Context: an optimization exercise on an open-source flow, tuned for small area. The choices shown serve that exercise and are no tape-out recipe.
Function was checked by simulation only, so behaviour that the tests miss may differ from the original.
Some runs may be left out. An edit can pass the tests and still lose a function that they never use.
Power and IR-drop figures of this design are not reliable: the tool's default activity estimate is inflated in some of its runs.

--- flow/run.sh ---
#!/bin/bash
# synth_recipe.tcl (not shown) runs the flow's synth.tcl, then flattens the netlist and writes it again
# the make line also repeats each setting of config.mk as NAME=value (left out here)
make -C /OpenROAD-flow-scripts/flow DESIGN_CONFIG=/design/flow/config.mk WORK_HOME=/design/flow/orfs CLKGATE_MAP_FILE= SYNTH_SCRIPT=/design/flow/synth_recipe.tcl finish
--- flow/config.mk ---
export PLATFORM = sky130hd
export DESIGN_NAME = top
export DESIGN_NICKNAME = top
export VERILOG_FILES = /design/flow/design.v
export SDC_FILE = /design/flow/constraint.sdc
export NUM_CORES = 4
export LEC_CHECK = 0
export CAP_MARGIN = 20
export CORE_MARGIN = 2
export CORE_UTILIZATION = 65
export CTS_BUF_LIST = sky130_fd_sc_hd__clkbuf_4 sky130_fd_sc_hd__clkbuf_8
export GPL_TIMING_DRIVEN = 0
export SLEW_MARGIN = 20
export SYNTH_HIERARCHICAL = 1
export SYNTH_MINIMUM_KEEP_SIZE = 0
--- flow/constraint.sdc ---
create_clock -name core_clock -period 7.0 [get_ports {clk}]
set_input_delay 1.4000 -clock core_clock [delete_from_list [all_inputs] [get_ports {clk}]]
set_output_delay 1.4000 -clock core_clock [all_outputs]
set_load 0.01 [all_outputs]
--- flow/design.v ---
module ha(input a, input b, output s, output co);
    assign s = a ^ b;
    assign co = a & b;
endmodule
module fa(input a, input b, input c, output s, output co);
    assign s = a ^ b ^ c;
    assign co = (a & b) | (a & c) | (b & c);
endmodule
module booth_enc(input [7:0] w, output [3:0] one, output [3:0] two, output [3:0] neg);
    wire [8:0] we = {w, 1'b0};
    genvar k;
    generate for (k = 0; k < 4; k = k + 1) begin : dig
        assign one[k] = we[2*k+1] ^ we[2*k];
        assign two[k] = (we[2*k+2] & ~we[2*k+1] & ~we[2*k]) | (~we[2*k+2] & we[2*k+1] & we[2*k]);
        assign neg[k] = we[2*k+2];
    end endgenerate
endmodule
module mac_col1(input [7:0] W1,
    input [7:0] X1,
    input [3:0] ew2_one,
    input [3:0] ew2_two,
    input [3:0] ew2_neg,
    input [7:0] X2,
    input [3:0] ew3_one,
    input [3:0] ew3_two,
    input [3:0] ew3_neg,
    input [7:0] X3,
    input [3:0] ew4_one,
    input [3:0] ew4_two,
    input [3:0] ew4_neg,
    input [7:0] X4,
    input [3:0] ew5_one,
    input [3:0] ew5_two,
    input [3:0] ew5_neg,
    input [7:0] X5,
    input [20:0] base,
    output [20:0] sum);
    wire p1;
    assign p1 = W1[0] & X1[0];
    wire p2;
    assign p2 = W1[0] & X1[1];
    wire p3;
    assign p3 = W1[0] & X1[2];
    wire p4;
    assign p4 = W1[0] & X1[3];
    wire p5;
    assign p5 = W1[0] & X1[4];
    wire p6;
    assign p6 = W1[0] & X1[5];
    wire p7;
    assign p7 = W1[0] & X1[6];
    wire p8;
    assign p8 = ~(W1[0] & X1[7]);
    wire p9;
    assign p9 = W1[1] & X1[0];
    wire p10;
    assign p10 = W1[1] & X1[1];
    wire p11;
    assign p11 = W1[1] & X1[2];
    wire p12;
    assign p12 = W1[1] & X1[3];
    wire p13;
    assign p13 = W1[1] & X1[4];
    wire p14;
    assign p14 = W1[1] & X1[5];
    wire p15;
    assign p15 = W1[1] & X1[6];
    wire p16;
    assign p16 = ~(W1[1] & X1[7]);
    wire p17;
    assign p17 = W1[2] & X1[0];
    wire p18;
    assign p18 = W1[2] & X1[1];
    wire p19;
    assign p19 = W1[2] & X1[2];
    wire p20;
    assign p20 = W1[2] & X1[3];
    wire p21;
    assign p21 = W1[2] & X1[4];
    wire p22;
    assign p22 = W1[2] & X1[5];
    wire p23;
    assign p23 = W1[2] & X1[6];
    wire p24;
    assign p24 = ~(W1[2] & X1[7]);
    wire p25;
    assign p25 = W1[3] & X1[0];
    wire p26;
    assign p26 = W1[3] & X1[1];
    wire p27;
    assign p27 = W1[3] & X1[2];
    wire p28;
    assign p28 = W1[3] & X1[3];
    wire p29;
    assign p29 = W1[3] & X1[4];
    wire p30;
    assign p30 = W1[3] & X1[5];
    wire p31;
    assign p31 = W1[3] & X1[6];
    wire p32;
    assign p32 = ~(W1[3] & X1[7]);
    wire p33;
    assign p33 = W1[4] & X1[0];
    wire p34;
    assign p34 = W1[4] & X1[1];
    wire p35;
    assign p35 = W1[4] & X1[2];
    wire p36;
    assign p36 = W1[4] & X1[3];
    wire p37;
    assign p37 = W1[4] & X1[4];
    wire p38;
    assign p38 = W1[4] & X1[5];
    wire p39;
    assign p39 = W1[4] & X1[6];
    wire p40;
    assign p40 = ~(W1[4] & X1[7]);
    wire p41;
    assign p41 = W1[5] & X1[0];
    wire p42;
    assign p42 = W1[5] & X1[1];
    wire p43;
    assign p43 = W1[5] & X1[2];
    wire p44;
    assign p44 = W1[5] & X1[3];
    wire p45;
    assign p45 = W1[5] & X1[4];
    wire p46;
    assign p46 = W1[5] & X1[5];
    wire p47;
    assign p47 = W1[5] & X1[6];
    wire p48;
    assign p48 = ~(W1[5] & X1[7]);
    wire p49;
    assign p49 = W1[6] & X1[0];
    wire p50;
    assign p50 = W1[6] & X1[1];
    wire p51;
    assign p51 = W1[6] & X1[2];
    wire p52;
    assign p52 = W1[6] & X1[3];
    wire p53;
    assign p53 = W1[6] & X1[4];
    wire p54;
    assign p54 = W1[6] & X1[5];
    wire p55;
    assign p55 = W1[6] & X1[6];
    wire p56;
    assign p56 = ~(W1[6] & X1[7]);
    wire p57;
    assign p57 = ~(W1[7] & X1[0]);
    wire p58;
    assign p58 = ~(W1[7] & X1[1]);
    wire p59;
    assign p59 = ~(W1[7] & X1[2]);
    wire p60;
    assign p60 = ~(W1[7] & X1[3]);
    wire p61;
    assign p61 = ~(W1[7] & X1[4]);
    wire p62;
    assign p62 = ~(W1[7] & X1[5]);
    wire p63;
    assign p63 = ~(W1[7] & X1[6]);
    wire p64;
    assign p64 = W1[7] & X1[7];
    wire b65;
    assign b65 = (ew2_one[0] & X2[0]) ^ ew2_neg[0];
    wire b66;
    assign b66 = ((ew2_one[0] & X2[1]) | (ew2_two[0] & X2[0])) ^ ew2_neg[0];
    wire b67;
    assign b67 = ((ew2_one[0] & X2[2]) | (ew2_two[0] & X2[1])) ^ ew2_neg[0];
    wire b68;
    assign b68 = ((ew2_one[0] & X2[3]) | (ew2_two[0] & X2[2])) ^ ew2_neg[0];
    wire b69;
    assign b69 = ((ew2_one[0] & X2[4]) | (ew2_two[0] & X2[3])) ^ ew2_neg[0];
    wire b70;
    assign b70 = ((ew2_one[0] & X2[5]) | (ew2_two[0] & X2[4])) ^ ew2_neg[0];
    wire b71;
    assign b71 = ((ew2_one[0] & X2[6]) | (ew2_two[0] & X2[5])) ^ ew2_neg[0];
    wire b72;
    assign b72 = ((ew2_one[0] & X2[7]) | (ew2_two[0] & X2[6])) ^ ew2_neg[0];
    wire b73;
    assign b73 = ~(((ew2_one[0] | ew2_two[0]) & X2[7]) ^ ew2_neg[0]);
    wire b74;
    assign b74 = (ew2_one[1] & X2[0]) ^ ew2_neg[1];
    wire b75;
    assign b75 = ((ew2_one[1] & X2[1]) | (ew2_two[1] & X2[0])) ^ ew2_neg[1];
    wire b76;
    assign b76 = ((ew2_one[1] & X2[2]) | (ew2_two[1] & X2[1])) ^ ew2_neg[1];
    wire b77;
    assign b77 = ((ew2_one[1] & X2[3]) | (ew2_two[1] & X2[2])) ^ ew2_neg[1];
    wire b78;
    assign b78 = ((ew2_one[1] & X2[4]) | (ew2_two[1] & X2[3])) ^ ew2_neg[1];
    wire b79;
    assign b79 = ((ew2_one[1] & X2[5]) | (ew2_two[1] & X2[4])) ^ ew2_neg[1];
    wire b80;
    assign b80 = ((ew2_one[1] & X2[6]) | (ew2_two[1] & X2[5])) ^ ew2_neg[1];
    wire b81;
    assign b81 = ((ew2_one[1] & X2[7]) | (ew2_two[1] & X2[6])) ^ ew2_neg[1];
    wire b82;
    assign b82 = ~(((ew2_one[1] | ew2_two[1]) & X2[7]) ^ ew2_neg[1]);
    wire b83;
    assign b83 = (ew2_one[2] & X2[0]) ^ ew2_neg[2];
    wire b84;
    assign b84 = ((ew2_one[2] & X2[1]) | (ew2_two[2] & X2[0])) ^ ew2_neg[2];
    wire b85;
    assign b85 = ((ew2_one[2] & X2[2]) | (ew2_two[2] & X2[1])) ^ ew2_neg[2];
    wire b86;
    assign b86 = ((ew2_one[2] & X2[3]) | (ew2_two[2] & X2[2])) ^ ew2_neg[2];
    wire b87;
    assign b87 = ((ew2_one[2] & X2[4]) | (ew2_two[2] & X2[3])) ^ ew2_neg[2];
    wire b88;
    assign b88 = ((ew2_one[2] & X2[5]) | (ew2_two[2] & X2[4])) ^ ew2_neg[2];
    wire b89;
    assign b89 = ((ew2_one[2] & X2[6]) | (ew2_two[2] & X2[5])) ^ ew2_neg[2];
    wire b90;
    assign b90 = ((ew2_one[2] & X2[7]) | (ew2_two[2] & X2[6])) ^ ew2_neg[2];
    wire b91;
    assign b91 = ~(((ew2_one[2] | ew2_two[2]) & X2[7]) ^ ew2_neg[2]);
    wire b92;
    assign b92 = (ew2_one[3] & X2[0]) ^ ew2_neg[3];
    wire b93;
    assign b93 = ((ew2_one[3] & X2[1]) | (ew2_two[3] & X2[0])) ^ ew2_neg[3];
    wire b94;
    assign b94 = ((ew2_one[3] & X2[2]) | (ew2_two[3] & X2[1])) ^ ew2_neg[3];
    wire b95;
    assign b95 = ((ew2_one[3] & X2[3]) | (ew2_two[3] & X2[2])) ^ ew2_neg[3];
    wire b96;
    assign b96 = ((ew2_one[3] & X2[4]) | (ew2_two[3] & X2[3])) ^ ew2_neg[3];
    wire b97;
    assign b97 = ((ew2_one[3] & X2[5]) | (ew2_two[3] & X2[4])) ^ ew2_neg[3];
    wire b98;
    assign b98 = ((ew2_one[3] & X2[6]) | (ew2_two[3] & X2[5])) ^ ew2_neg[3];
    wire b99;
    assign b99 = ((ew2_one[3] & X2[7]) | (ew2_two[3] & X2[6])) ^ ew2_neg[3];
    wire b100;
    assign b100 = ~(((ew2_one[3] | ew2_two[3]) & X2[7]) ^ ew2_neg[3]);
    wire b101;
    assign b101 = (ew3_one[0] & X3[0]) ^ ew3_neg[0];
    wire b102;
    assign b102 = ((ew3_one[0] & X3[1]) | (ew3_two[0] & X3[0])) ^ ew3_neg[0];
    wire b103;
    assign b103 = ((ew3_one[0] & X3[2]) | (ew3_two[0] & X3[1])) ^ ew3_neg[0];
    wire b104;
    assign b104 = ((ew3_one[0] & X3[3]) | (ew3_two[0] & X3[2])) ^ ew3_neg[0];
    wire b105;
    assign b105 = ((ew3_one[0] & X3[4]) | (ew3_two[0] & X3[3])) ^ ew3_neg[0];
    wire b106;
    assign b106 = ((ew3_one[0] & X3[5]) | (ew3_two[0] & X3[4])) ^ ew3_neg[0];
    wire b107;
    assign b107 = ((ew3_one[0] & X3[6]) | (ew3_two[0] & X3[5])) ^ ew3_neg[0];
    wire b108;
    assign b108 = ((ew3_one[0] & X3[7]) | (ew3_two[0] & X3[6])) ^ ew3_neg[0];
    wire b109;
    assign b109 = ~(((ew3_one[0] | ew3_two[0]) & X3[7]) ^ ew3_neg[0]);
    wire b110;
    assign b110 = (ew3_one[1] & X3[0]) ^ ew3_neg[1];
    wire b111;
    assign b111 = ((ew3_one[1] & X3[1]) | (ew3_two[1] & X3[0])) ^ ew3_neg[1];
    wire b112;
    assign b112 = ((ew3_one[1] & X3[2]) | (ew3_two[1] & X3[1])) ^ ew3_neg[1];
    wire b113;
    assign b113 = ((ew3_one[1] & X3[3]) | (ew3_two[1] & X3[2])) ^ ew3_neg[1];
    wire b114;
    assign b114 = ((ew3_one[1] & X3[4]) | (ew3_two[1] & X3[3])) ^ ew3_neg[1];
    wire b115;
    assign b115 = ((ew3_one[1] & X3[5]) | (ew3_two[1] & X3[4])) ^ ew3_neg[1];
    wire b116;
    assign b116 = ((ew3_one[1] & X3[6]) | (ew3_two[1] & X3[5])) ^ ew3_neg[1];
    wire b117;
    assign b117 = ((ew3_one[1] & X3[7]) | (ew3_two[1] & X3[6])) ^ ew3_neg[1];
    wire b118;
    assign b118 = ~(((ew3_one[1] | ew3_two[1]) & X3[7]) ^ ew3_neg[1]);
    wire b119;
    assign b119 = (ew3_one[2] & X3[0]) ^ ew3_neg[2];
    wire b120;
    assign b120 = ((ew3_one[2] & X3[1]) | (ew3_two[2] & X3[0])) ^ ew3_neg[2];
    wire b121;
    assign b121 = ((ew3_one[2] & X3[2]) | (ew3_two[2] & X3[1])) ^ ew3_neg[2];
    wire b122;
    assign b122 = ((ew3_one[2] & X3[3]) | (ew3_two[2] & X3[2])) ^ ew3_neg[2];
    wire b123;
    assign b123 = ((ew3_one[2] & X3[4]) | (ew3_two[2] & X3[3])) ^ ew3_neg[2];
    wire b124;
    assign b124 = ((ew3_one[2] & X3[5]) | (ew3_two[2] & X3[4])) ^ ew3_neg[2];
    wire b125;
    assign b125 = ((ew3_one[2] & X3[6]) | (ew3_two[2] & X3[5])) ^ ew3_neg[2];
    wire b126;
    assign b126 = ((ew3_one[2] & X3[7]) | (ew3_two[2] & X3[6])) ^ ew3_neg[2];
    wire b127;
    assign b127 = ~(((ew3_one[2] | ew3_two[2]) & X3[7]) ^ ew3_neg[2]);
    wire b128;
    assign b128 = (ew3_one[3] & X3[0]) ^ ew3_neg[3];
    wire b129;
    assign b129 = ((ew3_one[3] & X3[1]) | (ew3_two[3] & X3[0])) ^ ew3_neg[3];
    wire b130;
    assign b130 = ((ew3_one[3] & X3[2]) | (ew3_two[3] & X3[1])) ^ ew3_neg[3];
    wire b131;
    assign b131 = ((ew3_one[3] & X3[3]) | (ew3_two[3] & X3[2])) ^ ew3_neg[3];
    wire b132;
    assign b132 = ((ew3_one[3] & X3[4]) | (ew3_two[3] & X3[3])) ^ ew3_neg[3];
    wire b133;
    assign b133 = ((ew3_one[3] & X3[5]) | (ew3_two[3] & X3[4])) ^ ew3_neg[3];
    wire b134;
    assign b134 = ((ew3_one[3] & X3[6]) | (ew3_two[3] & X3[5])) ^ ew3_neg[3];
    wire b135;
    assign b135 = ((ew3_one[3] & X3[7]) | (ew3_two[3] & X3[6])) ^ ew3_neg[3];
    wire b136;
    assign b136 = ~(((ew3_one[3] | ew3_two[3]) & X3[7]) ^ ew3_neg[3]);
    wire b137;
    assign b137 = (ew4_one[0] & X4[0]) ^ ew4_neg[0];
    wire b138;
    assign b138 = ((ew4_one[0] & X4[1]) | (ew4_two[0] & X4[0])) ^ ew4_neg[0];
    wire b139;
    assign b139 = ((ew4_one[0] & X4[2]) | (ew4_two[0] & X4[1])) ^ ew4_neg[0];
    wire b140;
    assign b140 = ((ew4_one[0] & X4[3]) | (ew4_two[0] & X4[2])) ^ ew4_neg[0];
    wire b141;
    assign b141 = ((ew4_one[0] & X4[4]) | (ew4_two[0] & X4[3])) ^ ew4_neg[0];
    wire b142;
    assign b142 = ((ew4_one[0] & X4[5]) | (ew4_two[0] & X4[4])) ^ ew4_neg[0];
    wire b143;
    assign b143 = ((ew4_one[0] & X4[6]) | (ew4_two[0] & X4[5])) ^ ew4_neg[0];
    wire b144;
    assign b144 = ((ew4_one[0] & X4[7]) | (ew4_two[0] & X4[6])) ^ ew4_neg[0];
    wire b145;
    assign b145 = ~(((ew4_one[0] | ew4_two[0]) & X4[7]) ^ ew4_neg[0]);
    wire b146;
    assign b146 = (ew4_one[1] & X4[0]) ^ ew4_neg[1];
    wire b147;
    assign b147 = ((ew4_one[1] & X4[1]) | (ew4_two[1] & X4[0])) ^ ew4_neg[1];
    wire b148;
    assign b148 = ((ew4_one[1] & X4[2]) | (ew4_two[1] & X4[1])) ^ ew4_neg[1];
    wire b149;
    assign b149 = ((ew4_one[1] & X4[3]) | (ew4_two[1] & X4[2])) ^ ew4_neg[1];
    wire b150;
    assign b150 = ((ew4_one[1] & X4[4]) | (ew4_two[1] & X4[3])) ^ ew4_neg[1];
    wire b151;
    assign b151 = ((ew4_one[1] & X4[5]) | (ew4_two[1] & X4[4])) ^ ew4_neg[1];
    wire b152;
    assign b152 = ((ew4_one[1] & X4[6]) | (ew4_two[1] & X4[5])) ^ ew4_neg[1];
    wire b153;
    assign b153 = ((ew4_one[1] & X4[7]) | (ew4_two[1] & X4[6])) ^ ew4_neg[1];
    wire b154;
    assign b154 = ~(((ew4_one[1] | ew4_two[1]) & X4[7]) ^ ew4_neg[1]);
    wire b155;
    assign b155 = (ew4_one[2] & X4[0]) ^ ew4_neg[2];
    wire b156;
    assign b156 = ((ew4_one[2] & X4[1]) | (ew4_two[2] & X4[0])) ^ ew4_neg[2];
    wire b157;
    assign b157 = ((ew4_one[2] & X4[2]) | (ew4_two[2] & X4[1])) ^ ew4_neg[2];
    wire b158;
    assign b158 = ((ew4_one[2] & X4[3]) | (ew4_two[2] & X4[2])) ^ ew4_neg[2];
    wire b159;
    assign b159 = ((ew4_one[2] & X4[4]) | (ew4_two[2] & X4[3])) ^ ew4_neg[2];
    wire b160;
    assign b160 = ((ew4_one[2] & X4[5]) | (ew4_two[2] & X4[4])) ^ ew4_neg[2];
    wire b161;
    assign b161 = ((ew4_one[2] & X4[6]) | (ew4_two[2] & X4[5])) ^ ew4_neg[2];
    wire b162;
    assign b162 = ((ew4_one[2] & X4[7]) | (ew4_two[2] & X4[6])) ^ ew4_neg[2];
    wire b163;
    assign b163 = ~(((ew4_one[2] | ew4_two[2]) & X4[7]) ^ ew4_neg[2]);
    wire b164;
    assign b164 = (ew4_one[3] & X4[0]) ^ ew4_neg[3];
    wire b165;
    assign b165 = ((ew4_one[3] & X4[1]) | (ew4_two[3] & X4[0])) ^ ew4_neg[3];
    wire b166;
    assign b166 = ((ew4_one[3] & X4[2]) | (ew4_two[3] & X4[1])) ^ ew4_neg[3];
    wire b167;
    assign b167 = ((ew4_one[3] & X4[3]) | (ew4_two[3] & X4[2])) ^ ew4_neg[3];
    wire b168;
    assign b168 = ((ew4_one[3] & X4[4]) | (ew4_two[3] & X4[3])) ^ ew4_neg[3];
    wire b169;
    assign b169 = ((ew4_one[3] & X4[5]) | (ew4_two[3] & X4[4])) ^ ew4_neg[3];
    wire b170;
    assign b170 = ((ew4_one[3] & X4[6]) | (ew4_two[3] & X4[5])) ^ ew4_neg[3];
    wire b171;
    assign b171 = ((ew4_one[3] & X4[7]) | (ew4_two[3] & X4[6])) ^ ew4_neg[3];
    wire b172;
    assign b172 = ~(((ew4_one[3] | ew4_two[3]) & X4[7]) ^ ew4_neg[3]);
    wire b173;
    assign b173 = (ew5_one[0] & X5[0]) ^ ew5_neg[0];
    wire b174;
    assign b174 = ((ew5_one[0] & X5[1]) | (ew5_two[0] & X5[0])) ^ ew5_neg[0];
    wire b175;
    assign b175 = ((ew5_one[0] & X5[2]) | (ew5_two[0] & X5[1])) ^ ew5_neg[0];
    wire b176;
    assign b176 = ((ew5_one[0] & X5[3]) | (ew5_two[0] & X5[2])) ^ ew5_neg[0];
    wire b177;
    assign b177 = ((ew5_one[0] & X5[4]) | (ew5_two[0] & X5[3])) ^ ew5_neg[0];
    wire b178;
    assign b178 = ((ew5_one[0] & X5[5]) | (ew5_two[0] & X5[4])) ^ ew5_neg[0];
    wire b179;
    assign b179 = ((ew5_one[0] & X5[6]) | (ew5_two[0] & X5[5])) ^ ew5_neg[0];
    wire b180;
    assign b180 = ((ew5_one[0] & X5[7]) | (ew5_two[0] & X5[6])) ^ ew5_neg[0];
    wire b181;
    assign b181 = ~(((ew5_one[0] | ew5_two[0]) & X5[7]) ^ ew5_neg[0]);
    wire b182;
    assign b182 = (ew5_one[1] & X5[0]) ^ ew5_neg[1];
    wire b183;
    assign b183 = ((ew5_one[1] & X5[1]) | (ew5_two[1] & X5[0])) ^ ew5_neg[1];
    wire b184;
    assign b184 = ((ew5_one[1] & X5[2]) | (ew5_two[1] & X5[1])) ^ ew5_neg[1];
    wire b185;
    assign b185 = ((ew5_one[1] & X5[3]) | (ew5_two[1] & X5[2])) ^ ew5_neg[1];
    wire b186;
    assign b186 = ((ew5_one[1] & X5[4]) | (ew5_two[1] & X5[3])) ^ ew5_neg[1];
    wire b187;
    assign b187 = ((ew5_one[1] & X5[5]) | (ew5_two[1] & X5[4])) ^ ew5_neg[1];
    wire b188;
    assign b188 = ((ew5_one[1] & X5[6]) | (ew5_two[1] & X5[5])) ^ ew5_neg[1];
    wire b189;
    assign b189 = ((ew5_one[1] & X5[7]) | (ew5_two[1] & X5[6])) ^ ew5_neg[1];
    wire b190;
    assign b190 = ~(((ew5_one[1] | ew5_two[1]) & X5[7]) ^ ew5_neg[1]);
    wire b191;
    assign b191 = (ew5_one[2] & X5[0]) ^ ew5_neg[2];
    wire b192;
    assign b192 = ((ew5_one[2] & X5[1]) | (ew5_two[2] & X5[0])) ^ ew5_neg[2];
    wire b193;
    assign b193 = ((ew5_one[2] & X5[2]) | (ew5_two[2] & X5[1])) ^ ew5_neg[2];
    wire b194;
    assign b194 = ((ew5_one[2] & X5[3]) | (ew5_two[2] & X5[2])) ^ ew5_neg[2];
    wire b195;
    assign b195 = ((ew5_one[2] & X5[4]) | (ew5_two[2] & X5[3])) ^ ew5_neg[2];
    wire b196;
    assign b196 = ((ew5_one[2] & X5[5]) | (ew5_two[2] & X5[4])) ^ ew5_neg[2];
    wire b197;
    assign b197 = ((ew5_one[2] & X5[6]) | (ew5_two[2] & X5[5])) ^ ew5_neg[2];
    wire b198;
    assign b198 = ((ew5_one[2] & X5[7]) | (ew5_two[2] & X5[6])) ^ ew5_neg[2];
    wire b199;
    assign b199 = ~(((ew5_one[2] | ew5_two[2]) & X5[7]) ^ ew5_neg[2]);
    wire b200;
    assign b200 = (ew5_one[3] & X5[0]) ^ ew5_neg[3];
    wire b201;
    assign b201 = ((ew5_one[3] & X5[1]) | (ew5_two[3] & X5[0])) ^ ew5_neg[3];
    wire b202;
    assign b202 = ((ew5_one[3] & X5[2]) | (ew5_two[3] & X5[1])) ^ ew5_neg[3];
    wire b203;
    assign b203 = ((ew5_one[3] & X5[3]) | (ew5_two[3] & X5[2])) ^ ew5_neg[3];
    wire b204;
    assign b204 = ((ew5_one[3] & X5[4]) | (ew5_two[3] & X5[3])) ^ ew5_neg[3];
    wire b205;
    assign b205 = ((ew5_one[3] & X5[5]) | (ew5_two[3] & X5[4])) ^ ew5_neg[3];
    wire b206;
    assign b206 = ((ew5_one[3] & X5[6]) | (ew5_two[3] & X5[5])) ^ ew5_neg[3];
    wire b207;
    assign b207 = ((ew5_one[3] & X5[7]) | (ew5_two[3] & X5[6])) ^ ew5_neg[3];
    wire b208;
    assign b208 = ~(((ew5_one[3] | ew5_two[3]) & X5[7]) ^ ew5_neg[3]);
    wire s209;
    wire c210;
    fa us209 (.a(ew2_neg[2]), .b(ew3_neg[2]), .c(ew4_neg[2]), .s(s209), .co(c210));
    wire s211;
    wire c212;
    ha us211 (.a(ew5_neg[2]), .b(base[4]), .s(s211), .co(c212));
    wire s213;
    wire c214;
    fa us213 (.a(base[5]), .b(p13), .c(p20), .s(s213), .co(c214));
    wire s215;
    wire c216;
    fa us215 (.a(ew2_neg[3]), .b(ew3_neg[3]), .c(ew4_neg[3]), .s(s215), .co(c216));
    wire s217;
    wire c218;
    fa us217 (.a(ew5_neg[3]), .b(base[6]), .c(p14), .s(s217), .co(c218));
    wire s219;
    wire c220;
    fa us219 (.a(p21), .b(p28), .c(p35), .s(s219), .co(c220));
    wire s221;
    wire c222;
    fa us221 (.a(p42), .b(p49), .c(p7), .s(s221), .co(c222));
    wire s223;
    wire c224;
    fa us223 (.a(b107), .b(b114), .c(b121), .s(s223), .co(c224));
    wire s225;
    wire c226;
    fa us225 (.a(base[7]), .b(p15), .c(p22), .s(s225), .co(c226));
    wire s227;
    wire c228;
    fa us227 (.a(p29), .b(p36), .c(p43), .s(s227), .co(c228));
    wire s229;
    wire c230;
    fa us229 (.a(p50), .b(p57), .c(p8), .s(s229), .co(c230));
    wire s231;
    wire c232;
    fa us231 (.a(b108), .b(b115), .c(b122), .s(s231), .co(c232));
    wire s233;
    wire c234;
    fa us233 (.a(b129), .b(b144), .c(b151), .s(s233), .co(c234));
    wire s235;
    wire c236;
    ha us235 (.a(b158), .b(b165), .s(s235), .co(c236));
    wire s237;
    wire c238;
    fa us237 (.a(base[8]), .b(p16), .c(p23), .s(s237), .co(c238));
    wire s239;
    wire c240;
    fa us239 (.a(p30), .b(p37), .c(p44), .s(s239), .co(c240));
    wire s241;
    wire c242;
    fa us241 (.a(p51), .b(p58), .c(b109), .s(s241), .co(c242));
    wire s243;
    wire c244;
    fa us243 (.a(b116), .b(b123), .c(b130), .s(s243), .co(c244));
    wire s245;
    wire c246;
    fa us245 (.a(b145), .b(b152), .c(b159), .s(s245), .co(c246));
    wire s247;
    wire c248;
    ha us247 (.a(b166), .b(b181), .s(s247), .co(c248));
    wire s249;
    wire c250;
    fa us249 (.a(base[9]), .b(p24), .c(p31), .s(s249), .co(c250));
    wire s251;
    wire c252;
    fa us251 (.a(p38), .b(p45), .c(p52), .s(s251), .co(c252));
    wire s253;
    wire c254;
    fa us253 (.a(p59), .b(b117), .c(b124), .s(s253), .co(c254));
    wire s255;
    wire c256;
    fa us255 (.a(base[10]), .b(p32), .c(p39), .s(s255), .co(c256));
    wire s257;
    wire c258;
    fa us257 (.a(ew2_neg[1]), .b(ew3_neg[1]), .c(ew4_neg[1]), .s(s257), .co(c258));
    wire s259;
    wire c260;
    ha us259 (.a(ew5_neg[1]), .b(base[2]), .s(s259), .co(c260));
    wire s261;
    wire c262;
    fa us261 (.a(base[3]), .b(p11), .c(p18), .s(s261), .co(c262));
    wire s263;
    wire c264;
    fa us263 (.a(s209), .b(s211), .c(p12), .s(s263), .co(c264));
    wire s265;
    wire c266;
    fa us265 (.a(p19), .b(p26), .c(p33), .s(s265), .co(c266));
    wire s267;
    wire c268;
    fa us267 (.a(p5), .b(b105), .c(b112), .s(s267), .co(c268));
    wire s269;
    wire c270;
    ha us269 (.a(b119), .b(b141), .s(s269), .co(c270));
    wire s271;
    wire c272;
    fa us271 (.a(c210), .b(c212), .c(p27), .s(s271), .co(c272));
    wire s273;
    wire c274;
    fa us273 (.a(p34), .b(p41), .c(p6), .s(s273), .co(c274));
    wire s275;
    wire c276;
    fa us275 (.a(b106), .b(b113), .c(b120), .s(s275), .co(c276));
    wire s277;
    wire c278;
    fa us277 (.a(b142), .b(b149), .c(b156), .s(s277), .co(c278));
    wire s279;
    wire c280;
    fa us279 (.a(b178), .b(b185), .c(b192), .s(s279), .co(c280));
    wire s281;
    wire c282;
    fa us281 (.a(s215), .b(b128), .c(b143), .s(s281), .co(c282));
    wire s283;
    wire c284;
    fa us283 (.a(b150), .b(b157), .c(b164), .s(s283), .co(c284));
    wire s285;
    wire c286;
    fa us285 (.a(b179), .b(b186), .c(b193), .s(s285), .co(c286));
    wire s287;
    wire c288;
    fa us287 (.a(b200), .b(b71), .c(b78), .s(s287), .co(c288));
    wire s289;
    wire c290;
    fa us289 (.a(b85), .b(b92), .c(c214), .s(s289), .co(c290));
    wire s291;
    wire c292;
    ha us291 (.a(s217), .b(s219), .s(s291), .co(c292));
    wire s293;
    wire c294;
    fa us293 (.a(c216), .b(b180), .c(b187), .s(s293), .co(c294));
    wire s295;
    wire c296;
    fa us295 (.a(b194), .b(b201), .c(b72), .s(s295), .co(c296));
    wire s297;
    wire c298;
    fa us297 (.a(b79), .b(b86), .c(b93), .s(s297), .co(c298));
    wire s299;
    wire c300;
    fa us299 (.a(c218), .b(c220), .c(c222), .s(s299), .co(c300));
    wire s301;
    wire c302;
    fa us301 (.a(s235), .b(c224), .c(s225), .s(s301), .co(c302));
    wire s303;
    wire c304;
    fa us303 (.a(s227), .b(s229), .c(s231), .s(s303), .co(c304));
    wire s305;
    wire c306;
    fa us305 (.a(b188), .b(b195), .c(b202), .s(s305), .co(c306));
    wire s307;
    wire c308;
    fa us307 (.a(b73), .b(b80), .c(b87), .s(s307), .co(c308));
    wire s309;
    wire c310;
    fa us309 (.a(b94), .b(c236), .c(c226), .s(s309), .co(c310));
    wire s311;
    wire c312;
    fa us311 (.a(c228), .b(c230), .c(s247), .s(s311), .co(c312));
    wire s313;
    wire c314;
    fa us313 (.a(c232), .b(c234), .c(s237), .s(s313), .co(c314));
    wire s315;
    wire c316;
    fa us315 (.a(s239), .b(s241), .c(s243), .s(s315), .co(c316));
    wire s317;
    wire c318;
    fa us317 (.a(b131), .b(b153), .c(b160), .s(s317), .co(c318));
    wire s319;
    wire c320;
    fa us319 (.a(b167), .b(b189), .c(b196), .s(s319), .co(c320));
    wire s321;
    wire c322;
    fa us321 (.a(b203), .b(b81), .c(b88), .s(s321), .co(c322));
    wire s323;
    wire c324;
    fa us323 (.a(b95), .b(c248), .c(c238), .s(s323), .co(c324));
    wire s325;
    wire c326;
    fa us325 (.a(c240), .b(c242), .c(c244), .s(s325), .co(c326));
    wire s327;
    wire c328;
    fa us327 (.a(c246), .b(s249), .c(s251), .s(s327), .co(c328));
    wire s329;
    wire c330;
    fa us329 (.a(p46), .b(p53), .c(p60), .s(s329), .co(c330));
    wire s331;
    wire c332;
    fa us331 (.a(b118), .b(b125), .c(b132), .s(s331), .co(c332));
    wire s333;
    wire c334;
    fa us333 (.a(b154), .b(b161), .c(b168), .s(s333), .co(c334));
    wire s335;
    wire c336;
    fa us335 (.a(b190), .b(b197), .c(b204), .s(s335), .co(c336));
    wire s337;
    wire c338;
    fa us337 (.a(b82), .b(b89), .c(b96), .s(s337), .co(c338));
    wire s339;
    wire c340;
    fa us339 (.a(c250), .b(c252), .c(c254), .s(s339), .co(c340));
    wire s341;
    wire c342;
    fa us341 (.a(base[11]), .b(p40), .c(p47), .s(s341), .co(c342));
    wire s343;
    wire c344;
    fa us343 (.a(p54), .b(p61), .c(b126), .s(s343), .co(c344));
    wire s345;
    wire c346;
    fa us345 (.a(b133), .b(b162), .c(b169), .s(s345), .co(c346));
    wire s347;
    wire c348;
    ha us347 (.a(b198), .b(b205), .s(s347), .co(c348));
    wire s349;
    wire c350;
    fa us349 (.a(base[12]), .b(p48), .c(p55), .s(s349), .co(c350));
    wire s351;
    wire c352;
    ha us351 (.a(p62), .b(b127), .s(s351), .co(c352));
    wire s353;
    wire c354;
    ha us353 (.a(ew2_neg[0]), .b(ew3_neg[0]), .s(s353), .co(c354));
    wire s355;
    wire c356;
    fa us355 (.a(s257), .b(s259), .c(p10), .s(s355), .co(c356));
    wire s357;
    wire c358;
    fa us357 (.a(p17), .b(p3), .c(b103), .s(s357), .co(c358));
    wire s359;
    wire c360;
    fa us359 (.a(c258), .b(c260), .c(p25), .s(s359), .co(c360));
    wire s361;
    wire c362;
    fa us361 (.a(p4), .b(b104), .c(b111), .s(s361), .co(c362));
    wire s363;
    wire c364;
    fa us363 (.a(b140), .b(b147), .c(b176), .s(s363), .co(c364));
    wire s365;
    wire c366;
    fa us365 (.a(b148), .b(b155), .c(b177), .s(s365), .co(c366));
    wire s367;
    wire c368;
    fa us367 (.a(b184), .b(b191), .c(b69), .s(s367), .co(c368));
    wire s369;
    wire c370;
    fa us369 (.a(b76), .b(b83), .c(c262), .s(s369), .co(c370));
    wire s371;
    wire c372;
    ha us371 (.a(s269), .b(s263), .s(s371), .co(c372));
    wire s373;
    wire c374;
    fa us373 (.a(b70), .b(b77), .c(b84), .s(s373), .co(c374));
    wire s375;
    wire c376;
    fa us375 (.a(c270), .b(c264), .c(c266), .s(s375), .co(c376));
    wire s377;
    wire c378;
    fa us377 (.a(c268), .b(s213), .c(s271), .s(s377), .co(c378));
    wire s379;
    wire c380;
    fa us379 (.a(s273), .b(s275), .c(s277), .s(s379), .co(c380));
    wire s381;
    wire c382;
    fa us381 (.a(c272), .b(c274), .c(c276), .s(s381), .co(c382));
    wire s383;
    wire c384;
    fa us383 (.a(c278), .b(c280), .c(s221), .s(s383), .co(c384));
    wire s385;
    wire c386;
    fa us385 (.a(s223), .b(s281), .c(s283), .s(s385), .co(c386));
    wire s387;
    wire c388;
    fa us387 (.a(s285), .b(s287), .c(s291), .s(s387), .co(c388));
    wire s389;
    wire c390;
    fa us389 (.a(c282), .b(c284), .c(c286), .s(s389), .co(c390));
    wire s391;
    wire c392;
    fa us391 (.a(c288), .b(s233), .c(s293), .s(s391), .co(c392));
    wire s393;
    wire c394;
    fa us393 (.a(s295), .b(s297), .c(c290), .s(s393), .co(c394));
    wire s395;
    wire c396;
    fa us395 (.a(c292), .b(s299), .c(s301), .s(s395), .co(c396));
    wire s397;
    wire c398;
    fa us397 (.a(c294), .b(c296), .c(c298), .s(s397), .co(c398));
    wire s399;
    wire c400;
    fa us399 (.a(s245), .b(s305), .c(s307), .s(s399), .co(c400));
    wire s401;
    wire c402;
    fa us401 (.a(c300), .b(c302), .c(s309), .s(s401), .co(c402));
    wire s403;
    wire c404;
    fa us403 (.a(s311), .b(c304), .c(s313), .s(s403), .co(c404));
    wire s405;
    wire c406;
    fa us405 (.a(c306), .b(c308), .c(s253), .s(s405), .co(c406));
    wire s407;
    wire c408;
    fa us407 (.a(s317), .b(s319), .c(s321), .s(s407), .co(c408));
    wire s409;
    wire c410;
    fa us409 (.a(c310), .b(c312), .c(c314), .s(s409), .co(c410));
    wire s411;
    wire c412;
    fa us411 (.a(s323), .b(c316), .c(s325), .s(s411), .co(c412));
    wire s413;
    wire c414;
    fa us413 (.a(c318), .b(c320), .c(c322), .s(s413), .co(c414));
    wire s415;
    wire c416;
    fa us415 (.a(s255), .b(s329), .c(s331), .s(s415), .co(c416));
    wire s417;
    wire c418;
    fa us417 (.a(s333), .b(s335), .c(s337), .s(s417), .co(c418));
    wire s419;
    wire c420;
    fa us419 (.a(c324), .b(c326), .c(c328), .s(s419), .co(c420));
    wire s421;
    wire c422;
    fa us421 (.a(b90), .b(b97), .c(c256), .s(s421), .co(c422));
    wire s423;
    wire c424;
    fa us423 (.a(c330), .b(s347), .c(c332), .s(s423), .co(c424));
    wire s425;
    wire c426;
    fa us425 (.a(c334), .b(c336), .c(c338), .s(s425), .co(c426));
    wire s427;
    wire c428;
    fa us427 (.a(s341), .b(s343), .c(s345), .s(s427), .co(c428));
    wire s429;
    wire c430;
    fa us429 (.a(b134), .b(b163), .c(b170), .s(s429), .co(c430));
    wire s431;
    wire c432;
    fa us431 (.a(b199), .b(b206), .c(b91), .s(s431), .co(c432));
    wire s433;
    wire c434;
    fa us433 (.a(b98), .b(c348), .c(c342), .s(s433), .co(c434));
    wire s435;
    wire c436;
    fa us435 (.a(s351), .b(c344), .c(c346), .s(s435), .co(c436));
    wire s437;
    wire c438;
    fa us437 (.a(base[13]), .b(p56), .c(p63), .s(s437), .co(c438));
    wire s439;
    wire c440;
    fa us439 (.a(b135), .b(b171), .c(b207), .s(s439), .co(c440));
    wire s441;
    wire c442;
    fa us441 (.a(ew4_neg[0]), .b(ew5_neg[0]), .c(base[0]), .s(s441), .co(c442));
    wire s443;
    wire c444;
    ha us443 (.a(s353), .b(p1), .s(s443), .co(c444));
    wire s445;
    wire c446;
    fa us445 (.a(base[1]), .b(c354), .c(p2), .s(s445), .co(c446));
    wire s447;
    wire c448;
    fa us447 (.a(p9), .b(b102), .c(b138), .s(s447), .co(c448));
    wire s449;
    wire c450;
    fa us449 (.a(b110), .b(b139), .c(b146), .s(s449), .co(c450));
    wire s451;
    wire c452;
    fa us451 (.a(b175), .b(b182), .c(b67), .s(s451), .co(c452));
    wire s453;
    wire c454;
    ha us453 (.a(b74), .b(s355), .s(s453), .co(c454));
    wire s455;
    wire c456;
    fa us455 (.a(b183), .b(b68), .c(b75), .s(s455), .co(c456));
    wire s457;
    wire c458;
    fa us457 (.a(c356), .b(c358), .c(s261), .s(s457), .co(c458));
    wire s459;
    wire c460;
    fa us459 (.a(s359), .b(s361), .c(s363), .s(s459), .co(c460));
    wire s461;
    wire c462;
    fa us461 (.a(c360), .b(c362), .c(c364), .s(s461), .co(c462));
    wire s463;
    wire c464;
    fa us463 (.a(s265), .b(s267), .c(s365), .s(s463), .co(c464));
    wire s465;
    wire c466;
    fa us465 (.a(s367), .b(s371), .c(s369), .s(s465), .co(c466));
    wire s467;
    wire c468;
    fa us467 (.a(c366), .b(c368), .c(s279), .s(s467), .co(c468));
    wire s469;
    wire c470;
    fa us469 (.a(s373), .b(c370), .c(c372), .s(s469), .co(c470));
    wire s471;
    wire c472;
    fa us471 (.a(s375), .b(s377), .c(s379), .s(s471), .co(c472));
    wire s473;
    wire c474;
    fa us473 (.a(c374), .b(c376), .c(c378), .s(s473), .co(c474));
    wire s475;
    wire c476;
    fa us475 (.a(s289), .b(c380), .c(s381), .s(s475), .co(c476));
    wire s477;
    wire c478;
    fa us477 (.a(s383), .b(s385), .c(s387), .s(s477), .co(c478));
    wire s479;
    wire c480;
    fa us479 (.a(c382), .b(c384), .c(c386), .s(s479), .co(c480));
    wire s481;
    wire c482;
    fa us481 (.a(s389), .b(s303), .c(s391), .s(s481), .co(c482));
    wire s483;
    wire c484;
    fa us483 (.a(c388), .b(s393), .c(s395), .s(s483), .co(c484));
    wire s485;
    wire c486;
    fa us485 (.a(c390), .b(c392), .c(s397), .s(s485), .co(c486));
    wire s487;
    wire c488;
    fa us487 (.a(s315), .b(s399), .c(c394), .s(s487), .co(c488));
    wire s489;
    wire c490;
    fa us489 (.a(c396), .b(s401), .c(s403), .s(s489), .co(c490));
    wire s491;
    wire c492;
    fa us491 (.a(c398), .b(c400), .c(s327), .s(s491), .co(c492));
    wire s493;
    wire c494;
    fa us493 (.a(s405), .b(s407), .c(c402), .s(s493), .co(c494));
    wire s495;
    wire c496;
    fa us495 (.a(c404), .b(s409), .c(s411), .s(s495), .co(c496));
    wire s497;
    wire c498;
    fa us497 (.a(c406), .b(c408), .c(s339), .s(s497), .co(c498));
    wire s499;
    wire c500;
    fa us499 (.a(s413), .b(s415), .c(s417), .s(s499), .co(c500));
    wire s501;
    wire c502;
    fa us501 (.a(c410), .b(c412), .c(s419), .s(s501), .co(c502));
    wire s503;
    wire c504;
    fa us503 (.a(c340), .b(c414), .c(s421), .s(s503), .co(c504));
    wire s505;
    wire c506;
    fa us505 (.a(c416), .b(c418), .c(s423), .s(s505), .co(c506));
    wire s507;
    wire c508;
    fa us507 (.a(s425), .b(s427), .c(c420), .s(s507), .co(c508));
    wire s509;
    wire c510;
    fa us509 (.a(s349), .b(s429), .c(s431), .s(s509), .co(c510));
    wire s511;
    wire c512;
    fa us511 (.a(c422), .b(c424), .c(c426), .s(s511), .co(c512));
    wire s513;
    wire c514;
    fa us513 (.a(s433), .b(c428), .c(s435), .s(s513), .co(c514));
    wire s515;
    wire c516;
    fa us515 (.a(b99), .b(c352), .c(c350), .s(s515), .co(c516));
    wire s517;
    wire c518;
    fa us517 (.a(c430), .b(c432), .c(s437), .s(s517), .co(c518));
    wire s519;
    wire c520;
    fa us519 (.a(s439), .b(c434), .c(c436), .s(s519), .co(c520));
    wire s521;
    wire c522;
    fa us521 (.a(base[14]), .b(p64), .c(b100), .s(s521), .co(c522));
    wire s523;
    wire c524;
    fa us523 (.a(b136), .b(b172), .c(b208), .s(s523), .co(c524));
    wire s525;
    wire c526;
    ha us525 (.a(c438), .b(c440), .s(s525), .co(c526));
    wire s527;
    wire c528;
    fa us527 (.a(s441), .b(b101), .c(b137), .s(s527), .co(c528));
    wire s529;
    wire c530;
    fa us529 (.a(c442), .b(b174), .c(b66), .s(s529), .co(c530));
    wire s531;
    wire c532;
    ha us531 (.a(c444), .b(s445), .s(s531), .co(c532));
    wire s533;
    wire c534;
    fa us533 (.a(c446), .b(c448), .c(s357), .s(s533), .co(c534));
    wire s535;
    wire c536;
    fa us535 (.a(s449), .b(s451), .c(s453), .s(s535), .co(c536));
    wire s537;
    wire c538;
    fa us537 (.a(c450), .b(c452), .c(s455), .s(s537), .co(c538));
    wire s539;
    wire c540;
    fa us539 (.a(c454), .b(s457), .c(s459), .s(s539), .co(c540));
    wire s541;
    wire c542;
    fa us541 (.a(c456), .b(c458), .c(c460), .s(s541), .co(c542));
    wire s543;
    wire c544;
    fa us543 (.a(s461), .b(s463), .c(s465), .s(s543), .co(c544));
    wire s545;
    wire c546;
    fa us545 (.a(c462), .b(c464), .c(s467), .s(s545), .co(c546));
    wire s547;
    wire c548;
    fa us547 (.a(c466), .b(s469), .c(s471), .s(s547), .co(c548));
    wire s549;
    wire c550;
    fa us549 (.a(c468), .b(c470), .c(s473), .s(s549), .co(c550));
    wire s551;
    wire c552;
    fa us551 (.a(c472), .b(s475), .c(s477), .s(s551), .co(c552));
    wire s553;
    wire c554;
    fa us553 (.a(c474), .b(c476), .c(s479), .s(s553), .co(c554));
    wire s555;
    wire c556;
    fa us555 (.a(s481), .b(c478), .c(s483), .s(s555), .co(c556));
    wire s557;
    wire c558;
    fa us557 (.a(c480), .b(c482), .c(s485), .s(s557), .co(c558));
    wire s559;
    wire c560;
    fa us559 (.a(s487), .b(c484), .c(s489), .s(s559), .co(c560));
    wire s561;
    wire c562;
    fa us561 (.a(c486), .b(s491), .c(c488), .s(s561), .co(c562));
    wire s563;
    wire c564;
    fa us563 (.a(s493), .b(c490), .c(s495), .s(s563), .co(c564));
    wire s565;
    wire c566;
    fa us565 (.a(c492), .b(s497), .c(s499), .s(s565), .co(c566));
    wire s567;
    wire c568;
    fa us567 (.a(c494), .b(c496), .c(s501), .s(s567), .co(c568));
    wire s569;
    wire c570;
    fa us569 (.a(c498), .b(s503), .c(c500), .s(s569), .co(c570));
    wire s571;
    wire c572;
    fa us571 (.a(s505), .b(c502), .c(s507), .s(s571), .co(c572));
    wire s573;
    wire c574;
    fa us573 (.a(s509), .b(c504), .c(c506), .s(s573), .co(c574));
    wire s575;
    wire c576;
    fa us575 (.a(s511), .b(s513), .c(c508), .s(s575), .co(c576));
    wire s577;
    wire c578;
    fa us577 (.a(s515), .b(c510), .c(s517), .s(s577), .co(c578));
    wire s579;
    wire c580;
    fa us579 (.a(c512), .b(c514), .c(s519), .s(s579), .co(c580));
    wire s581;
    wire c582;
    fa us581 (.a(s521), .b(s523), .c(c516), .s(s581), .co(c582));
    wire s583;
    wire c584;
    fa us583 (.a(s525), .b(c518), .c(c520), .s(s583), .co(c584));
    wire s585;
    wire c586;
    fa us585 (.a(base[15]), .b(c522), .c(c524), .s(s585), .co(c586));
    wire s587;
    wire c588;
    ha us587 (.a(b173), .b(b65), .s(s587), .co(c588));
    wire s589;
    wire c590;
    fa us589 (.a(c528), .b(s447), .c(s529), .s(s589), .co(c590));
    wire s591;
    wire c592;
    fa us591 (.a(c530), .b(c532), .c(s533), .s(s591), .co(c592));
    wire s593;
    wire c594;
    fa us593 (.a(c534), .b(s537), .c(c536), .s(s593), .co(c594));
    wire s595;
    wire c596;
    fa us595 (.a(c538), .b(c540), .c(s541), .s(s595), .co(c596));
    wire s597;
    wire c598;
    fa us597 (.a(c542), .b(s545), .c(c544), .s(s597), .co(c598));
    wire s599;
    wire c600;
    fa us599 (.a(c546), .b(s549), .c(c548), .s(s599), .co(c600));
    wire s601;
    wire c602;
    fa us601 (.a(c550), .b(s553), .c(c552), .s(s601), .co(c602));
    wire s603;
    wire c604;
    fa us603 (.a(c554), .b(s557), .c(c556), .s(s603), .co(c604));
    wire s605;
    wire c606;
    fa us605 (.a(c558), .b(s561), .c(c560), .s(s605), .co(c606));
    wire s607;
    wire c608;
    fa us607 (.a(c562), .b(s565), .c(c564), .s(s607), .co(c608));
    wire s609;
    wire c610;
    fa us609 (.a(c566), .b(s569), .c(c568), .s(s609), .co(c610));
    wire s611;
    wire c612;
    fa us611 (.a(c570), .b(s573), .c(s575), .s(s611), .co(c612));
    wire s613;
    wire c614;
    fa us613 (.a(s577), .b(c574), .c(s579), .s(s613), .co(c614));
    wire s615;
    wire c616;
    fa us615 (.a(s581), .b(c578), .c(c580), .s(s615), .co(c616));
    wire s617;
    wire c618;
    fa us617 (.a(c526), .b(s585), .c(c582), .s(s617), .co(c618));
    wire s619;
    wire c620;
    ha us619 (.a(s443), .b(s587), .s(s619), .co(c620));
    wire s621;
    wire c622;
    fa us621 (.a(c588), .b(s531), .c(s589), .s(s621), .co(c622));
    wire s623;
    wire c624;
    fa us623 (.a(c590), .b(s535), .c(s591), .s(s623), .co(c624));
    wire s625;
    wire c626;
    fa us625 (.a(c592), .b(s539), .c(s593), .s(s625), .co(c626));
    wire s627;
    wire c628;
    fa us627 (.a(c594), .b(s543), .c(s595), .s(s627), .co(c628));
    wire s629;
    wire c630;
    fa us629 (.a(c596), .b(s547), .c(s597), .s(s629), .co(c630));
    wire s631;
    wire c632;
    fa us631 (.a(c598), .b(s551), .c(s599), .s(s631), .co(c632));
    wire s633;
    wire c634;
    fa us633 (.a(c600), .b(s555), .c(s601), .s(s633), .co(c634));
    wire s635;
    wire c636;
    fa us635 (.a(s559), .b(c602), .c(s603), .s(s635), .co(c636));
    wire s637;
    wire c638;
    fa us637 (.a(s563), .b(c604), .c(s605), .s(s637), .co(c638));
    wire s639;
    wire c640;
    fa us639 (.a(s567), .b(c606), .c(s607), .s(s639), .co(c640));
    wire s641;
    wire c642;
    fa us641 (.a(s571), .b(c608), .c(s609), .s(s641), .co(c642));
    wire s643;
    wire c644;
    fa us643 (.a(c572), .b(s611), .c(c610), .s(s643), .co(c644));
    wire s645;
    wire c646;
    fa us645 (.a(c576), .b(s613), .c(c612), .s(s645), .co(c646));
    wire s647;
    wire c648;
    fa us647 (.a(s583), .b(c614), .c(s615), .s(s647), .co(c648));
    wire s649;
    wire c650;
    fa us649 (.a(c584), .b(s617), .c(c616), .s(s649), .co(c650));
    wire s651;
    wire c652;
    fa us651 (.a(base[16]), .b(c586), .c(c618), .s(s651), .co(c652));
    wire [20:0] ra = {base[20], base[19], base[18], c652, c650, c648, c646, c644, c642, c640, c638, c636, c634, c632, c630, c628, c626, c624, c622, c620, s619};
    wire [20:0] rb = {1'b0, 1'b0, 1'b0, base[17], s651, s649, s647, s645, s643, s641, s639, s637, s635, s633, s631, s629, s627, s625, s623, s621, s527};
    wire [5:0] rc;
    assign rc[0] = 1'b0;
    fa ucpa0 (.a(ra[0]), .b(rb[0]), .c(rc[0]), .s(sum[0]), .co(rc[1]));
    fa ucpa1 (.a(ra[1]), .b(rb[1]), .c(rc[1]), .s(sum[1]), .co(rc[2]));
    fa ucpa2 (.a(ra[2]), .b(rb[2]), .c(rc[2]), .s(sum[2]), .co(rc[3]));
    fa ucpa3 (.a(ra[3]), .b(rb[3]), .c(rc[3]), .s(sum[3]), .co(rc[4]));
    fa ucpa4 (.a(ra[4]), .b(rb[4]), .c(rc[4]), .s(sum[4]), .co(rc[5]));
    assign sum[20:5] = ra[20:5] + rb[20:5] + rc[5];
endmodule
module mac_col2(input [3:0] ex2_one,
    input [3:0] ex2_two,
    input [3:0] ex2_neg,
    input [7:0] W1,
    input [3:0] ew2_one,
    input [3:0] ew2_two,
    input [3:0] ew2_neg,
    input [7:0] X3,
    input [3:0] ew3_one,
    input [3:0] ew3_two,
    input [3:0] ew3_neg,
    input [7:0] X4,
    input [3:0] ew4_one,
    input [3:0] ew4_two,
    input [3:0] ew4_neg,
    input [7:0] X5,
    input [3:0] ew5_one,
    input [3:0] ew5_two,
    input [3:0] ew5_neg,
    input [7:0] X6,
    input [20:0] base,
    output [20:0] sum);
    wire b1;
    assign b1 = (ex2_one[0] & W1[0]) ^ ex2_neg[0];
    wire b2;
    assign b2 = ((ex2_one[0] & W1[1]) | (ex2_two[0] & W1[0])) ^ ex2_neg[0];
    wire b3;
    assign b3 = ((ex2_one[0] & W1[2]) | (ex2_two[0] & W1[1])) ^ ex2_neg[0];
    wire b4;
    assign b4 = ((ex2_one[0] & W1[3]) | (ex2_two[0] & W1[2])) ^ ex2_neg[0];
    wire b5;
    assign b5 = ((ex2_one[0] & W1[4]) | (ex2_two[0] & W1[3])) ^ ex2_neg[0];
    wire b6;
    assign b6 = ((ex2_one[0] & W1[5]) | (ex2_two[0] & W1[4])) ^ ex2_neg[0];
    wire b7;
    assign b7 = ((ex2_one[0] & W1[6]) | (ex2_two[0] & W1[5])) ^ ex2_neg[0];
    wire b8;
    assign b8 = ((ex2_one[0] & W1[7]) | (ex2_two[0] & W1[6])) ^ ex2_neg[0];
    wire b9;
    assign b9 = ~(((ex2_one[0] | ex2_two[0]) & W1[7]) ^ ex2_neg[0]);
    wire b10;
    assign b10 = (ex2_one[1] & W1[0]) ^ ex2_neg[1];
    wire b11;
    assign b11 = ((ex2_one[1] & W1[1]) | (ex2_two[1] & W1[0])) ^ ex2_neg[1];
    wire b12;
    assign b12 = ((ex2_one[1] & W1[2]) | (ex2_two[1] & W1[1])) ^ ex2_neg[1];
    wire b13;
    assign b13 = ((ex2_one[1] & W1[3]) | (ex2_two[1] & W1[2])) ^ ex2_neg[1];
    wire b14;
    assign b14 = ((ex2_one[1] & W1[4]) | (ex2_two[1] & W1[3])) ^ ex2_neg[1];
    wire b15;
    assign b15 = ((ex2_one[1] & W1[5]) | (ex2_two[1] & W1[4])) ^ ex2_neg[1];
    wire b16;
    assign b16 = ((ex2_one[1] & W1[6]) | (ex2_two[1] & W1[5])) ^ ex2_neg[1];
    wire b17;
    assign b17 = ((ex2_one[1] & W1[7]) | (ex2_two[1] & W1[6])) ^ ex2_neg[1];
    wire b18;
    assign b18 = ~(((ex2_one[1] | ex2_two[1]) & W1[7]) ^ ex2_neg[1]);
    wire b19;
    assign b19 = (ex2_one[2] & W1[0]) ^ ex2_neg[2];
    wire b20;
    assign b20 = ((ex2_one[2] & W1[1]) | (ex2_two[2] & W1[0])) ^ ex2_neg[2];
    wire b21;
    assign b21 = ((ex2_one[2] & W1[2]) | (ex2_two[2] & W1[1])) ^ ex2_neg[2];
    wire b22;
    assign b22 = ((ex2_one[2] & W1[3]) | (ex2_two[2] & W1[2])) ^ ex2_neg[2];
    wire b23;
    assign b23 = ((ex2_one[2] & W1[4]) | (ex2_two[2] & W1[3])) ^ ex2_neg[2];
    wire b24;
    assign b24 = ((ex2_one[2] & W1[5]) | (ex2_two[2] & W1[4])) ^ ex2_neg[2];
    wire b25;
    assign b25 = ((ex2_one[2] & W1[6]) | (ex2_two[2] & W1[5])) ^ ex2_neg[2];
    wire b26;
    assign b26 = ((ex2_one[2] & W1[7]) | (ex2_two[2] & W1[6])) ^ ex2_neg[2];
    wire b27;
    assign b27 = ~(((ex2_one[2] | ex2_two[2]) & W1[7]) ^ ex2_neg[2]);
    wire b28;
    assign b28 = (ex2_one[3] & W1[0]) ^ ex2_neg[3];
    wire b29;
    assign b29 = ((ex2_one[3] & W1[1]) | (ex2_two[3] & W1[0])) ^ ex2_neg[3];
    wire b30;
    assign b30 = ((ex2_one[3] & W1[2]) | (ex2_two[3] & W1[1])) ^ ex2_neg[3];
    wire b31;
    assign b31 = ((ex2_one[3] & W1[3]) | (ex2_two[3] & W1[2])) ^ ex2_neg[3];
    wire b32;
    assign b32 = ((ex2_one[3] & W1[4]) | (ex2_two[3] & W1[3])) ^ ex2_neg[3];
    wire b33;
    assign b33 = ((ex2_one[3] & W1[5]) | (ex2_two[3] & W1[4])) ^ ex2_neg[3];
    wire b34;
    assign b34 = ((ex2_one[3] & W1[6]) | (ex2_two[3] & W1[5])) ^ ex2_neg[3];
    wire b35;
    assign b35 = ((ex2_one[3] & W1[7]) | (ex2_two[3] & W1[6])) ^ ex2_neg[3];
    wire b36;
    assign b36 = ~(((ex2_one[3] | ex2_two[3]) & W1[7]) ^ ex2_neg[3]);
    wire b37;
    assign b37 = (ew2_one[0] & X3[0]) ^ ew2_neg[0];
    wire b38;
    assign b38 = ((ew2_one[0] & X3[1]) | (ew2_two[0] & X3[0])) ^ ew2_neg[0];
    wire b39;
    assign b39 = ((ew2_one[0] & X3[2]) | (ew2_two[0] & X3[1])) ^ ew2_neg[0];
    wire b40;
    assign b40 = ((ew2_one[0] & X3[3]) | (ew2_two[0] & X3[2])) ^ ew2_neg[0];
    wire b41;
    assign b41 = ((ew2_one[0] & X3[4]) | (ew2_two[0] & X3[3])) ^ ew2_neg[0];
    wire b42;
    assign b42 = ((ew2_one[0] & X3[5]) | (ew2_two[0] & X3[4])) ^ ew2_neg[0];
    wire b43;
    assign b43 = ((ew2_one[0] & X3[6]) | (ew2_two[0] & X3[5])) ^ ew2_neg[0];
    wire b44;
    assign b44 = ((ew2_one[0] & X3[7]) | (ew2_two[0] & X3[6])) ^ ew2_neg[0];
    wire b45;
    assign b45 = ~(((ew2_one[0] | ew2_two[0]) & X3[7]) ^ ew2_neg[0]);
    wire b46;
    assign b46 = (ew2_one[1] & X3[0]) ^ ew2_neg[1];
    wire b47;
    assign b47 = ((ew2_one[1] & X3[1]) | (ew2_two[1] & X3[0])) ^ ew2_neg[1];
    wire b48;
    assign b48 = ((ew2_one[1] & X3[2]) | (ew2_two[1] & X3[1])) ^ ew2_neg[1];
    wire b49;
    assign b49 = ((ew2_one[1] & X3[3]) | (ew2_two[1] & X3[2])) ^ ew2_neg[1];
    wire b50;
    assign b50 = ((ew2_one[1] & X3[4]) | (ew2_two[1] & X3[3])) ^ ew2_neg[1];
    wire b51;
    assign b51 = ((ew2_one[1] & X3[5]) | (ew2_two[1] & X3[4])) ^ ew2_neg[1];
    wire b52;
    assign b52 = ((ew2_one[1] & X3[6]) | (ew2_two[1] & X3[5])) ^ ew2_neg[1];
    wire b53;
    assign b53 = ((ew2_one[1] & X3[7]) | (ew2_two[1] & X3[6])) ^ ew2_neg[1];
    wire b54;
    assign b54 = ~(((ew2_one[1] | ew2_two[1]) & X3[7]) ^ ew2_neg[1]);
    wire b55;
    assign b55 = (ew2_one[2] & X3[0]) ^ ew2_neg[2];
    wire b56;
    assign b56 = ((ew2_one[2] & X3[1]) | (ew2_two[2] & X3[0])) ^ ew2_neg[2];
    wire b57;
    assign b57 = ((ew2_one[2] & X3[2]) | (ew2_two[2] & X3[1])) ^ ew2_neg[2];
    wire b58;
    assign b58 = ((ew2_one[2] & X3[3]) | (ew2_two[2] & X3[2])) ^ ew2_neg[2];
    wire b59;
    assign b59 = ((ew2_one[2] & X3[4]) | (ew2_two[2] & X3[3])) ^ ew2_neg[2];
    wire b60;
    assign b60 = ((ew2_one[2] & X3[5]) | (ew2_two[2] & X3[4])) ^ ew2_neg[2];
    wire b61;
    assign b61 = ((ew2_one[2] & X3[6]) | (ew2_two[2] & X3[5])) ^ ew2_neg[2];
    wire b62;
    assign b62 = ((ew2_one[2] & X3[7]) | (ew2_two[2] & X3[6])) ^ ew2_neg[2];
    wire b63;
    assign b63 = ~(((ew2_one[2] | ew2_two[2]) & X3[7]) ^ ew2_neg[2]);
    wire b64;
    assign b64 = (ew2_one[3] & X3[0]) ^ ew2_neg[3];
    wire b65;
    assign b65 = ((ew2_one[3] & X3[1]) | (ew2_two[3] & X3[0])) ^ ew2_neg[3];
    wire b66;
    assign b66 = ((ew2_one[3] & X3[2]) | (ew2_two[3] & X3[1])) ^ ew2_neg[3];
    wire b67;
    assign b67 = ((ew2_one[3] & X3[3]) | (ew2_two[3] & X3[2])) ^ ew2_neg[3];
    wire b68;
    assign b68 = ((ew2_one[3] & X3[4]) | (ew2_two[3] & X3[3])) ^ ew2_neg[3];
    wire b69;
    assign b69 = ((ew2_one[3] & X3[5]) | (ew2_two[3] & X3[4])) ^ ew2_neg[3];
    wire b70;
    assign b70 = ((ew2_one[3] & X3[6]) | (ew2_two[3] & X3[5])) ^ ew2_neg[3];
    wire b71;
    assign b71 = ((ew2_one[3] & X3[7]) | (ew2_two[3] & X3[6])) ^ ew2_neg[3];
    wire b72;
    assign b72 = ~(((ew2_one[3] | ew2_two[3]) & X3[7]) ^ ew2_neg[3]);
    wire b73;
    assign b73 = (ew3_one[0] & X4[0]) ^ ew3_neg[0];
    wire b74;
    assign b74 = ((ew3_one[0] & X4[1]) | (ew3_two[0] & X4[0])) ^ ew3_neg[0];
    wire b75;
    assign b75 = ((ew3_one[0] & X4[2]) | (ew3_two[0] & X4[1])) ^ ew3_neg[0];
    wire b76;
    assign b76 = ((ew3_one[0] & X4[3]) | (ew3_two[0] & X4[2])) ^ ew3_neg[0];
    wire b77;
    assign b77 = ((ew3_one[0] & X4[4]) | (ew3_two[0] & X4[3])) ^ ew3_neg[0];
    wire b78;
    assign b78 = ((ew3_one[0] & X4[5]) | (ew3_two[0] & X4[4])) ^ ew3_neg[0];
    wire b79;
    assign b79 = ((ew3_one[0] & X4[6]) | (ew3_two[0] & X4[5])) ^ ew3_neg[0];
    wire b80;
    assign b80 = ((ew3_one[0] & X4[7]) | (ew3_two[0] & X4[6])) ^ ew3_neg[0];
    wire b81;
    assign b81 = ~(((ew3_one[0] | ew3_two[0]) & X4[7]) ^ ew3_neg[0]);
    wire b82;
    assign b82 = (ew3_one[1] & X4[0]) ^ ew3_neg[1];
    wire b83;
    assign b83 = ((ew3_one[1] & X4[1]) | (ew3_two[1] & X4[0])) ^ ew3_neg[1];
    wire b84;
    assign b84 = ((ew3_one[1] & X4[2]) | (ew3_two[1] & X4[1])) ^ ew3_neg[1];
    wire b85;
    assign b85 = ((ew3_one[1] & X4[3]) | (ew3_two[1] & X4[2])) ^ ew3_neg[1];
    wire b86;
    assign b86 = ((ew3_one[1] & X4[4]) | (ew3_two[1] & X4[3])) ^ ew3_neg[1];
    wire b87;
    assign b87 = ((ew3_one[1] & X4[5]) | (ew3_two[1] & X4[4])) ^ ew3_neg[1];
    wire b88;
    assign b88 = ((ew3_one[1] & X4[6]) | (ew3_two[1] & X4[5])) ^ ew3_neg[1];
    wire b89;
    assign b89 = ((ew3_one[1] & X4[7]) | (ew3_two[1] & X4[6])) ^ ew3_neg[1];
    wire b90;
    assign b90 = ~(((ew3_one[1] | ew3_two[1]) & X4[7]) ^ ew3_neg[1]);
    wire b91;
    assign b91 = (ew3_one[2] & X4[0]) ^ ew3_neg[2];
    wire b92;
    assign b92 = ((ew3_one[2] & X4[1]) | (ew3_two[2] & X4[0])) ^ ew3_neg[2];
    wire b93;
    assign b93 = ((ew3_one[2] & X4[2]) | (ew3_two[2] & X4[1])) ^ ew3_neg[2];
    wire b94;
    assign b94 = ((ew3_one[2] & X4[3]) | (ew3_two[2] & X4[2])) ^ ew3_neg[2];
    wire b95;
    assign b95 = ((ew3_one[2] & X4[4]) | (ew3_two[2] & X4[3])) ^ ew3_neg[2];
    wire b96;
    assign b96 = ((ew3_one[2] & X4[5]) | (ew3_two[2] & X4[4])) ^ ew3_neg[2];
    wire b97;
    assign b97 = ((ew3_one[2] & X4[6]) | (ew3_two[2] & X4[5])) ^ ew3_neg[2];
    wire b98;
    assign b98 = ((ew3_one[2] & X4[7]) | (ew3_two[2] & X4[6])) ^ ew3_neg[2];
    wire b99;
    assign b99 = ~(((ew3_one[2] | ew3_two[2]) & X4[7]) ^ ew3_neg[2]);
    wire b100;
    assign b100 = (ew3_one[3] & X4[0]) ^ ew3_neg[3];
    wire b101;
    assign b101 = ((ew3_one[3] & X4[1]) | (ew3_two[3] & X4[0])) ^ ew3_neg[3];
    wire b102;
    assign b102 = ((ew3_one[3] & X4[2]) | (ew3_two[3] & X4[1])) ^ ew3_neg[3];
    wire b103;
    assign b103 = ((ew3_one[3] & X4[3]) | (ew3_two[3] & X4[2])) ^ ew3_neg[3];
    wire b104;
    assign b104 = ((ew3_one[3] & X4[4]) | (ew3_two[3] & X4[3])) ^ ew3_neg[3];
    wire b105;
    assign b105 = ((ew3_one[3] & X4[5]) | (ew3_two[3] & X4[4])) ^ ew3_neg[3];
    wire b106;
    assign b106 = ((ew3_one[3] & X4[6]) | (ew3_two[3] & X4[5])) ^ ew3_neg[3];
    wire b107;
    assign b107 = ((ew3_one[3] & X4[7]) | (ew3_two[3] & X4[6])) ^ ew3_neg[3];
    wire b108;
    assign b108 = ~(((ew3_one[3] | ew3_two[3]) & X4[7]) ^ ew3_neg[3]);
    wire b109;
    assign b109 = (ew4_one[0] & X5[0]) ^ ew4_neg[0];
    wire b110;
    assign b110 = ((ew4_one[0] & X5[1]) | (ew4_two[0] & X5[0])) ^ ew4_neg[0];
    wire b111;
    assign b111 = ((ew4_one[0] & X5[2]) | (ew4_two[0] & X5[1])) ^ ew4_neg[0];
    wire b112;
    assign b112 = ((ew4_one[0] & X5[3]) | (ew4_two[0] & X5[2])) ^ ew4_neg[0];
    wire b113;
    assign b113 = ((ew4_one[0] & X5[4]) | (ew4_two[0] & X5[3])) ^ ew4_neg[0];
    wire b114;
    assign b114 = ((ew4_one[0] & X5[5]) | (ew4_two[0] & X5[4])) ^ ew4_neg[0];
    wire b115;
    assign b115 = ((ew4_one[0] & X5[6]) | (ew4_two[0] & X5[5])) ^ ew4_neg[0];
    wire b116;
    assign b116 = ((ew4_one[0] & X5[7]) | (ew4_two[0] & X5[6])) ^ ew4_neg[0];
    wire b117;
    assign b117 = ~(((ew4_one[0] | ew4_two[0]) & X5[7]) ^ ew4_neg[0]);
    wire b118;
    assign b118 = (ew4_one[1] & X5[0]) ^ ew4_neg[1];
    wire b119;
    assign b119 = ((ew4_one[1] & X5[1]) | (ew4_two[1] & X5[0])) ^ ew4_neg[1];
    wire b120;
    assign b120 = ((ew4_one[1] & X5[2]) | (ew4_two[1] & X5[1])) ^ ew4_neg[1];
    wire b121;
    assign b121 = ((ew4_one[1] & X5[3]) | (ew4_two[1] & X5[2])) ^ ew4_neg[1];
    wire b122;
    assign b122 = ((ew4_one[1] & X5[4]) | (ew4_two[1] & X5[3])) ^ ew4_neg[1];
    wire b123;
    assign b123 = ((ew4_one[1] & X5[5]) | (ew4_two[1] & X5[4])) ^ ew4_neg[1];
    wire b124;
    assign b124 = ((ew4_one[1] & X5[6]) | (ew4_two[1] & X5[5])) ^ ew4_neg[1];
    wire b125;
    assign b125 = ((ew4_one[1] & X5[7]) | (ew4_two[1] & X5[6])) ^ ew4_neg[1];
    wire b126;
    assign b126 = ~(((ew4_one[1] | ew4_two[1]) & X5[7]) ^ ew4_neg[1]);
    wire b127;
    assign b127 = (ew4_one[2] & X5[0]) ^ ew4_neg[2];
    wire b128;
    assign b128 = ((ew4_one[2] & X5[1]) | (ew4_two[2] & X5[0])) ^ ew4_neg[2];
    wire b129;
    assign b129 = ((ew4_one[2] & X5[2]) | (ew4_two[2] & X5[1])) ^ ew4_neg[2];
    wire b130;
    assign b130 = ((ew4_one[2] & X5[3]) | (ew4_two[2] & X5[2])) ^ ew4_neg[2];
    wire b131;
    assign b131 = ((ew4_one[2] & X5[4]) | (ew4_two[2] & X5[3])) ^ ew4_neg[2];
    wire b132;
    assign b132 = ((ew4_one[2] & X5[5]) | (ew4_two[2] & X5[4])) ^ ew4_neg[2];
    wire b133;
    assign b133 = ((ew4_one[2] & X5[6]) | (ew4_two[2] & X5[5])) ^ ew4_neg[2];
    wire b134;
    assign b134 = ((ew4_one[2] & X5[7]) | (ew4_two[2] & X5[6])) ^ ew4_neg[2];
    wire b135;
    assign b135 = ~(((ew4_one[2] | ew4_two[2]) & X5[7]) ^ ew4_neg[2]);
    wire b136;
    assign b136 = (ew4_one[3] & X5[0]) ^ ew4_neg[3];
    wire b137;
    assign b137 = ((ew4_one[3] & X5[1]) | (ew4_two[3] & X5[0])) ^ ew4_neg[3];
    wire b138;
    assign b138 = ((ew4_one[3] & X5[2]) | (ew4_two[3] & X5[1])) ^ ew4_neg[3];
    wire b139;
    assign b139 = ((ew4_one[3] & X5[3]) | (ew4_two[3] & X5[2])) ^ ew4_neg[3];
    wire b140;
    assign b140 = ((ew4_one[3] & X5[4]) | (ew4_two[3] & X5[3])) ^ ew4_neg[3];
    wire b141;
    assign b141 = ((ew4_one[3] & X5[5]) | (ew4_two[3] & X5[4])) ^ ew4_neg[3];
    wire b142;
    assign b142 = ((ew4_one[3] & X5[6]) | (ew4_two[3] & X5[5])) ^ ew4_neg[3];
    wire b143;
    assign b143 = ((ew4_one[3] & X5[7]) | (ew4_two[3] & X5[6])) ^ ew4_neg[3];
    wire b144;
    assign b144 = ~(((ew4_one[3] | ew4_two[3]) & X5[7]) ^ ew4_neg[3]);
    wire b145;
    assign b145 = (ew5_one[0] & X6[0]) ^ ew5_neg[0];
    wire b146;
    assign b146 = ((ew5_one[0] & X6[1]) | (ew5_two[0] & X6[0])) ^ ew5_neg[0];
    wire b147;
    assign b147 = ((ew5_one[0] & X6[2]) | (ew5_two[0] & X6[1])) ^ ew5_neg[0];
    wire b148;
    assign b148 = ((ew5_one[0] & X6[3]) | (ew5_two[0] & X6[2])) ^ ew5_neg[0];
    wire b149;
    assign b149 = ((ew5_one[0] & X6[4]) | (ew5_two[0] & X6[3])) ^ ew5_neg[0];
    wire b150;
    assign b150 = ((ew5_one[0] & X6[5]) | (ew5_two[0] & X6[4])) ^ ew5_neg[0];
    wire b151;
    assign b151 = ((ew5_one[0] & X6[6]) | (ew5_two[0] & X6[5])) ^ ew5_neg[0];
    wire b152;
    assign b152 = ((ew5_one[0] & X6[7]) | (ew5_two[0] & X6[6])) ^ ew5_neg[0];
    wire b153;
    assign b153 = ~(((ew5_one[0] | ew5_two[0]) & X6[7]) ^ ew5_neg[0]);
    wire b154;
    assign b154 = (ew5_one[1] & X6[0]) ^ ew5_neg[1];
    wire b155;
    assign b155 = ((ew5_one[1] & X6[1]) | (ew5_two[1] & X6[0])) ^ ew5_neg[1];
    wire b156;
    assign b156 = ((ew5_one[1] & X6[2]) | (ew5_two[1] & X6[1])) ^ ew5_neg[1];
    wire b157;
    assign b157 = ((ew5_one[1] & X6[3]) | (ew5_two[1] & X6[2])) ^ ew5_neg[1];
    wire b158;
    assign b158 = ((ew5_one[1] & X6[4]) | (ew5_two[1] & X6[3])) ^ ew5_neg[1];
    wire b159;
    assign b159 = ((ew5_one[1] & X6[5]) | (ew5_two[1] & X6[4])) ^ ew5_neg[1];
    wire b160;
    assign b160 = ((ew5_one[1] & X6[6]) | (ew5_two[1] & X6[5])) ^ ew5_neg[1];
    wire b161;
    assign b161 = ((ew5_one[1] & X6[7]) | (ew5_two[1] & X6[6])) ^ ew5_neg[1];
    wire b162;
    assign b162 = ~(((ew5_one[1] | ew5_two[1]) & X6[7]) ^ ew5_neg[1]);
    wire b163;
    assign b163 = (ew5_one[2] & X6[0]) ^ ew5_neg[2];
    wire b164;
    assign b164 = ((ew5_one[2] & X6[1]) | (ew5_two[2] & X6[0])) ^ ew5_neg[2];
    wire b165;
    assign b165 = ((ew5_one[2] & X6[2]) | (ew5_two[2] & X6[1])) ^ ew5_neg[2];
    wire b166;
    assign b166 = ((ew5_one[2] & X6[3]) | (ew5_two[2] & X6[2])) ^ ew5_neg[2];
    wire b167;
    assign b167 = ((ew5_one[2] & X6[4]) | (ew5_two[2] & X6[3])) ^ ew5_neg[2];
    wire b168;
    assign b168 = ((ew5_one[2] & X6[5]) | (ew5_two[2] & X6[4])) ^ ew5_neg[2];
    wire b169;
    assign b169 = ((ew5_one[2] & X6[6]) | (ew5_two[2] & X6[5])) ^ ew5_neg[2];
    wire b170;
    assign b170 = ((ew5_one[2] & X6[7]) | (ew5_two[2] & X6[6])) ^ ew5_neg[2];
    wire b171;
    assign b171 = ~(((ew5_one[2] | ew5_two[2]) & X6[7]) ^ ew5_neg[2]);
    wire b172;
    assign b172 = (ew5_one[3] & X6[0]) ^ ew5_neg[3];
    wire b173;
    assign b173 = ((ew5_one[3] & X6[1]) | (ew5_two[3] & X6[0])) ^ ew5_neg[3];
    wire b174;
    assign b174 = ((ew5_one[3] & X6[2]) | (ew5_two[3] & X6[1])) ^ ew5_neg[3];
    wire b175;
    assign b175 = ((ew5_one[3] & X6[3]) | (ew5_two[3] & X6[2])) ^ ew5_neg[3];
    wire b176;
    assign b176 = ((ew5_one[3] & X6[4]) | (ew5_two[3] & X6[3])) ^ ew5_neg[3];
    wire b177;
    assign b177 = ((ew5_one[3] & X6[5]) | (ew5_two[3] & X6[4])) ^ ew5_neg[3];
    wire b178;
    assign b178 = ((ew5_one[3] & X6[6]) | (ew5_two[3] & X6[5])) ^ ew5_neg[3];
    wire b179;
    assign b179 = ((ew5_one[3] & X6[7]) | (ew5_two[3] & X6[6])) ^ ew5_neg[3];
    wire b180;
    assign b180 = ~(((ew5_one[3] | ew5_two[3]) & X6[7]) ^ ew5_neg[3]);
    wire s181;
    wire c182;
    fa us181 (.a(ew2_neg[2]), .b(ew3_neg[2]), .c(ew4_neg[2]), .s(s181), .co(c182));
    wire s183;
    wire c184;
    fa us183 (.a(ew2_neg[3]), .b(ew3_neg[3]), .c(ew4_neg[3]), .s(s183), .co(c184));
    wire s185;
    wire c186;
    fa us185 (.a(ew5_neg[3]), .b(ex2_neg[3]), .c(base[6]), .s(s185), .co(c186));
    wire s187;
    wire c188;
    fa us187 (.a(b100), .b(b115), .c(b122), .s(s187), .co(c188));
    wire s189;
    wire c190;
    ha us189 (.a(b129), .b(b136), .s(s189), .co(c190));
    wire s191;
    wire c192;
    fa us191 (.a(base[7]), .b(b101), .c(b116), .s(s191), .co(c192));
    wire s193;
    wire c194;
    fa us193 (.a(b123), .b(b130), .c(b137), .s(s193), .co(c194));
    wire s195;
    wire c196;
    fa us195 (.a(b152), .b(b159), .c(b166), .s(s195), .co(c196));
    wire s197;
    wire c198;
    fa us197 (.a(base[8]), .b(b102), .c(b117), .s(s197), .co(c198));
    wire s199;
    wire c200;
    fa us199 (.a(b124), .b(b131), .c(b138), .s(s199), .co(c200));
    wire s201;
    wire c202;
    ha us201 (.a(b153), .b(b160), .s(s201), .co(c202));
    wire s203;
    wire c204;
    fa us203 (.a(ew2_neg[1]), .b(ew3_neg[1]), .c(ew4_neg[1]), .s(s203), .co(c204));
    wire s205;
    wire c206;
    ha us205 (.a(ew5_neg[1]), .b(ex2_neg[1]), .s(s205), .co(c206));
    wire s207;
    wire c208;
    fa us207 (.a(ew5_neg[2]), .b(ex2_neg[2]), .c(base[4]), .s(s207), .co(c208));
    wire s209;
    wire c210;
    fa us209 (.a(s181), .b(b113), .c(b120), .s(s209), .co(c210));
    wire s211;
    wire c212;
    fa us211 (.a(b127), .b(b149), .c(b156), .s(s211), .co(c212));
    wire s213;
    wire c214;
    fa us213 (.a(base[5]), .b(c182), .c(b114), .s(s213), .co(c214));
    wire s215;
    wire c216;
    fa us215 (.a(b121), .b(b128), .c(b150), .s(s215), .co(c216));
    wire s217;
    wire c218;
    fa us217 (.a(b157), .b(b164), .c(b42), .s(s217), .co(c218));
    wire s219;
    wire c220;
    ha us219 (.a(b49), .b(b56), .s(s219), .co(c220));
    wire s221;
    wire c222;
    fa us221 (.a(s183), .b(s185), .c(b151), .s(s221), .co(c222));
    wire s223;
    wire c224;
    fa us223 (.a(b158), .b(b165), .c(b172), .s(s223), .co(c224));
    wire s225;
    wire c226;
    fa us225 (.a(b43), .b(b50), .c(b57), .s(s225), .co(c226));
    wire s227;
    wire c228;
    fa us227 (.a(b64), .b(b79), .c(b86), .s(s227), .co(c228));
    wire s229;
    wire c230;
    fa us229 (.a(b93), .b(b14), .c(b21), .s(s229), .co(c230));
    wire s231;
    wire c232;
    fa us231 (.a(c184), .b(c186), .c(b173), .s(s231), .co(c232));
    wire s233;
    wire c234;
    fa us233 (.a(b44), .b(b51), .c(b58), .s(s233), .co(c234));
    wire s235;
    wire c236;
    fa us235 (.a(b65), .b(b80), .c(b87), .s(s235), .co(c236));
    wire s237;
    wire c238;
    fa us237 (.a(b94), .b(b15), .c(b22), .s(s237), .co(c238));
    wire s239;
    wire c240;
    fa us239 (.a(b29), .b(b8), .c(c190), .s(s239), .co(c240));
    wire s241;
    wire c242;
    ha us241 (.a(c188), .b(s191), .s(s241), .co(c242));
    wire s243;
    wire c244;
    fa us243 (.a(b167), .b(b174), .c(b45), .s(s243), .co(c244));
    wire s245;
    wire c246;
    fa us245 (.a(b52), .b(b59), .c(b66), .s(s245), .co(c246));
    wire s247;
    wire c248;
    fa us247 (.a(b81), .b(b88), .c(b95), .s(s247), .co(c248));
    wire s249;
    wire c250;
    fa us249 (.a(b16), .b(b23), .c(b30), .s(s249), .co(c250));
    wire s251;
    wire c252;
    fa us251 (.a(b9), .b(s201), .c(c192), .s(s251), .co(c252));
    wire s253;
    wire c254;
    fa us253 (.a(c194), .b(c196), .c(s197), .s(s253), .co(c254));
    wire s255;
    wire c256;
    fa us255 (.a(base[9]), .b(b103), .c(b125), .s(s255), .co(c256));
    wire s257;
    wire c258;
    fa us257 (.a(b132), .b(b139), .c(b161), .s(s257), .co(c258));
    wire s259;
    wire c260;
    fa us259 (.a(b168), .b(b175), .c(b53), .s(s259), .co(c260));
    wire s261;
    wire c262;
    fa us261 (.a(b60), .b(b67), .c(b89), .s(s261), .co(c262));
    wire s263;
    wire c264;
    fa us263 (.a(b96), .b(b17), .c(b24), .s(s263), .co(c264));
    wire s265;
    wire c266;
    fa us265 (.a(b31), .b(c202), .c(c198), .s(s265), .co(c266));
    wire s267;
    wire c268;
    fa us267 (.a(base[10]), .b(b104), .c(b126), .s(s267), .co(c268));
    wire s269;
    wire c270;
    fa us269 (.a(b133), .b(b140), .c(b162), .s(s269), .co(c270));
    wire s271;
    wire c272;
    fa us271 (.a(b169), .b(b176), .c(b54), .s(s271), .co(c272));
    wire s273;
    wire c274;
    fa us273 (.a(b61), .b(b68), .c(b90), .s(s273), .co(c274));
    wire s275;
    wire c276;
    ha us275 (.a(b97), .b(b18), .s(s275), .co(c276));
    wire s277;
    wire c278;
    fa us277 (.a(base[11]), .b(b105), .c(b134), .s(s277), .co(c278));
    wire s279;
    wire c280;
    ha us279 (.a(b141), .b(b170), .s(s279), .co(c280));
    wire s281;
    wire c282;
    fa us281 (.a(ew2_neg[0]), .b(ew3_neg[0]), .c(ew4_neg[0]), .s(s281), .co(c282));
    wire s283;
    wire c284;
    fa us283 (.a(base[2]), .b(s205), .c(s203), .s(s283), .co(c284));
    wire s285;
    wire c286;
    fa us285 (.a(b111), .b(b118), .c(b147), .s(s285), .co(c286));
    wire s287;
    wire c288;
    fa us287 (.a(base[3]), .b(c206), .c(c204), .s(s287), .co(c288));
    wire s289;
    wire c290;
    fa us289 (.a(b112), .b(b119), .c(b148), .s(s289), .co(c290));
    wire s291;
    wire c292;
    fa us291 (.a(b155), .b(b40), .c(b47), .s(s291), .co(c292));
    wire s293;
    wire c294;
    fa us293 (.a(s207), .b(b163), .c(b41), .s(s293), .co(c294));
    wire s295;
    wire c296;
    fa us295 (.a(b48), .b(b55), .c(b77), .s(s295), .co(c296));
    wire s297;
    wire c298;
    fa us297 (.a(b84), .b(b91), .c(b12), .s(s297), .co(c298));
    wire s299;
    wire c300;
    ha us299 (.a(b19), .b(b5), .s(s299), .co(c300));
    wire s301;
    wire c302;
    fa us301 (.a(c208), .b(b78), .c(b85), .s(s301), .co(c302));
    wire s303;
    wire c304;
    fa us303 (.a(b92), .b(b13), .c(b20), .s(s303), .co(c304));
    wire s305;
    wire c306;
    fa us305 (.a(b6), .b(s219), .c(c210), .s(s305), .co(c306));
    wire s307;
    wire c308;
    fa us307 (.a(c212), .b(s213), .c(s215), .s(s307), .co(c308));
    wire s309;
    wire c310;
    fa us309 (.a(b28), .b(b7), .c(c220), .s(s309), .co(c310));
    wire s311;
    wire c312;
    fa us311 (.a(s189), .b(c214), .c(c216), .s(s311), .co(c312));
    wire s313;
    wire c314;
    fa us313 (.a(c218), .b(s187), .c(s221), .s(s313), .co(c314));
    wire s315;
    wire c316;
    fa us315 (.a(s223), .b(s225), .c(s227), .s(s315), .co(c316));
    wire s317;
    wire c318;
    fa us317 (.a(c222), .b(c224), .c(c226), .s(s317), .co(c318));
    wire s319;
    wire c320;
    fa us319 (.a(c228), .b(s193), .c(s195), .s(s319), .co(c320));
    wire s321;
    wire c322;
    fa us321 (.a(s231), .b(s233), .c(s235), .s(s321), .co(c322));
    wire s323;
    wire c324;
    fa us323 (.a(c230), .b(s237), .c(s239), .s(s323), .co(c324));
    wire s325;
    wire c326;
    fa us325 (.a(c232), .b(c234), .c(c236), .s(s325), .co(c326));
    wire s327;
    wire c328;
    fa us327 (.a(s199), .b(s243), .c(s245), .s(s327), .co(c328));
    wire s329;
    wire c330;
    fa us329 (.a(s247), .b(c238), .c(c240), .s(s329), .co(c330));
    wire s331;
    wire c332;
    fa us331 (.a(s249), .b(c242), .c(s251), .s(s331), .co(c332));
    wire s333;
    wire c334;
    fa us333 (.a(c200), .b(c244), .c(c246), .s(s333), .co(c334));
    wire s335;
    wire c336;
    fa us335 (.a(c248), .b(s255), .c(s257), .s(s335), .co(c336));
    wire s337;
    wire c338;
    fa us337 (.a(s259), .b(s261), .c(c250), .s(s337), .co(c338));
    wire s339;
    wire c340;
    fa us339 (.a(s263), .b(c252), .c(c254), .s(s339), .co(c340));
    wire s341;
    wire c342;
    fa us341 (.a(b25), .b(b32), .c(c256), .s(s341), .co(c342));
    wire s343;
    wire c344;
    fa us343 (.a(c258), .b(c260), .c(c262), .s(s343), .co(c344));
    wire s345;
    wire c346;
    fa us345 (.a(s267), .b(s269), .c(s271), .s(s345), .co(c346));
    wire s347;
    wire c348;
    fa us347 (.a(s273), .b(s275), .c(c264), .s(s347), .co(c348));
    wire s349;
    wire c350;
    fa us349 (.a(b177), .b(b62), .c(b69), .s(s349), .co(c350));
    wire s351;
    wire c352;
    fa us351 (.a(b98), .b(b26), .c(b33), .s(s351), .co(c352));
    wire s353;
    wire c354;
    fa us353 (.a(s279), .b(c268), .c(c270), .s(s353), .co(c354));
    wire s355;
    wire c356;
    fa us355 (.a(c272), .b(c274), .c(c276), .s(s355), .co(c356));
    wire s357;
    wire c358;
    fa us357 (.a(base[12]), .b(b106), .c(b135), .s(s357), .co(c358));
    wire s359;
    wire c360;
    fa us359 (.a(b142), .b(b171), .c(b178), .s(s359), .co(c360));
    wire s361;
    wire c362;
    fa us361 (.a(b63), .b(b70), .c(b99), .s(s361), .co(c362));
    wire s363;
    wire c364;
    fa us363 (.a(b27), .b(b34), .c(c280), .s(s363), .co(c364));
    wire s365;
    wire c366;
    ha us365 (.a(base[13]), .b(b107), .s(s365), .co(c366));
    wire s367;
    wire c368;
    fa us367 (.a(ew5_neg[0]), .b(ex2_neg[0]), .c(base[0]), .s(s367), .co(c368));
    wire s369;
    wire c370;
    ha us369 (.a(s281), .b(b109), .s(s369), .co(c370));
    wire s371;
    wire c372;
    fa us371 (.a(base[1]), .b(c282), .c(b110), .s(s371), .co(c372));
    wire s373;
    wire c374;
    ha us373 (.a(b146), .b(b38), .s(s373), .co(c374));
    wire s375;
    wire c376;
    fa us375 (.a(b154), .b(b39), .c(b46), .s(s375), .co(c376));
    wire s377;
    wire c378;
    fa us377 (.a(b75), .b(b82), .c(s283), .s(s377), .co(c378));
    wire s379;
    wire c380;
    ha us379 (.a(b10), .b(b3), .s(s379), .co(c380));
    wire s381;
    wire c382;
    fa us381 (.a(c284), .b(s287), .c(b76), .s(s381), .co(c382));
    wire s383;
    wire c384;
    fa us383 (.a(b83), .b(b11), .c(b4), .s(s383), .co(c384));
    wire s385;
    wire c386;
    fa us385 (.a(c286), .b(s289), .c(s291), .s(s385), .co(c386));
    wire s387;
    wire c388;
    fa us387 (.a(c288), .b(c290), .c(c292), .s(s387), .co(c388));
    wire s389;
    wire c390;
    fa us389 (.a(s209), .b(s211), .c(s293), .s(s389), .co(c390));
    wire s391;
    wire c392;
    fa us391 (.a(s295), .b(s299), .c(s297), .s(s391), .co(c392));
    wire s393;
    wire c394;
    fa us393 (.a(c294), .b(c296), .c(c300), .s(s393), .co(c394));
    wire s395;
    wire c396;
    fa us395 (.a(s217), .b(s301), .c(c298), .s(s395), .co(c396));
    wire s397;
    wire c398;
    fa us397 (.a(s303), .b(s305), .c(s307), .s(s397), .co(c398));
    wire s399;
    wire c400;
    fa us399 (.a(c302), .b(c304), .c(s229), .s(s399), .co(c400));
    wire s401;
    wire c402;
    fa us401 (.a(c306), .b(s309), .c(c308), .s(s401), .co(c402));
    wire s403;
    wire c404;
    fa us403 (.a(s311), .b(s313), .c(s315), .s(s403), .co(c404));
    wire s405;
    wire c406;
    fa us405 (.a(c310), .b(c312), .c(s241), .s(s405), .co(c406));
    wire s407;
    wire c408;
    fa us407 (.a(c314), .b(c316), .c(s317), .s(s407), .co(c408));
    wire s409;
    wire c410;
    fa us409 (.a(s319), .b(s321), .c(s323), .s(s409), .co(c410));
    wire s411;
    wire c412;
    fa us411 (.a(c318), .b(c320), .c(c322), .s(s411), .co(c412));
    wire s413;
    wire c414;
    fa us413 (.a(s325), .b(s253), .c(s327), .s(s413), .co(c414));
    wire s415;
    wire c416;
    fa us415 (.a(c324), .b(s329), .c(s331), .s(s415), .co(c416));
    wire s417;
    wire c418;
    fa us417 (.a(c326), .b(c328), .c(s265), .s(s417), .co(c418));
    wire s419;
    wire c420;
    fa us419 (.a(s333), .b(s335), .c(c330), .s(s419), .co(c420));
    wire s421;
    wire c422;
    fa us421 (.a(s337), .b(c332), .c(s339), .s(s421), .co(c422));
    wire s423;
    wire c424;
    fa us423 (.a(c266), .b(c334), .c(c336), .s(s423), .co(c424));
    wire s425;
    wire c426;
    fa us425 (.a(s341), .b(s343), .c(c338), .s(s425), .co(c426));
    wire s427;
    wire c428;
    fa us427 (.a(s345), .b(s347), .c(c340), .s(s427), .co(c428));
    wire s429;
    wire c430;
    fa us429 (.a(s277), .b(s349), .c(s351), .s(s429), .co(c430));
    wire s431;
    wire c432;
    fa us431 (.a(c342), .b(c344), .c(c346), .s(s431), .co(c432));
    wire s433;
    wire c434;
    fa us433 (.a(s353), .b(c348), .c(s355), .s(s433), .co(c434));
    wire s435;
    wire c436;
    fa us435 (.a(c278), .b(c350), .c(s357), .s(s435), .co(c436));
    wire s437;
    wire c438;
    fa us437 (.a(s359), .b(s361), .c(c352), .s(s437), .co(c438));
    wire s439;
    wire c440;
    fa us439 (.a(c354), .b(s363), .c(c356), .s(s439), .co(c440));
    wire s441;
    wire c442;
    fa us441 (.a(b143), .b(b179), .c(b71), .s(s441), .co(c442));
    wire s443;
    wire c444;
    fa us443 (.a(b35), .b(s365), .c(c358), .s(s443), .co(c444));
    wire s445;
    wire c446;
    fa us445 (.a(c360), .b(c362), .c(c364), .s(s445), .co(c446));
    wire s447;
    wire c448;
    fa us447 (.a(base[14]), .b(b108), .c(b144), .s(s447), .co(c448));
    wire s449;
    wire c450;
    fa us449 (.a(b180), .b(b72), .c(b36), .s(s449), .co(c450));
    wire s451;
    wire c452;
    fa us451 (.a(s367), .b(b145), .c(b37), .s(s451), .co(c452));
    wire s453;
    wire c454;
    fa us453 (.a(c368), .b(b74), .c(b2), .s(s453), .co(c454));
    wire s455;
    wire c456;
    ha us455 (.a(c370), .b(s373), .s(s455), .co(c456));
    wire s457;
    wire c458;
    fa us457 (.a(c374), .b(c372), .c(s285), .s(s457), .co(c458));
    wire s459;
    wire c460;
    fa us459 (.a(s375), .b(s377), .c(s379), .s(s459), .co(c460));
    wire s461;
    wire c462;
    fa us461 (.a(c376), .b(c378), .c(c380), .s(s461), .co(c462));
    wire s463;
    wire c464;
    fa us463 (.a(s381), .b(s383), .c(s385), .s(s463), .co(c464));
    wire s465;
    wire c466;
    fa us465 (.a(c382), .b(c384), .c(c386), .s(s465), .co(c466));
    wire s467;
    wire c468;
    fa us467 (.a(s387), .b(s389), .c(s391), .s(s467), .co(c468));
    wire s469;
    wire c470;
    fa us469 (.a(c388), .b(c390), .c(s393), .s(s469), .co(c470));
    wire s471;
    wire c472;
    fa us471 (.a(c392), .b(s395), .c(s397), .s(s471), .co(c472));
    wire s473;
    wire c474;
    fa us473 (.a(c394), .b(c396), .c(s399), .s(s473), .co(c474));
    wire s475;
    wire c476;
    fa us475 (.a(c398), .b(s401), .c(s403), .s(s475), .co(c476));
    wire s477;
    wire c478;
    fa us477 (.a(c400), .b(c402), .c(s405), .s(s477), .co(c478));
    wire s479;
    wire c480;
    fa us479 (.a(c404), .b(s407), .c(s409), .s(s479), .co(c480));
    wire s481;
    wire c482;
    fa us481 (.a(c406), .b(c408), .c(s411), .s(s481), .co(c482));
    wire s483;
    wire c484;
    fa us483 (.a(s413), .b(c410), .c(s415), .s(s483), .co(c484));
    wire s485;
    wire c486;
    fa us485 (.a(c412), .b(c414), .c(s417), .s(s485), .co(c486));
    wire s487;
    wire c488;
    fa us487 (.a(s419), .b(c416), .c(s421), .s(s487), .co(c488));
    wire s489;
    wire c490;
    fa us489 (.a(c418), .b(s423), .c(c420), .s(s489), .co(c490));
    wire s491;
    wire c492;
    fa us491 (.a(s425), .b(c422), .c(s427), .s(s491), .co(c492));
    wire s493;
    wire c494;
    fa us493 (.a(s429), .b(c424), .c(c426), .s(s493), .co(c494));
    wire s495;
    wire c496;
    fa us495 (.a(s431), .b(s433), .c(c428), .s(s495), .co(c496));
    wire s497;
    wire c498;
    fa us497 (.a(s435), .b(c430), .c(s437), .s(s497), .co(c498));
    wire s499;
    wire c500;
    fa us499 (.a(c432), .b(c434), .c(s439), .s(s499), .co(c500));
    wire s501;
    wire c502;
    fa us501 (.a(s441), .b(c436), .c(s443), .s(s501), .co(c502));
    wire s503;
    wire c504;
    fa us503 (.a(c438), .b(s445), .c(c440), .s(s503), .co(c504));
    wire s505;
    wire c506;
    fa us505 (.a(c366), .b(c442), .c(s447), .s(s505), .co(c506));
    wire s507;
    wire c508;
    fa us507 (.a(s449), .b(c444), .c(c446), .s(s507), .co(c508));
    wire s509;
    wire c510;
    ha us509 (.a(base[15]), .b(c448), .s(s509), .co(c510));
    wire s511;
    wire c512;
    ha us511 (.a(b73), .b(b1), .s(s511), .co(c512));
    wire s513;
    wire c514;
    fa us513 (.a(c452), .b(s371), .c(s453), .s(s513), .co(c514));
    wire s515;
    wire c516;
    fa us515 (.a(c454), .b(c456), .c(s457), .s(s515), .co(c516));
    wire s517;
    wire c518;
    fa us517 (.a(c458), .b(c460), .c(s461), .s(s517), .co(c518));
    wire s519;
    wire c520;
    fa us519 (.a(c462), .b(c464), .c(s465), .s(s519), .co(c520));
    wire s521;
    wire c522;
    fa us521 (.a(c466), .b(s469), .c(c468), .s(s521), .co(c522));
    wire s523;
    wire c524;
    fa us523 (.a(c470), .b(s473), .c(c472), .s(s523), .co(c524));
    wire s525;
    wire c526;
    fa us525 (.a(c474), .b(s477), .c(c476), .s(s525), .co(c526));
    wire s527;
    wire c528;
    fa us527 (.a(c478), .b(s481), .c(c480), .s(s527), .co(c528));
    wire s529;
    wire c530;
    fa us529 (.a(c482), .b(s485), .c(c484), .s(s529), .co(c530));
    wire s531;
    wire c532;
    fa us531 (.a(c486), .b(s489), .c(s491), .s(s531), .co(c532));
    wire s533;
    wire c534;
    fa us533 (.a(c490), .b(s493), .c(c492), .s(s533), .co(c534));
    wire s535;
    wire c536;
    fa us535 (.a(s497), .b(c494), .c(s499), .s(s535), .co(c536));
    wire s537;
    wire c538;
    fa us537 (.a(s501), .b(c498), .c(c500), .s(s537), .co(c538));
    wire s539;
    wire c540;
    fa us539 (.a(s505), .b(c502), .c(s507), .s(s539), .co(c540));
    wire s541;
    wire c542;
    fa us541 (.a(c450), .b(s509), .c(c506), .s(s541), .co(c542));
    wire s543;
    wire c544;
    ha us543 (.a(s369), .b(s451), .s(s543), .co(c544));
    wire s545;
    wire c546;
    fa us545 (.a(c512), .b(s455), .c(s513), .s(s545), .co(c546));
    wire s547;
    wire c548;
    fa us547 (.a(s459), .b(c514), .c(s515), .s(s547), .co(c548));
    wire s549;
    wire c550;
    fa us549 (.a(c516), .b(s517), .c(s463), .s(s549), .co(c550));
    wire s551;
    wire c552;
    fa us551 (.a(c518), .b(s467), .c(s519), .s(s551), .co(c552));
    wire s553;
    wire c554;
    fa us553 (.a(c520), .b(s471), .c(s521), .s(s553), .co(c554));
    wire s555;
    wire c556;
    fa us555 (.a(c522), .b(s475), .c(s523), .s(s555), .co(c556));
    wire s557;
    wire c558;
    fa us557 (.a(s479), .b(c524), .c(s525), .s(s557), .co(c558));
    wire s559;
    wire c560;
    fa us559 (.a(c526), .b(s483), .c(s527), .s(s559), .co(c560));
    wire s561;
    wire c562;
    fa us561 (.a(s487), .b(c528), .c(s529), .s(s561), .co(c562));
    wire s563;
    wire c564;
    fa us563 (.a(c488), .b(c530), .c(s531), .s(s563), .co(c564));
    wire s565;
    wire c566;
    fa us565 (.a(s495), .b(c532), .c(s533), .s(s565), .co(c566));
    wire s567;
    wire c568;
    fa us567 (.a(c496), .b(s535), .c(c534), .s(s567), .co(c568));
    wire s569;
    wire c570;
    fa us569 (.a(s503), .b(c536), .c(s537), .s(s569), .co(c570));
    wire s571;
    wire c572;
    fa us571 (.a(c504), .b(s539), .c(c538), .s(s571), .co(c572));
    wire s573;
    wire c574;
    fa us573 (.a(s541), .b(c508), .c(c540), .s(s573), .co(c574));
    wire s575;
    wire c576;
    fa us575 (.a(base[16]), .b(c510), .c(c542), .s(s575), .co(c576));
    wire [20:0] ra = {base[20], base[19], base[18], c576, c574, c572, c570, c568, c566, c564, c562, c560, c558, c556, c554, c552, c550, c548, c546, c544, s543};
    wire [20:0] rb = {1'b0, 1'b0, 1'b0, base[17], s575, s573, s571, s569, s567, s565, s563, s561, s559, s557, s555, s553, s551, s549, s547, s545, s511};
    wire [5:0] rc;
    assign rc[0] = 1'b0;
    fa ucpa0 (.a(ra[0]), .b(rb[0]), .c(rc[0]), .s(sum[0]), .co(rc[1]));
    fa ucpa1 (.a(ra[1]), .b(rb[1]), .c(rc[1]), .s(sum[1]), .co(rc[2]));
    fa ucpa2 (.a(ra[2]), .b(rb[2]), .c(rc[2]), .s(sum[2]), .co(rc[3]));
    fa ucpa3 (.a(ra[3]), .b(rb[3]), .c(rc[3]), .s(sum[3]), .co(rc[4]));
    fa ucpa4 (.a(ra[4]), .b(rb[4]), .c(rc[4]), .s(sum[4]), .co(rc[5]));
    assign sum[20:5] = ra[20:5] + rb[20:5] + rc[5];
endmodule
module mac_col3(input [3:0] ex3_one,
    input [3:0] ex3_two,
    input [3:0] ex3_neg,
    input [7:0] W1,
    input [3:0] ew2_one,
    input [3:0] ew2_two,
    input [3:0] ew2_neg,
    input [7:0] X4,
    input [3:0] ew3_one,
    input [3:0] ew3_two,
    input [3:0] ew3_neg,
    input [7:0] X5,
    input [3:0] ew4_one,
    input [3:0] ew4_two,
    input [3:0] ew4_neg,
    input [7:0] X6,
    input [3:0] ew5_one,
    input [3:0] ew5_two,
    input [3:0] ew5_neg,
    input [7:0] X7,
    input [20:0] base,
    output [20:0] sum);
    wire b1;
    assign b1 = (ex3_one[0] & W1[0]) ^ ex3_neg[0];
    wire b2;
    assign b2 = ((ex3_one[0] & W1[1]) | (ex3_two[0] & W1[0])) ^ ex3_neg[0];
    wire b3;
    assign b3 = ((ex3_one[0] & W1[2]) | (ex3_two[0] & W1[1])) ^ ex3_neg[0];
    wire b4;
    assign b4 = ((ex3_one[0] & W1[3]) | (ex3_two[0] & W1[2])) ^ ex3_neg[0];
    wire b5;
    assign b5 = ((ex3_one[0] & W1[4]) | (ex3_two[0] & W1[3])) ^ ex3_neg[0];
    wire b6;
    assign b6 = ((ex3_one[0] & W1[5]) | (ex3_two[0] & W1[4])) ^ ex3_neg[0];
    wire b7;
    assign b7 = ((ex3_one[0] & W1[6]) | (ex3_two[0] & W1[5])) ^ ex3_neg[0];
    wire b8;
    assign b8 = ((ex3_one[0] & W1[7]) | (ex3_two[0] & W1[6])) ^ ex3_neg[0];
    wire b9;
    assign b9 = ~(((ex3_one[0] | ex3_two[0]) & W1[7]) ^ ex3_neg[0]);
    wire b10;
    assign b10 = (ex3_one[1] & W1[0]) ^ ex3_neg[1];
    wire b11;
    assign b11 = ((ex3_one[1] & W1[1]) | (ex3_two[1] & W1[0])) ^ ex3_neg[1];
    wire b12;
    assign b12 = ((ex3_one[1] & W1[2]) | (ex3_two[1] & W1[1])) ^ ex3_neg[1];
    wire b13;
    assign b13 = ((ex3_one[1] & W1[3]) | (ex3_two[1] & W1[2])) ^ ex3_neg[1];
    wire b14;
    assign b14 = ((ex3_one[1] & W1[4]) | (ex3_two[1] & W1[3])) ^ ex3_neg[1];
    wire b15;
    assign b15 = ((ex3_one[1] & W1[5]) | (ex3_two[1] & W1[4])) ^ ex3_neg[1];
    wire b16;
    assign b16 = ((ex3_one[1] & W1[6]) | (ex3_two[1] & W1[5])) ^ ex3_neg[1];
    wire b17;
    assign b17 = ((ex3_one[1] & W1[7]) | (ex3_two[1] & W1[6])) ^ ex3_neg[1];
    wire b18;
    assign b18 = ~(((ex3_one[1] | ex3_two[1]) & W1[7]) ^ ex3_neg[1]);
    wire b19;
    assign b19 = (ex3_one[2] & W1[0]) ^ ex3_neg[2];
    wire b20;
    assign b20 = ((ex3_one[2] & W1[1]) | (ex3_two[2] & W1[0])) ^ ex3_neg[2];
    wire b21;
    assign b21 = ((ex3_one[2] & W1[2]) | (ex3_two[2] & W1[1])) ^ ex3_neg[2];
    wire b22;
    assign b22 = ((ex3_one[2] & W1[3]) | (ex3_two[2] & W1[2])) ^ ex3_neg[2];
    wire b23;
    assign b23 = ((ex3_one[2] & W1[4]) | (ex3_two[2] & W1[3])) ^ ex3_neg[2];
    wire b24;
    assign b24 = ((ex3_one[2] & W1[5]) | (ex3_two[2] & W1[4])) ^ ex3_neg[2];
    wire b25;
    assign b25 = ((ex3_one[2] & W1[6]) | (ex3_two[2] & W1[5])) ^ ex3_neg[2];
    wire b26;
    assign b26 = ((ex3_one[2] & W1[7]) | (ex3_two[2] & W1[6])) ^ ex3_neg[2];
    wire b27;
    assign b27 = ~(((ex3_one[2] | ex3_two[2]) & W1[7]) ^ ex3_neg[2]);
    wire b28;
    assign b28 = (ex3_one[3] & W1[0]) ^ ex3_neg[3];
    wire b29;
    assign b29 = ((ex3_one[3] & W1[1]) | (ex3_two[3] & W1[0])) ^ ex3_neg[3];
    wire b30;
    assign b30 = ((ex3_one[3] & W1[2]) | (ex3_two[3] & W1[1])) ^ ex3_neg[3];
    wire b31;
    assign b31 = ((ex3_one[3] & W1[3]) | (ex3_two[3] & W1[2])) ^ ex3_neg[3];
    wire b32;
    assign b32 = ((ex3_one[3] & W1[4]) | (ex3_two[3] & W1[3])) ^ ex3_neg[3];
    wire b33;
    assign b33 = ((ex3_one[3] & W1[5]) | (ex3_two[3] & W1[4])) ^ ex3_neg[3];
    wire b34;
    assign b34 = ((ex3_one[3] & W1[6]) | (ex3_two[3] & W1[5])) ^ ex3_neg[3];
    wire b35;
    assign b35 = ((ex3_one[3] & W1[7]) | (ex3_two[3] & W1[6])) ^ ex3_neg[3];
    wire b36;
    assign b36 = ~(((ex3_one[3] | ex3_two[3]) & W1[7]) ^ ex3_neg[3]);
    wire b37;
    assign b37 = (ew2_one[0] & X4[0]) ^ ew2_neg[0];
    wire b38;
    assign b38 = ((ew2_one[0] & X4[1]) | (ew2_two[0] & X4[0])) ^ ew2_neg[0];
    wire b39;
    assign b39 = ((ew2_one[0] & X4[2]) | (ew2_two[0] & X4[1])) ^ ew2_neg[0];
    wire b40;
    assign b40 = ((ew2_one[0] & X4[3]) | (ew2_two[0] & X4[2])) ^ ew2_neg[0];
    wire b41;
    assign b41 = ((ew2_one[0] & X4[4]) | (ew2_two[0] & X4[3])) ^ ew2_neg[0];
    wire b42;
    assign b42 = ((ew2_one[0] & X4[5]) | (ew2_two[0] & X4[4])) ^ ew2_neg[0];
    wire b43;
    assign b43 = ((ew2_one[0] & X4[6]) | (ew2_two[0] & X4[5])) ^ ew2_neg[0];
    wire b44;
    assign b44 = ((ew2_one[0] & X4[7]) | (ew2_two[0] & X4[6])) ^ ew2_neg[0];
    wire b45;
    assign b45 = ~(((ew2_one[0] | ew2_two[0]) & X4[7]) ^ ew2_neg[0]);
    wire b46;
    assign b46 = (ew2_one[1] & X4[0]) ^ ew2_neg[1];
    wire b47;
    assign b47 = ((ew2_one[1] & X4[1]) | (ew2_two[1] & X4[0])) ^ ew2_neg[1];
    wire b48;
    assign b48 = ((ew2_one[1] & X4[2]) | (ew2_two[1] & X4[1])) ^ ew2_neg[1];
    wire b49;
    assign b49 = ((ew2_one[1] & X4[3]) | (ew2_two[1] & X4[2])) ^ ew2_neg[1];
    wire b50;
    assign b50 = ((ew2_one[1] & X4[4]) | (ew2_two[1] & X4[3])) ^ ew2_neg[1];
    wire b51;
    assign b51 = ((ew2_one[1] & X4[5]) | (ew2_two[1] & X4[4])) ^ ew2_neg[1];
    wire b52;
    assign b52 = ((ew2_one[1] & X4[6]) | (ew2_two[1] & X4[5])) ^ ew2_neg[1];
    wire b53;
    assign b53 = ((ew2_one[1] & X4[7]) | (ew2_two[1] & X4[6])) ^ ew2_neg[1];
    wire b54;
    assign b54 = ~(((ew2_one[1] | ew2_two[1]) & X4[7]) ^ ew2_neg[1]);
    wire b55;
    assign b55 = (ew2_one[2] & X4[0]) ^ ew2_neg[2];
    wire b56;
    assign b56 = ((ew2_one[2] & X4[1]) | (ew2_two[2] & X4[0])) ^ ew2_neg[2];
    wire b57;
    assign b57 = ((ew2_one[2] & X4[2]) | (ew2_two[2] & X4[1])) ^ ew2_neg[2];
    wire b58;
    assign b58 = ((ew2_one[2] & X4[3]) | (ew2_two[2] & X4[2])) ^ ew2_neg[2];
    wire b59;
    assign b59 = ((ew2_one[2] & X4[4]) | (ew2_two[2] & X4[3])) ^ ew2_neg[2];
    wire b60;
    assign b60 = ((ew2_one[2] & X4[5]) | (ew2_two[2] & X4[4])) ^ ew2_neg[2];
    wire b61;
    assign b61 = ((ew2_one[2] & X4[6]) | (ew2_two[2] & X4[5])) ^ ew2_neg[2];
    wire b62;
    assign b62 = ((ew2_one[2] & X4[7]) | (ew2_two[2] & X4[6])) ^ ew2_neg[2];
    wire b63;
    assign b63 = ~(((ew2_one[2] | ew2_two[2]) & X4[7]) ^ ew2_neg[2]);
    wire b64;
    assign b64 = (ew2_one[3] & X4[0]) ^ ew2_neg[3];
    wire b65;
    assign b65 = ((ew2_one[3] & X4[1]) | (ew2_two[3] & X4[0])) ^ ew2_neg[3];
    wire b66;
    assign b66 = ((ew2_one[3] & X4[2]) | (ew2_two[3] & X4[1])) ^ ew2_neg[3];
    wire b67;
    assign b67 = ((ew2_one[3] & X4[3]) | (ew2_two[3] & X4[2])) ^ ew2_neg[3];
    wire b68;
    assign b68 = ((ew2_one[3] & X4[4]) | (ew2_two[3] & X4[3])) ^ ew2_neg[3];
    wire b69;
    assign b69 = ((ew2_one[3] & X4[5]) | (ew2_two[3] & X4[4])) ^ ew2_neg[3];
    wire b70;
    assign b70 = ((ew2_one[3] & X4[6]) | (ew2_two[3] & X4[5])) ^ ew2_neg[3];
    wire b71;
    assign b71 = ((ew2_one[3] & X4[7]) | (ew2_two[3] & X4[6])) ^ ew2_neg[3];
    wire b72;
    assign b72 = ~(((ew2_one[3] | ew2_two[3]) & X4[7]) ^ ew2_neg[3]);
    wire b73;
    assign b73 = (ew3_one[0] & X5[0]) ^ ew3_neg[0];
    wire b74;
    assign b74 = ((ew3_one[0] & X5[1]) | (ew3_two[0] & X5[0])) ^ ew3_neg[0];
    wire b75;
    assign b75 = ((ew3_one[0] & X5[2]) | (ew3_two[0] & X5[1])) ^ ew3_neg[0];
    wire b76;
    assign b76 = ((ew3_one[0] & X5[3]) | (ew3_two[0] & X5[2])) ^ ew3_neg[0];
    wire b77;
    assign b77 = ((ew3_one[0] & X5[4]) | (ew3_two[0] & X5[3])) ^ ew3_neg[0];
    wire b78;
    assign b78 = ((ew3_one[0] & X5[5]) | (ew3_two[0] & X5[4])) ^ ew3_neg[0];
    wire b79;
    assign b79 = ((ew3_one[0] & X5[6]) | (ew3_two[0] & X5[5])) ^ ew3_neg[0];
    wire b80;
    assign b80 = ((ew3_one[0] & X5[7]) | (ew3_two[0] & X5[6])) ^ ew3_neg[0];
    wire b81;
    assign b81 = ~(((ew3_one[0] | ew3_two[0]) & X5[7]) ^ ew3_neg[0]);
    wire b82;
    assign b82 = (ew3_one[1] & X5[0]) ^ ew3_neg[1];
    wire b83;
    assign b83 = ((ew3_one[1] & X5[1]) | (ew3_two[1] & X5[0])) ^ ew3_neg[1];
    wire b84;
    assign b84 = ((ew3_one[1] & X5[2]) | (ew3_two[1] & X5[1])) ^ ew3_neg[1];
    wire b85;
    assign b85 = ((ew3_one[1] & X5[3]) | (ew3_two[1] & X5[2])) ^ ew3_neg[1];
    wire b86;
    assign b86 = ((ew3_one[1] & X5[4]) | (ew3_two[1] & X5[3])) ^ ew3_neg[1];
    wire b87;
    assign b87 = ((ew3_one[1] & X5[5]) | (ew3_two[1] & X5[4])) ^ ew3_neg[1];
    wire b88;
    assign b88 = ((ew3_one[1] & X5[6]) | (ew3_two[1] & X5[5])) ^ ew3_neg[1];
    wire b89;
    assign b89 = ((ew3_one[1] & X5[7]) | (ew3_two[1] & X5[6])) ^ ew3_neg[1];
    wire b90;
    assign b90 = ~(((ew3_one[1] | ew3_two[1]) & X5[7]) ^ ew3_neg[1]);
    wire b91;
    assign b91 = (ew3_one[2] & X5[0]) ^ ew3_neg[2];
    wire b92;
    assign b92 = ((ew3_one[2] & X5[1]) | (ew3_two[2] & X5[0])) ^ ew3_neg[2];
    wire b93;
    assign b93 = ((ew3_one[2] & X5[2]) | (ew3_two[2] & X5[1])) ^ ew3_neg[2];
    wire b94;
    assign b94 = ((ew3_one[2] & X5[3]) | (ew3_two[2] & X5[2])) ^ ew3_neg[2];
    wire b95;
    assign b95 = ((ew3_one[2] & X5[4]) | (ew3_two[2] & X5[3])) ^ ew3_neg[2];
    wire b96;
    assign b96 = ((ew3_one[2] & X5[5]) | (ew3_two[2] & X5[4])) ^ ew3_neg[2];
    wire b97;
    assign b97 = ((ew3_one[2] & X5[6]) | (ew3_two[2] & X5[5])) ^ ew3_neg[2];
    wire b98;
    assign b98 = ((ew3_one[2] & X5[7]) | (ew3_two[2] & X5[6])) ^ ew3_neg[2];
    wire b99;
    assign b99 = ~(((ew3_one[2] | ew3_two[2]) & X5[7]) ^ ew3_neg[2]);
    wire b100;
    assign b100 = (ew3_one[3] & X5[0]) ^ ew3_neg[3];
    wire b101;
    assign b101 = ((ew3_one[3] & X5[1]) | (ew3_two[3] & X5[0])) ^ ew3_neg[3];
    wire b102;
    assign b102 = ((ew3_one[3] & X5[2]) | (ew3_two[3] & X5[1])) ^ ew3_neg[3];
    wire b103;
    assign b103 = ((ew3_one[3] & X5[3]) | (ew3_two[3] & X5[2])) ^ ew3_neg[3];
    wire b104;
    assign b104 = ((ew3_one[3] & X5[4]) | (ew3_two[3] & X5[3])) ^ ew3_neg[3];
    wire b105;
    assign b105 = ((ew3_one[3] & X5[5]) | (ew3_two[3] & X5[4])) ^ ew3_neg[3];
    wire b106;
    assign b106 = ((ew3_one[3] & X5[6]) | (ew3_two[3] & X5[5])) ^ ew3_neg[3];
    wire b107;
    assign b107 = ((ew3_one[3] & X5[7]) | (ew3_two[3] & X5[6])) ^ ew3_neg[3];
    wire b108;
    assign b108 = ~(((ew3_one[3] | ew3_two[3]) & X5[7]) ^ ew3_neg[3]);
    wire b109;
    assign b109 = (ew4_one[0] & X6[0]) ^ ew4_neg[0];
    wire b110;
    assign b110 = ((ew4_one[0] & X6[1]) | (ew4_two[0] & X6[0])) ^ ew4_neg[0];
    wire b111;
    assign b111 = ((ew4_one[0] & X6[2]) | (ew4_two[0] & X6[1])) ^ ew4_neg[0];
    wire b112;
    assign b112 = ((ew4_one[0] & X6[3]) | (ew4_two[0] & X6[2])) ^ ew4_neg[0];
    wire b113;
    assign b113 = ((ew4_one[0] & X6[4]) | (ew4_two[0] & X6[3])) ^ ew4_neg[0];
    wire b114;
    assign b114 = ((ew4_one[0] & X6[5]) | (ew4_two[0] & X6[4])) ^ ew4_neg[0];
    wire b115;
    assign b115 = ((ew4_one[0] & X6[6]) | (ew4_two[0] & X6[5])) ^ ew4_neg[0];
    wire b116;
    assign b116 = ((ew4_one[0] & X6[7]) | (ew4_two[0] & X6[6])) ^ ew4_neg[0];
    wire b117;
    assign b117 = ~(((ew4_one[0] | ew4_two[0]) & X6[7]) ^ ew4_neg[0]);
    wire b118;
    assign b118 = (ew4_one[1] & X6[0]) ^ ew4_neg[1];
    wire b119;
    assign b119 = ((ew4_one[1] & X6[1]) | (ew4_two[1] & X6[0])) ^ ew4_neg[1];
    wire b120;
    assign b120 = ((ew4_one[1] & X6[2]) | (ew4_two[1] & X6[1])) ^ ew4_neg[1];
    wire b121;
    assign b121 = ((ew4_one[1] & X6[3]) | (ew4_two[1] & X6[2])) ^ ew4_neg[1];
    wire b122;
    assign b122 = ((ew4_one[1] & X6[4]) | (ew4_two[1] & X6[3])) ^ ew4_neg[1];
    wire b123;
    assign b123 = ((ew4_one[1] & X6[5]) | (ew4_two[1] & X6[4])) ^ ew4_neg[1];
    wire b124;
    assign b124 = ((ew4_one[1] & X6[6]) | (ew4_two[1] & X6[5])) ^ ew4_neg[1];
    wire b125;
    assign b125 = ((ew4_one[1] & X6[7]) | (ew4_two[1] & X6[6])) ^ ew4_neg[1];
    wire b126;
    assign b126 = ~(((ew4_one[1] | ew4_two[1]) & X6[7]) ^ ew4_neg[1]);
    wire b127;
    assign b127 = (ew4_one[2] & X6[0]) ^ ew4_neg[2];
    wire b128;
    assign b128 = ((ew4_one[2] & X6[1]) | (ew4_two[2] & X6[0])) ^ ew4_neg[2];
    wire b129;
    assign b129 = ((ew4_one[2] & X6[2]) | (ew4_two[2] & X6[1])) ^ ew4_neg[2];
    wire b130;
    assign b130 = ((ew4_one[2] & X6[3]) | (ew4_two[2] & X6[2])) ^ ew4_neg[2];
    wire b131;
    assign b131 = ((ew4_one[2] & X6[4]) | (ew4_two[2] & X6[3])) ^ ew4_neg[2];
    wire b132;
    assign b132 = ((ew4_one[2] & X6[5]) | (ew4_two[2] & X6[4])) ^ ew4_neg[2];
    wire b133;
    assign b133 = ((ew4_one[2] & X6[6]) | (ew4_two[2] & X6[5])) ^ ew4_neg[2];
    wire b134;
    assign b134 = ((ew4_one[2] & X6[7]) | (ew4_two[2] & X6[6])) ^ ew4_neg[2];
    wire b135;
    assign b135 = ~(((ew4_one[2] | ew4_two[2]) & X6[7]) ^ ew4_neg[2]);
    wire b136;
    assign b136 = (ew4_one[3] & X6[0]) ^ ew4_neg[3];
    wire b137;
    assign b137 = ((ew4_one[3] & X6[1]) | (ew4_two[3] & X6[0])) ^ ew4_neg[3];
    wire b138;
    assign b138 = ((ew4_one[3] & X6[2]) | (ew4_two[3] & X6[1])) ^ ew4_neg[3];
    wire b139;
    assign b139 = ((ew4_one[3] & X6[3]) | (ew4_two[3] & X6[2])) ^ ew4_neg[3];
    wire b140;
    assign b140 = ((ew4_one[3] & X6[4]) | (ew4_two[3] & X6[3])) ^ ew4_neg[3];
    wire b141;
    assign b141 = ((ew4_one[3] & X6[5]) | (ew4_two[3] & X6[4])) ^ ew4_neg[3];
    wire b142;
    assign b142 = ((ew4_one[3] & X6[6]) | (ew4_two[3] & X6[5])) ^ ew4_neg[3];
    wire b143;
    assign b143 = ((ew4_one[3] & X6[7]) | (ew4_two[3] & X6[6])) ^ ew4_neg[3];
    wire b144;
    assign b144 = ~(((ew4_one[3] | ew4_two[3]) & X6[7]) ^ ew4_neg[3]);
    wire b145;
    assign b145 = (ew5_one[0] & X7[0]) ^ ew5_neg[0];
    wire b146;
    assign b146 = ((ew5_one[0] & X7[1]) | (ew5_two[0] & X7[0])) ^ ew5_neg[0];
    wire b147;
    assign b147 = ((ew5_one[0] & X7[2]) | (ew5_two[0] & X7[1])) ^ ew5_neg[0];
    wire b148;
    assign b148 = ((ew5_one[0] & X7[3]) | (ew5_two[0] & X7[2])) ^ ew5_neg[0];
    wire b149;
    assign b149 = ((ew5_one[0] & X7[4]) | (ew5_two[0] & X7[3])) ^ ew5_neg[0];
    wire b150;
    assign b150 = ((ew5_one[0] & X7[5]) | (ew5_two[0] & X7[4])) ^ ew5_neg[0];
    wire b151;
    assign b151 = ((ew5_one[0] & X7[6]) | (ew5_two[0] & X7[5])) ^ ew5_neg[0];
    wire b152;
    assign b152 = ((ew5_one[0] & X7[7]) | (ew5_two[0] & X7[6])) ^ ew5_neg[0];
    wire b153;
    assign b153 = ~(((ew5_one[0] | ew5_two[0]) & X7[7]) ^ ew5_neg[0]);
    wire b154;
    assign b154 = (ew5_one[1] & X7[0]) ^ ew5_neg[1];
    wire b155;
    assign b155 = ((ew5_one[1] & X7[1]) | (ew5_two[1] & X7[0])) ^ ew5_neg[1];
    wire b156;
    assign b156 = ((ew5_one[1] & X7[2]) | (ew5_two[1] & X7[1])) ^ ew5_neg[1];
    wire b157;
    assign b157 = ((ew5_one[1] & X7[3]) | (ew5_two[1] & X7[2])) ^ ew5_neg[1];
    wire b158;
    assign b158 = ((ew5_one[1] & X7[4]) | (ew5_two[1] & X7[3])) ^ ew5_neg[1];
    wire b159;
    assign b159 = ((ew5_one[1] & X7[5]) | (ew5_two[1] & X7[4])) ^ ew5_neg[1];
    wire b160;
    assign b160 = ((ew5_one[1] & X7[6]) | (ew5_two[1] & X7[5])) ^ ew5_neg[1];
    wire b161;
    assign b161 = ((ew5_one[1] & X7[7]) | (ew5_two[1] & X7[6])) ^ ew5_neg[1];
    wire b162;
    assign b162 = ~(((ew5_one[1] | ew5_two[1]) & X7[7]) ^ ew5_neg[1]);
    wire b163;
    assign b163 = (ew5_one[2] & X7[0]) ^ ew5_neg[2];
    wire b164;
    assign b164 = ((ew5_one[2] & X7[1]) | (ew5_two[2] & X7[0])) ^ ew5_neg[2];
    wire b165;
    assign b165 = ((ew5_one[2] & X7[2]) | (ew5_two[2] & X7[1])) ^ ew5_neg[2];
    wire b166;
    assign b166 = ((ew5_one[2] & X7[3]) | (ew5_two[2] & X7[2])) ^ ew5_neg[2];
    wire b167;
    assign b167 = ((ew5_one[2] & X7[4]) | (ew5_two[2] & X7[3])) ^ ew5_neg[2];
    wire b168;
    assign b168 = ((ew5_one[2] & X7[5]) | (ew5_two[2] & X7[4])) ^ ew5_neg[2];
    wire b169;
    assign b169 = ((ew5_one[2] & X7[6]) | (ew5_two[2] & X7[5])) ^ ew5_neg[2];
    wire b170;
    assign b170 = ((ew5_one[2] & X7[7]) | (ew5_two[2] & X7[6])) ^ ew5_neg[2];
    wire b171;
    assign b171 = ~(((ew5_one[2] | ew5_two[2]) & X7[7]) ^ ew5_neg[2]);
    wire b172;
    assign b172 = (ew5_one[3] & X7[0]) ^ ew5_neg[3];
    wire b173;
    assign b173 = ((ew5_one[3] & X7[1]) | (ew5_two[3] & X7[0])) ^ ew5_neg[3];
    wire b174;
    assign b174 = ((ew5_one[3] & X7[2]) | (ew5_two[3] & X7[1])) ^ ew5_neg[3];
    wire b175;
    assign b175 = ((ew5_one[3] & X7[3]) | (ew5_two[3] & X7[2])) ^ ew5_neg[3];
    wire b176;
    assign b176 = ((ew5_one[3] & X7[4]) | (ew5_two[3] & X7[3])) ^ ew5_neg[3];
    wire b177;
    assign b177 = ((ew5_one[3] & X7[5]) | (ew5_two[3] & X7[4])) ^ ew5_neg[3];
    wire b178;
    assign b178 = ((ew5_one[3] & X7[6]) | (ew5_two[3] & X7[5])) ^ ew5_neg[3];
    wire b179;
    assign b179 = ((ew5_one[3] & X7[7]) | (ew5_two[3] & X7[6])) ^ ew5_neg[3];
    wire b180;
    assign b180 = ~(((ew5_one[3] | ew5_two[3]) & X7[7]) ^ ew5_neg[3]);
    wire s181;
    wire c182;
    fa us181 (.a(ew2_neg[2]), .b(ew3_neg[2]), .c(ew4_neg[2]), .s(s181), .co(c182));
    wire s183;
    wire c184;
    fa us183 (.a(ew2_neg[3]), .b(ew3_neg[3]), .c(ew4_neg[3]), .s(s183), .co(c184));
    wire s185;
    wire c186;
    fa us185 (.a(ew5_neg[3]), .b(ex3_neg[3]), .c(base[6]), .s(s185), .co(c186));
    wire s187;
    wire c188;
    fa us187 (.a(b100), .b(b115), .c(b122), .s(s187), .co(c188));
    wire s189;
    wire c190;
    ha us189 (.a(b129), .b(b136), .s(s189), .co(c190));
    wire s191;
    wire c192;
    fa us191 (.a(base[7]), .b(b101), .c(b116), .s(s191), .co(c192));
    wire s193;
    wire c194;
    fa us193 (.a(b123), .b(b130), .c(b137), .s(s193), .co(c194));
    wire s195;
    wire c196;
    fa us195 (.a(b152), .b(b159), .c(b166), .s(s195), .co(c196));
    wire s197;
    wire c198;
    fa us197 (.a(base[8]), .b(b102), .c(b117), .s(s197), .co(c198));
    wire s199;
    wire c200;
    fa us199 (.a(b124), .b(b131), .c(b138), .s(s199), .co(c200));
    wire s201;
    wire c202;
    ha us201 (.a(b153), .b(b160), .s(s201), .co(c202));
    wire s203;
    wire c204;
    fa us203 (.a(ew2_neg[1]), .b(ew3_neg[1]), .c(ew4_neg[1]), .s(s203), .co(c204));
    wire s205;
    wire c206;
    ha us205 (.a(ew5_neg[1]), .b(ex3_neg[1]), .s(s205), .co(c206));
    wire s207;
    wire c208;
    fa us207 (.a(ew5_neg[2]), .b(ex3_neg[2]), .c(base[4]), .s(s207), .co(c208));
    wire s209;
    wire c210;
    fa us209 (.a(s181), .b(b113), .c(b120), .s(s209), .co(c210));
    wire s211;
    wire c212;
    fa us211 (.a(b127), .b(b149), .c(b156), .s(s211), .co(c212));
    wire s213;
    wire c214;
    fa us213 (.a(base[5]), .b(c182), .c(b114), .s(s213), .co(c214));
    wire s215;
    wire c216;
    fa us215 (.a(b121), .b(b128), .c(b150), .s(s215), .co(c216));
    wire s217;
    wire c218;
    fa us217 (.a(b157), .b(b164), .c(b42), .s(s217), .co(c218));
    wire s219;
    wire c220;
    ha us219 (.a(b49), .b(b56), .s(s219), .co(c220));
    wire s221;
    wire c222;
    fa us221 (.a(s183), .b(s185), .c(b151), .s(s221), .co(c222));
    wire s223;
    wire c224;
    fa us223 (.a(b158), .b(b165), .c(b172), .s(s223), .co(c224));
    wire s225;
    wire c226;
    fa us225 (.a(b43), .b(b50), .c(b57), .s(s225), .co(c226));
    wire s227;
    wire c228;
    fa us227 (.a(b64), .b(b79), .c(b86), .s(s227), .co(c228));
    wire s229;
    wire c230;
    fa us229 (.a(b93), .b(b14), .c(b21), .s(s229), .co(c230));
    wire s231;
    wire c232;
    fa us231 (.a(c184), .b(c186), .c(b173), .s(s231), .co(c232));
    wire s233;
    wire c234;
    fa us233 (.a(b44), .b(b51), .c(b58), .s(s233), .co(c234));
    wire s235;
    wire c236;
    fa us235 (.a(b65), .b(b80), .c(b87), .s(s235), .co(c236));
    wire s237;
    wire c238;
    fa us237 (.a(b94), .b(b15), .c(b22), .s(s237), .co(c238));
    wire s239;
    wire c240;
    fa us239 (.a(b29), .b(b8), .c(c190), .s(s239), .co(c240));
    wire s241;
    wire c242;
    ha us241 (.a(c188), .b(s191), .s(s241), .co(c242));
    wire s243;
    wire c244;
    fa us243 (.a(b167), .b(b174), .c(b45), .s(s243), .co(c244));
    wire s245;
    wire c246;
    fa us245 (.a(b52), .b(b59), .c(b66), .s(s245), .co(c246));
    wire s247;
    wire c248;
    fa us247 (.a(b81), .b(b88), .c(b95), .s(s247), .co(c248));
    wire s249;
    wire c250;
    fa us249 (.a(b16), .b(b23), .c(b30), .s(s249), .co(c250));
    wire s251;
    wire c252;
    fa us251 (.a(b9), .b(s201), .c(c192), .s(s251), .co(c252));
    wire s253;
    wire c254;
    fa us253 (.a(c194), .b(c196), .c(s197), .s(s253), .co(c254));
    wire s255;
    wire c256;
    fa us255 (.a(base[9]), .b(b103), .c(b125), .s(s255), .co(c256));
    wire s257;
    wire c258;
    fa us257 (.a(b132), .b(b139), .c(b161), .s(s257), .co(c258));
    wire s259;
    wire c260;
    fa us259 (.a(b168), .b(b175), .c(b53), .s(s259), .co(c260));
    wire s261;
    wire c262;
    fa us261 (.a(b60), .b(b67), .c(b89), .s(s261), .co(c262));
    wire s263;
    wire c264;
    fa us263 (.a(b96), .b(b17), .c(b24), .s(s263), .co(c264));
    wire s265;
    wire c266;
    fa us265 (.a(b31), .b(c202), .c(c198), .s(s265), .co(c266));
    wire s267;
    wire c268;
    fa us267 (.a(base[10]), .b(b104), .c(b126), .s(s267), .co(c268));
    wire s269;
    wire c270;
    fa us269 (.a(b133), .b(b140), .c(b162), .s(s269), .co(c270));
    wire s271;
    wire c272;
    fa us271 (.a(b169), .b(b176), .c(b54), .s(s271), .co(c272));
    wire s273;
    wire c274;
    fa us273 (.a(b61), .b(b68), .c(b90), .s(s273), .co(c274));
    wire s275;
    wire c276;
    ha us275 (.a(b97), .b(b18), .s(s275), .co(c276));
    wire s277;
    wire c278;
    fa us277 (.a(base[11]), .b(b105), .c(b134), .s(s277), .co(c278));
    wire s279;
    wire c280;
    ha us279 (.a(b141), .b(b170), .s(s279), .co(c280));
    wire s281;
    wire c282;
    fa us281 (.a(ew2_neg[0]), .b(ew3_neg[0]), .c(ew4_neg[0]), .s(s281), .co(c282));
    wire s283;
    wire c284;
    fa us283 (.a(base[2]), .b(s205), .c(s203), .s(s283), .co(c284));
    wire s285;
    wire c286;
    fa us285 (.a(b111), .b(b118), .c(b147), .s(s285), .co(c286));
    wire s287;
    wire c288;
    fa us287 (.a(base[3]), .b(c206), .c(c204), .s(s287), .co(c288));
    wire s289;
    wire c290;
    fa us289 (.a(b112), .b(b119), .c(b148), .s(s289), .co(c290));
    wire s291;
    wire c292;
    fa us291 (.a(b155), .b(b40), .c(b47), .s(s291), .co(c292));
    wire s293;
    wire c294;
    fa us293 (.a(s207), .b(b163), .c(b41), .s(s293), .co(c294));
    wire s295;
    wire c296;
    fa us295 (.a(b48), .b(b55), .c(b77), .s(s295), .co(c296));
    wire s297;
    wire c298;
    fa us297 (.a(b84), .b(b91), .c(b12), .s(s297), .co(c298));
    wire s299;
    wire c300;
    ha us299 (.a(b19), .b(b5), .s(s299), .co(c300));
    wire s301;
    wire c302;
    fa us301 (.a(c208), .b(b78), .c(b85), .s(s301), .co(c302));
    wire s303;
    wire c304;
    fa us303 (.a(b92), .b(b13), .c(b20), .s(s303), .co(c304));
    wire s305;
    wire c306;
    fa us305 (.a(b6), .b(s219), .c(c210), .s(s305), .co(c306));
    wire s307;
    wire c308;
    fa us307 (.a(c212), .b(s213), .c(s215), .s(s307), .co(c308));
    wire s309;
    wire c310;
    fa us309 (.a(b28), .b(b7), .c(c220), .s(s309), .co(c310));
    wire s311;
    wire c312;
    fa us311 (.a(s189), .b(c214), .c(c216), .s(s311), .co(c312));
    wire s313;
    wire c314;
    fa us313 (.a(c218), .b(s187), .c(s221), .s(s313), .co(c314));
    wire s315;
    wire c316;
    fa us315 (.a(s223), .b(s225), .c(s227), .s(s315), .co(c316));
    wire s317;
    wire c318;
    fa us317 (.a(c222), .b(c224), .c(c226), .s(s317), .co(c318));
    wire s319;
    wire c320;
    fa us319 (.a(c228), .b(s193), .c(s195), .s(s319), .co(c320));
    wire s321;
    wire c322;
    fa us321 (.a(s231), .b(s233), .c(s235), .s(s321), .co(c322));
    wire s323;
    wire c324;
    fa us323 (.a(c230), .b(s237), .c(s239), .s(s323), .co(c324));
    wire s325;
    wire c326;
    fa us325 (.a(c232), .b(c234), .c(c236), .s(s325), .co(c326));
    wire s327;
    wire c328;
    fa us327 (.a(s199), .b(s243), .c(s245), .s(s327), .co(c328));
    wire s329;
    wire c330;
    fa us329 (.a(s247), .b(c238), .c(c240), .s(s329), .co(c330));
    wire s331;
    wire c332;
    fa us331 (.a(s249), .b(c242), .c(s251), .s(s331), .co(c332));
    wire s333;
    wire c334;
    fa us333 (.a(c200), .b(c244), .c(c246), .s(s333), .co(c334));
    wire s335;
    wire c336;
    fa us335 (.a(c248), .b(s255), .c(s257), .s(s335), .co(c336));
    wire s337;
    wire c338;
    fa us337 (.a(s259), .b(s261), .c(c250), .s(s337), .co(c338));
    wire s339;
    wire c340;
    fa us339 (.a(s263), .b(c252), .c(c254), .s(s339), .co(c340));
    wire s341;
    wire c342;
    fa us341 (.a(b25), .b(b32), .c(c256), .s(s341), .co(c342));
    wire s343;
    wire c344;
    fa us343 (.a(c258), .b(c260), .c(c262), .s(s343), .co(c344));
    wire s345;
    wire c346;
    fa us345 (.a(s267), .b(s269), .c(s271), .s(s345), .co(c346));
    wire s347;
    wire c348;
    fa us347 (.a(s273), .b(s275), .c(c264), .s(s347), .co(c348));
    wire s349;
    wire c350;
    fa us349 (.a(b177), .b(b62), .c(b69), .s(s349), .co(c350));
    wire s351;
    wire c352;
    fa us351 (.a(b98), .b(b26), .c(b33), .s(s351), .co(c352));
    wire s353;
    wire c354;
    fa us353 (.a(s279), .b(c268), .c(c270), .s(s353), .co(c354));
    wire s355;
    wire c356;
    fa us355 (.a(c272), .b(c274), .c(c276), .s(s355), .co(c356));
    wire s357;
    wire c358;
    fa us357 (.a(base[12]), .b(b106), .c(b135), .s(s357), .co(c358));
    wire s359;
    wire c360;
    fa us359 (.a(b142), .b(b171), .c(b178), .s(s359), .co(c360));
    wire s361;
    wire c362;
    fa us361 (.a(b63), .b(b70), .c(b99), .s(s361), .co(c362));
    wire s363;
    wire c364;
    fa us363 (.a(b27), .b(b34), .c(c280), .s(s363), .co(c364));
    wire s365;
    wire c366;
    ha us365 (.a(base[13]), .b(b107), .s(s365), .co(c366));
    wire s367;
    wire c368;
    fa us367 (.a(ew5_neg[0]), .b(ex3_neg[0]), .c(base[0]), .s(s367), .co(c368));
    wire s369;
    wire c370;
    ha us369 (.a(s281), .b(b109), .s(s369), .co(c370));
    wire s371;
    wire c372;
    fa us371 (.a(base[1]), .b(c282), .c(b110), .s(s371), .co(c372));
    wire s373;
    wire c374;
    ha us373 (.a(b146), .b(b38), .s(s373), .co(c374));
    wire s375;
    wire c376;
    fa us375 (.a(b154), .b(b39), .c(b46), .s(s375), .co(c376));
    wire s377;
    wire c378;
    fa us377 (.a(b75), .b(b82), .c(s283), .s(s377), .co(c378));
    wire s379;
    wire c380;
    ha us379 (.a(b10), .b(b3), .s(s379), .co(c380));
    wire s381;
    wire c382;
    fa us381 (.a(c284), .b(s287), .c(b76), .s(s381), .co(c382));
    wire s383;
    wire c384;
    fa us383 (.a(b83), .b(b11), .c(b4), .s(s383), .co(c384));
    wire s385;
    wire c386;
    fa us385 (.a(c286), .b(s289), .c(s291), .s(s385), .co(c386));
    wire s387;
    wire c388;
    fa us387 (.a(c288), .b(c290), .c(c292), .s(s387), .co(c388));
    wire s389;
    wire c390;
    fa us389 (.a(s209), .b(s211), .c(s293), .s(s389), .co(c390));
    wire s391;
    wire c392;
    fa us391 (.a(s295), .b(s299), .c(s297), .s(s391), .co(c392));
    wire s393;
    wire c394;
    fa us393 (.a(c294), .b(c296), .c(c300), .s(s393), .co(c394));
    wire s395;
    wire c396;
    fa us395 (.a(s217), .b(s301), .c(c298), .s(s395), .co(c396));
    wire s397;
    wire c398;
    fa us397 (.a(s303), .b(s305), .c(s307), .s(s397), .co(c398));
    wire s399;
    wire c400;
    fa us399 (.a(c302), .b(c304), .c(s229), .s(s399), .co(c400));
    wire s401;
    wire c402;
    fa us401 (.a(c306), .b(s309), .c(c308), .s(s401), .co(c402));
    wire s403;
    wire c404;
    fa us403 (.a(s311), .b(s313), .c(s315), .s(s403), .co(c404));
    wire s405;
    wire c406;
    fa us405 (.a(c310), .b(c312), .c(s241), .s(s405), .co(c406));
    wire s407;
    wire c408;
    fa us407 (.a(c314), .b(c316), .c(s317), .s(s407), .co(c408));
    wire s409;
    wire c410;
    fa us409 (.a(s319), .b(s321), .c(s323), .s(s409), .co(c410));
    wire s411;
    wire c412;
    fa us411 (.a(c318), .b(c320), .c(c322), .s(s411), .co(c412));
    wire s413;
    wire c414;
    fa us413 (.a(s325), .b(s253), .c(s327), .s(s413), .co(c414));
    wire s415;
    wire c416;
    fa us415 (.a(c324), .b(s329), .c(s331), .s(s415), .co(c416));
    wire s417;
    wire c418;
    fa us417 (.a(c326), .b(c328), .c(s265), .s(s417), .co(c418));
    wire s419;
    wire c420;
    fa us419 (.a(s333), .b(s335), .c(c330), .s(s419), .co(c420));
    wire s421;
    wire c422;
    fa us421 (.a(s337), .b(c332), .c(s339), .s(s421), .co(c422));
    wire s423;
    wire c424;
    fa us423 (.a(c266), .b(c334), .c(c336), .s(s423), .co(c424));
    wire s425;
    wire c426;
    fa us425 (.a(s341), .b(s343), .c(c338), .s(s425), .co(c426));
    wire s427;
    wire c428;
    fa us427 (.a(s345), .b(s347), .c(c340), .s(s427), .co(c428));
    wire s429;
    wire c430;
    fa us429 (.a(s277), .b(s349), .c(s351), .s(s429), .co(c430));
    wire s431;
    wire c432;
    fa us431 (.a(c342), .b(c344), .c(c346), .s(s431), .co(c432));
    wire s433;
    wire c434;
    fa us433 (.a(s353), .b(c348), .c(s355), .s(s433), .co(c434));
    wire s435;
    wire c436;
    fa us435 (.a(c278), .b(c350), .c(s357), .s(s435), .co(c436));
    wire s437;
    wire c438;
    fa us437 (.a(s359), .b(s361), .c(c352), .s(s437), .co(c438));
    wire s439;
    wire c440;
    fa us439 (.a(c354), .b(s363), .c(c356), .s(s439), .co(c440));
    wire s441;
    wire c442;
    fa us441 (.a(b143), .b(b179), .c(b71), .s(s441), .co(c442));
    wire s443;
    wire c444;
    fa us443 (.a(b35), .b(s365), .c(c358), .s(s443), .co(c444));
    wire s445;
    wire c446;
    fa us445 (.a(c360), .b(c362), .c(c364), .s(s445), .co(c446));
    wire s447;
    wire c448;
    fa us447 (.a(base[14]), .b(b108), .c(b144), .s(s447), .co(c448));
    wire s449;
    wire c450;
    fa us449 (.a(b180), .b(b72), .c(b36), .s(s449), .co(c450));
    wire s451;
    wire c452;
    fa us451 (.a(s367), .b(b145), .c(b37), .s(s451), .co(c452));
    wire s453;
    wire c454;
    fa us453 (.a(c368), .b(b74), .c(b2), .s(s453), .co(c454));
    wire s455;
    wire c456;
    ha us455 (.a(c370), .b(s373), .s(s455), .co(c456));
    wire s457;
    wire c458;
    fa us457 (.a(c374), .b(c372), .c(s285), .s(s457), .co(c458));
    wire s459;
    wire c460;
    fa us459 (.a(s375), .b(s377), .c(s379), .s(s459), .co(c460));
    wire s461;
    wire c462;
    fa us461 (.a(c376), .b(c378), .c(c380), .s(s461), .co(c462));
    wire s463;
    wire c464;
    fa us463 (.a(s381), .b(s383), .c(s385), .s(s463), .co(c464));
    wire s465;
    wire c466;
    fa us465 (.a(c382), .b(c384), .c(c386), .s(s465), .co(c466));
    wire s467;
    wire c468;
    fa us467 (.a(s387), .b(s389), .c(s391), .s(s467), .co(c468));
    wire s469;
    wire c470;
    fa us469 (.a(c388), .b(c390), .c(s393), .s(s469), .co(c470));
    wire s471;
    wire c472;
    fa us471 (.a(c392), .b(s395), .c(s397), .s(s471), .co(c472));
    wire s473;
    wire c474;
    fa us473 (.a(c394), .b(c396), .c(s399), .s(s473), .co(c474));
    wire s475;
    wire c476;
    fa us475 (.a(c398), .b(s401), .c(s403), .s(s475), .co(c476));
    wire s477;
    wire c478;
    fa us477 (.a(c400), .b(c402), .c(s405), .s(s477), .co(c478));
    wire s479;
    wire c480;
    fa us479 (.a(c404), .b(s407), .c(s409), .s(s479), .co(c480));
    wire s481;
    wire c482;
    fa us481 (.a(c406), .b(c408), .c(s411), .s(s481), .co(c482));
    wire s483;
    wire c484;
    fa us483 (.a(s413), .b(c410), .c(s415), .s(s483), .co(c484));
    wire s485;
    wire c486;
    fa us485 (.a(c412), .b(c414), .c(s417), .s(s485), .co(c486));
    wire s487;
    wire c488;
    fa us487 (.a(s419), .b(c416), .c(s421), .s(s487), .co(c488));
    wire s489;
    wire c490;
    fa us489 (.a(c418), .b(s423), .c(c420), .s(s489), .co(c490));
    wire s491;
    wire c492;
    fa us491 (.a(s425), .b(c422), .c(s427), .s(s491), .co(c492));
    wire s493;
    wire c494;
    fa us493 (.a(s429), .b(c424), .c(c426), .s(s493), .co(c494));
    wire s495;
    wire c496;
    fa us495 (.a(s431), .b(s433), .c(c428), .s(s495), .co(c496));
    wire s497;
    wire c498;
    fa us497 (.a(s435), .b(c430), .c(s437), .s(s497), .co(c498));
    wire s499;
    wire c500;
    fa us499 (.a(c432), .b(c434), .c(s439), .s(s499), .co(c500));
    wire s501;
    wire c502;
    fa us501 (.a(s441), .b(c436), .c(s443), .s(s501), .co(c502));
    wire s503;
    wire c504;
    fa us503 (.a(c438), .b(s445), .c(c440), .s(s503), .co(c504));
    wire s505;
    wire c506;
    fa us505 (.a(c366), .b(c442), .c(s447), .s(s505), .co(c506));
    wire s507;
    wire c508;
    fa us507 (.a(s449), .b(c444), .c(c446), .s(s507), .co(c508));
    wire s509;
    wire c510;
    ha us509 (.a(base[15]), .b(c448), .s(s509), .co(c510));
    wire s511;
    wire c512;
    ha us511 (.a(b73), .b(b1), .s(s511), .co(c512));
    wire s513;
    wire c514;
    fa us513 (.a(c452), .b(s371), .c(s453), .s(s513), .co(c514));
    wire s515;
    wire c516;
    fa us515 (.a(c454), .b(c456), .c(s457), .s(s515), .co(c516));
    wire s517;
    wire c518;
    fa us517 (.a(c458), .b(c460), .c(s461), .s(s517), .co(c518));
    wire s519;
    wire c520;
    fa us519 (.a(c462), .b(c464), .c(s465), .s(s519), .co(c520));
    wire s521;
    wire c522;
    fa us521 (.a(c466), .b(s469), .c(c468), .s(s521), .co(c522));
    wire s523;
    wire c524;
    fa us523 (.a(c470), .b(s473), .c(c472), .s(s523), .co(c524));
    wire s525;
    wire c526;
    fa us525 (.a(c474), .b(s477), .c(c476), .s(s525), .co(c526));
    wire s527;
    wire c528;
    fa us527 (.a(c478), .b(s481), .c(c480), .s(s527), .co(c528));
    wire s529;
    wire c530;
    fa us529 (.a(c482), .b(s485), .c(c484), .s(s529), .co(c530));
    wire s531;
    wire c532;
    fa us531 (.a(c486), .b(s489), .c(s491), .s(s531), .co(c532));
    wire s533;
    wire c534;
    fa us533 (.a(c490), .b(s493), .c(c492), .s(s533), .co(c534));
    wire s535;
    wire c536;
    fa us535 (.a(s497), .b(c494), .c(s499), .s(s535), .co(c536));
    wire s537;
    wire c538;
    fa us537 (.a(s501), .b(c498), .c(c500), .s(s537), .co(c538));
    wire s539;
    wire c540;
    fa us539 (.a(s505), .b(c502), .c(s507), .s(s539), .co(c540));
    wire s541;
    wire c542;
    fa us541 (.a(c450), .b(s509), .c(c506), .s(s541), .co(c542));
    wire s543;
    wire c544;
    ha us543 (.a(s369), .b(s451), .s(s543), .co(c544));
    wire s545;
    wire c546;
    fa us545 (.a(c512), .b(s455), .c(s513), .s(s545), .co(c546));
    wire s547;
    wire c548;
    fa us547 (.a(s459), .b(c514), .c(s515), .s(s547), .co(c548));
    wire s549;
    wire c550;
    fa us549 (.a(c516), .b(s517), .c(s463), .s(s549), .co(c550));
    wire s551;
    wire c552;
    fa us551 (.a(c518), .b(s467), .c(s519), .s(s551), .co(c552));
    wire s553;
    wire c554;
    fa us553 (.a(c520), .b(s471), .c(s521), .s(s553), .co(c554));
    wire s555;
    wire c556;
    fa us555 (.a(c522), .b(s475), .c(s523), .s(s555), .co(c556));
    wire s557;
    wire c558;
    fa us557 (.a(s479), .b(c524), .c(s525), .s(s557), .co(c558));
    wire s559;
    wire c560;
    fa us559 (.a(c526), .b(s483), .c(s527), .s(s559), .co(c560));
    wire s561;
    wire c562;
    fa us561 (.a(s487), .b(c528), .c(s529), .s(s561), .co(c562));
    wire s563;
    wire c564;
    fa us563 (.a(c488), .b(c530), .c(s531), .s(s563), .co(c564));
    wire s565;
    wire c566;
    fa us565 (.a(s495), .b(c532), .c(s533), .s(s565), .co(c566));
    wire s567;
    wire c568;
    fa us567 (.a(c496), .b(s535), .c(c534), .s(s567), .co(c568));
    wire s569;
    wire c570;
    fa us569 (.a(s503), .b(c536), .c(s537), .s(s569), .co(c570));
    wire s571;
    wire c572;
    fa us571 (.a(c504), .b(s539), .c(c538), .s(s571), .co(c572));
    wire s573;
    wire c574;
    fa us573 (.a(s541), .b(c508), .c(c540), .s(s573), .co(c574));
    wire s575;
    wire c576;
    fa us575 (.a(base[16]), .b(c510), .c(c542), .s(s575), .co(c576));
    wire [20:0] ra = {base[20], base[19], base[18], c576, c574, c572, c570, c568, c566, c564, c562, c560, c558, c556, c554, c552, c550, c548, c546, c544, s543};
    wire [20:0] rb = {1'b0, 1'b0, 1'b0, base[17], s575, s573, s571, s569, s567, s565, s563, s561, s559, s557, s555, s553, s551, s549, s547, s545, s511};
    wire [5:0] rc;
    assign rc[0] = 1'b0;
    fa ucpa0 (.a(ra[0]), .b(rb[0]), .c(rc[0]), .s(sum[0]), .co(rc[1]));
    fa ucpa1 (.a(ra[1]), .b(rb[1]), .c(rc[1]), .s(sum[1]), .co(rc[2]));
    fa ucpa2 (.a(ra[2]), .b(rb[2]), .c(rc[2]), .s(sum[2]), .co(rc[3]));
    fa ucpa3 (.a(ra[3]), .b(rb[3]), .c(rc[3]), .s(sum[3]), .co(rc[4]));
    fa ucpa4 (.a(ra[4]), .b(rb[4]), .c(rc[4]), .s(sum[4]), .co(rc[5]));
    assign sum[20:5] = ra[20:5] + rb[20:5] + rc[5];
endmodule
module top(input clk,
           input rst_n,
           input weight_select,
           input [7:0] fmaps_in1,
           input [7:0] fmaps_in2,
           input [7:0] fmaps_in3,
           input [7:0] fmaps_in4,
           input [7:0] fmaps_in5,
           input [7:0] fmaps_in6,
           input [7:0] fmaps_in7,
           input [7:0] weight_in1,
           input [7:0] weight_in2,
           input [7:0] weight_in3,
           input [7:0] weight_in4,
           input [7:0] weight_in5,
           output [1:0] cs,
           output [1:0] we,
           output [4:0] fmaps_addr,
           output [5:0] weight_addr,
           output valid,
           output signed [20:0] acc);
    reg        worken;
    reg [4:0]  faddr;
    reg [5:0]  waddr1;
    reg        started;
    always @(posedge clk or negedge rst_n) begin
        if (!rst_n) begin
            worken  <= 1'b0;
            faddr   <= 5'd0;
            waddr1  <= 6'd18;
            started <= 1'b0;
        end else begin
            worken <= 1'b1;
            if (worken) begin
                faddr  <= (faddr == 5'd18) ? 5'd0 : faddr + 5'd1;
                waddr1 <= (waddr1 == 6'd37) ? 6'd18 : waddr1 + 6'd1;
            end
            if (faddr == 5'd10)
                started <= 1'b1;
        end
    end
    assign cs          = {worken, worken};
    assign we          = 2'b00;
    assign fmaps_addr  = faddr;
    assign weight_addr = weight_select ? waddr1 : {1'b0, faddr};
    assign valid = started & ((faddr == 5'd2)  | (faddr == 5'd3)  | (faddr == 5'd4)  |
                              (faddr == 5'd11) | (faddr == 5'd12) | (faddr == 5'd13) |
                              (faddr == 5'd16) | (faddr == 5'd17) | (faddr == 5'd18));
    reg newwin, k9;
    always @(posedge clk or negedge rst_n) begin
        if (!rst_n) begin
            newwin <= 1'b1;
            k9     <= 1'b1;
        end else begin
            newwin <= ~worken | (faddr == 5'd18) | (faddr == 5'd8) | (faddr == 5'd13);
            k9     <= ~worken | (faddr == 5'd18);
        end
    end
    wire [7:0] wk = {8{worken}};
    reg [7:0] x3_1;
    reg [7:0] x4_1, x4_2;
    reg [7:0] x5_1, x5_2, x5_3;
    reg [7:0] x6_1, x6_2;
    reg [7:0] x7_1;
    reg [7:0] w5_1;
    always @(posedge clk or negedge rst_n) begin
        if (!rst_n) begin
            x3_1 <= 0;
            x4_1 <= 0; x4_2 <= 0;
            x5_1 <= 0; x5_2 <= 0; x5_3 <= 0;
            x6_1 <= 0; x6_2 <= 0;
            x7_1 <= 0;
            w5_1 <= 0;
        end else begin
            x3_1 <= fmaps_in3 & wk; x4_1 <= fmaps_in4 & wk;
            x5_1 <= fmaps_in5 & wk; x6_1 <= fmaps_in6 & wk; x7_1 <= fmaps_in7 & wk;
            w5_1 <= weight_in5 & wk;
            x4_2 <= x4_1;
            x5_2 <= x5_1; x5_3 <= x5_2;
            x6_2 <= x6_1;
        end
    end
    reg [7:0] x2_1, x3_2, x4_3, x5_4, x6_3, x7_2;
    always @(posedge clk) begin
        x2_1 <= fmaps_in2 & wk;
        x3_2 <= x3_1;
        x4_3 <= x4_2;
        x5_4 <= x5_3;
        x6_3 <= x6_2;
        x7_2 <= x7_1;
    end
    reg [7:0] w2_1;
    reg [7:0] w3_1, w3_2;
    reg [7:0] w4_1, w4_2, w4_3;
    reg [7:0] w5_2, w5_3, w5_4;
    always @(posedge clk) begin
        w2_1 <= weight_in2; w3_1 <= weight_in3; w4_1 <= weight_in4;
        w3_2 <= w3_1;
        w4_2 <= w4_1; w4_3 <= w4_2;
        w5_2 <= w5_1; w5_3 <= w5_2; w5_4 <= w5_3;
    end
    wire [7:0] X1 = fmaps_in1, X2 = x2_1, X3 = x3_2, X4 = x4_3, X5 = x5_4,
               X6 = x6_3, X7 = x7_2;
    wire [7:0] W1 = weight_in1, W2 = w2_1, W3 = w3_2, W4 = w4_3, W5 = w5_4;
    reg [20:0] s1, s2, s3;
    reg [20:0] o, h2, h3, h4;
    wire [20:0] base1 = newwin ? (k9 ? 21'd1021184 : 21'd1499392) : s1;
    wire [20:0] base2 = newwin ? (k9 ? 21'd1117952 : 21'd1553152) : s2;
    wire [20:0] base3 = newwin ? (k9 ? 21'd1117952 : 21'd1553152) : s3;
    wire [3:0] ew2_one, ew2_two, ew2_neg;
    booth_enc enc_w2(.w(W2), .one(ew2_one), .two(ew2_two), .neg(ew2_neg));
    wire [3:0] ew3_one, ew3_two, ew3_neg;
    booth_enc enc_w3(.w(W3), .one(ew3_one), .two(ew3_two), .neg(ew3_neg));
    wire [3:0] ew4_one, ew4_two, ew4_neg;
    booth_enc enc_w4(.w(W4), .one(ew4_one), .two(ew4_two), .neg(ew4_neg));
    wire [3:0] ew5_one, ew5_two, ew5_neg;
    booth_enc enc_w5(.w(W5), .one(ew5_one), .two(ew5_two), .neg(ew5_neg));
    wire [3:0] ex2_one, ex2_two, ex2_neg;
    booth_enc enc_x2(.w(X2), .one(ex2_one), .two(ex2_two), .neg(ex2_neg));
    wire [3:0] ex3_one, ex3_two, ex3_neg;
    booth_enc enc_x3(.w(X3), .one(ex3_one), .two(ex3_two), .neg(ex3_neg));
    wire [20:0] sum1, sum2, sum3;
    mac_col1 mac1(.W1(W1), .X1(X1), .ew2_one(ew2_one), .ew2_two(ew2_two), .ew2_neg(ew2_neg), .X2(X2), .ew3_one(ew3_one), .ew3_two(ew3_two), .ew3_neg(ew3_neg), .X3(X3), .ew4_one(ew4_one), .ew4_two(ew4_two), .ew4_neg(ew4_neg), .X4(X4), .ew5_one(ew5_one), .ew5_two(ew5_two), .ew5_neg(ew5_neg), .X5(X5),
        .base(base1), .sum(sum1));
    mac_col2 mac2(.ex2_one(ex2_one), .ex2_two(ex2_two), .ex2_neg(ex2_neg), .W1(W1), .ew2_one(ew2_one), .ew2_two(ew2_two), .ew2_neg(ew2_neg), .X3(X3), .ew3_one(ew3_one), .ew3_two(ew3_two), .ew3_neg(ew3_neg), .X4(X4), .ew4_one(ew4_one), .ew4_two(ew4_two), .ew4_neg(ew4_neg), .X5(X5), .ew5_one(ew5_one), .ew5_two(ew5_two), .ew5_neg(ew5_neg), .X6(X6),
        .base(base2), .sum(sum2));
    mac_col3 mac3(.ex3_one(ex3_one), .ex3_two(ex3_two), .ex3_neg(ex3_neg), .W1(W1), .ew2_one(ew2_one), .ew2_two(ew2_two), .ew2_neg(ew2_neg), .X4(X4), .ew3_one(ew3_one), .ew3_two(ew3_two), .ew3_neg(ew3_neg), .X5(X5), .ew4_one(ew4_one), .ew4_two(ew4_two), .ew4_neg(ew4_neg), .X6(X6), .ew5_one(ew5_one), .ew5_two(ew5_two), .ew5_neg(ew5_neg), .X7(X7),
        .base(base3), .sum(sum3));
    always @(posedge clk) begin
        s1 <= sum1;
        s2 <= sum2;
        s3 <= sum3;
        h2 <= newwin ? s1 : h3;
        h3 <= newwin ? s2 : h4;
        h4 <= s3;
        o  <= h2;
    end
    assign acc = o;
endmodule
==> flow_summary_export.csv, run 1 <==
group,metric,value,unit
sta,period_needed,7.00,ns
global_routing,grt_max_degree,55,
yosys,yosysSeqAreaShare,0.226,
critical_path,worstPathCellList,"nor2b_4 > clkbuf_1 > a22oi_1 > xnor2_1 > ha_1 > fa_1 > fa_1 > fa_1 > fa_1 > fa_1 > fa_1 > fa_1 > inv_1 > fa_1 > nor2b_1 > o2111ai_2 > a21boi_1 > o21a_1 > nor4_1",
status,status,"failed layout checks",
yosys,synth_most_common_cell,"fa_1",
yosys,synth_edf_count,0,
sta,finClkSkew,0.0422,ns
yosys,synth_mux_area_frac,0.0169,
sta,grt_setup_unrepaired,"true",
cts,tritoncts,"done",
finish,final_common_cell,"fa_1",
cts,hold_buffers,0,
yosys,avgSynthCellArea,11.3,µm²
min_path,hp-class,"register to register",
yosys,ys_types,65,
yosys,synthCells,3018,
yosys,yosys.area.top_type,"fa_1",
placed_design,gp_congestion,1.05,
critical_path,cp-start-kind,"register",
routing,viasPerCell,6.39,
floorplan,start_util,0.661,
sta,setup_slack,-0.000354,ns
yosys,synth_xor_area_frac,0.144,
placed_design,hpwl,88.3,mm
critical_path,cp_max_fo,10,
min_path,worstHoldStart,"h2[16]",
routing,drtAntennaViolNets,0,
floorplan,die_y,233,µm
status,so_faults,"setup timing",
yosys,synthArstFlopShare,0.262,
sta,slew_headroom,0.236,
yosys,synth_area,0.0341,mm²
routing,dr.first_iter.drc_count,2541,
yosys,synth_commonest_cells,"591 x fa_1, 471 x xnor2_1, 392 x a22oi_1",
sta,worst_pin_slew,1.14,ns
finish,fillers,3610,
critical_path,cpPeakStageDelay,0.61,ns
yosys,synth_flop_cell,"dfxtp_1",
sta,fin_hold_ws,0.305,ns
yosys,synth_simple_gate_area_share,0.0585,
cts,insertion_delay,0.70,ns
sta,setup_viol,1,
## run 1: modules after synthesis, one instance, submodules excluded
module / flip-flops and latches / area (µm²) / cells inside
top: 362 / 9580 / 632
mac_col2: 0 / 3910 / 556
ha: 0 / 12.5 / 1
fa: 0 / 20.0 / 1
mac_col1: 0 / 3670 / 533
mac_col3: 0 / 3910 / 556
booth_enc: 0 / 124 / 18
## run 1: final timing paths
path                             endpoint  slack (ns)  depth (start not counted)
worst min-delay path                o[16]        0.31                          0
min in group asynchronous       waddr1[5]        0.69                          1
max in group asynchronous          newwin        5.62                          2
worst min register to register      o[16]        0.31                          0
worst max-delay path               s2[15]     -0.0004                         19
worst max register to register     s2[15]     -0.0004                         19
## run 1: worst max-delay path: cells and delay by family, from the launching register on
kind / cells / cell delay, ns
buf+inv: 2 / 0.46
fa+ha+maj: 9 / 3.49
simple gates: 3 / 1.09
flops: 1 / 0.56
xor+xnor: 1 / 0.35
compound gates: 4 / 0.90
## run 1: sequential cells by signal (all words and copies together) (netlist names), 21 cells and up
register  flops
s2           21
s3           21
o            21
h4           21
h2           21
h3           21
s1           21
## run 1: final cells by class
class	instances	area share
multi-input cells	2285	0.662
flip-flops and latches	362	0.205
plain buffers	328	0.0382
repair buffers	133	0.0359
clock buffers	83	0.0269
well taps	680	0.0225
clock inverters	19	0.00513
inverters	39	0.00387
diodes	6	0.000397
## run 1: metal layers
layer  up-vias  global-route usage  share of wire
li1      10400                   -              -
met4         4               0.307          0.085
met2      1640               0.619           0.44
met5         -                   0        0.00024
met3       386               0.104           0.11
met1     12700               0.536           0.37
## run 1: through the flow
step | instance area [µm²] | util | cells | setup WS [ns]
after floorplan | 34100 | - | 3019 | 0.602
after global placement | 36300 | 0.703 | 3831 | -1.27
after detailed placement | 36300 | 0.704 | 3832 | -1.31
after CTS | 37600 | 0.729 | 3934 | 0.00919
after global routing | 37800 | 0.732 | 3929 | -0.0297
final | 37800 | 0.732 | 3935 | -0.000354
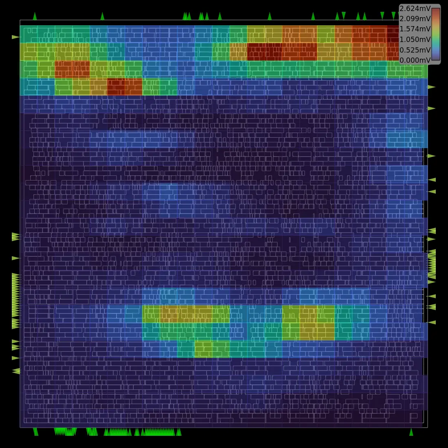
(run_1/final_ir_drop.png)

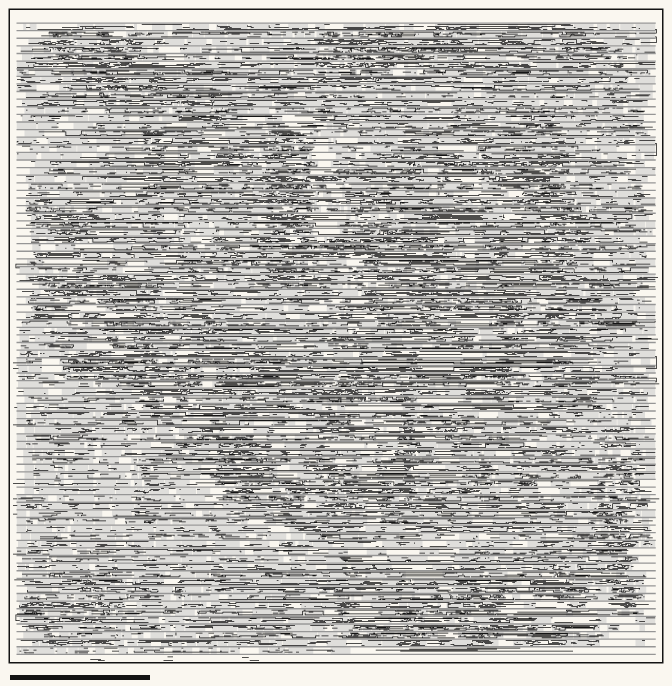
(run_1/met1.png)
Bar = 50 µm. Supply wires on this layer in gray. Cells faint in the background.
wire length on this layer: 41.1 mm
nets with wire on the layer: 3661
main direction: horizontal
share of all routed wire: 37%
met1 Track Usage GR: 0.536
via count: 25100
routed wire length: 110 mm

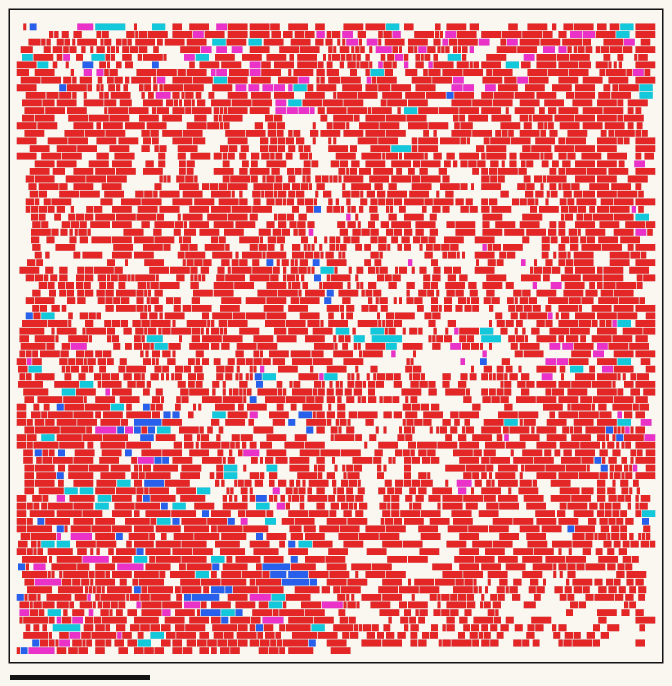
(run_1/drive_strength.png)
Bar = 50 µm.
legend:
  red:
    size: drive 1 or less
    cells: 2976
    share: 92%
    most_used: fa_1
  cyan:
    size: drive 6 and up
    cells: 75
    share: 2.3%
    most_used: clkbuf_8
  blue:
    size: drive 3 to 4
    cells: 74
    share: 2.3%
    most_used: buf_4
  magenta:
    size: drive 2
    cells: 124
    share: 3.8%
    most_used: mux2_2
Non-clk bufs: 461
P&R area growth vs syn: 10.7%

## Run 2: what changed since run 1
--- a/flow/design.v
+++ b/flow/design.v
@@ -1121,10 +1121,3 @@
     wire [20:0] rb = {1'b0, 1'b0, 1'b0, base[17], s651, s649, s647, s645, s643, s641, s639, s637, s635, s633, s631, s629, s627, s625, s623, s621, s527};
-    wire [5:0] rc;
-    assign rc[0] = 1'b0;
-    fa ucpa0 (.a(ra[0]), .b(rb[0]), .c(rc[0]), .s(sum[0]), .co(rc[1]));
-    fa ucpa1 (.a(ra[1]), .b(rb[1]), .c(rc[1]), .s(sum[1]), .co(rc[2]));
-    fa ucpa2 (.a(ra[2]), .b(rb[2]), .c(rc[2]), .s(sum[2]), .co(rc[3]));
-    fa ucpa3 (.a(ra[3]), .b(rb[3]), .c(rc[3]), .s(sum[3]), .co(rc[4]));
-    fa ucpa4 (.a(ra[4]), .b(rb[4]), .c(rc[4]), .s(sum[4]), .co(rc[5]));
-    assign sum[20:5] = ra[20:5] + rb[20:5] + rc[5];
+    assign sum = ra + rb;
 endmodule
@@ -2108,10 +2101,3 @@
     wire [20:0] rb = {1'b0, 1'b0, 1'b0, base[17], s575, s573, s571, s569, s567, s565, s563, s561, s559, s557, s555, s553, s551, s549, s547, s545, s511};
-    wire [5:0] rc;
-    assign rc[0] = 1'b0;
-    fa ucpa0 (.a(ra[0]), .b(rb[0]), .c(rc[0]), .s(sum[0]), .co(rc[1]));
-    fa ucpa1 (.a(ra[1]), .b(rb[1]), .c(rc[1]), .s(sum[1]), .co(rc[2]));
-    fa ucpa2 (.a(ra[2]), .b(rb[2]), .c(rc[2]), .s(sum[2]), .co(rc[3]));
-    fa ucpa3 (.a(ra[3]), .b(rb[3]), .c(rc[3]), .s(sum[3]), .co(rc[4]));
-    fa ucpa4 (.a(ra[4]), .b(rb[4]), .c(rc[4]), .s(sum[4]), .co(rc[5]));
-    assign sum[20:5] = ra[20:5] + rb[20:5] + rc[5];
+    assign sum = ra + rb;
 endmodule
@@ -3095,10 +3081,3 @@
     wire [20:0] rb = {1'b0, 1'b0, 1'b0, base[17], s575, s573, s571, s569, s567, s565, s563, s561, s559, s557, s555, s553, s551, s549, s547, s545, s511};
-    wire [5:0] rc;
-    assign rc[0] = 1'b0;
-    fa ucpa0 (.a(ra[0]), .b(rb[0]), .c(rc[0]), .s(sum[0]), .co(rc[1]));
-    fa ucpa1 (.a(ra[1]), .b(rb[1]), .c(rc[1]), .s(sum[1]), .co(rc[2]));
-    fa ucpa2 (.a(ra[2]), .b(rb[2]), .c(rc[2]), .s(sum[2]), .co(rc[3]));
-    fa ucpa3 (.a(ra[3]), .b(rb[3]), .c(rc[3]), .s(sum[3]), .co(rc[4]));
-    fa ucpa4 (.a(ra[4]), .b(rb[4]), .c(rc[4]), .s(sum[4]), .co(rc[5]));
-    assign sum[20:5] = ra[20:5] + rb[20:5] + rc[5];
+    assign sum = ra + rb;
 endmodule
--- a/flow/config.mk
+++ b/flow/config.mk
@@ -10,4 +10,2 @@
 export CORE_UTILIZATION = 65
-export CTS_BUF_LIST = sky130_fd_sc_hd__clkbuf_4 sky130_fd_sc_hd__clkbuf_8
-export GPL_TIMING_DRIVEN = 0
 export SLEW_MARGIN = 20
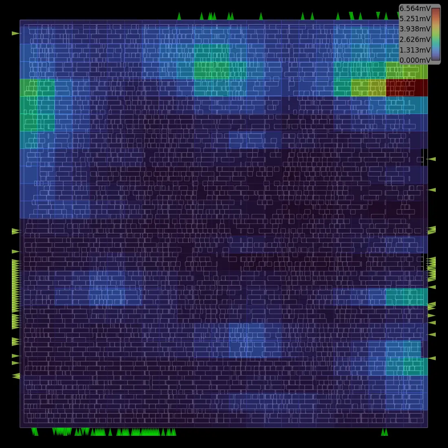
(run_2/final_ir_drop.png)

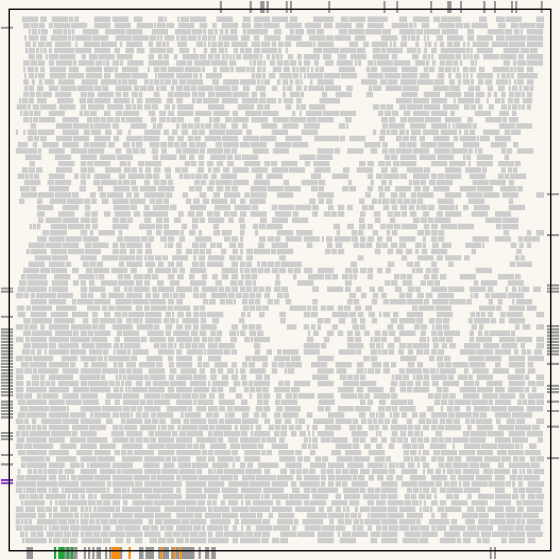
(run_2/pins.png)
Pins as bars across the die edge, other pins in gray.
legend:
  green:
    port: weight_addr
    pins: 6
    direction: output
    edge: south
  purple:
    port: cs
    pins: 2
    direction: output
    edge: west
  orange:
    port: weight_in4
    pins: 8
    direction: input
    edge: south
all pins by edge: 55 south, 39 west, 23 east, 19 north
die width: 234 µm
port bufs: 133

==> flow_summary_export.csv, run 2 <==
group,metric,value,unit
status,status,"complete, no violations",
yosys,avgSynthCellArea,11.2,µm²
finish,final_common_cell,"fa_1",
routing,route.met3.wl,16.3,mm
routing,viasPerCell,6.76,
routing,dr.first_iter.drc_count,3378,
critical_path,cp_max_fo,4,
routing,dr.max_layer_used,"met5",
finish,synthToLayoutAreaGrowth,13.3,%
global_routing,met1_usage,0.549,
cts,tritoncts,"done",
critical_path,worstReg2RegEnd,"s1[17]",
global_routing,gr-max-usage-layer,"met2",
sta,period_needed,6.75,ns
finish,fillers,3459,
min_path,hold_depth,0,
placed_design,dp.cells,3845,
global_routing,gr-usage-met2,0.705,
yosys,synth_flop_cell,"dfxtp_1",
critical_path,reg2reg_depth,19,
sta,slew_headroom,0.233,
yosys,synth_area,0.0343,mm²
placed_design,hpwl,93.2,mm
yosys,synth_most_common_cell,"fa_1",
routing,met1_length,41.0,mm
min_path,hp-class,"register to register",
yosys,yosysSeqAreaShare,0.225,
global_routing,gr-usage-met3,0.172,
yosys,synthArstFlopShare,0.262,
floorplan,start_util,0.656,
yosys,synthCells,3073,
sta,setup_viol,0,
global_routing,grt_max_degree,90,
min_path,holdPathEnd,"w4_3[2]",
critical_path,r2r_slack,0.27,ns
routing,via_count,26500,
yosys,synth_commonest_cells,"573 x fa_1, 485 x xnor2_1, 393 x a22oi_1",
-- run 2: changes by cell type after synthesis, moves of 7 or more --
cell / change
nand2_1: +14
a21o_1: +7
nor2_1: +12
fa_1: -18
o21ai_0: +31
xnor2_1: +14
ha_1: +18
a21oi_1: +19
o21ai_1: -21
-- run 2: cell type report --
class,count,area share
Clock buffer,49,0.0265
Multi-Input combinational cell,2350,0.649
Sequential cell,362,0.199
Tap cell,688,0.0221
Clock inverter,21,0.00762
Inverter,34,0.00328
Timing Repair Buffer,411,0.0918
Antenna cell,4,0.000257
-- run 2: critical path, cell delays in order --
cell and delay [ns]:
clkdlybuf4s50_1 0.54, buf_4 0.21, buf_4 0.13, and2_1 0.15, fa_1 0.47, fa_1 0.42, fa_1 0.51, fa_1 0.43
fa_1 0.41, fa_1 0.52, fa_1 0.43, ha_1 0.33, a21oi_1 0.13, o21ai_0 0.12, or4_1 0.52, a31o_1 0.25
a21oi_2 0.15, xnor2_1 0.12
-- run 2: worst max-delay path by stage --
stage,start,to,depth (start not counted)
2_1_floorplan,weight_in1[3],s1[16],16
3_5_place_dp,weight_in1[3],s1[20],20
4_1_cts,w4_3[4],s3[17],20
6_report,weight_in1[3],s1[16],18
3_3_place_gp,weight_in1[3],s1[16],18
5_1_grt,weight_in1[4],s3[17],18
-- run 2: timing repair --
item,CTS,global route
gates resized for setup,0,3
setup endpoints to repair,0,5
hold buffers,0,0
-- run 2: metrics by stage --
stage                     utilization  instance area [µm²]  worst slack, ns  hold WS, ns
final                           0.743                38900            0.253        0.287
after global routing            0.743                38900           0.0127        0.300
after CTS                       0.743                38900            0.246        0.295
after detailed placement        0.717                37500           -0.263        0.312
after global placement          0.717                37500           -0.269        0.310
after floorplan                     -                34300            0.554        0.310
-- run 2: cells by family after synthesis --
| logic type | Yosys count | share of synthesized area |
|---|---|---|
| flops | 362 | 0.225 |
| other cells | 2 | 0.000219 |
| fa+ha+maj | 681 | 0.374 |
| compound gates | 650 | 0.133 |
| mux | 49 | 0.0159 |
| xor+xnor | 580 | 0.148 |
| buf+inv | 362 | 0.0442 |
| simple gates | 387 | 0.0601 |
## Run 3: what changed since run 2
==> flow/flow/run.sh (new file) <==
#!/bin/bash
# The standard synthesis and layout (standard.sh), with one change:
# the input and output ports are buffered with sky130_fd_sc_hd__buf_1
# instead of the placer's default buffer cell.  Each step's output goes to a
# log file of its own in this folder.
set -euo pipefail
bash standard.sh synth > synth.log 2>&1
export BUFFER_PORTS_ARGS="-buffer_cell sky130_fd_sc_hd__buf_1"
bash standard.sh finish > layout.log 2>&1
==> flow/standard.sh (new file) <==
#!/bin/bash
# synth_recipe.tcl (not shown) runs the flow's synth.tcl, then flattens the netlist and writes it again
# the make line also repeats each setting of config.mk as NAME=value (left out here)
make -C /OpenROAD-flow-scripts/flow DESIGN_CONFIG=/design/flow/config.mk WORK_HOME=/design/flow/orfs CLKGATE_MAP_FILE= SYNTH_SCRIPT=/design/flow/synth_recipe.tcl "${@:-finish}"
removed: flow/run.sh
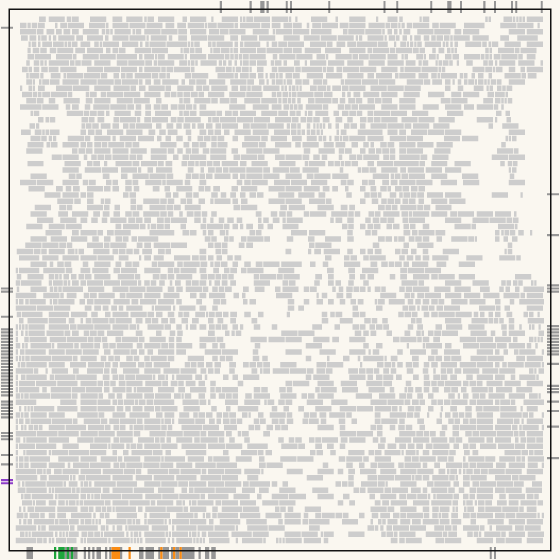
(run_3/pins.png)
Pins as bars across the die edge, other pins in gray.
legend:
  green:
    port: weight_addr
    pins: 6
    direction: output
    edge: south
  orange:
    port: weight_in4
    pins: 8
    direction: input
    edge: south
  purple:
    port: cs
    pins: 2
    direction: output
    edge: west
all pins by edge: 55 south, 39 west, 23 east, 19 north
Die Y-Extent: 234 µm

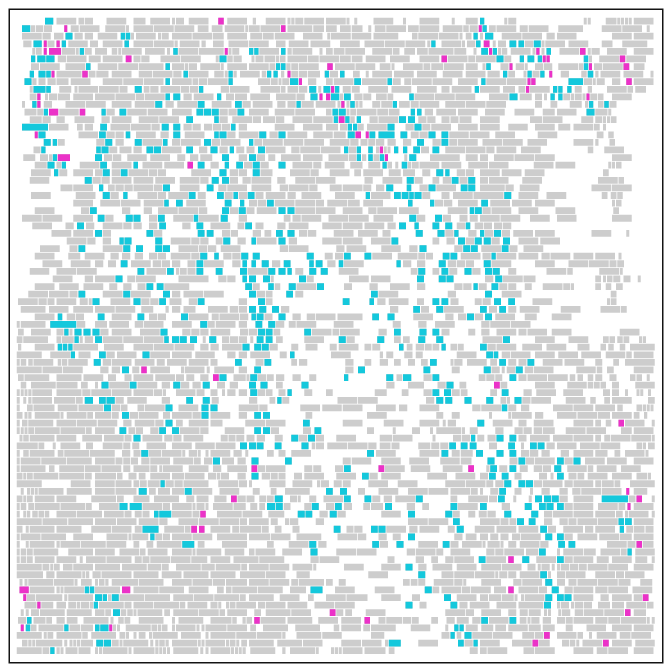
(run_3/gate_families.png)
legend:
  cyan:
    family: inverting AOI/OAI gates
    cells: 614
    most_used: a22oi_1
    where: all over the die
  magenta:
    family: NOR gates
    cells: 79
    most_used: nor2b_1
    where: all over the die
most common cell after layout, fill and taps aside: fa_1
final std cells w/o fill: 3841
fraction of area in multi-input gates: 0.673

==> flow_summary_export.csv, run 3 <==
group,metric,value,unit
sta,worst_pin_slew,0.917,ns
floorplan,die_w,234,µm
placed_design,gp_congestion,1.09,
yosys,synthArstFlopShare,0.262,
floorplan,start_util,0.656,
status,status,"complete, no violations",
routing,route.met3.wl,15.8,mm
placed_design,port_buffers,133,
critical_path,cp-start-kind,"register",
sta,setup_viol,0,
sta,finClkSkew,0.0934,ns
yosys,synth_area,0.0343,mm²
routing,drtAntennaViolNets,0,
sta,slew_headroom,0.388,
finish,drive_gt1_frac,0.121,
critical_path,worstPathCellList,"xor2_2 > buf_4 > a22oi_1 > xnor2_1 > fa_1 > fa_1 > fa_1 > fa_1 > fa_1 > fa_1 > ha_1 > o21a_1 > nor2_1 > a2111oi_2 > or4_1 > a31o_1 > a21oi_2 > xnor2_1",
floorplan,fp.coreArea,0.0523,mm²
routing,wl_met2,54.7,mm
routing,dr.max_layer_used,"met5",
finish,synthToLayoutAreaGrowth,9.23,%
cts,tritoncts,"done",
yosys,synth_edf_count,0,
critical_path,cpPeakStageDelay,0.54,ns
critical_path,slowest_stage,"xor2_2",
critical_path,cp_max_fo,19,
finish,fin_area,0.0375,mm²
yosys,synth_commonest_cells,"573 x fa_1, 485 x xnor2_1, 393 x a22oi_1",
yosys,yosys.area.top_type,"fa_1",
finish,antennaDiodeCount,0,
yosys,avgSynthCellArea,11.2,µm²
min_path,hp-class,"register to register",
yosys,synthCells,3073,
placed_design,post_dp_cell_area,0.0362,mm²
critical_path,path_common_cell,"fa_1",
global_routing,grt_max_degree,71,
yosys,synth_most_common_cell,"fa_1",
placed_design,hpwl,91.2,mm
routing,wl,123,mm
cts,insertion_delay,0.65,ns
sta,grt_setup_unrepaired,"false",
sta,period_needed,6.74,ns
routing,viasPerCell,6.80,
yosys,ys_types,71,
routing,dr.first_iter.drc_count,3339,
run 3: cell counts after synthesis:
No cell type changed its count.
run 3: final timing paths:
kind | startpoint | endpoint | slack (ns) | cells past startpoint
worst max-delay path | w3_2[2] | s1[16] | 0.26 | 18
min in group asynchronous | rst_n | x7_1[5] | 0.78 | 1
max in group asynchronous | rst_n | x6_2[0] | 5.08 | 2
worst min register to register | w4_2[7] | w4_3[7] | 0.27 | 0
worst max register to register | w3_2[2] | s1[16] | 0.26 | 18
worst min-delay path | w4_2[7] | w4_3[7] | 0.27 | 0
run 3: logic make-up (layout without fill, tap and decap cells):
family / after synthesis / in the layout / synth area share
other: 2 / 3 / 0.000219
AOI/OAI and AO/OA: 650 / 650 / 0.133
buffers and inverters: 362 / 441 / 0.0442
adders and majority gates: 681 / 681 / 0.374
xor gates and xnor gates: 580 / 580 / 0.148
DFF: 362 / 362 / 0.225
muxes: 49 / 49 / 0.0159
and+or+nand+nor: 387 / 387 / 0.0601
run 3: cell type report:
cell class | instances | area [µm²]
Timing Repair Buffer | 342 | 2230
Sequential cell | 362 | 7750
Tap cell | 688 | 861
Fill cell | 3585 | 14800
Clock buffer | 49 | 1040
Clock inverter | 16 | 235
Multi-Input combinational cell | 2350 | 25200
Inverter | 34 | 128
run 3: timing repair:
item / in CTS / in global routing
hold buffers: 0 / 0
resized for setup: 0 / 1
endpoints found under the setup margin: 0 / 4
hold endpoints to repair: 0 / 0
run 3: layer usage:
layer | vias up | track usage
li1 | 10300 | -
met4 | 8 | 0.330
met2 | 2045 | 0.713
met5 | - | 0
met1 | 13000 | 0.554
met3 | 697 | 0.157
run 3: worst max-delay path, delay by kind of cell, from the launching register on:
kind                       cells  cell delay [ns]
AOI/OAI and AO/OA              5             0.86
DFF                            1             0.38
xor gates and xnor gates       3             0.96
adders and majority gates      7             3.30
and+or+nand+nor                2             0.62
buffers and inverters          1             0.43
run 3: stage by stage:
step	setup WS [ns]	std cells	hold WS, ns
5_1_grt	0.0415	3841	0.296
2_1_floorplan	0.554	3074	0.310
4_1_cts	0.341	3840	0.287
3_3_place_gp	0.126	3775	0.310
6_report	0.264	3841	0.275
3_5_place_dp	-0.0185	3775	0.312
## Run 4: what changed since run 3
==> flow/flow/run.sh (replaced) <==
#!/bin/bash
# The standard synthesis and layout (standard.sh), with two changes:
# the input and output ports are buffered with sky130_fd_sc_hd__buf_1
# instead of the placer's default buffer cell, and clock tree synthesis
# uses larger sink clusters and no dummy loads.  Each step's output goes to
# a log file of its own in this folder.
set -euo pipefail
bash standard.sh synth > synth.log 2>&1
export BUFFER_PORTS_ARGS="-buffer_cell sky130_fd_sc_hd__buf_1"
export CTS_ARGS="-sink_clustering_enable -repair_clock_nets -dont_use_dummy_load -sink_clustering_size 30 -sink_clustering_max_diameter 100"
bash standard.sh finish > layout.log 2>&1
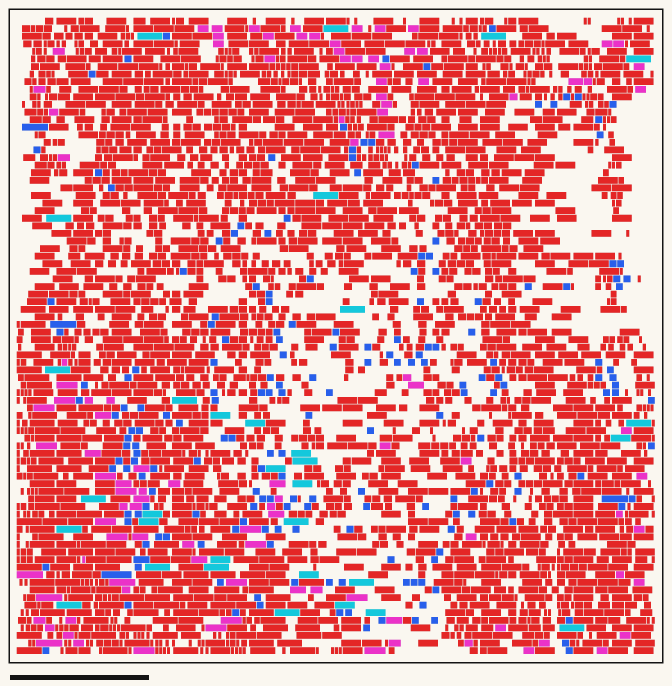
(run_4/drive_strength.png)
Bar = 50 µm.
legend:
  cyan:
    size: drive 6 and up
    cells: 32
    share: 1.0%
    most_used: clkbuf_16
  blue:
    size: drive 3 to 4
    cells: 202
    share: 6.5%
    most_used: buf_4
  magenta:
    size: drive 2
    cells: 107
    share: 3.4%
    most_used: mux2_2
  red:
    size: drive 1 or less
    cells: 2766
    share: 89%
    most_used: fa_1
final setup margin: 0.236 ns
Non-clk bufs: 341
final instance area: 0.0367 mm²
P&R area growth vs syn: 6.91%

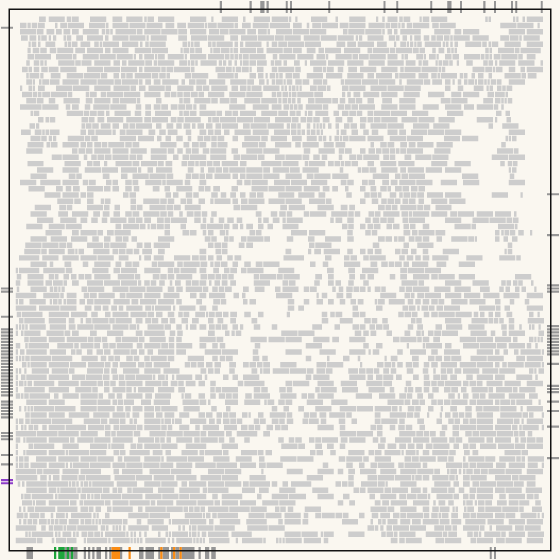
(run_4/pins.png)
Pins as bars across the die edge, other pins in gray.
legend:
  orange:
    port: weight_in4
    pins: 8
    direction: input
    edge: south
  purple:
    port: cs
    pins: 2
    direction: output
    edge: west
  green:
    port: weight_addr
    pins: 6
    direction: output
    edge: south
all pins by edge: 55 south, 39 west, 23 east, 19 north

==> flow_summary_export.csv, run 4 <==
group,metric,value,unit
status,status,"complete, no violations",
routing,dr.first_iter.drc_count,3120,
min_path,hp-class,"register to register",
yosys,ys_types,71,
sta,slew_headroom,0.298,
global_routing,gr-usage-met3,0.150,
routing,route.met3.wl,15.4,mm
sta,setup_viol,0,
global_routing,gr-max-usage-layer,"met2",
cts,insertion_delay,0.61,ns
placed_design,dp.cells,3775,
cts,tritoncts,"done",
finish,final_common_cell,"fa_1",
routing,met1_length,40.5,mm
finish,drive_gt1_frac,0.110,
routing,drtAntennaViolNets,0,
floorplan,die_y,234,µm
placed_design,gp_congestion,1.09,
critical_path,cp_max_fo,23,
yosys,synth_most_common_cell,"fa_1",
placed_design,port_buffers,133,
floorplan,fp.coreArea,0.0523,mm²
yosys,synth_area,0.0343,mm²
cts,hold_buffers,0,
global_routing,gr-usage-met2,0.694,
routing,wl,120,mm
sta,period_needed,6.76,ns
yosys,avgSynthCellArea,11.2,µm²
yosys,synthArstFlopShare,0.262,
yosys,synth_commonest_cells,"573 x fa_1, 485 x xnor2_1, 393 x a22oi_1",
sta,worst_pin_slew,1.05,ns
floorplan,die_w,234,µm
routing,via_count,25800,
yosys,synth_flop_cell,"dfxtp_1",
yosys,yosys.area.top_type,"fa_1",
floorplan,start_util,0.656,
## run 4: cell counts after synthesis
No cell type changed its count.
## run 4: critical path, cell delays in order, from the launching register on
cell	delay, ns
dfxtp_2	0.62
nand3b_1	0.17
o21ai_2	0.14
buf_4	0.38
a22oi_1	0.31
xnor2_1	0.31
fa_1	0.48
fa_1	0.45
fa_1	0.49
fa_1	0.41
fa_1	0.58
fa_1	0.46
fa_1	0.49
ha_1	0.40
and2_1	0.21
a221oi_4	0.34
o21bai_1	0.12
a21oi_1	0.18
xnor2_1	0.13
## run 4: final timing paths
path                          from         to  depth (start not counted)
min reg2reg                  s3[6]      h4[6]                          0
max                        w3_2[5]     s3[14]                         18
max in group asynchronous    rst_n   faddr[4]                          2
min                          s3[6]      h4[6]                          0
min in group asynchronous    rst_n  waddr1[0]                          1
max reg2reg                w3_2[5]     s3[14]                         18
## run 4: per-module statistics from Yosys (local to each module, per instance)
module     times used  cell area [µm²]  flops+latches  cells
mac_col3            1             4080              0    570
mac_col2            1             4100              0    592
top                 1             9580            362    632
booth_enc           6              124              0     18
fa                570             20.0              0      1
mac_col1            1             3810              0    553
ha                 48             12.5              0      1
## run 4: area by class of cell
type | count | area, µm²
inverters | 34 | 128
multi-input cells | 2350 | 25200
flip-flops and latches | 362 | 7750
well taps | 688 | 861
repair buffers | 341 | 2210
fillers | 3715 | 15600
clock buffers | 20 | 500
## run 4: through the flow
stage | setup slack (ns) | area [µm²] | hold WS, ns | util
3_3_place_gp | 0.126 | 36200 | 0.310 | 0.691
5_1_grt | 0.0246 | 36700 | 0.293 | 0.701
2_1_floorplan | 0.554 | 34300 | 0.310 | -
6_report | 0.236 | 36700 | 0.282 | 0.701
4_1_cts | 0.268 | 36700 | 0.291 | 0.701
3_5_place_dp | -0.0185 | 36200 | 0.312 | 0.691
## run 4: cell families after synthesis
logic type	share of synthesized area
fa+ha+maj	0.374
other cells	0.000219
flops	0.225
mux	0.0159
simple gates	0.0601
buf+inv	0.0442
compound gates	0.133
xor+xnor	0.148
## Run 5: what changed since run 4
--- a/flow/config.mk
+++ b/flow/config.mk
@@ -7,6 +7,6 @@
 export LEC_CHECK = 0
-export CAP_MARGIN = 20
+export CAP_MARGIN = 0
 export CORE_MARGIN = 2
 export CORE_UTILIZATION = 65
-export SLEW_MARGIN = 20
+export SLEW_MARGIN = 0
 export SYNTH_HIERARCHICAL = 1
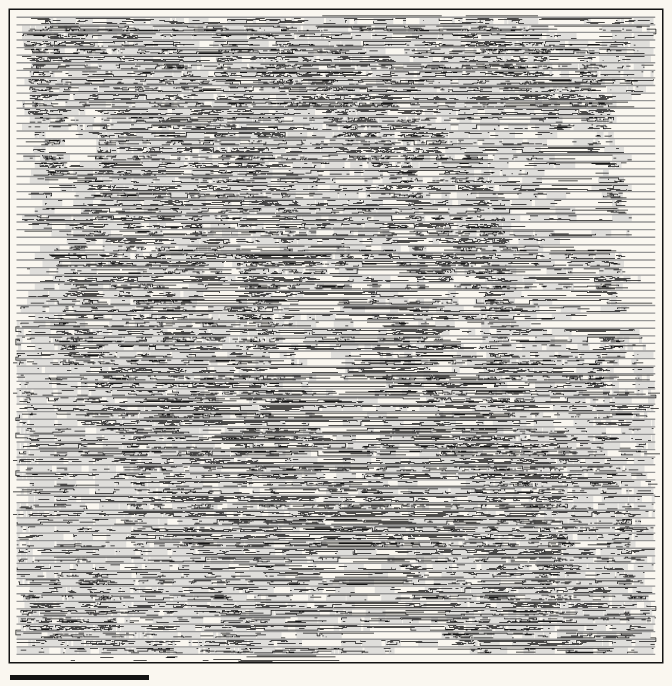
(run_5/met1.png)
Bar = 50 µm. Supply wires on this layer in gray. Cells faint in the background.
main direction: horizontal
nets with wire on the layer: 3486
share of all routed wire: 34%
wire length on this layer: 40.5 mm
longest straight run: 87.9 µm
routed wire length: 120 mm
via count: 25800
met1 Track Usage GR: 0.545

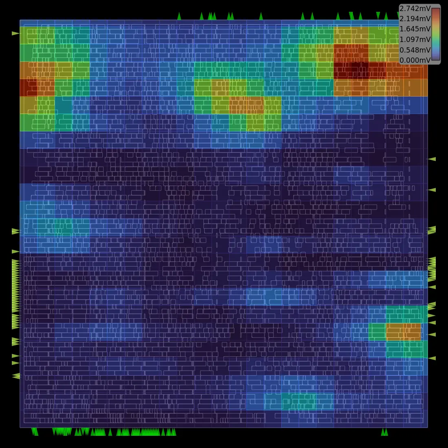
(run_5/final_ir_drop.png)

==> flow_summary_export.csv, run 5 <==
group,metric,value,unit
global_routing,grt_max_degree,71,
yosys,synth_edf_count,0,
sta,setup_viol,0,
sta,finClkSkew,0.104,ns
placed_design,dp.cells,3775,
placed_design,place_ws,-0.0185,ns
min_path,hp-class,"register to register",
sta,period_needed,6.76,ns
critical_path,r2r_start,"w3_2[5]",
floorplan,die_w,234,µm
routing,dr.first_iter.drc_count,3120,
placed_design,port_buffers,133,
sta,grt_setup_unrepaired,"false",
floorplan,fp.coreArea,0.0523,mm²
critical_path,cp_max_fo,23,
critical_path,cp-start-kind,"register",
sta,worst_pin_slew,1.05,ns
critical_path,r2r_slack,0.24,ns
min_path,holdPathEnd,"h4[6]",
routing,viasPerCell,6.80,
min_path,worstHoldStart,"s3[6]",
sta,slew_headroom,0.298,
global_routing,grt.total_usage,0.455,
yosys,yosysSeqAreaShare,0.225,
yosys,synth_commonest_cells,"573 x fa_1, 485 x xnor2_1, 393 x a22oi_1",
finish,synthToLayoutAreaGrowth,6.91,%
floorplan,start_util,0.656,
cts,tritoncts,"done",
placed_design,gp_congestion,1.09,
status,status,"complete, no violations",
critical_path,critPathLaunch,"w3_2[5]",
finish,fin_area,0.0367,mm²
critical_path,crit_end,"s3[14]",
yosys,synth_area,0.0343,mm²
yosys,avgSynthCellArea,11.2,µm²
critical_path,cp.arrival,7.27,ns
floorplan,die_y,234,µm
finish,final_cells,3795,
finish,drive_gt1_frac,0.110,
placed_design,post_dp_cell_area,0.0362,mm²
sta,setup_slack,0.236,ns
min_path,hold_depth,0,
yosys,synthArstFlopShare,0.262,
cts,insertion_delay,0.61,ns
critical_path,reg2reg_depth,18,
routing,drtAntennaViolNets,0,
yosys,yosys.area.top_type,"fa_1",
yosys,synth_flop_cell,"dfxtp_1",
yosys,synth_most_common_cell,"fa_1",
yosys,ys_types,71,
finish,final_common_cell,"fa_1",
critical_path,worstReg2RegEnd,"s3[14]",
==> run 5: cell counts in the layout (fill, tap and decap cells not counted) <==
Identical to the previous run, type by type.
==> run 5: modules after synthesis, one instance, submodules excluded <==
module     flops+latches  times used  cells  cell area (µm²)
top                  362           1    632             9580
booth_enc              0           6     18              124
mac_col2               0           1    592             4100
mac_col1               0           1    553             3810
ha                     0          48      1             12.5
mac_col3               0           1    570             4080
fa                     0         570      1             20.0
==> run 5: kinds of logic after synthesis <==
group / count (synthesis) / share of synthesized area
and+or+nand+nor: 387 / 0.0601
AOI/OAI and AO/OA: 650 / 0.133
xor gates and xnor gates: 580 / 0.148
other: 2 / 0.000219
adders and majority gates: 681 / 0.374
DFF: 362 / 0.225
muxes: 49 / 0.0159
buffers and inverters: 362 / 0.0442
==> run 5: routing by layer <==
layer / wire length (µm) / share of wire / global-route usage / up-vias
li1: - / - / - / 10300
met5: 21 / 0.00018 / 0 / -
met1: 40500 / 0.34 / 0.545 / 12800
met3: 15400 / 0.13 / 0.150 / 689
met2: 53300 / 0.44 / 0.694 / 2005
met4: 10700 / 0.089 / 0.329 / 4
==> run 5: critical path: stages (launching register included) <==
cell,delay [ns]
dfxtp_2,0.62
nand3b_1,0.17
o21ai_2,0.14
buf_4,0.38
a22oi_1,0.31
xnor2_1,0.31
fa_1,0.48
fa_1,0.45
fa_1,0.49
fa_1,0.41
fa_1,0.58
fa_1,0.46
fa_1,0.49
ha_1,0.40
and2_1,0.21
a221oi_4,0.34
o21bai_1,0.12
a21oi_1,0.18
xnor2_1,0.13
==> run 5: repair_timing <==
item | 4_1_cts | 5_1_grt
setup endpoints to repair | 0 | 5
gates resized for setup | 0 | 1
hold buffers | 0 | 0
==> run 5: layout make-up <==
class                           count  area [µm²]
Sequential cell                   362        7750
Timing Repair Buffer              341        2210
Tap cell                          688         861
Inverter                           34         128
Multi-Input combinational cell   2350       25200
Clock buffer                       20         500
Fill cell                        3715       15600
==> run 5: metrics by stage <==
stage	hold slack (ns)	util	TNS (ns)
detailed placement	0.312	0.691	-0.0316
global placement	0.310	0.691	0
finish	0.282	0.701	0
global route	0.293	0.701	0
floorplan	0.310	-	0
CTS	0.291	0.701	0
## Run 6: what changed since run 5
--- a/flow/design.v
+++ b/flow/design.v
@@ -1121,3 +1121,10 @@
     wire [20:0] rb = {1'b0, 1'b0, 1'b0, base[17], s651, s649, s647, s645, s643, s641, s639, s637, s635, s633, s631, s629, s627, s625, s623, s621, s527};
-    assign sum = ra + rb;
+    wire [5:0] rc;
+    assign rc[0] = 1'b0;
+    fa ucpa0 (.a(ra[0]), .b(rb[0]), .c(rc[0]), .s(sum[0]), .co(rc[1]));
+    fa ucpa1 (.a(ra[1]), .b(rb[1]), .c(rc[1]), .s(sum[1]), .co(rc[2]));
+    fa ucpa2 (.a(ra[2]), .b(rb[2]), .c(rc[2]), .s(sum[2]), .co(rc[3]));
+    fa ucpa3 (.a(ra[3]), .b(rb[3]), .c(rc[3]), .s(sum[3]), .co(rc[4]));
+    fa ucpa4 (.a(ra[4]), .b(rb[4]), .c(rc[4]), .s(sum[4]), .co(rc[5]));
+    assign sum[20:5] = ra[20:5] + rb[20:5] + rc[5];
 endmodule
@@ -2101,3 +2108,10 @@
     wire [20:0] rb = {1'b0, 1'b0, 1'b0, base[17], s575, s573, s571, s569, s567, s565, s563, s561, s559, s557, s555, s553, s551, s549, s547, s545, s511};
-    assign sum = ra + rb;
+    wire [5:0] rc;
+    assign rc[0] = 1'b0;
+    fa ucpa0 (.a(ra[0]), .b(rb[0]), .c(rc[0]), .s(sum[0]), .co(rc[1]));
+    fa ucpa1 (.a(ra[1]), .b(rb[1]), .c(rc[1]), .s(sum[1]), .co(rc[2]));
+    fa ucpa2 (.a(ra[2]), .b(rb[2]), .c(rc[2]), .s(sum[2]), .co(rc[3]));
+    fa ucpa3 (.a(ra[3]), .b(rb[3]), .c(rc[3]), .s(sum[3]), .co(rc[4]));
+    fa ucpa4 (.a(ra[4]), .b(rb[4]), .c(rc[4]), .s(sum[4]), .co(rc[5]));
+    assign sum[20:5] = ra[20:5] + rb[20:5] + rc[5];
 endmodule
@@ -3081,3 +3095,10 @@
     wire [20:0] rb = {1'b0, 1'b0, 1'b0, base[17], s575, s573, s571, s569, s567, s565, s563, s561, s559, s557, s555, s553, s551, s549, s547, s545, s511};
-    assign sum = ra + rb;
+    wire [5:0] rc;
+    assign rc[0] = 1'b0;
+    fa ucpa0 (.a(ra[0]), .b(rb[0]), .c(rc[0]), .s(sum[0]), .co(rc[1]));
+    fa ucpa1 (.a(ra[1]), .b(rb[1]), .c(rc[1]), .s(sum[1]), .co(rc[2]));
+    fa ucpa2 (.a(ra[2]), .b(rb[2]), .c(rc[2]), .s(sum[2]), .co(rc[3]));
+    fa ucpa3 (.a(ra[3]), .b(rb[3]), .c(rc[3]), .s(sum[3]), .co(rc[4]));
+    fa ucpa4 (.a(ra[4]), .b(rb[4]), .c(rc[4]), .s(sum[4]), .co(rc[5]));
+    assign sum[20:5] = ra[20:5] + rb[20:5] + rc[5];
 endmodule
--- a/flow/config.mk
+++ b/flow/config.mk
@@ -7,6 +7,6 @@
 export LEC_CHECK = 0
-export CAP_MARGIN = 0
+export CAP_MARGIN = 20
 export CORE_MARGIN = 2
 export CORE_UTILIZATION = 65
-export SLEW_MARGIN = 0
+export SLEW_MARGIN = 20
 export SYNTH_HIERARCHICAL = 1
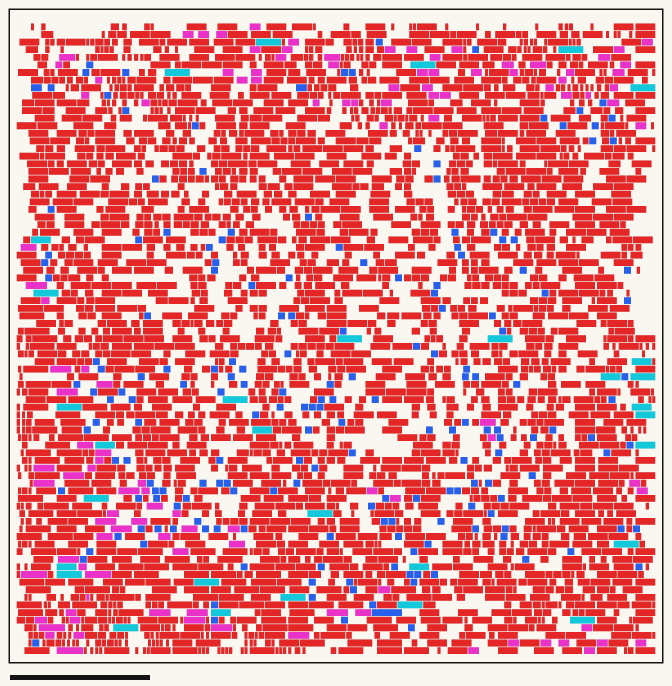
(run_6/drive_strength.png)
Bar = 50 µm.
legend:
  magenta:
    size: drive 2
    cells: 115
    share: 3.8%
    most_used: mux2_2
  blue:
    size: drive 3 to 4
    cells: 191
    share: 6.3%
    most_used: buf_4
  red:
    size: drive 1 or less
    cells: 2700
    share: 89%
    most_used: fa_1
  cyan:
    size: drive 6 and up
    cells: 31
    share: 1.0%
    most_used: clkbuf_16
P&R area growth vs syn: 6.50%
Non-clk bufs: 331
final setup margin: 0.162 ns

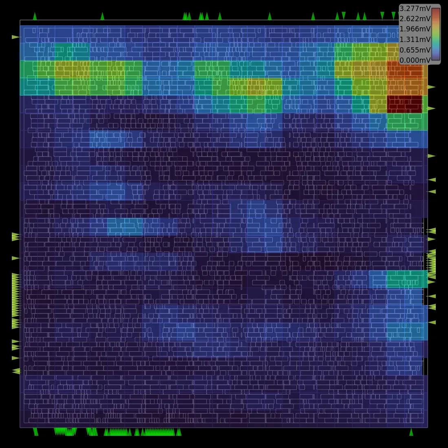
(run_6/final_ir_drop.png)

==> flow_summary_export.csv, run 6 <==
group,metric,value,unit
finish,final_common_cell,"fa_1",
yosys,ys_types,65,
routing,dr.max_layer_used,"met5",
sta,finClkSkew,0.0841,ns
critical_path,slowest_stage,"o22ai_2",
sta,tns,0,ns
routing,via_count,25000,
critical_path,worst-path-buf-inv,1,
routing,viasPerCell,6.73,
finish,fin_area,0.0364,mm²
routing,route.met3.wl,13.0,mm
routing,drtAntennaViolNets,0,
placed_design,place_ws,-0.189,ns
placed_design,post_dp_cell_area,0.0359,mm²
critical_path,cp_max_fo,10,
yosys,synth_edf_count,0,
cts,cts_resized,0,
yosys,yosys.area.top_type,"fa_1",
finish,final_cells,3717,
floorplan,start_util,0.661,
routing,met1_length,39.6,mm
yosys,synth_commonest_cells,"591 x fa_1, 471 x xnor2_1, 392 x a22oi_1",
yosys,synth_most_common_cell,"fa_1",
placed_design,hpwl,83.2,mm
sta,period_needed,6.84,ns
critical_path,cp-start-kind,"register",
yosys,avgSynthCellArea,11.3,µm²
yosys,yosysSeqAreaShare,0.226,
floorplan,fp.coreArea,0.0516,mm²
sta,slew_headroom,0.292,
yosys,synthArstFlopShare,0.262,
global_routing,grt.total_usage,0.427,
finish,utilization,0.704,
sta,grt_setup_unrepaired,"false",
status,status,"complete, no violations",
critical_path,worstPathCellList,"nand2b_1 > o22ai_2 > a22oi_1 > xnor2_1 > fa_1 > fa_1 > fa_1 > fa_1 > fa_1 > fa_1 > fa_1 > inv_1 > fa_1 > and2b_1 > o211ai_2 > a21oi_1 > a221oi_1 > o311ai_1",
finish,drive_gt1_frac,0.111,
finish,antennaDiodeCount,0,
critical_path,cp.arrival,7.24,ns
yosys,synth_area,0.0341,mm²
sta,fin_hold_ws,0.303,ns
yosys,synthCells,3018,
critical_path,crit_family,"adder cells",
critical_path,cpPeakStageDelay,0.71,ns
placed_design,gp_congestion,0.997,
-- run 6: cell types whose count changed after synthesis, sizes merged, moves of 5 or more --
cell,change
inv,+5
nor2,-13
a21oi,-18
o21ai,-8
nand2,-15
a21o,-7
ha,-18
o2111ai,+5
fa,+18
buf,+8
xnor2,-14
-- run 6: Yosys stat by module (local to each module, per instance) --
module	cells inside	cell area (µm²)	flops+latches
top	632	9580	362
mac_col2	556	3910	0
mac_col3	556	3910	0
mac_col1	533	3670	0
booth_enc	18	124	0
fa	1	20.0	0
ha	1	12.5	0
-- run 6: cell families after synthesis --
group,synth area share
and+or+nand+nor,0.0585
xor gates and xnor gates,0.144
DFF,0.226
adders and majority gates,0.380
other,0.000550
AOI/OAI and AO/OA,0.127
buffers and inverters,0.0463
muxes,0.0169
-- run 6: cell type report --
cell class,instances,area (µm²)
multi-input combinational,2285,25000
timing repair buffer,331,2130
fill,3751,15300
tap,680,851
sequential,362,7750
inverter,39,146
clock buffer,20,500
-- run 6: path summary, 6_finish.rpt --
path	from	endpoint	slack, ns	cells after the start
worst max-delay path	w5_4[3]	s1[19]	0.16	18
worst min-delay path	w5_3[3]	w5_4[3]	0.30	0
worst max register to register	w5_4[3]	s1[19]	0.16	18
worst min register to register	w5_3[3]	w5_4[3]	0.30	0
max in group asynchronous	rst_n	x5_3[3]	5.07	2
min in group asynchronous	rst_n	waddr1[5]	0.77	1
-- run 6: layer usage --
| metal | track usage | vias up |
|---|---|---|
| met5 | 0 | - |
| met2 | 0.665 | 1759 |
| met1 | 0.533 | 12700 |
| met4 | 0.277 | 2 |
| li1 | - | 10000 |
| met3 | 0.108 | 559 |
-- run 6: worst reg2reg max path: cells and delay by family, from the launching register on --
family,cells,cell delay (ns)
XOR/XNOR,1,0.21
flip-flops,1,0.59
buffers and inverters,1,0.12
AND/OR/NAND/NOR,2,0.33
adder cells (fa/ha/maj),8,3.65
AO/OA/AOI/OAI,6,1.74
## Run 7: what changed since run 6
--- a/flow/config.mk
+++ b/flow/config.mk
@@ -10,2 +10,3 @@
 export CORE_UTILIZATION = 65
+export PLACE_DENSITY = 0.7
 export SLEW_MARGIN = 20
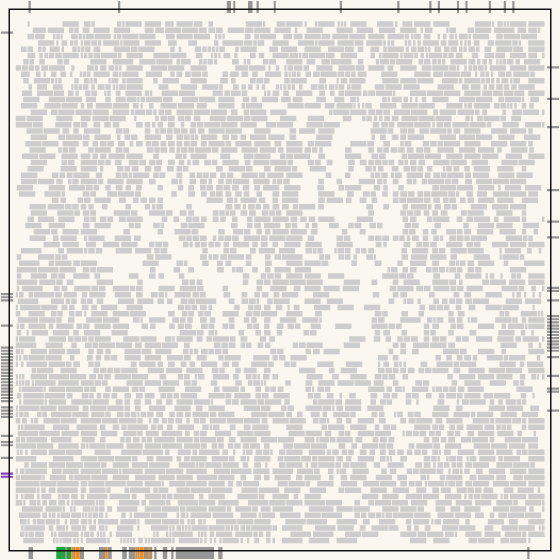
(run_7/pins.png)
Pins as bars across the die edge, other pins in gray.
legend:
  green:
    port: weight_addr
    pins: 6
    direction: output
    edge: south
  purple:
    port: cs
    pins: 2
    direction: output
    edge: west
  orange:
    port: weight_in4
    pins: 8
    direction: input
    edge: south
all pins by edge: 59 south, 33 west, 26 east, 18 north
die width: 233 µm
Die Y-Extent: 233 µm

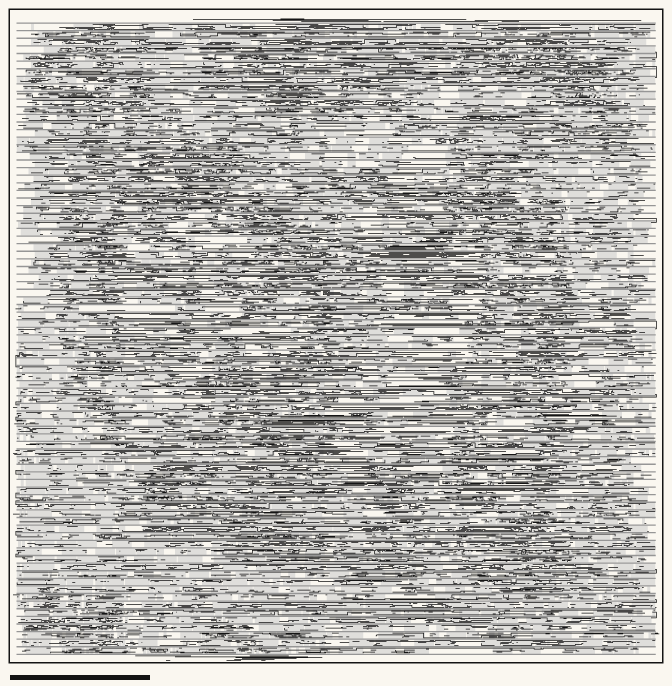
(run_7/met1.png)
Bar = 50 µm. Supply wires on this layer in gray. Cells faint in the background.
longest straight run: 97.5 µm
share of all routed wire: 35%
wire length on this layer: 40.5 mm
routed wire length: 115 mm
met1 Track Usage GR: 0.544
via count: 25000

==> flow_summary_export.csv, run 7 <==
group,metric,value,unit
yosys,synth_flop_cell,"dfxtp_1",
yosys,synth-compound-area-share,0.127,
placed_design,gp_congestion,1.01,
yosys,ys_types,65,
critical_path,slowest_stage,"dfxtp_2",
yosys,synth_area,0.0341,mm²
critical_path,cp_max_fo,15,
yosys,yosysSeqAreaShare,0.226,
sta,worst_pin_slew,1.11,ns
yosys,synth_simple_gate_area_share,0.0585,
finish,fin_area,0.0363,mm²
floorplan,start_util,0.661,
critical_path,cpPeakStageDelay,0.74,ns
yosys,synthCells,3018,
critical_path,path_common_cell,"fa_1",
sta,setup_viol,0,
cts,insertion_delay,0.57,ns
routing,viasPerCell,6.72,
yosys,synth_top_family_by_area,"adder cells",
finish,fillers,3720,
min_path,hp-class,"register to register",
status,status,"complete, no violations",
cts,hold_buffers,0,
cts,tritoncts,"done",
min_path,hold_depth,0,
placed_design,port_buffers,133,
yosys,synth_fa_ha_area_frac,0.380,
floorplan,fp.coreArea,0.0516,mm²
sta,finClkSkew,0.0371,ns
yosys,synth_mux_area_frac,0.0169,
sta,slew_headroom,0.256,
sta,period_needed,6.83,ns
yosys,synthArstFlopShare,0.262,
critical_path,cp.arrival,7.28,ns
min_path,worstHoldStart,"h2[17]",
global_routing,gr-max-usage-layer,"met2",
==> run 7: cells by family after synthesis <==
logic type,Yosys count
flops,362
other cells,5
xor+xnor,562
buf+inv,372
fa+ha+maj,681
simple gates,368
compound gates,616
mux,52
==> run 7: final cells by class <==
class                      instances  area, µm²  share of cell area
clock buffer                      17        425              0.0117
tap                              680        851              0.0234
multi-input combinational       2285      25000               0.688
sequential                       362       7750               0.213
inverter                          39        146             0.00403
timing repair buffer             331       2170              0.0597
==> run 7: metrics by stage <==
| step | instances | setup TNS (ns) | worst slack [ns] | hold WS, ns | utilization |
|---|---|---|---|---|---|
| 6_report | 3714 | 0 | 0.167 | 0.304 | 0.704 |
| 2_1_floorplan | 3019 | 0 | 0.602 | 0.310 | - |
| 3_3_place_gp | 3697 | -0.879 | -0.193 | 0.310 | 0.695 |
| 4_1_cts | 3714 | 0 | 0.260 | 0.321 | 0.704 |
| 3_5_place_dp | 3697 | -2.41 | -0.270 | 0.312 | 0.695 |
| 5_1_grt | 3714 | 0 | 0.0338 | 0.298 | 0.704 |
==> run 7: layer usage <==
| layer | up-vias | part of all wire |
|---|---|---|
| li1 | 10000 | - |
| met1 | 12500 | 0.35 |
| met2 | 1858 | 0.45 |
| met3 | 594 | 0.11 |
| met4 | 2 | 0.081 |
| met5 | - | 0.00011 |
==> run 7: modules after synthesis (local to each module, per instance) <==
| module | cells | times used |
|---|---|---|
| top | 632 | 1 |
| mac_col2 | 556 | 1 |
| mac_col3 | 556 | 1 |
| mac_col1 | 533 | 1 |
| booth_enc | 18 | 6 |
| fa | 1 | 585 |
| ha | 1 | 48 |
==> run 7: worst max path at each step <==
stage	end	startpoint	slack (ns)	cells past startpoint
finish	s1[13]	w2_1[3]	0.17	17
global route	s1[19]	w2_1[3]	0.03	17
CTS	s1[19]	w2_1[3]	0.26	18
detailed placement	s1[19]	weight_in1[0]	-0.27	18
global placement	s3[15]	weight_in1[0]	-0.19	18
floorplan	s2[15]	weight_in1[0]	0.60	18
==> run 7: worst max-delay path: cells and delay by family, from the launching register on <==
family	cells	cell delay, ns
fa+ha+maj	10	4.36
flops	1	0.74
buf+inv	3	0.73
compound gates	2	0.46
simple gates	1	0.22
xor+xnor	1	0.17
==> run 7: what timing repair did <==
item / 4_1_cts / 5_1_grt
endpoints found under the hold margin: 0 / 0
gates resized for setup: 0 / 3
buffers inserted: 0 / 0
endpoints found under the setup margin: 0 / 6
## Run 8: large edit since run 7, in outline
flow/design.v: 3243 -> 3226 lines; modules unchanged: 3
  mac_col1: edited, 1113 -> 1106 lines
  mac_col2: edited, 987 -> 980 lines
  mac_col3: edited, 987 -> 980 lines
  top: edited, 139 -> 143 lines
==> module top as of run 8 <==
module top(input clk,
           input rst_n,
           input weight_select,
           input [7:0] fmaps_in1,
           input [7:0] fmaps_in2,
           input [7:0] fmaps_in3,
           input [7:0] fmaps_in4,
           input [7:0] fmaps_in5,
           input [7:0] fmaps_in6,
           input [7:0] fmaps_in7,
           input [7:0] weight_in1,
           input [7:0] weight_in2,
           input [7:0] weight_in3,
           input [7:0] weight_in4,
           input [7:0] weight_in5,
           output [1:0] cs,
           output [1:0] we,
           output [4:0] fmaps_addr,
           output [5:0] weight_addr,
           output valid,
           output signed [20:0] acc);
    reg        worken;
    reg [4:0]  faddr;
    reg [5:0]  waddr1;
    reg        started;
    always @(posedge clk or negedge rst_n) begin
        if (!rst_n) begin
            worken  <= 1'b0;
            faddr   <= 5'd0;
            waddr1  <= 6'd18;
            started <= 1'b0;
        end else begin
            worken <= 1'b1;
            if (worken) begin
                faddr  <= (faddr == 5'd18) ? 5'd0 : faddr + 5'd1;
                waddr1 <= (waddr1 == 6'd37) ? 6'd18 : waddr1 + 6'd1;
            end
            if (faddr == 5'd10)
                started <= 1'b1;
        end
    end
    assign cs          = {worken, worken};
    assign we          = 2'b00;
    assign fmaps_addr  = faddr;
    assign weight_addr = weight_select ? waddr1 : {1'b0, faddr};
    assign valid = started & ((faddr == 5'd2)  | (faddr == 5'd3)  | (faddr == 5'd4)  |
                              (faddr == 5'd11) | (faddr == 5'd12) | (faddr == 5'd13) |
                              (faddr == 5'd16) | (faddr == 5'd17) | (faddr == 5'd18));
    reg newwin, k9;
    always @(posedge clk or negedge rst_n) begin
        if (!rst_n) begin
            newwin <= 1'b1;
            k9     <= 1'b1;
        end else begin
            newwin <= ~worken | (faddr == 5'd18) | (faddr == 5'd8) | (faddr == 5'd13);
            k9     <= ~worken | (faddr == 5'd18);
        end
    end
    wire [7:0] wk = {8{worken}};
    reg [7:0] x3_1;
    reg [7:0] x4_1, x4_2;
    reg [7:0] x5_1, x5_2, x5_3;
    reg [7:0] x6_1, x6_2;
    reg [7:0] x7_1;
    reg [7:0] w5_1;
    always @(posedge clk or negedge rst_n) begin
        if (!rst_n) begin
            x3_1 <= 0;
            x4_1 <= 0; x4_2 <= 0;
            x5_1 <= 0; x5_2 <= 0; x5_3 <= 0;
            x6_1 <= 0; x6_2 <= 0;
            x7_1 <= 0;
            w5_1 <= 0;
        end else begin
            x3_1 <= fmaps_in3 & wk; x4_1 <= fmaps_in4 & wk;
            x5_1 <= fmaps_in5 & wk; x6_1 <= fmaps_in6 & wk; x7_1 <= fmaps_in7 & wk;
            w5_1 <= weight_in5 & wk;
            x4_2 <= x4_1;
            x5_2 <= x5_1; x5_3 <= x5_2;
            x6_2 <= x6_1;
        end
    end
    reg [7:0] x2_1, x3_2, x4_3, x5_4, x6_3, x7_2;
    always @(posedge clk) begin
        x2_1 <= fmaps_in2 & wk;
        x3_2 <= x3_1;
        x4_3 <= x4_2;
        x5_4 <= x5_3;
        x6_3 <= x6_2;
        x7_2 <= x7_1;
    end
    reg [7:0] w3_1;
    reg [7:0] w4_1, w4_2;
    reg [7:0] w5_2, w5_3;
    reg [3:0] ew2_one, ew2_two, ew2_neg;
    reg [3:0] ew3_one, ew3_two, ew3_neg;
    reg [3:0] ew4_one, ew4_two, ew4_neg;
    reg [3:0] ew5_one, ew5_two, ew5_neg;
    wire [3:0] d2_one, d2_two, d2_neg, d3_one, d3_two, d3_neg;
    wire [3:0] d4_one, d4_two, d4_neg, d5_one, d5_two, d5_neg;
    booth_enc enc_w2(.w(weight_in2), .one(d2_one), .two(d2_two), .neg(d2_neg));
    booth_enc enc_w3(.w(w3_1), .one(d3_one), .two(d3_two), .neg(d3_neg));
    booth_enc enc_w4(.w(w4_2), .one(d4_one), .two(d4_two), .neg(d4_neg));
    booth_enc enc_w5(.w(w5_3), .one(d5_one), .two(d5_two), .neg(d5_neg));
    always @(posedge clk) begin
        w3_1 <= weight_in3;
        w4_1 <= weight_in4; w4_2 <= w4_1;
        w5_2 <= w5_1; w5_3 <= w5_2;
        ew2_one <= d2_one; ew2_two <= d2_two; ew2_neg <= d2_neg;
        ew3_one <= d3_one; ew3_two <= d3_two; ew3_neg <= d3_neg;
        ew4_one <= d4_one; ew4_two <= d4_two; ew4_neg <= d4_neg;
        ew5_one <= d5_one; ew5_two <= d5_two; ew5_neg <= d5_neg;
    end
    wire [7:0] X1 = fmaps_in1, X2 = x2_1, X3 = x3_2, X4 = x4_3, X5 = x5_4,
               X6 = x6_3, X7 = x7_2;
    wire [7:0] W1 = weight_in1;
    reg [20:0] s1, s2, s3;
    reg [20:0] o, h2, h3, h4;
    wire [20:0] base1 = newwin ? (k9 ? 21'd1021184 : 21'd1499392) : s1;
    wire [20:0] base2 = newwin ? (k9 ? 21'd1117952 : 21'd1553152) : s2;
    wire [20:0] base3 = newwin ? (k9 ? 21'd1117952 : 21'd1553152) : s3;
    wire [3:0] ex2_one, ex2_two, ex2_neg;
    booth_enc enc_x2(.w(X2), .one(ex2_one), .two(ex2_two), .neg(ex2_neg));
    wire [3:0] ex3_one, ex3_two, ex3_neg;
    booth_enc enc_x3(.w(X3), .one(ex3_one), .two(ex3_two), .neg(ex3_neg));
    wire [20:0] sum1, sum2, sum3;
    mac_col1 mac1(.W1(W1), .X1(X1), .ew2_one(ew2_one), .ew2_two(ew2_two), .ew2_neg(ew2_neg), .X2(X2), .ew3_one(ew3_one), .ew3_two(ew3_two), .ew3_neg(ew3_neg), .X3(X3), .ew4_one(ew4_one), .ew4_two(ew4_two), .ew4_neg(ew4_neg), .X4(X4), .ew5_one(ew5_one), .ew5_two(ew5_two), .ew5_neg(ew5_neg), .X5(X5),
        .base(base1), .sum(sum1));
    mac_col2 mac2(.ex2_one(ex2_one), .ex2_two(ex2_two), .ex2_neg(ex2_neg), .W1(W1), .ew2_one(ew2_one), .ew2_two(ew2_two), .ew2_neg(ew2_neg), .X3(X3), .ew3_one(ew3_one), .ew3_two(ew3_two), .ew3_neg(ew3_neg), .X4(X4), .ew4_one(ew4_one), .ew4_two(ew4_two), .ew4_neg(ew4_neg), .X5(X5), .ew5_one(ew5_one), .ew5_two(ew5_two), .ew5_neg(ew5_neg), .X6(X6),
        .base(base2), .sum(sum2));
    mac_col3 mac3(.ex3_one(ex3_one), .ex3_two(ex3_two), .ex3_neg(ex3_neg), .W1(W1), .ew2_one(ew2_one), .ew2_two(ew2_two), .ew2_neg(ew2_neg), .X4(X4), .ew3_one(ew3_one), .ew3_two(ew3_two), .ew3_neg(ew3_neg), .X5(X5), .ew4_one(ew4_one), .ew4_two(ew4_two), .ew4_neg(ew4_neg), .X6(X6), .ew5_one(ew5_one), .ew5_two(ew5_two), .ew5_neg(ew5_neg), .X7(X7),
        .base(base3), .sum(sum3));
    always @(posedge clk) begin
        s1 <= sum1;
        s2 <= sum2;
        s3 <= sum3;
        h2 <= newwin ? s1 : h3;
        h3 <= newwin ? s2 : h4;
        h4 <= s3;
        o  <= h2;
    end
    assign acc = o;
endmodule
==> flow/flow/run.sh (replaced) <==
#!/bin/bash
# The standard synthesis and layout (standard.sh), with one change:
# the input and output ports are buffered with sky130_fd_sc_hd__buf_1
# instead of the placer's default buffer cell.  Each step's output goes to a
# log file of its own in this folder.
set -euo pipefail
bash standard.sh synth > synth.log 2>&1
export BUFFER_PORTS_ARGS="-buffer_cell sky130_fd_sc_hd__buf_1"
bash standard.sh finish > layout.log 2>&1
--- a/flow/config.mk
+++ b/flow/config.mk
@@ -9,5 +9,4 @@
 export CORE_MARGIN = 2
 export CORE_UTILIZATION = 65
-export PLACE_DENSITY = 0.7
 export SLEW_MARGIN = 20
 export SYNTH_HIERARCHICAL = 1
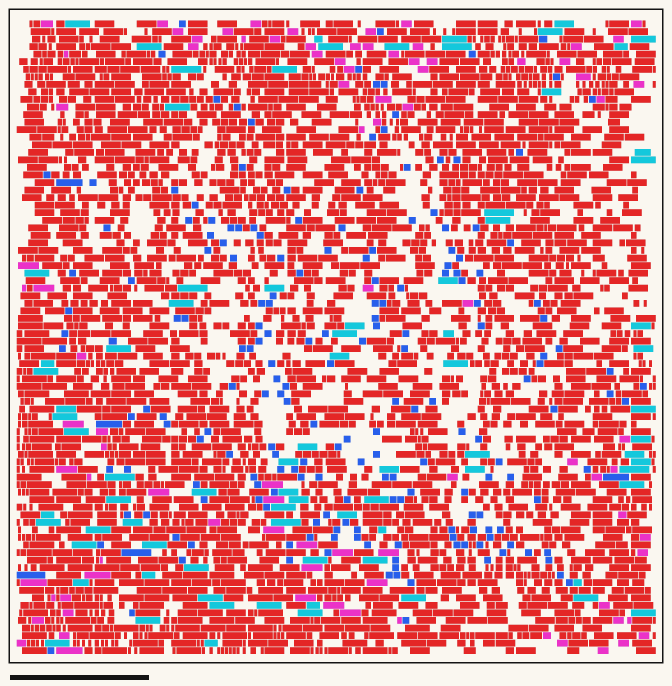
(run_8/drive_strength.png)
Bar = 50 µm.
legend:
  magenta:
    size: drive 2
    cells: 89
    share: 2.8%
    most_used: mux2_2
  blue:
    size: drive 3 to 4
    cells: 203
    share: 6.4%
    most_used: buf_4
  red:
    size: drive 1 or less
    cells: 2810
    share: 88%
    most_used: fa_1
  cyan:
    size: drive 6 and up
    cells: 81
    share: 2.5%
    most_used: clkbuf_16
P&R area growth vs syn: 9.67%
final instance area: 0.0380 mm²
final setup margin: 0.258 ns
Non-clk bufs: 345

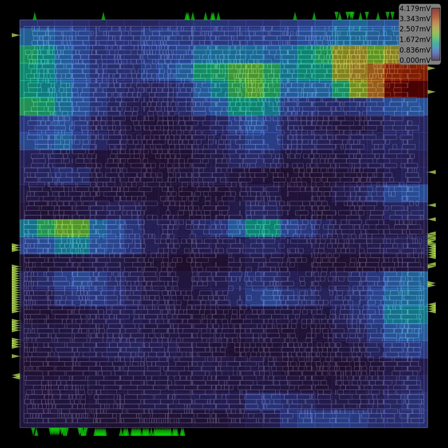
(run_8/final_ir_drop.png)

==> flow_summary_export.csv, run 8 <==
group,metric,value,unit
floorplan,die_w,235,µm
global_routing,grt.total_usage,0.452,
placed_design,post_dp_cell_area,0.0365,mm²
yosys,synthCells,3089,
finish,final_common_cell,"fa_1",
routing,wl,122,mm
cts,hold_buffers,0,
yosys,synth_flop_cell,"dfxtp_1",
yosys,synth_fa_ha_area_frac,0.370,
yosys,synth_edf_count,0,
critical_path,cp_max_fo,12,
status,status,"complete, no violations",
min_path,hold_depth,0,
critical_path,crit_family,"adder cells",
sta,slew_headroom,0.280,
placed_design,port_buffers,133,
sta,setup_viol,0,
finish,drive_gt1_frac,0.117,
cts,cts_setup_buffers,0,
critical_path,cp-start-kind,"register",
floorplan,start_util,0.658,
critical_path,slowest_stage,"dfxtp_1",
sta,period_needed,6.74,ns
yosys,synth_area,0.0346,mm²
yosys,synth_simple_gate_area_share,0.0595,
yosys,synth_top_family_by_area,"adder cells",
finish,final_cells,3872,
critical_path,cpPeakStageDelay,1.03,ns
sta,finClkSkew,0.0723,ns
yosys,synth-compound-area-share,0.132,
placed_design,gp_congestion,1.11,
floorplan,fp.coreArea,0.0527,mm²
sta,tns,0,ns
critical_path,worstReg2RegEnd,"s2[17]",
placed_design,dp.cells,3795,
critical_path,reg2reg_depth,16,
yosys,synthArstFlopShare,0.251,
yosys,synth_most_common_cell,"fa_1",
yosys,ys_types,71,
global_routing,grt_max_degree,71,
critical_path,cp.arrival,7.24,ns
==> run 8: changes by cell type in the layout (fill, tap and decap cells not counted), sizes merged, moves of 7 or more <==
cell    previous run  this run
a21o              12        19
a21oi             32        50
buf              329       344
clkbuf            19        52
clkinv             0        13
dfxtp            267       283
fa               591       573
ha                90       108
nand2            107       122
nor2              22        35
o21ai            108       116
xnor2            471       485
==> run 8: cell type report <==
type / instances / area (µm²) / share of cell area
clock inverter: 25 / 367 / 0.00965
multi-input combinational: 2350 / 25100 / 0.660
inverter: 34 / 128 / 0.00336
timing repair buffer: 345 / 2330 / 0.0614
clock buffer: 51 / 1140 / 0.0301
tap: 688 / 861 / 0.0227
antenna: 1 / 2.50 / 0.0000659
sequential: 378 / 8080 / 0.213
==> run 8: through the flow <==
stage	hold WS, ns	setup WS [ns]	util
2_1_floorplan	0.310	0.812	-
3_3_place_gp	0.310	0.280	0.693
3_5_place_dp	0.312	0.161	0.693
4_1_cts	0.309	0.395	0.721
5_1_grt	0.320	0.137	0.722
6_report	0.302	0.258	0.722
==> run 8: how the worst min path moves through the flow <==
| stage | endpoint | slack [ns] |
|---|---|---|
| after CTS | w4_2[4] | 0.31 |
| after global routing | o[15] | 0.32 |
| final | w4_2[4] | 0.30 |
| after global placement | o[12] | 0.31 |
| after detailed placement | w5_3[3] | 0.31 |
| after floorplan | o[0] | 0.31 |
==> run 8: kinds of logic (layout without fill, tap and decap cells) <==
| logic type | count (synthesis) | after routing |
|---|---|---|
| XOR/XNOR | 580 | 580 |
| AO/OA/AOI/OAI | 650 | 650 |
| AND/OR/NAND/NOR | 387 | 387 |
| multiplexers | 49 | 49 |
| buffers and inverters | 362 | 455 |
| other | 2 | 4 |
| adder cells (fa/ha/maj) | 681 | 681 |
| flip-flops | 378 | 378 |
==> run 8: metal layers <==
| metal | GRT usage | share of wire | vias up |
|---|---|---|---|
| li1 | - | - | 10500 |
| met4 | 0.292 | 0.082 | 8 |
| met2 | 0.685 | 0.44 | 1962 |
| met5 | 0.0104 | 0.00096 | - |
| met3 | 0.149 | 0.13 | 651 |
| met1 | 0.558 | 0.35 | 13000 |
## Run 9: large edit since run 8, in outline
flow/design.v: 3226 -> 3189 lines; modules unchanged: 3
  mac_col1: edited, 1106 -> 1091 lines
  mac_col2: edited, 980 -> 971 lines
  mac_col3: edited, 980 -> 971 lines
  top: edited, 143 -> 139 lines
==> module top as of run 9 <==
module top(input clk,
           input rst_n,
           input weight_select,
           input [7:0] fmaps_in1,
           input [7:0] fmaps_in2,
           input [7:0] fmaps_in3,
           input [7:0] fmaps_in4,
           input [7:0] fmaps_in5,
           input [7:0] fmaps_in6,
           input [7:0] fmaps_in7,
           input [7:0] weight_in1,
           input [7:0] weight_in2,
           input [7:0] weight_in3,
           input [7:0] weight_in4,
           input [7:0] weight_in5,
           output [1:0] cs,
           output [1:0] we,
           output [4:0] fmaps_addr,
           output [5:0] weight_addr,
           output valid,
           output signed [20:0] acc);
    reg        worken;
    reg [4:0]  faddr;
    reg [5:0]  waddr1;
    reg        started;
    always @(posedge clk or negedge rst_n) begin
        if (!rst_n) begin
            worken  <= 1'b0;
            faddr   <= 5'd0;
            waddr1  <= 6'd18;
            started <= 1'b0;
        end else begin
            worken <= 1'b1;
            if (worken) begin
                faddr  <= (faddr == 5'd18) ? 5'd0 : faddr + 5'd1;
                waddr1 <= (waddr1 == 6'd37) ? 6'd18 : waddr1 + 6'd1;
            end
            if (faddr == 5'd10)
                started <= 1'b1;
        end
    end
    assign cs          = {worken, worken};
    assign we          = 2'b00;
    assign fmaps_addr  = faddr;
    assign weight_addr = weight_select ? waddr1 : {1'b0, faddr};
    assign valid = started & ((faddr == 5'd2)  | (faddr == 5'd3)  | (faddr == 5'd4)  |
                              (faddr == 5'd11) | (faddr == 5'd12) | (faddr == 5'd13) |
                              (faddr == 5'd16) | (faddr == 5'd17) | (faddr == 5'd18));
    reg newwin, k9;
    always @(posedge clk or negedge rst_n) begin
        if (!rst_n) begin
            newwin <= 1'b1;
            k9     <= 1'b1;
        end else begin
            newwin <= ~worken | (faddr == 5'd18) | (faddr == 5'd8) | (faddr == 5'd13);
            k9     <= ~worken | (faddr == 5'd18);
        end
    end
    wire [7:0] wk = {8{worken}};
    reg [7:0] x3_1;
    reg [7:0] x4_1, x4_2;
    reg [7:0] x5_1, x5_2, x5_3;
    reg [7:0] x6_1, x6_2;
    reg [7:0] x7_1;
    reg [7:0] w5_1;
    always @(posedge clk or negedge rst_n) begin
        if (!rst_n) begin
            x3_1 <= 0;
            x4_1 <= 0; x4_2 <= 0;
            x5_1 <= 0; x5_2 <= 0; x5_3 <= 0;
            x6_1 <= 0; x6_2 <= 0;
            x7_1 <= 0;
            w5_1 <= 0;
        end else begin
            x3_1 <= fmaps_in3 & wk; x4_1 <= fmaps_in4 & wk;
            x5_1 <= fmaps_in5 & wk; x6_1 <= fmaps_in6 & wk; x7_1 <= fmaps_in7 & wk;
            w5_1 <= weight_in5 & wk;
            x4_2 <= x4_1;
            x5_2 <= x5_1; x5_3 <= x5_2;
            x6_2 <= x6_1;
        end
    end
    reg [7:0] x2_1, x3_2, x4_3, x5_4, x6_3, x7_2;
    always @(posedge clk) begin
        x2_1 <= fmaps_in2 & wk;
        x3_2 <= x3_1;
        x4_3 <= x4_2;
        x5_4 <= x5_3;
        x6_3 <= x6_2;
        x7_2 <= x7_1;
    end
    reg [7:0] w2_1;
    reg [7:0] w3_1, w3_2;
    reg [7:0] w4_1, w4_2, w4_3;
    reg [7:0] w5_2, w5_3, w5_4;
    always @(posedge clk) begin
        w2_1 <= weight_in2; w3_1 <= weight_in3; w4_1 <= weight_in4;
        w3_2 <= w3_1;
        w4_2 <= w4_1; w4_3 <= w4_2;
        w5_2 <= w5_1; w5_3 <= w5_2; w5_4 <= w5_3;
    end
    wire [7:0] X1 = fmaps_in1, X2 = x2_1, X3 = x3_2, X4 = x4_3, X5 = x5_4,
               X6 = x6_3, X7 = x7_2;
    wire [7:0] W1 = weight_in1, W2 = w2_1, W3 = w3_2, W4 = w4_3, W5 = w5_4;
    reg [20:0] s1, s2, s3;
    reg [20:0] o, h2, h3, h4;
    wire [20:0] base1 = newwin ? (k9 ? 21'd1021184 : 21'd1499392) : s1;
    wire [20:0] base2 = newwin ? (k9 ? 21'd1117952 : 21'd1553152) : s2;
    wire [20:0] base3 = newwin ? (k9 ? 21'd1117952 : 21'd1553152) : s3;
    wire [3:0] ew2_one, ew2_two, ew2_neg;
    booth_enc enc_w2(.w(W2), .one(ew2_one), .two(ew2_two), .neg(ew2_neg));
    wire [3:0] ew3_one, ew3_two, ew3_neg;
    booth_enc enc_w3(.w(W3), .one(ew3_one), .two(ew3_two), .neg(ew3_neg));
    wire [3:0] ew4_one, ew4_two, ew4_neg;
    booth_enc enc_w4(.w(W4), .one(ew4_one), .two(ew4_two), .neg(ew4_neg));
    wire [3:0] ew5_one, ew5_two, ew5_neg;
    booth_enc enc_w5(.w(W5), .one(ew5_one), .two(ew5_two), .neg(ew5_neg));
    wire [3:0] ex2_one, ex2_two, ex2_neg;
    booth_enc enc_x2(.w(X2), .one(ex2_one), .two(ex2_two), .neg(ex2_neg));
    wire [3:0] ex3_one, ex3_two, ex3_neg;
    booth_enc enc_x3(.w(X3), .one(ex3_one), .two(ex3_two), .neg(ex3_neg));
    wire [20:0] sum1, sum2, sum3;
    mac_col1 mac1(.W1(W1), .X1(X1), .ew2_one(ew2_one), .ew2_two(ew2_two), .ew2_neg(ew2_neg), .X2(X2), .ew3_one(ew3_one), .ew3_two(ew3_two), .ew3_neg(ew3_neg), .X3(X3), .ew4_one(ew4_one), .ew4_two(ew4_two), .ew4_neg(ew4_neg), .X4(X4), .ew5_one(ew5_one), .ew5_two(ew5_two), .ew5_neg(ew5_neg), .X5(X5),
        .base(base1), .sum(sum1));
    mac_col2 mac2(.ex2_one(ex2_one), .ex2_two(ex2_two), .ex2_neg(ex2_neg), .W1(W1), .ew2_one(ew2_one), .ew2_two(ew2_two), .ew2_neg(ew2_neg), .X3(X3), .ew3_one(ew3_one), .ew3_two(ew3_two), .ew3_neg(ew3_neg), .X4(X4), .ew4_one(ew4_one), .ew4_two(ew4_two), .ew4_neg(ew4_neg), .X5(X5), .ew5_one(ew5_one), .ew5_two(ew5_two), .ew5_neg(ew5_neg), .X6(X6),
        .base(base2), .sum(sum2));
    mac_col3 mac3(.ex3_one(ex3_one), .ex3_two(ex3_two), .ex3_neg(ex3_neg), .W1(W1), .ew2_one(ew2_one), .ew2_two(ew2_two), .ew2_neg(ew2_neg), .X4(X4), .ew3_one(ew3_one), .ew3_two(ew3_two), .ew3_neg(ew3_neg), .X5(X5), .ew4_one(ew4_one), .ew4_two(ew4_two), .ew4_neg(ew4_neg), .X6(X6), .ew5_one(ew5_one), .ew5_two(ew5_two), .ew5_neg(ew5_neg), .X7(X7),
        .base(base3), .sum(sum3));
    always @(posedge clk) begin
        s1 <= sum1;
        s2 <= sum2;
        s3 <= sum3;
        h2 <= newwin ? s1 : h3;
        h3 <= newwin ? s2 : h4;
        h4 <= s3;
        o  <= h2;
    end
    assign acc = o;
endmodule
==> flow/flow/run.sh (replaced) <==
#!/bin/bash
# The standard synthesis and layout (standard.sh), with two changes:
# the input and output ports are buffered with sky130_fd_sc_hd__buf_1
# instead of the placer's default buffer cell, and clock tree synthesis
# uses larger sink clusters and no dummy loads.  Each step's output goes to
# a log file of its own in this folder.
set -euo pipefail
bash standard.sh synth > synth.log 2>&1
export BUFFER_PORTS_ARGS="-buffer_cell sky130_fd_sc_hd__buf_1"
export CTS_ARGS="-sink_clustering_enable -repair_clock_nets -dont_use_dummy_load -sink_clustering_size 30 -sink_clustering_max_diameter 100"
bash standard.sh finish > layout.log 2>&1
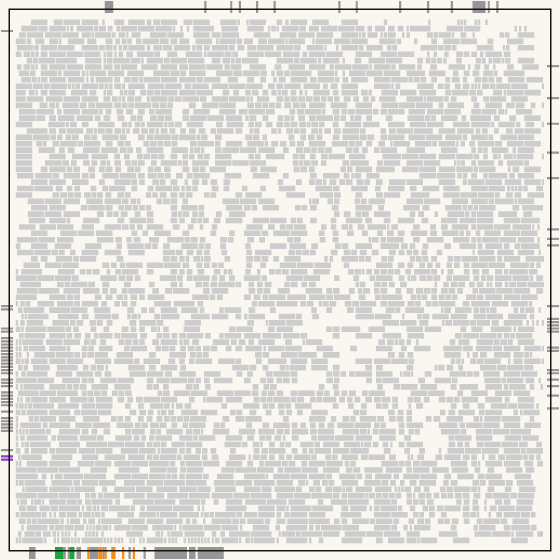
(run_9/pins.png)
Pins as bars across the die edge, other pins in gray.
legend:
  green:
    port: weight_addr
    pins: 6
    direction: output
    edge: south
  purple:
    port: cs
    pins: 2
    direction: output
    edge: west
  orange:
    port: weight_in4
    pins: 8
    direction: input
    edge: south
Die Y-Extent: 230 µm
die width: 230 µm

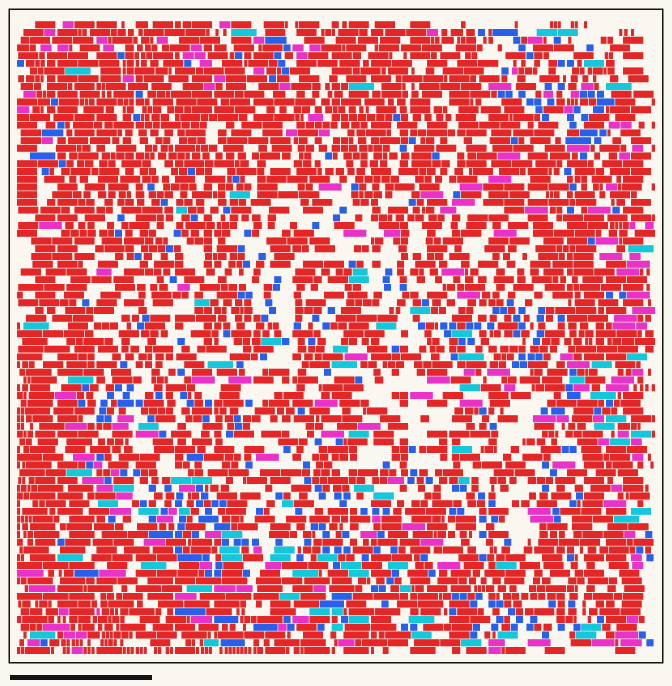
(run_9/drive_strength.png)
Bar = 50 µm.
legend:
  cyan:
    size: drive 6 and up
    cells: 76
    share: 2.5%
    most_used: buf_12
  red:
    size: drive 1 or less
    cells: 2476
    share: 82%
    most_used: fa_1
  magenta:
    size: drive 2
    cells: 155
    share: 5.1%
    most_used: fa_2
  blue:
    size: drive 3 to 4
    cells: 323
    share: 11%
    most_used: buf_4
final instance area: 0.0372 mm²
final setup margin: 0.0986 ns
P&R area growth vs syn: 12.4%
Non-clk bufs: 489

==> flow_summary_export.csv, run 9 <==
group,metric,value,unit
status,status,"complete, no violations",
placed_design,post_dp_cell_area,0.0360,mm²
finish,fillers,3364,
min_path,hp-class,"register to register",
yosys,synth_mux_area_frac,0.0165,
yosys,yosys.area.top_type,"fa_1",
yosys,synth_most_common_cell,"fa_1",
sta,slew_headroom,0.291,
sta,finClkSkew,0.0726,ns
cts,hold_buffers,0,
min_path,worstHoldStart,"x7_1[6]",
cts,tritoncts,"done",
yosys,synth_fa_ha_area_frac,0.377,
routing,dr.first_iter.drc_count,3427,
critical_path,crit_family,"adder cells",
yosys,synth_flop_cell,"dfxtp_1",
routing,via_count,24900,
routing,drtAntennaViolNets,0,
floorplan,start_util,0.659,
critical_path,slowest_stage,"nor2b_1",
global_routing,grt.total_usage,0.464,
yosys,avgSynthCellArea,11.6,µm²
routing,viasPerCell,6.72,
finish,drive_gt1_frac,0.183,
critical_path,cpPeakStageDelay,0.66,ns
yosys,synth_commonest_cells,"607 x fa_1, 470 x xnor2_1, 392 x a22oi_1",
finish,final_common_cell,"fa_1",
yosys,synth_top_family_by_area,"adder cells",
critical_path,cp_max_fo,13,
finish,multiInputGateArea,0.0242,mm²
placed_design,gp_congestion,1.03,
## run 9: area by class of cell
class / count / area share
clock buffers: 19 / 0.0128
inverters: 25 / 0.00252
diodes: 4 / 0.000269
repair buffers: 489 / 0.102
multi-input cells: 2135 / 0.651
well taps: 672 / 0.0226
flip-flops and latches: 362 / 0.209
## run 9: repair_timing
action	CTS	global route
pin swaps	3	57
setup endpoints to repair	18	20
setup buffers	7	20
resized for setup	26	92
## run 9: worst paths after layout
path                                 end  cells past startpoint  slack [ns]
min in group asynchronous        w5_1[1]                      1        0.84
max in group asynchronous       faddr[1]                      2        5.06
worst max-delay path              s3[19]                     19         0.1
worst min-delay path             x7_2[6]                      0        0.25
worst max register to register    s3[19]                     19         0.1
worst min register to register   x7_2[6]                      0        0.25
## run 9: modules after synthesis (local to each module, per instance)
| module | times used | area [µm²] | flops+latches |
|---|---|---|---|
| fa | 607 | 20.0 | 0 |
| mac_col3 | 1 | 3540 | 0 |
| mac_col1 | 1 | 3530 | 0 |
| mac_col2 | 1 | 3540 | 0 |
| top | 1 | 9580 | 362 |
| booth_enc | 6 | 124 | 0 |
## run 9: layer usage
layer / track usage / vias to the layer above / share of wire
met1: 0.599 / 12400 / 0.34
met2: 0.703 / 2129 / 0.44
met5: 0 / - / 0.000092
met3: 0.136 / 625 / 0.14
li1: - / 9712 / -
met4: 0.268 / 2 / 0.080
## run 9: cells by family after synthesis
family                     after synthesis
adders and majority gates              633
and+or+nand+nor                        338
xor gates and xnor gates               561
buffers and inverters                  368
muxes                                   49
DFF                                    362
other                                    2
AOI/OAI and AO/OA                      551
## run 9: metrics by stage
step | instances | setup TNS [ns] | util | worst slack (ns)
floorplan | 2865 | 0 | - | 0.00926
global placement | 3656 | -10.92 | 0.717 | -0.650
detailed placement | 3656 | -12.26 | 0.717 | -0.693
CTS | 3682 | 0 | 0.730 | 0.00456
global route | 3702 | -0.0393 | 0.741 | -0.0277
finish | 3706 | 0 | 0.741 | 0.0986
--- run 10: outline of the changes from run 9 ---
flow/design.v: 3189 -> 3193 lines; modules unchanged: 3
  mac_col1: edited, 1091 -> 1091 lines
  mac_col2: edited, 971 -> 971 lines
  mac_col3: edited, 971 -> 971 lines
  top: edited, 139 -> 143 lines
==> module top as of run 10 <==
module top(input clk,
           input rst_n,
           input weight_select,
           input [7:0] fmaps_in1,
           input [7:0] fmaps_in2,
           input [7:0] fmaps_in3,
           input [7:0] fmaps_in4,
           input [7:0] fmaps_in5,
           input [7:0] fmaps_in6,
           input [7:0] fmaps_in7,
           input [7:0] weight_in1,
           input [7:0] weight_in2,
           input [7:0] weight_in3,
           input [7:0] weight_in4,
           input [7:0] weight_in5,
           output [1:0] cs,
           output [1:0] we,
           output [4:0] fmaps_addr,
           output [5:0] weight_addr,
           output valid,
           output signed [20:0] acc);
    reg        worken;
    reg [4:0]  faddr;
    reg [5:0]  waddr1;
    reg        started;
    always @(posedge clk or negedge rst_n) begin
        if (!rst_n) begin
            worken  <= 1'b0;
            faddr   <= 5'd0;
            waddr1  <= 6'd18;
            started <= 1'b0;
        end else begin
            worken <= 1'b1;
            if (worken) begin
                faddr  <= (faddr == 5'd18) ? 5'd0 : faddr + 5'd1;
                waddr1 <= (waddr1 == 6'd37) ? 6'd18 : waddr1 + 6'd1;
            end
            if (faddr == 5'd10)
                started <= 1'b1;
        end
    end
    assign cs          = {worken, worken};
    assign we          = 2'b00;
    assign fmaps_addr  = faddr;
    assign weight_addr = weight_select ? waddr1 : {1'b0, faddr};
    assign valid = started & ((faddr == 5'd2)  | (faddr == 5'd3)  | (faddr == 5'd4)  |
                              (faddr == 5'd11) | (faddr == 5'd12) | (faddr == 5'd13) |
                              (faddr == 5'd16) | (faddr == 5'd17) | (faddr == 5'd18));
    reg newwin, k9;
    always @(posedge clk or negedge rst_n) begin
        if (!rst_n) begin
            newwin <= 1'b1;
            k9     <= 1'b1;
        end else begin
            newwin <= ~worken | (faddr == 5'd18) | (faddr == 5'd8) | (faddr == 5'd13);
            k9     <= ~worken | (faddr == 5'd18);
        end
    end
    wire [7:0] wk = {8{worken}};
    reg [7:0] x3_1;
    reg [7:0] x4_1, x4_2;
    reg [7:0] x5_1, x5_2, x5_3;
    reg [7:0] x6_1, x6_2;
    reg [7:0] x7_1;
    reg [7:0] w5_1;
    always @(posedge clk or negedge rst_n) begin
        if (!rst_n) begin
            x3_1 <= 0;
            x4_1 <= 0; x4_2 <= 0;
            x5_1 <= 0; x5_2 <= 0; x5_3 <= 0;
            x6_1 <= 0; x6_2 <= 0;
            x7_1 <= 0;
            w5_1 <= 0;
        end else begin
            x3_1 <= fmaps_in3 & wk; x4_1 <= fmaps_in4 & wk;
            x5_1 <= fmaps_in5 & wk; x6_1 <= fmaps_in6 & wk; x7_1 <= fmaps_in7 & wk;
            w5_1 <= weight_in5 & wk;
            x4_2 <= x4_1;
            x5_2 <= x5_1; x5_3 <= x5_2;
            x6_2 <= x6_1;
        end
    end
    reg [7:0] x2_1, x3_2, x4_3, x5_4, x6_3, x7_2;
    always @(posedge clk) begin
        x2_1 <= fmaps_in2 & wk;
        x3_2 <= x3_1;
        x4_3 <= x4_2;
        x5_4 <= x5_3;
        x6_3 <= x6_2;
        x7_2 <= x7_1;
    end
    reg [7:0] w3_1;
    reg [7:0] w4_1, w4_2;
    reg [7:0] w5_2, w5_3;
    reg [3:0] ew2_one, ew2_two, ew2_neg;
    reg [3:0] ew3_one, ew3_two, ew3_neg;
    reg [3:0] ew4_one, ew4_two, ew4_neg;
    reg [3:0] ew5_one, ew5_two, ew5_neg;
    wire [3:0] d2_one, d2_two, d2_neg, d3_one, d3_two, d3_neg;
    wire [3:0] d4_one, d4_two, d4_neg, d5_one, d5_two, d5_neg;
    booth_enc enc_w2(.w(weight_in2), .one(d2_one), .two(d2_two), .neg(d2_neg));
    booth_enc enc_w3(.w(w3_1), .one(d3_one), .two(d3_two), .neg(d3_neg));
    booth_enc enc_w4(.w(w4_2), .one(d4_one), .two(d4_two), .neg(d4_neg));
    booth_enc enc_w5(.w(w5_3), .one(d5_one), .two(d5_two), .neg(d5_neg));
    always @(posedge clk) begin
        w3_1 <= weight_in3;
        w4_1 <= weight_in4; w4_2 <= w4_1;
        w5_2 <= w5_1; w5_3 <= w5_2;
        ew2_one <= d2_one; ew2_two <= d2_two; ew2_neg <= d2_neg;
        ew3_one <= d3_one; ew3_two <= d3_two; ew3_neg <= d3_neg;
        ew4_one <= d4_one; ew4_two <= d4_two; ew4_neg <= d4_neg;
        ew5_one <= d5_one; ew5_two <= d5_two; ew5_neg <= d5_neg;
    end
    wire [7:0] X1 = fmaps_in1, X2 = x2_1, X3 = x3_2, X4 = x4_3, X5 = x5_4,
               X6 = x6_3, X7 = x7_2;
    wire [7:0] W1 = weight_in1;
    reg [20:0] s1, s2, s3;
    reg [20:0] o, h2, h3, h4;
    wire [20:0] base1 = newwin ? (k9 ? 21'd1021184 : 21'd1499392) : s1;
    wire [20:0] base2 = newwin ? (k9 ? 21'd1117952 : 21'd1553152) : s2;
    wire [20:0] base3 = newwin ? (k9 ? 21'd1117952 : 21'd1553152) : s3;
    wire [3:0] ex2_one, ex2_two, ex2_neg;
    booth_enc enc_x2(.w(X2), .one(ex2_one), .two(ex2_two), .neg(ex2_neg));
    wire [3:0] ex3_one, ex3_two, ex3_neg;
    booth_enc enc_x3(.w(X3), .one(ex3_one), .two(ex3_two), .neg(ex3_neg));
    wire [20:0] sum1, sum2, sum3;
    mac_col1 mac1(.W1(W1), .X1(X1), .ew2_one(ew2_one), .ew2_two(ew2_two), .ew2_neg(ew2_neg), .X2(X2), .ew3_one(ew3_one), .ew3_two(ew3_two), .ew3_neg(ew3_neg), .X3(X3), .ew4_one(ew4_one), .ew4_two(ew4_two), .ew4_neg(ew4_neg), .X4(X4), .ew5_one(ew5_one), .ew5_two(ew5_two), .ew5_neg(ew5_neg), .X5(X5),
        .base(base1), .sum(sum1));
    mac_col2 mac2(.ex2_one(ex2_one), .ex2_two(ex2_two), .ex2_neg(ex2_neg), .W1(W1), .ew2_one(ew2_one), .ew2_two(ew2_two), .ew2_neg(ew2_neg), .X3(X3), .ew3_one(ew3_one), .ew3_two(ew3_two), .ew3_neg(ew3_neg), .X4(X4), .ew4_one(ew4_one), .ew4_two(ew4_two), .ew4_neg(ew4_neg), .X5(X5), .ew5_one(ew5_one), .ew5_two(ew5_two), .ew5_neg(ew5_neg), .X6(X6),
        .base(base2), .sum(sum2));
    mac_col3 mac3(.ex3_one(ex3_one), .ex3_two(ex3_two), .ex3_neg(ex3_neg), .W1(W1), .ew2_one(ew2_one), .ew2_two(ew2_two), .ew2_neg(ew2_neg), .X4(X4), .ew3_one(ew3_one), .ew3_two(ew3_two), .ew3_neg(ew3_neg), .X5(X5), .ew4_one(ew4_one), .ew4_two(ew4_two), .ew4_neg(ew4_neg), .X6(X6), .ew5_one(ew5_one), .ew5_two(ew5_two), .ew5_neg(ew5_neg), .X7(X7),
        .base(base3), .sum(sum3));
    always @(posedge clk) begin
        s1 <= sum1;
        s2 <= sum2;
        s3 <= sum3;
        h2 <= newwin ? s1 : h3;
        h3 <= newwin ? s2 : h4;
        h4 <= s3;
        o  <= h2;
    end
    assign acc = o;
endmodule
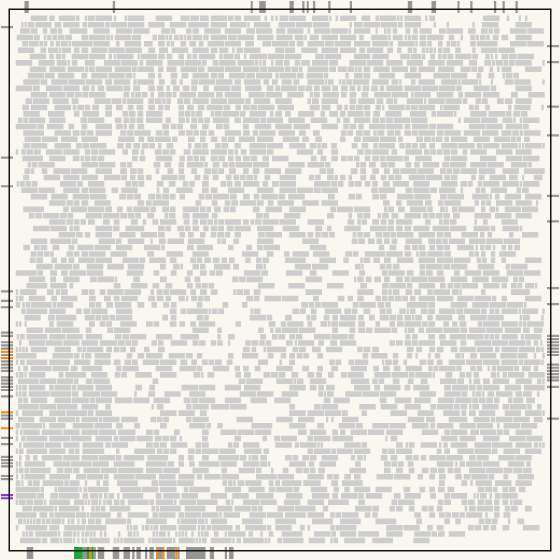
(run_10/pins.png)
Pins as bars across the die edge, other pins in gray.
legend:
  green:
    port: weight_addr
    pins: 6
    direction: output
    edge: south
  purple:
    port: cs
    pins: 2
    direction: output
    edge: west
  orange:
    port: weight_in4
    pins: 8
    direction: input
    edge: 4 south, 4 west
all pins by edge: 52 south, 38 west, 23 north, 23 east
die width: 231 µm
Die Y-Extent: 231 µm

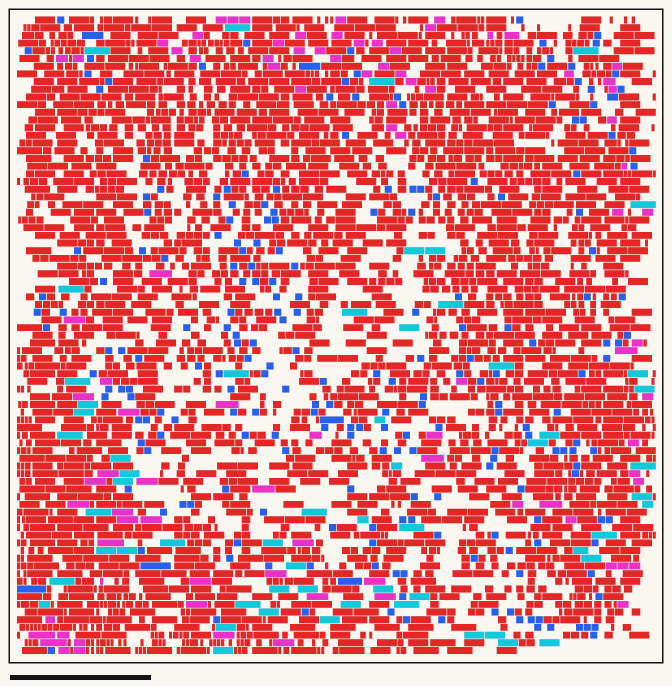
(run_10/drive_strength.png)
Bar = 50 µm.
legend:
  red:
    size: drive 1 or less
    cells: 2572
    share: 87%
    most_used: fa_1
  cyan:
    size: drive 6 and up
    cells: 58
    share: 2.0%
    most_used: buf_12
  magenta:
    size: drive 2
    cells: 91
    share: 3.1%
    most_used: mux2_2
  blue:
    size: drive 3 to 4
    cells: 229
    share: 7.8%
    most_used: buf_4
final instance area: 0.0362 mm²
P&R area growth vs syn: 8.38%
Non-clk bufs: 391
final setup margin: 0.141 ns

==> flow_summary_export.csv, run 10 <==
group,metric,value,unit
critical_path,worstReg2RegEnd,"s3[18]",
global_routing,met1_usage,0.576,
critical_path,cp_max_fo,14,
global_routing,gr-max-usage-layer,"met2",
yosys,avgSynthCellArea,11.6,µm²
floorplan,fp.coreArea,0.0511,mm²
finish,multiInputGateArea,0.0238,mm²
sta,grt_setup_unrepaired,"false",
global_routing,grt_pass1_wl,173,mm
finish,seq_area,0.00809,mm²
yosys,synth_most_common_cell,"fa_1",
floorplan,start_util,0.654,
routing,wl,117,mm
finish,drive_gt1_frac,0.128,
status,status,"complete, no violations",
min_path,hold_depth,0,
finish,fillers,3636,
cts,cts.clk_slew.worst_paths,0.10,ns
routing,drtAntennaViolNets,0,
sta,slew_headroom,0.463,
min_path,hp-class,"register to register",
finish,utilization,0.708,
routing,via_count,24500,
min_path,holdPathEnd,"w5_3[7]",
yosys,synth_flop_cell,"dfxtp_1",
critical_path,reg2reg_depth,17,
routing,met1_length,41.5,mm
critical_path,r2r_slack,0.14,ns
cts,cts-buffers-inserted,21,
cts,cts_setup_buffers,0,
cts,cts_sinks,378,
cts,insertion_delay,0.59,ns
cts,htreeDepth,1,
sta,period_needed,6.86,ns
yosys,ys_types,58,
sta,finClkSkew,0.0683,ns
global_routing,gr-usage-met3,0.139,
yosys,synth_area,0.0334,mm²
routing,route.met3.wl,14.9,mm
critical_path,cp-start-kind,"register",
routing,viasPerCell,6.75,
routing,dr.max_layer_used,"met5",
cts,cts_resized,3,
sta,fin_hold_ws,0.331,ns
cts,hold_buffers,0,
yosys,synthArstFlopShare,0.251,
yosys,yosys.area.top_type,"fa_1",
global_routing,grt_max_degree,89,
global_routing,gr-usage-met2,0.686,
placed_design,hpwl,88.6,mm
global_routing,grt.total_usage,0.455,
routing,wl_met2,51.6,mm
min_path,worstHoldStart,"w5_2[7]",
yosys,yosysSeqAreaShare,0.241,
run 10: changes by cell type after synthesis, sizes merged:
cell and change:
dfxtp +16
run 10: cell families after synthesis:
logic type | count (synthesis) | synth area share
multiplexers | 49 | 0.0164
adder cells (fa/ha/maj) | 633 | 0.374
AND/OR/NAND/NOR | 338 | 0.0557
other | 2 | 0.000225
buffers and inverters | 368 | 0.0491
AO/OA/AOI/OAI | 551 | 0.117
flip-flops | 378 | 0.241
XOR/XNOR | 561 | 0.147
run 10: critical path, stage by stage, from the launching register on:
cell and delay [ns]:
dfxtp_1 0.67, buf_4 0.43, a22oi_1 0.14, xnor2_1 0.23, fa_1 0.47, fa_1 0.43, fa_1 0.60, fa_1 0.46
fa_1 0.49, fa_1 0.44, fa_1 0.42, fa_1 0.43, fa_1 0.39, ha_1 0.38, a41o_1 0.27, o211ai_2 0.19
o21ai_1 0.11, xor2_1 0.15
run 10: modules after synthesis (local to each module, per instance):
module,cells,flip-flops and latches,copies in the design,cell area [µm²]
fa,1,0,607,20.0
mac_col1,521,0,1,3530
mac_col2,498,0,1,3540
mac_col3,498,0,1,3540
top,648,378,1,9900
booth_enc,18,0,6,124
run 10: final cells by class:
class                           count  area share
Tap cell                          680      0.0235
Clock buffer                       21      0.0145
Timing Repair Buffer              391      0.0788
Inverter                           25     0.00259
Multi-Input combinational cell   2135       0.657
Antenna cell                        2    0.000138
Sequential cell                   378       0.223
run 10: how the worst max path moves through the flow:
stage	start	end	slack, ns	cells after the start
finish	ew2_two[0]	s3[18]	0.14	17
global route	ew2_two[0]	s3[18]	0.0007	17
CTS	newwin	s1[19]	0.02	18
detailed placement	weight_in1[1]	s2[19]	-0.39	19
global placement	weight_in1[1]	s3[17]	-0.28	19
floorplan	newwin	s3[17]	0.18	21
run 10: per-stage QoR:
step	setup TNS, ns	instances	instance area (µm²)	setup WS (ns)
6_report	0	3632	36200	0.141
3_5_place_dp	-6.29	3609	35500	-0.389
5_1_grt	0	3630	36200	0.000735
4_1_cts	0	3630	36100	0.0185
3_3_place_gp	-3.73	3609	35500	-0.282
2_1_floorplan	0	2881	33400	0.179
## Run 11: what changed since run 10
--- a/flow/config.mk
+++ b/flow/config.mk
@@ -10,2 +10,3 @@
 export CORE_UTILIZATION = 65
+export PLACE_DENSITY = 0.7
 export SLEW_MARGIN = 20
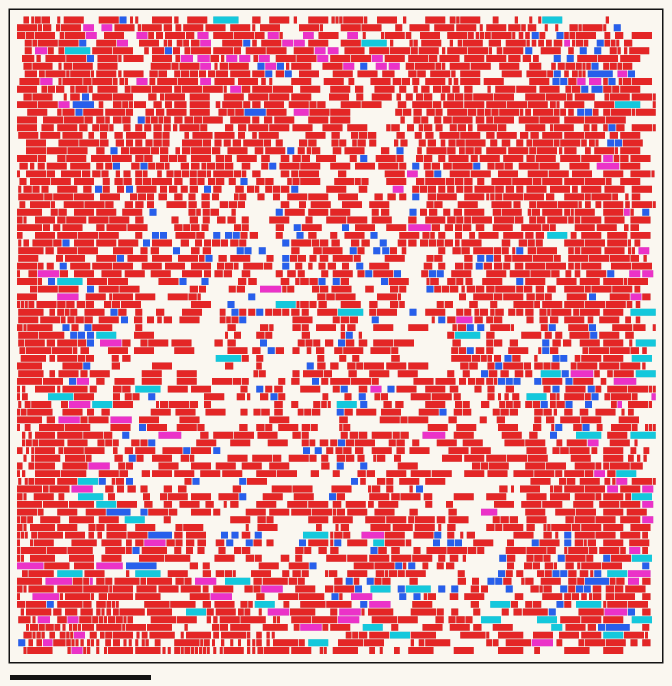
(run_11/drive_strength.png)
Bar = 50 µm.
legend:
  blue:
    size: drive 3 to 4
    cells: 238
    share: 8.1%
    most_used: buf_4
  red:
    size: drive 1 or less
    cells: 2562
    share: 87%
    most_used: fa_1
  magenta:
    size: drive 2
    cells: 99
    share: 3.4%
    most_used: mux2_2
  cyan:
    size: drive 6 and up
    cells: 51
    share: 1.7%
    most_used: buf_12
Non-clk bufs: 393
final setup margin: 0.110 ns
P&R area growth vs syn: 8.29%

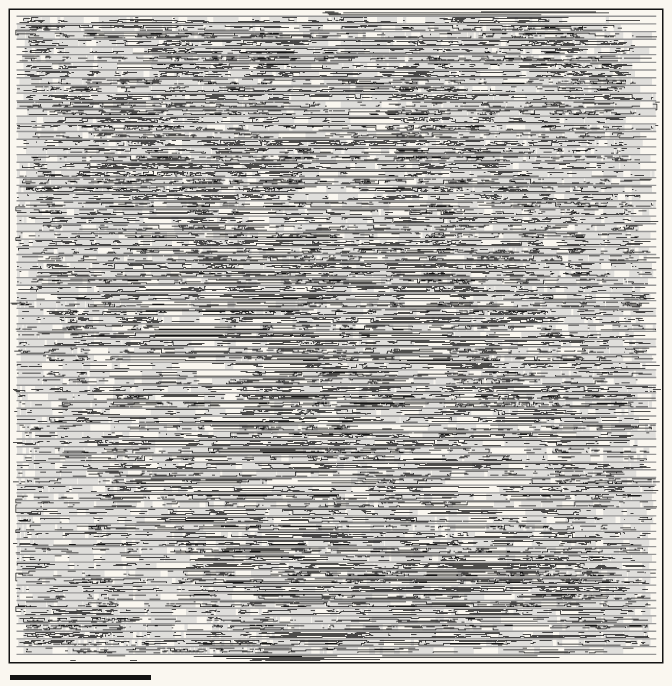
(run_11/met1.png)
Bar = 50 µm. Supply wires on this layer in gray. Cells faint in the background.
nets with wire on the layer: 3305
share of all routed wire: 36%
wire length on this layer: 42.1 mm
main direction: horizontal
longest straight run: 103 µm
via count: 24400
routed wire length: 118 mm
met1 Track Usage GR: 0.594

==> flow_summary_export.csv, run 11 <==
group,metric,value,unit
yosys,synthArstFlopShare,0.251,
critical_path,crit_end,"s3[19]",
sta,period_needed,6.89,ns
floorplan,die_y,231,µm
sta,finClkSkew,0.0663,ns
routing,viasPerCell,6.72,
placed_design,dp.cells,3609,
critical_path,r2r_slack,0.11,ns
critical_path,cp.depth,18,
critical_path,cp_max_fo,5,
status,status,"complete, no violations",
floorplan,start_util,0.654,
global_routing,grt_max_degree,71,
sta,tns,0,ns
cts,htreeDepth,1,
placed_design,post_dp_cell_area,0.0355,mm²
critical_path,worstReg2RegEnd,"s3[19]",
cts,insertion_delay,0.58,ns
sta,worst_pin_slew,1.04,ns
placed_design,gp_congestion,1.01,
floorplan,fp.coreArea,0.0511,mm²
critical_path,path_common_cell,"fa_1",
placed_design,port_buffers,133,
critical_path,critPathLaunch,"newwin",
critical_path,cp-start-kind,"register",
routing,dr.first_iter.drc_count,3059,
yosys,ys_types,58,
cts,cts-buffers-inserted,19,
min_path,worstHoldStart,"x4_2[1]",
sta,setup_viol,0,
placed_design,hpwl,90.2,mm
finish,final_common_cell,"fa_1",
yosys,synth_most_common_cell,"fa_1",
routing,drtAntennaViolNets,0,
==> run 11: cell counts after synthesis <==
No cell type changed its count.
==> run 11: area by class of cell <==
type	count	area (µm²)	share of cell area
flip-flops and latches	378	8090	0.224
multi-input cells	2135	23800	0.658
repair buffers	393	2850	0.0787
diodes	1	2.50	0.0000692
inverters	25	93.8	0.00259
clock buffers	19	475	0.0131
well taps	680	851	0.0235
==> run 11: per-module statistics from Yosys, one instance, submodules excluded <==
module	cells inside	flip-flops and latches	area, µm²
top	648	378	9900
fa	1	0	20.0
booth_enc	18	0	124
mac_col3	498	0	3540
mac_col2	498	0	3540
mac_col1	521	0	3530
==> run 11: cell families after synthesis <==
| logic type | Yosys count | synth area share |
|---|---|---|
| AO/OA/AOI/OAI | 551 | 0.117 |
| XOR/XNOR | 561 | 0.147 |
| adder cells (fa/ha/maj) | 633 | 0.374 |
| buffers and inverters | 368 | 0.0491 |
| flip-flops | 378 | 0.241 |
| multiplexers | 49 | 0.0164 |
| other | 2 | 0.000225 |
| AND/OR/NAND/NOR | 338 | 0.0557 |
==> run 11: layer usage <==
| metal | vias to the layer above | global-route usage | part of all wire | wire length [µm] |
|---|---|---|---|---|
| met5 | - | 0 | 0.00059 | 70 |
| li1 | 9568 | - | - | - |
| met2 | 1918 | 0.693 | 0.44 | 52100 |
| met4 | 10 | 0.284 | 0.080 | 9440 |
| met3 | 604 | 0.117 | 0.12 | 14600 |
| met1 | 12300 | 0.594 | 0.36 | 42100 |
==> run 11: metrics by stage <==
step / setup WS, ns / utilization
floorplan: 0.179 / -
global placement: -0.440 / 0.695
detailed placement: -0.528 / 0.695
CTS: 0.0118 / 0.705
global route: -0.0240 / 0.708
finish: 0.110 / 0.708
==> run 11: timing repair <==
item | in CTS | in global routing
gates cloned | 0 | 1
buffers inserted | 0 | 1
resized for setup | 2 | 38
endpoints found under the setup margin | 4 | 17

==> layout pictures side by side <==
IR drop map.
picture 1
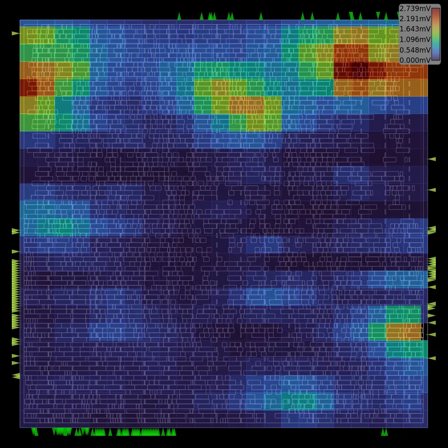
picture 2
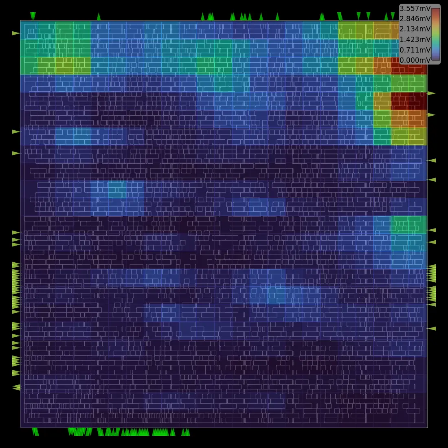
Picture 1 comes from run 3.
Picture 2 comes from run 10.

-- what the ideal ports hide --
Ports are ideal in the flow. The routed layouts listed here were re-timed in OpenROAD. Step 1, drivers: a clkbuf_16 drives clk and a buf_2 each remaining input, both assumed. Step 2 times the ports against the registers' clock, not the clock port: input delays grow and output delays shrink by t, the midpoint of the rising clock arrivals with the driver on. Three values: ideal, step 1, step 2; two values: the first two.
run | t, ns | slack for setup (ns) | hold WS [ns] | worst register clock-pin slew, ns | worst data-port slew with drivers (ns)
run 1 | 0.739 | 0.000 / 0.000 / -0.677 | 0.305 / 0.305 / 0.305 | 0.07 / 0.07 | 0.05
run 2 | 0.651 | 0.253 / 0.269 / -0.357 | 0.287 / 0.287 / 0.287 | 0.07 / 0.07 | 0.06
run 3 | 0.660 | 0.264 / 0.264 / -0.111 | 0.275 / 0.275 / 0.275 | 0.07 / 0.07 | 0.06
run 4 | 0.611 | 0.236 / 0.236 / -0.121 | 0.282 / 0.282 / 0.282 | 0.11 / 0.11 | 0.05
run 5 | 0.611 | 0.236 / 0.236 / -0.121 | 0.282 / 0.282 / 0.282 | 0.11 / 0.11 | 0.05
run 6 | 0.619 | 0.162 / 0.162 / -0.271 | 0.303 / 0.303 / 0.303 | 0.11 / 0.11 | 0.06
run 7 | 0.619 | 0.167 / 0.167 / -0.213 | 0.304 / 0.304 / 0.304 | 0.12 / 0.12 | 0.05
run 8 | 0.663 | 0.258 / 0.258 / 0.006 | 0.302 / 0.302 / 0.302 | 0.07 / 0.07 | 0.06
run 9 | 0.603 | 0.099 / 0.099 / -0.348 | 0.251 / 0.251 / 0.251 | 0.11 / 0.11 | 0.13
run 10 | 0.625 | 0.141 / 0.141 / -0.347 | 0.331 / 0.331 / 0.331 | 0.11 / 0.11 | 0.06
run 11 | 0.607 | 0.110 / 0.110 / -0.264 | 0.314 / 0.314 / 0.314 | 0.11 / 0.11 | 0.10
The setup slack of run 1, which loses most, moves by 0.000 ns with the drivers and by -0.677 ns with both steps.
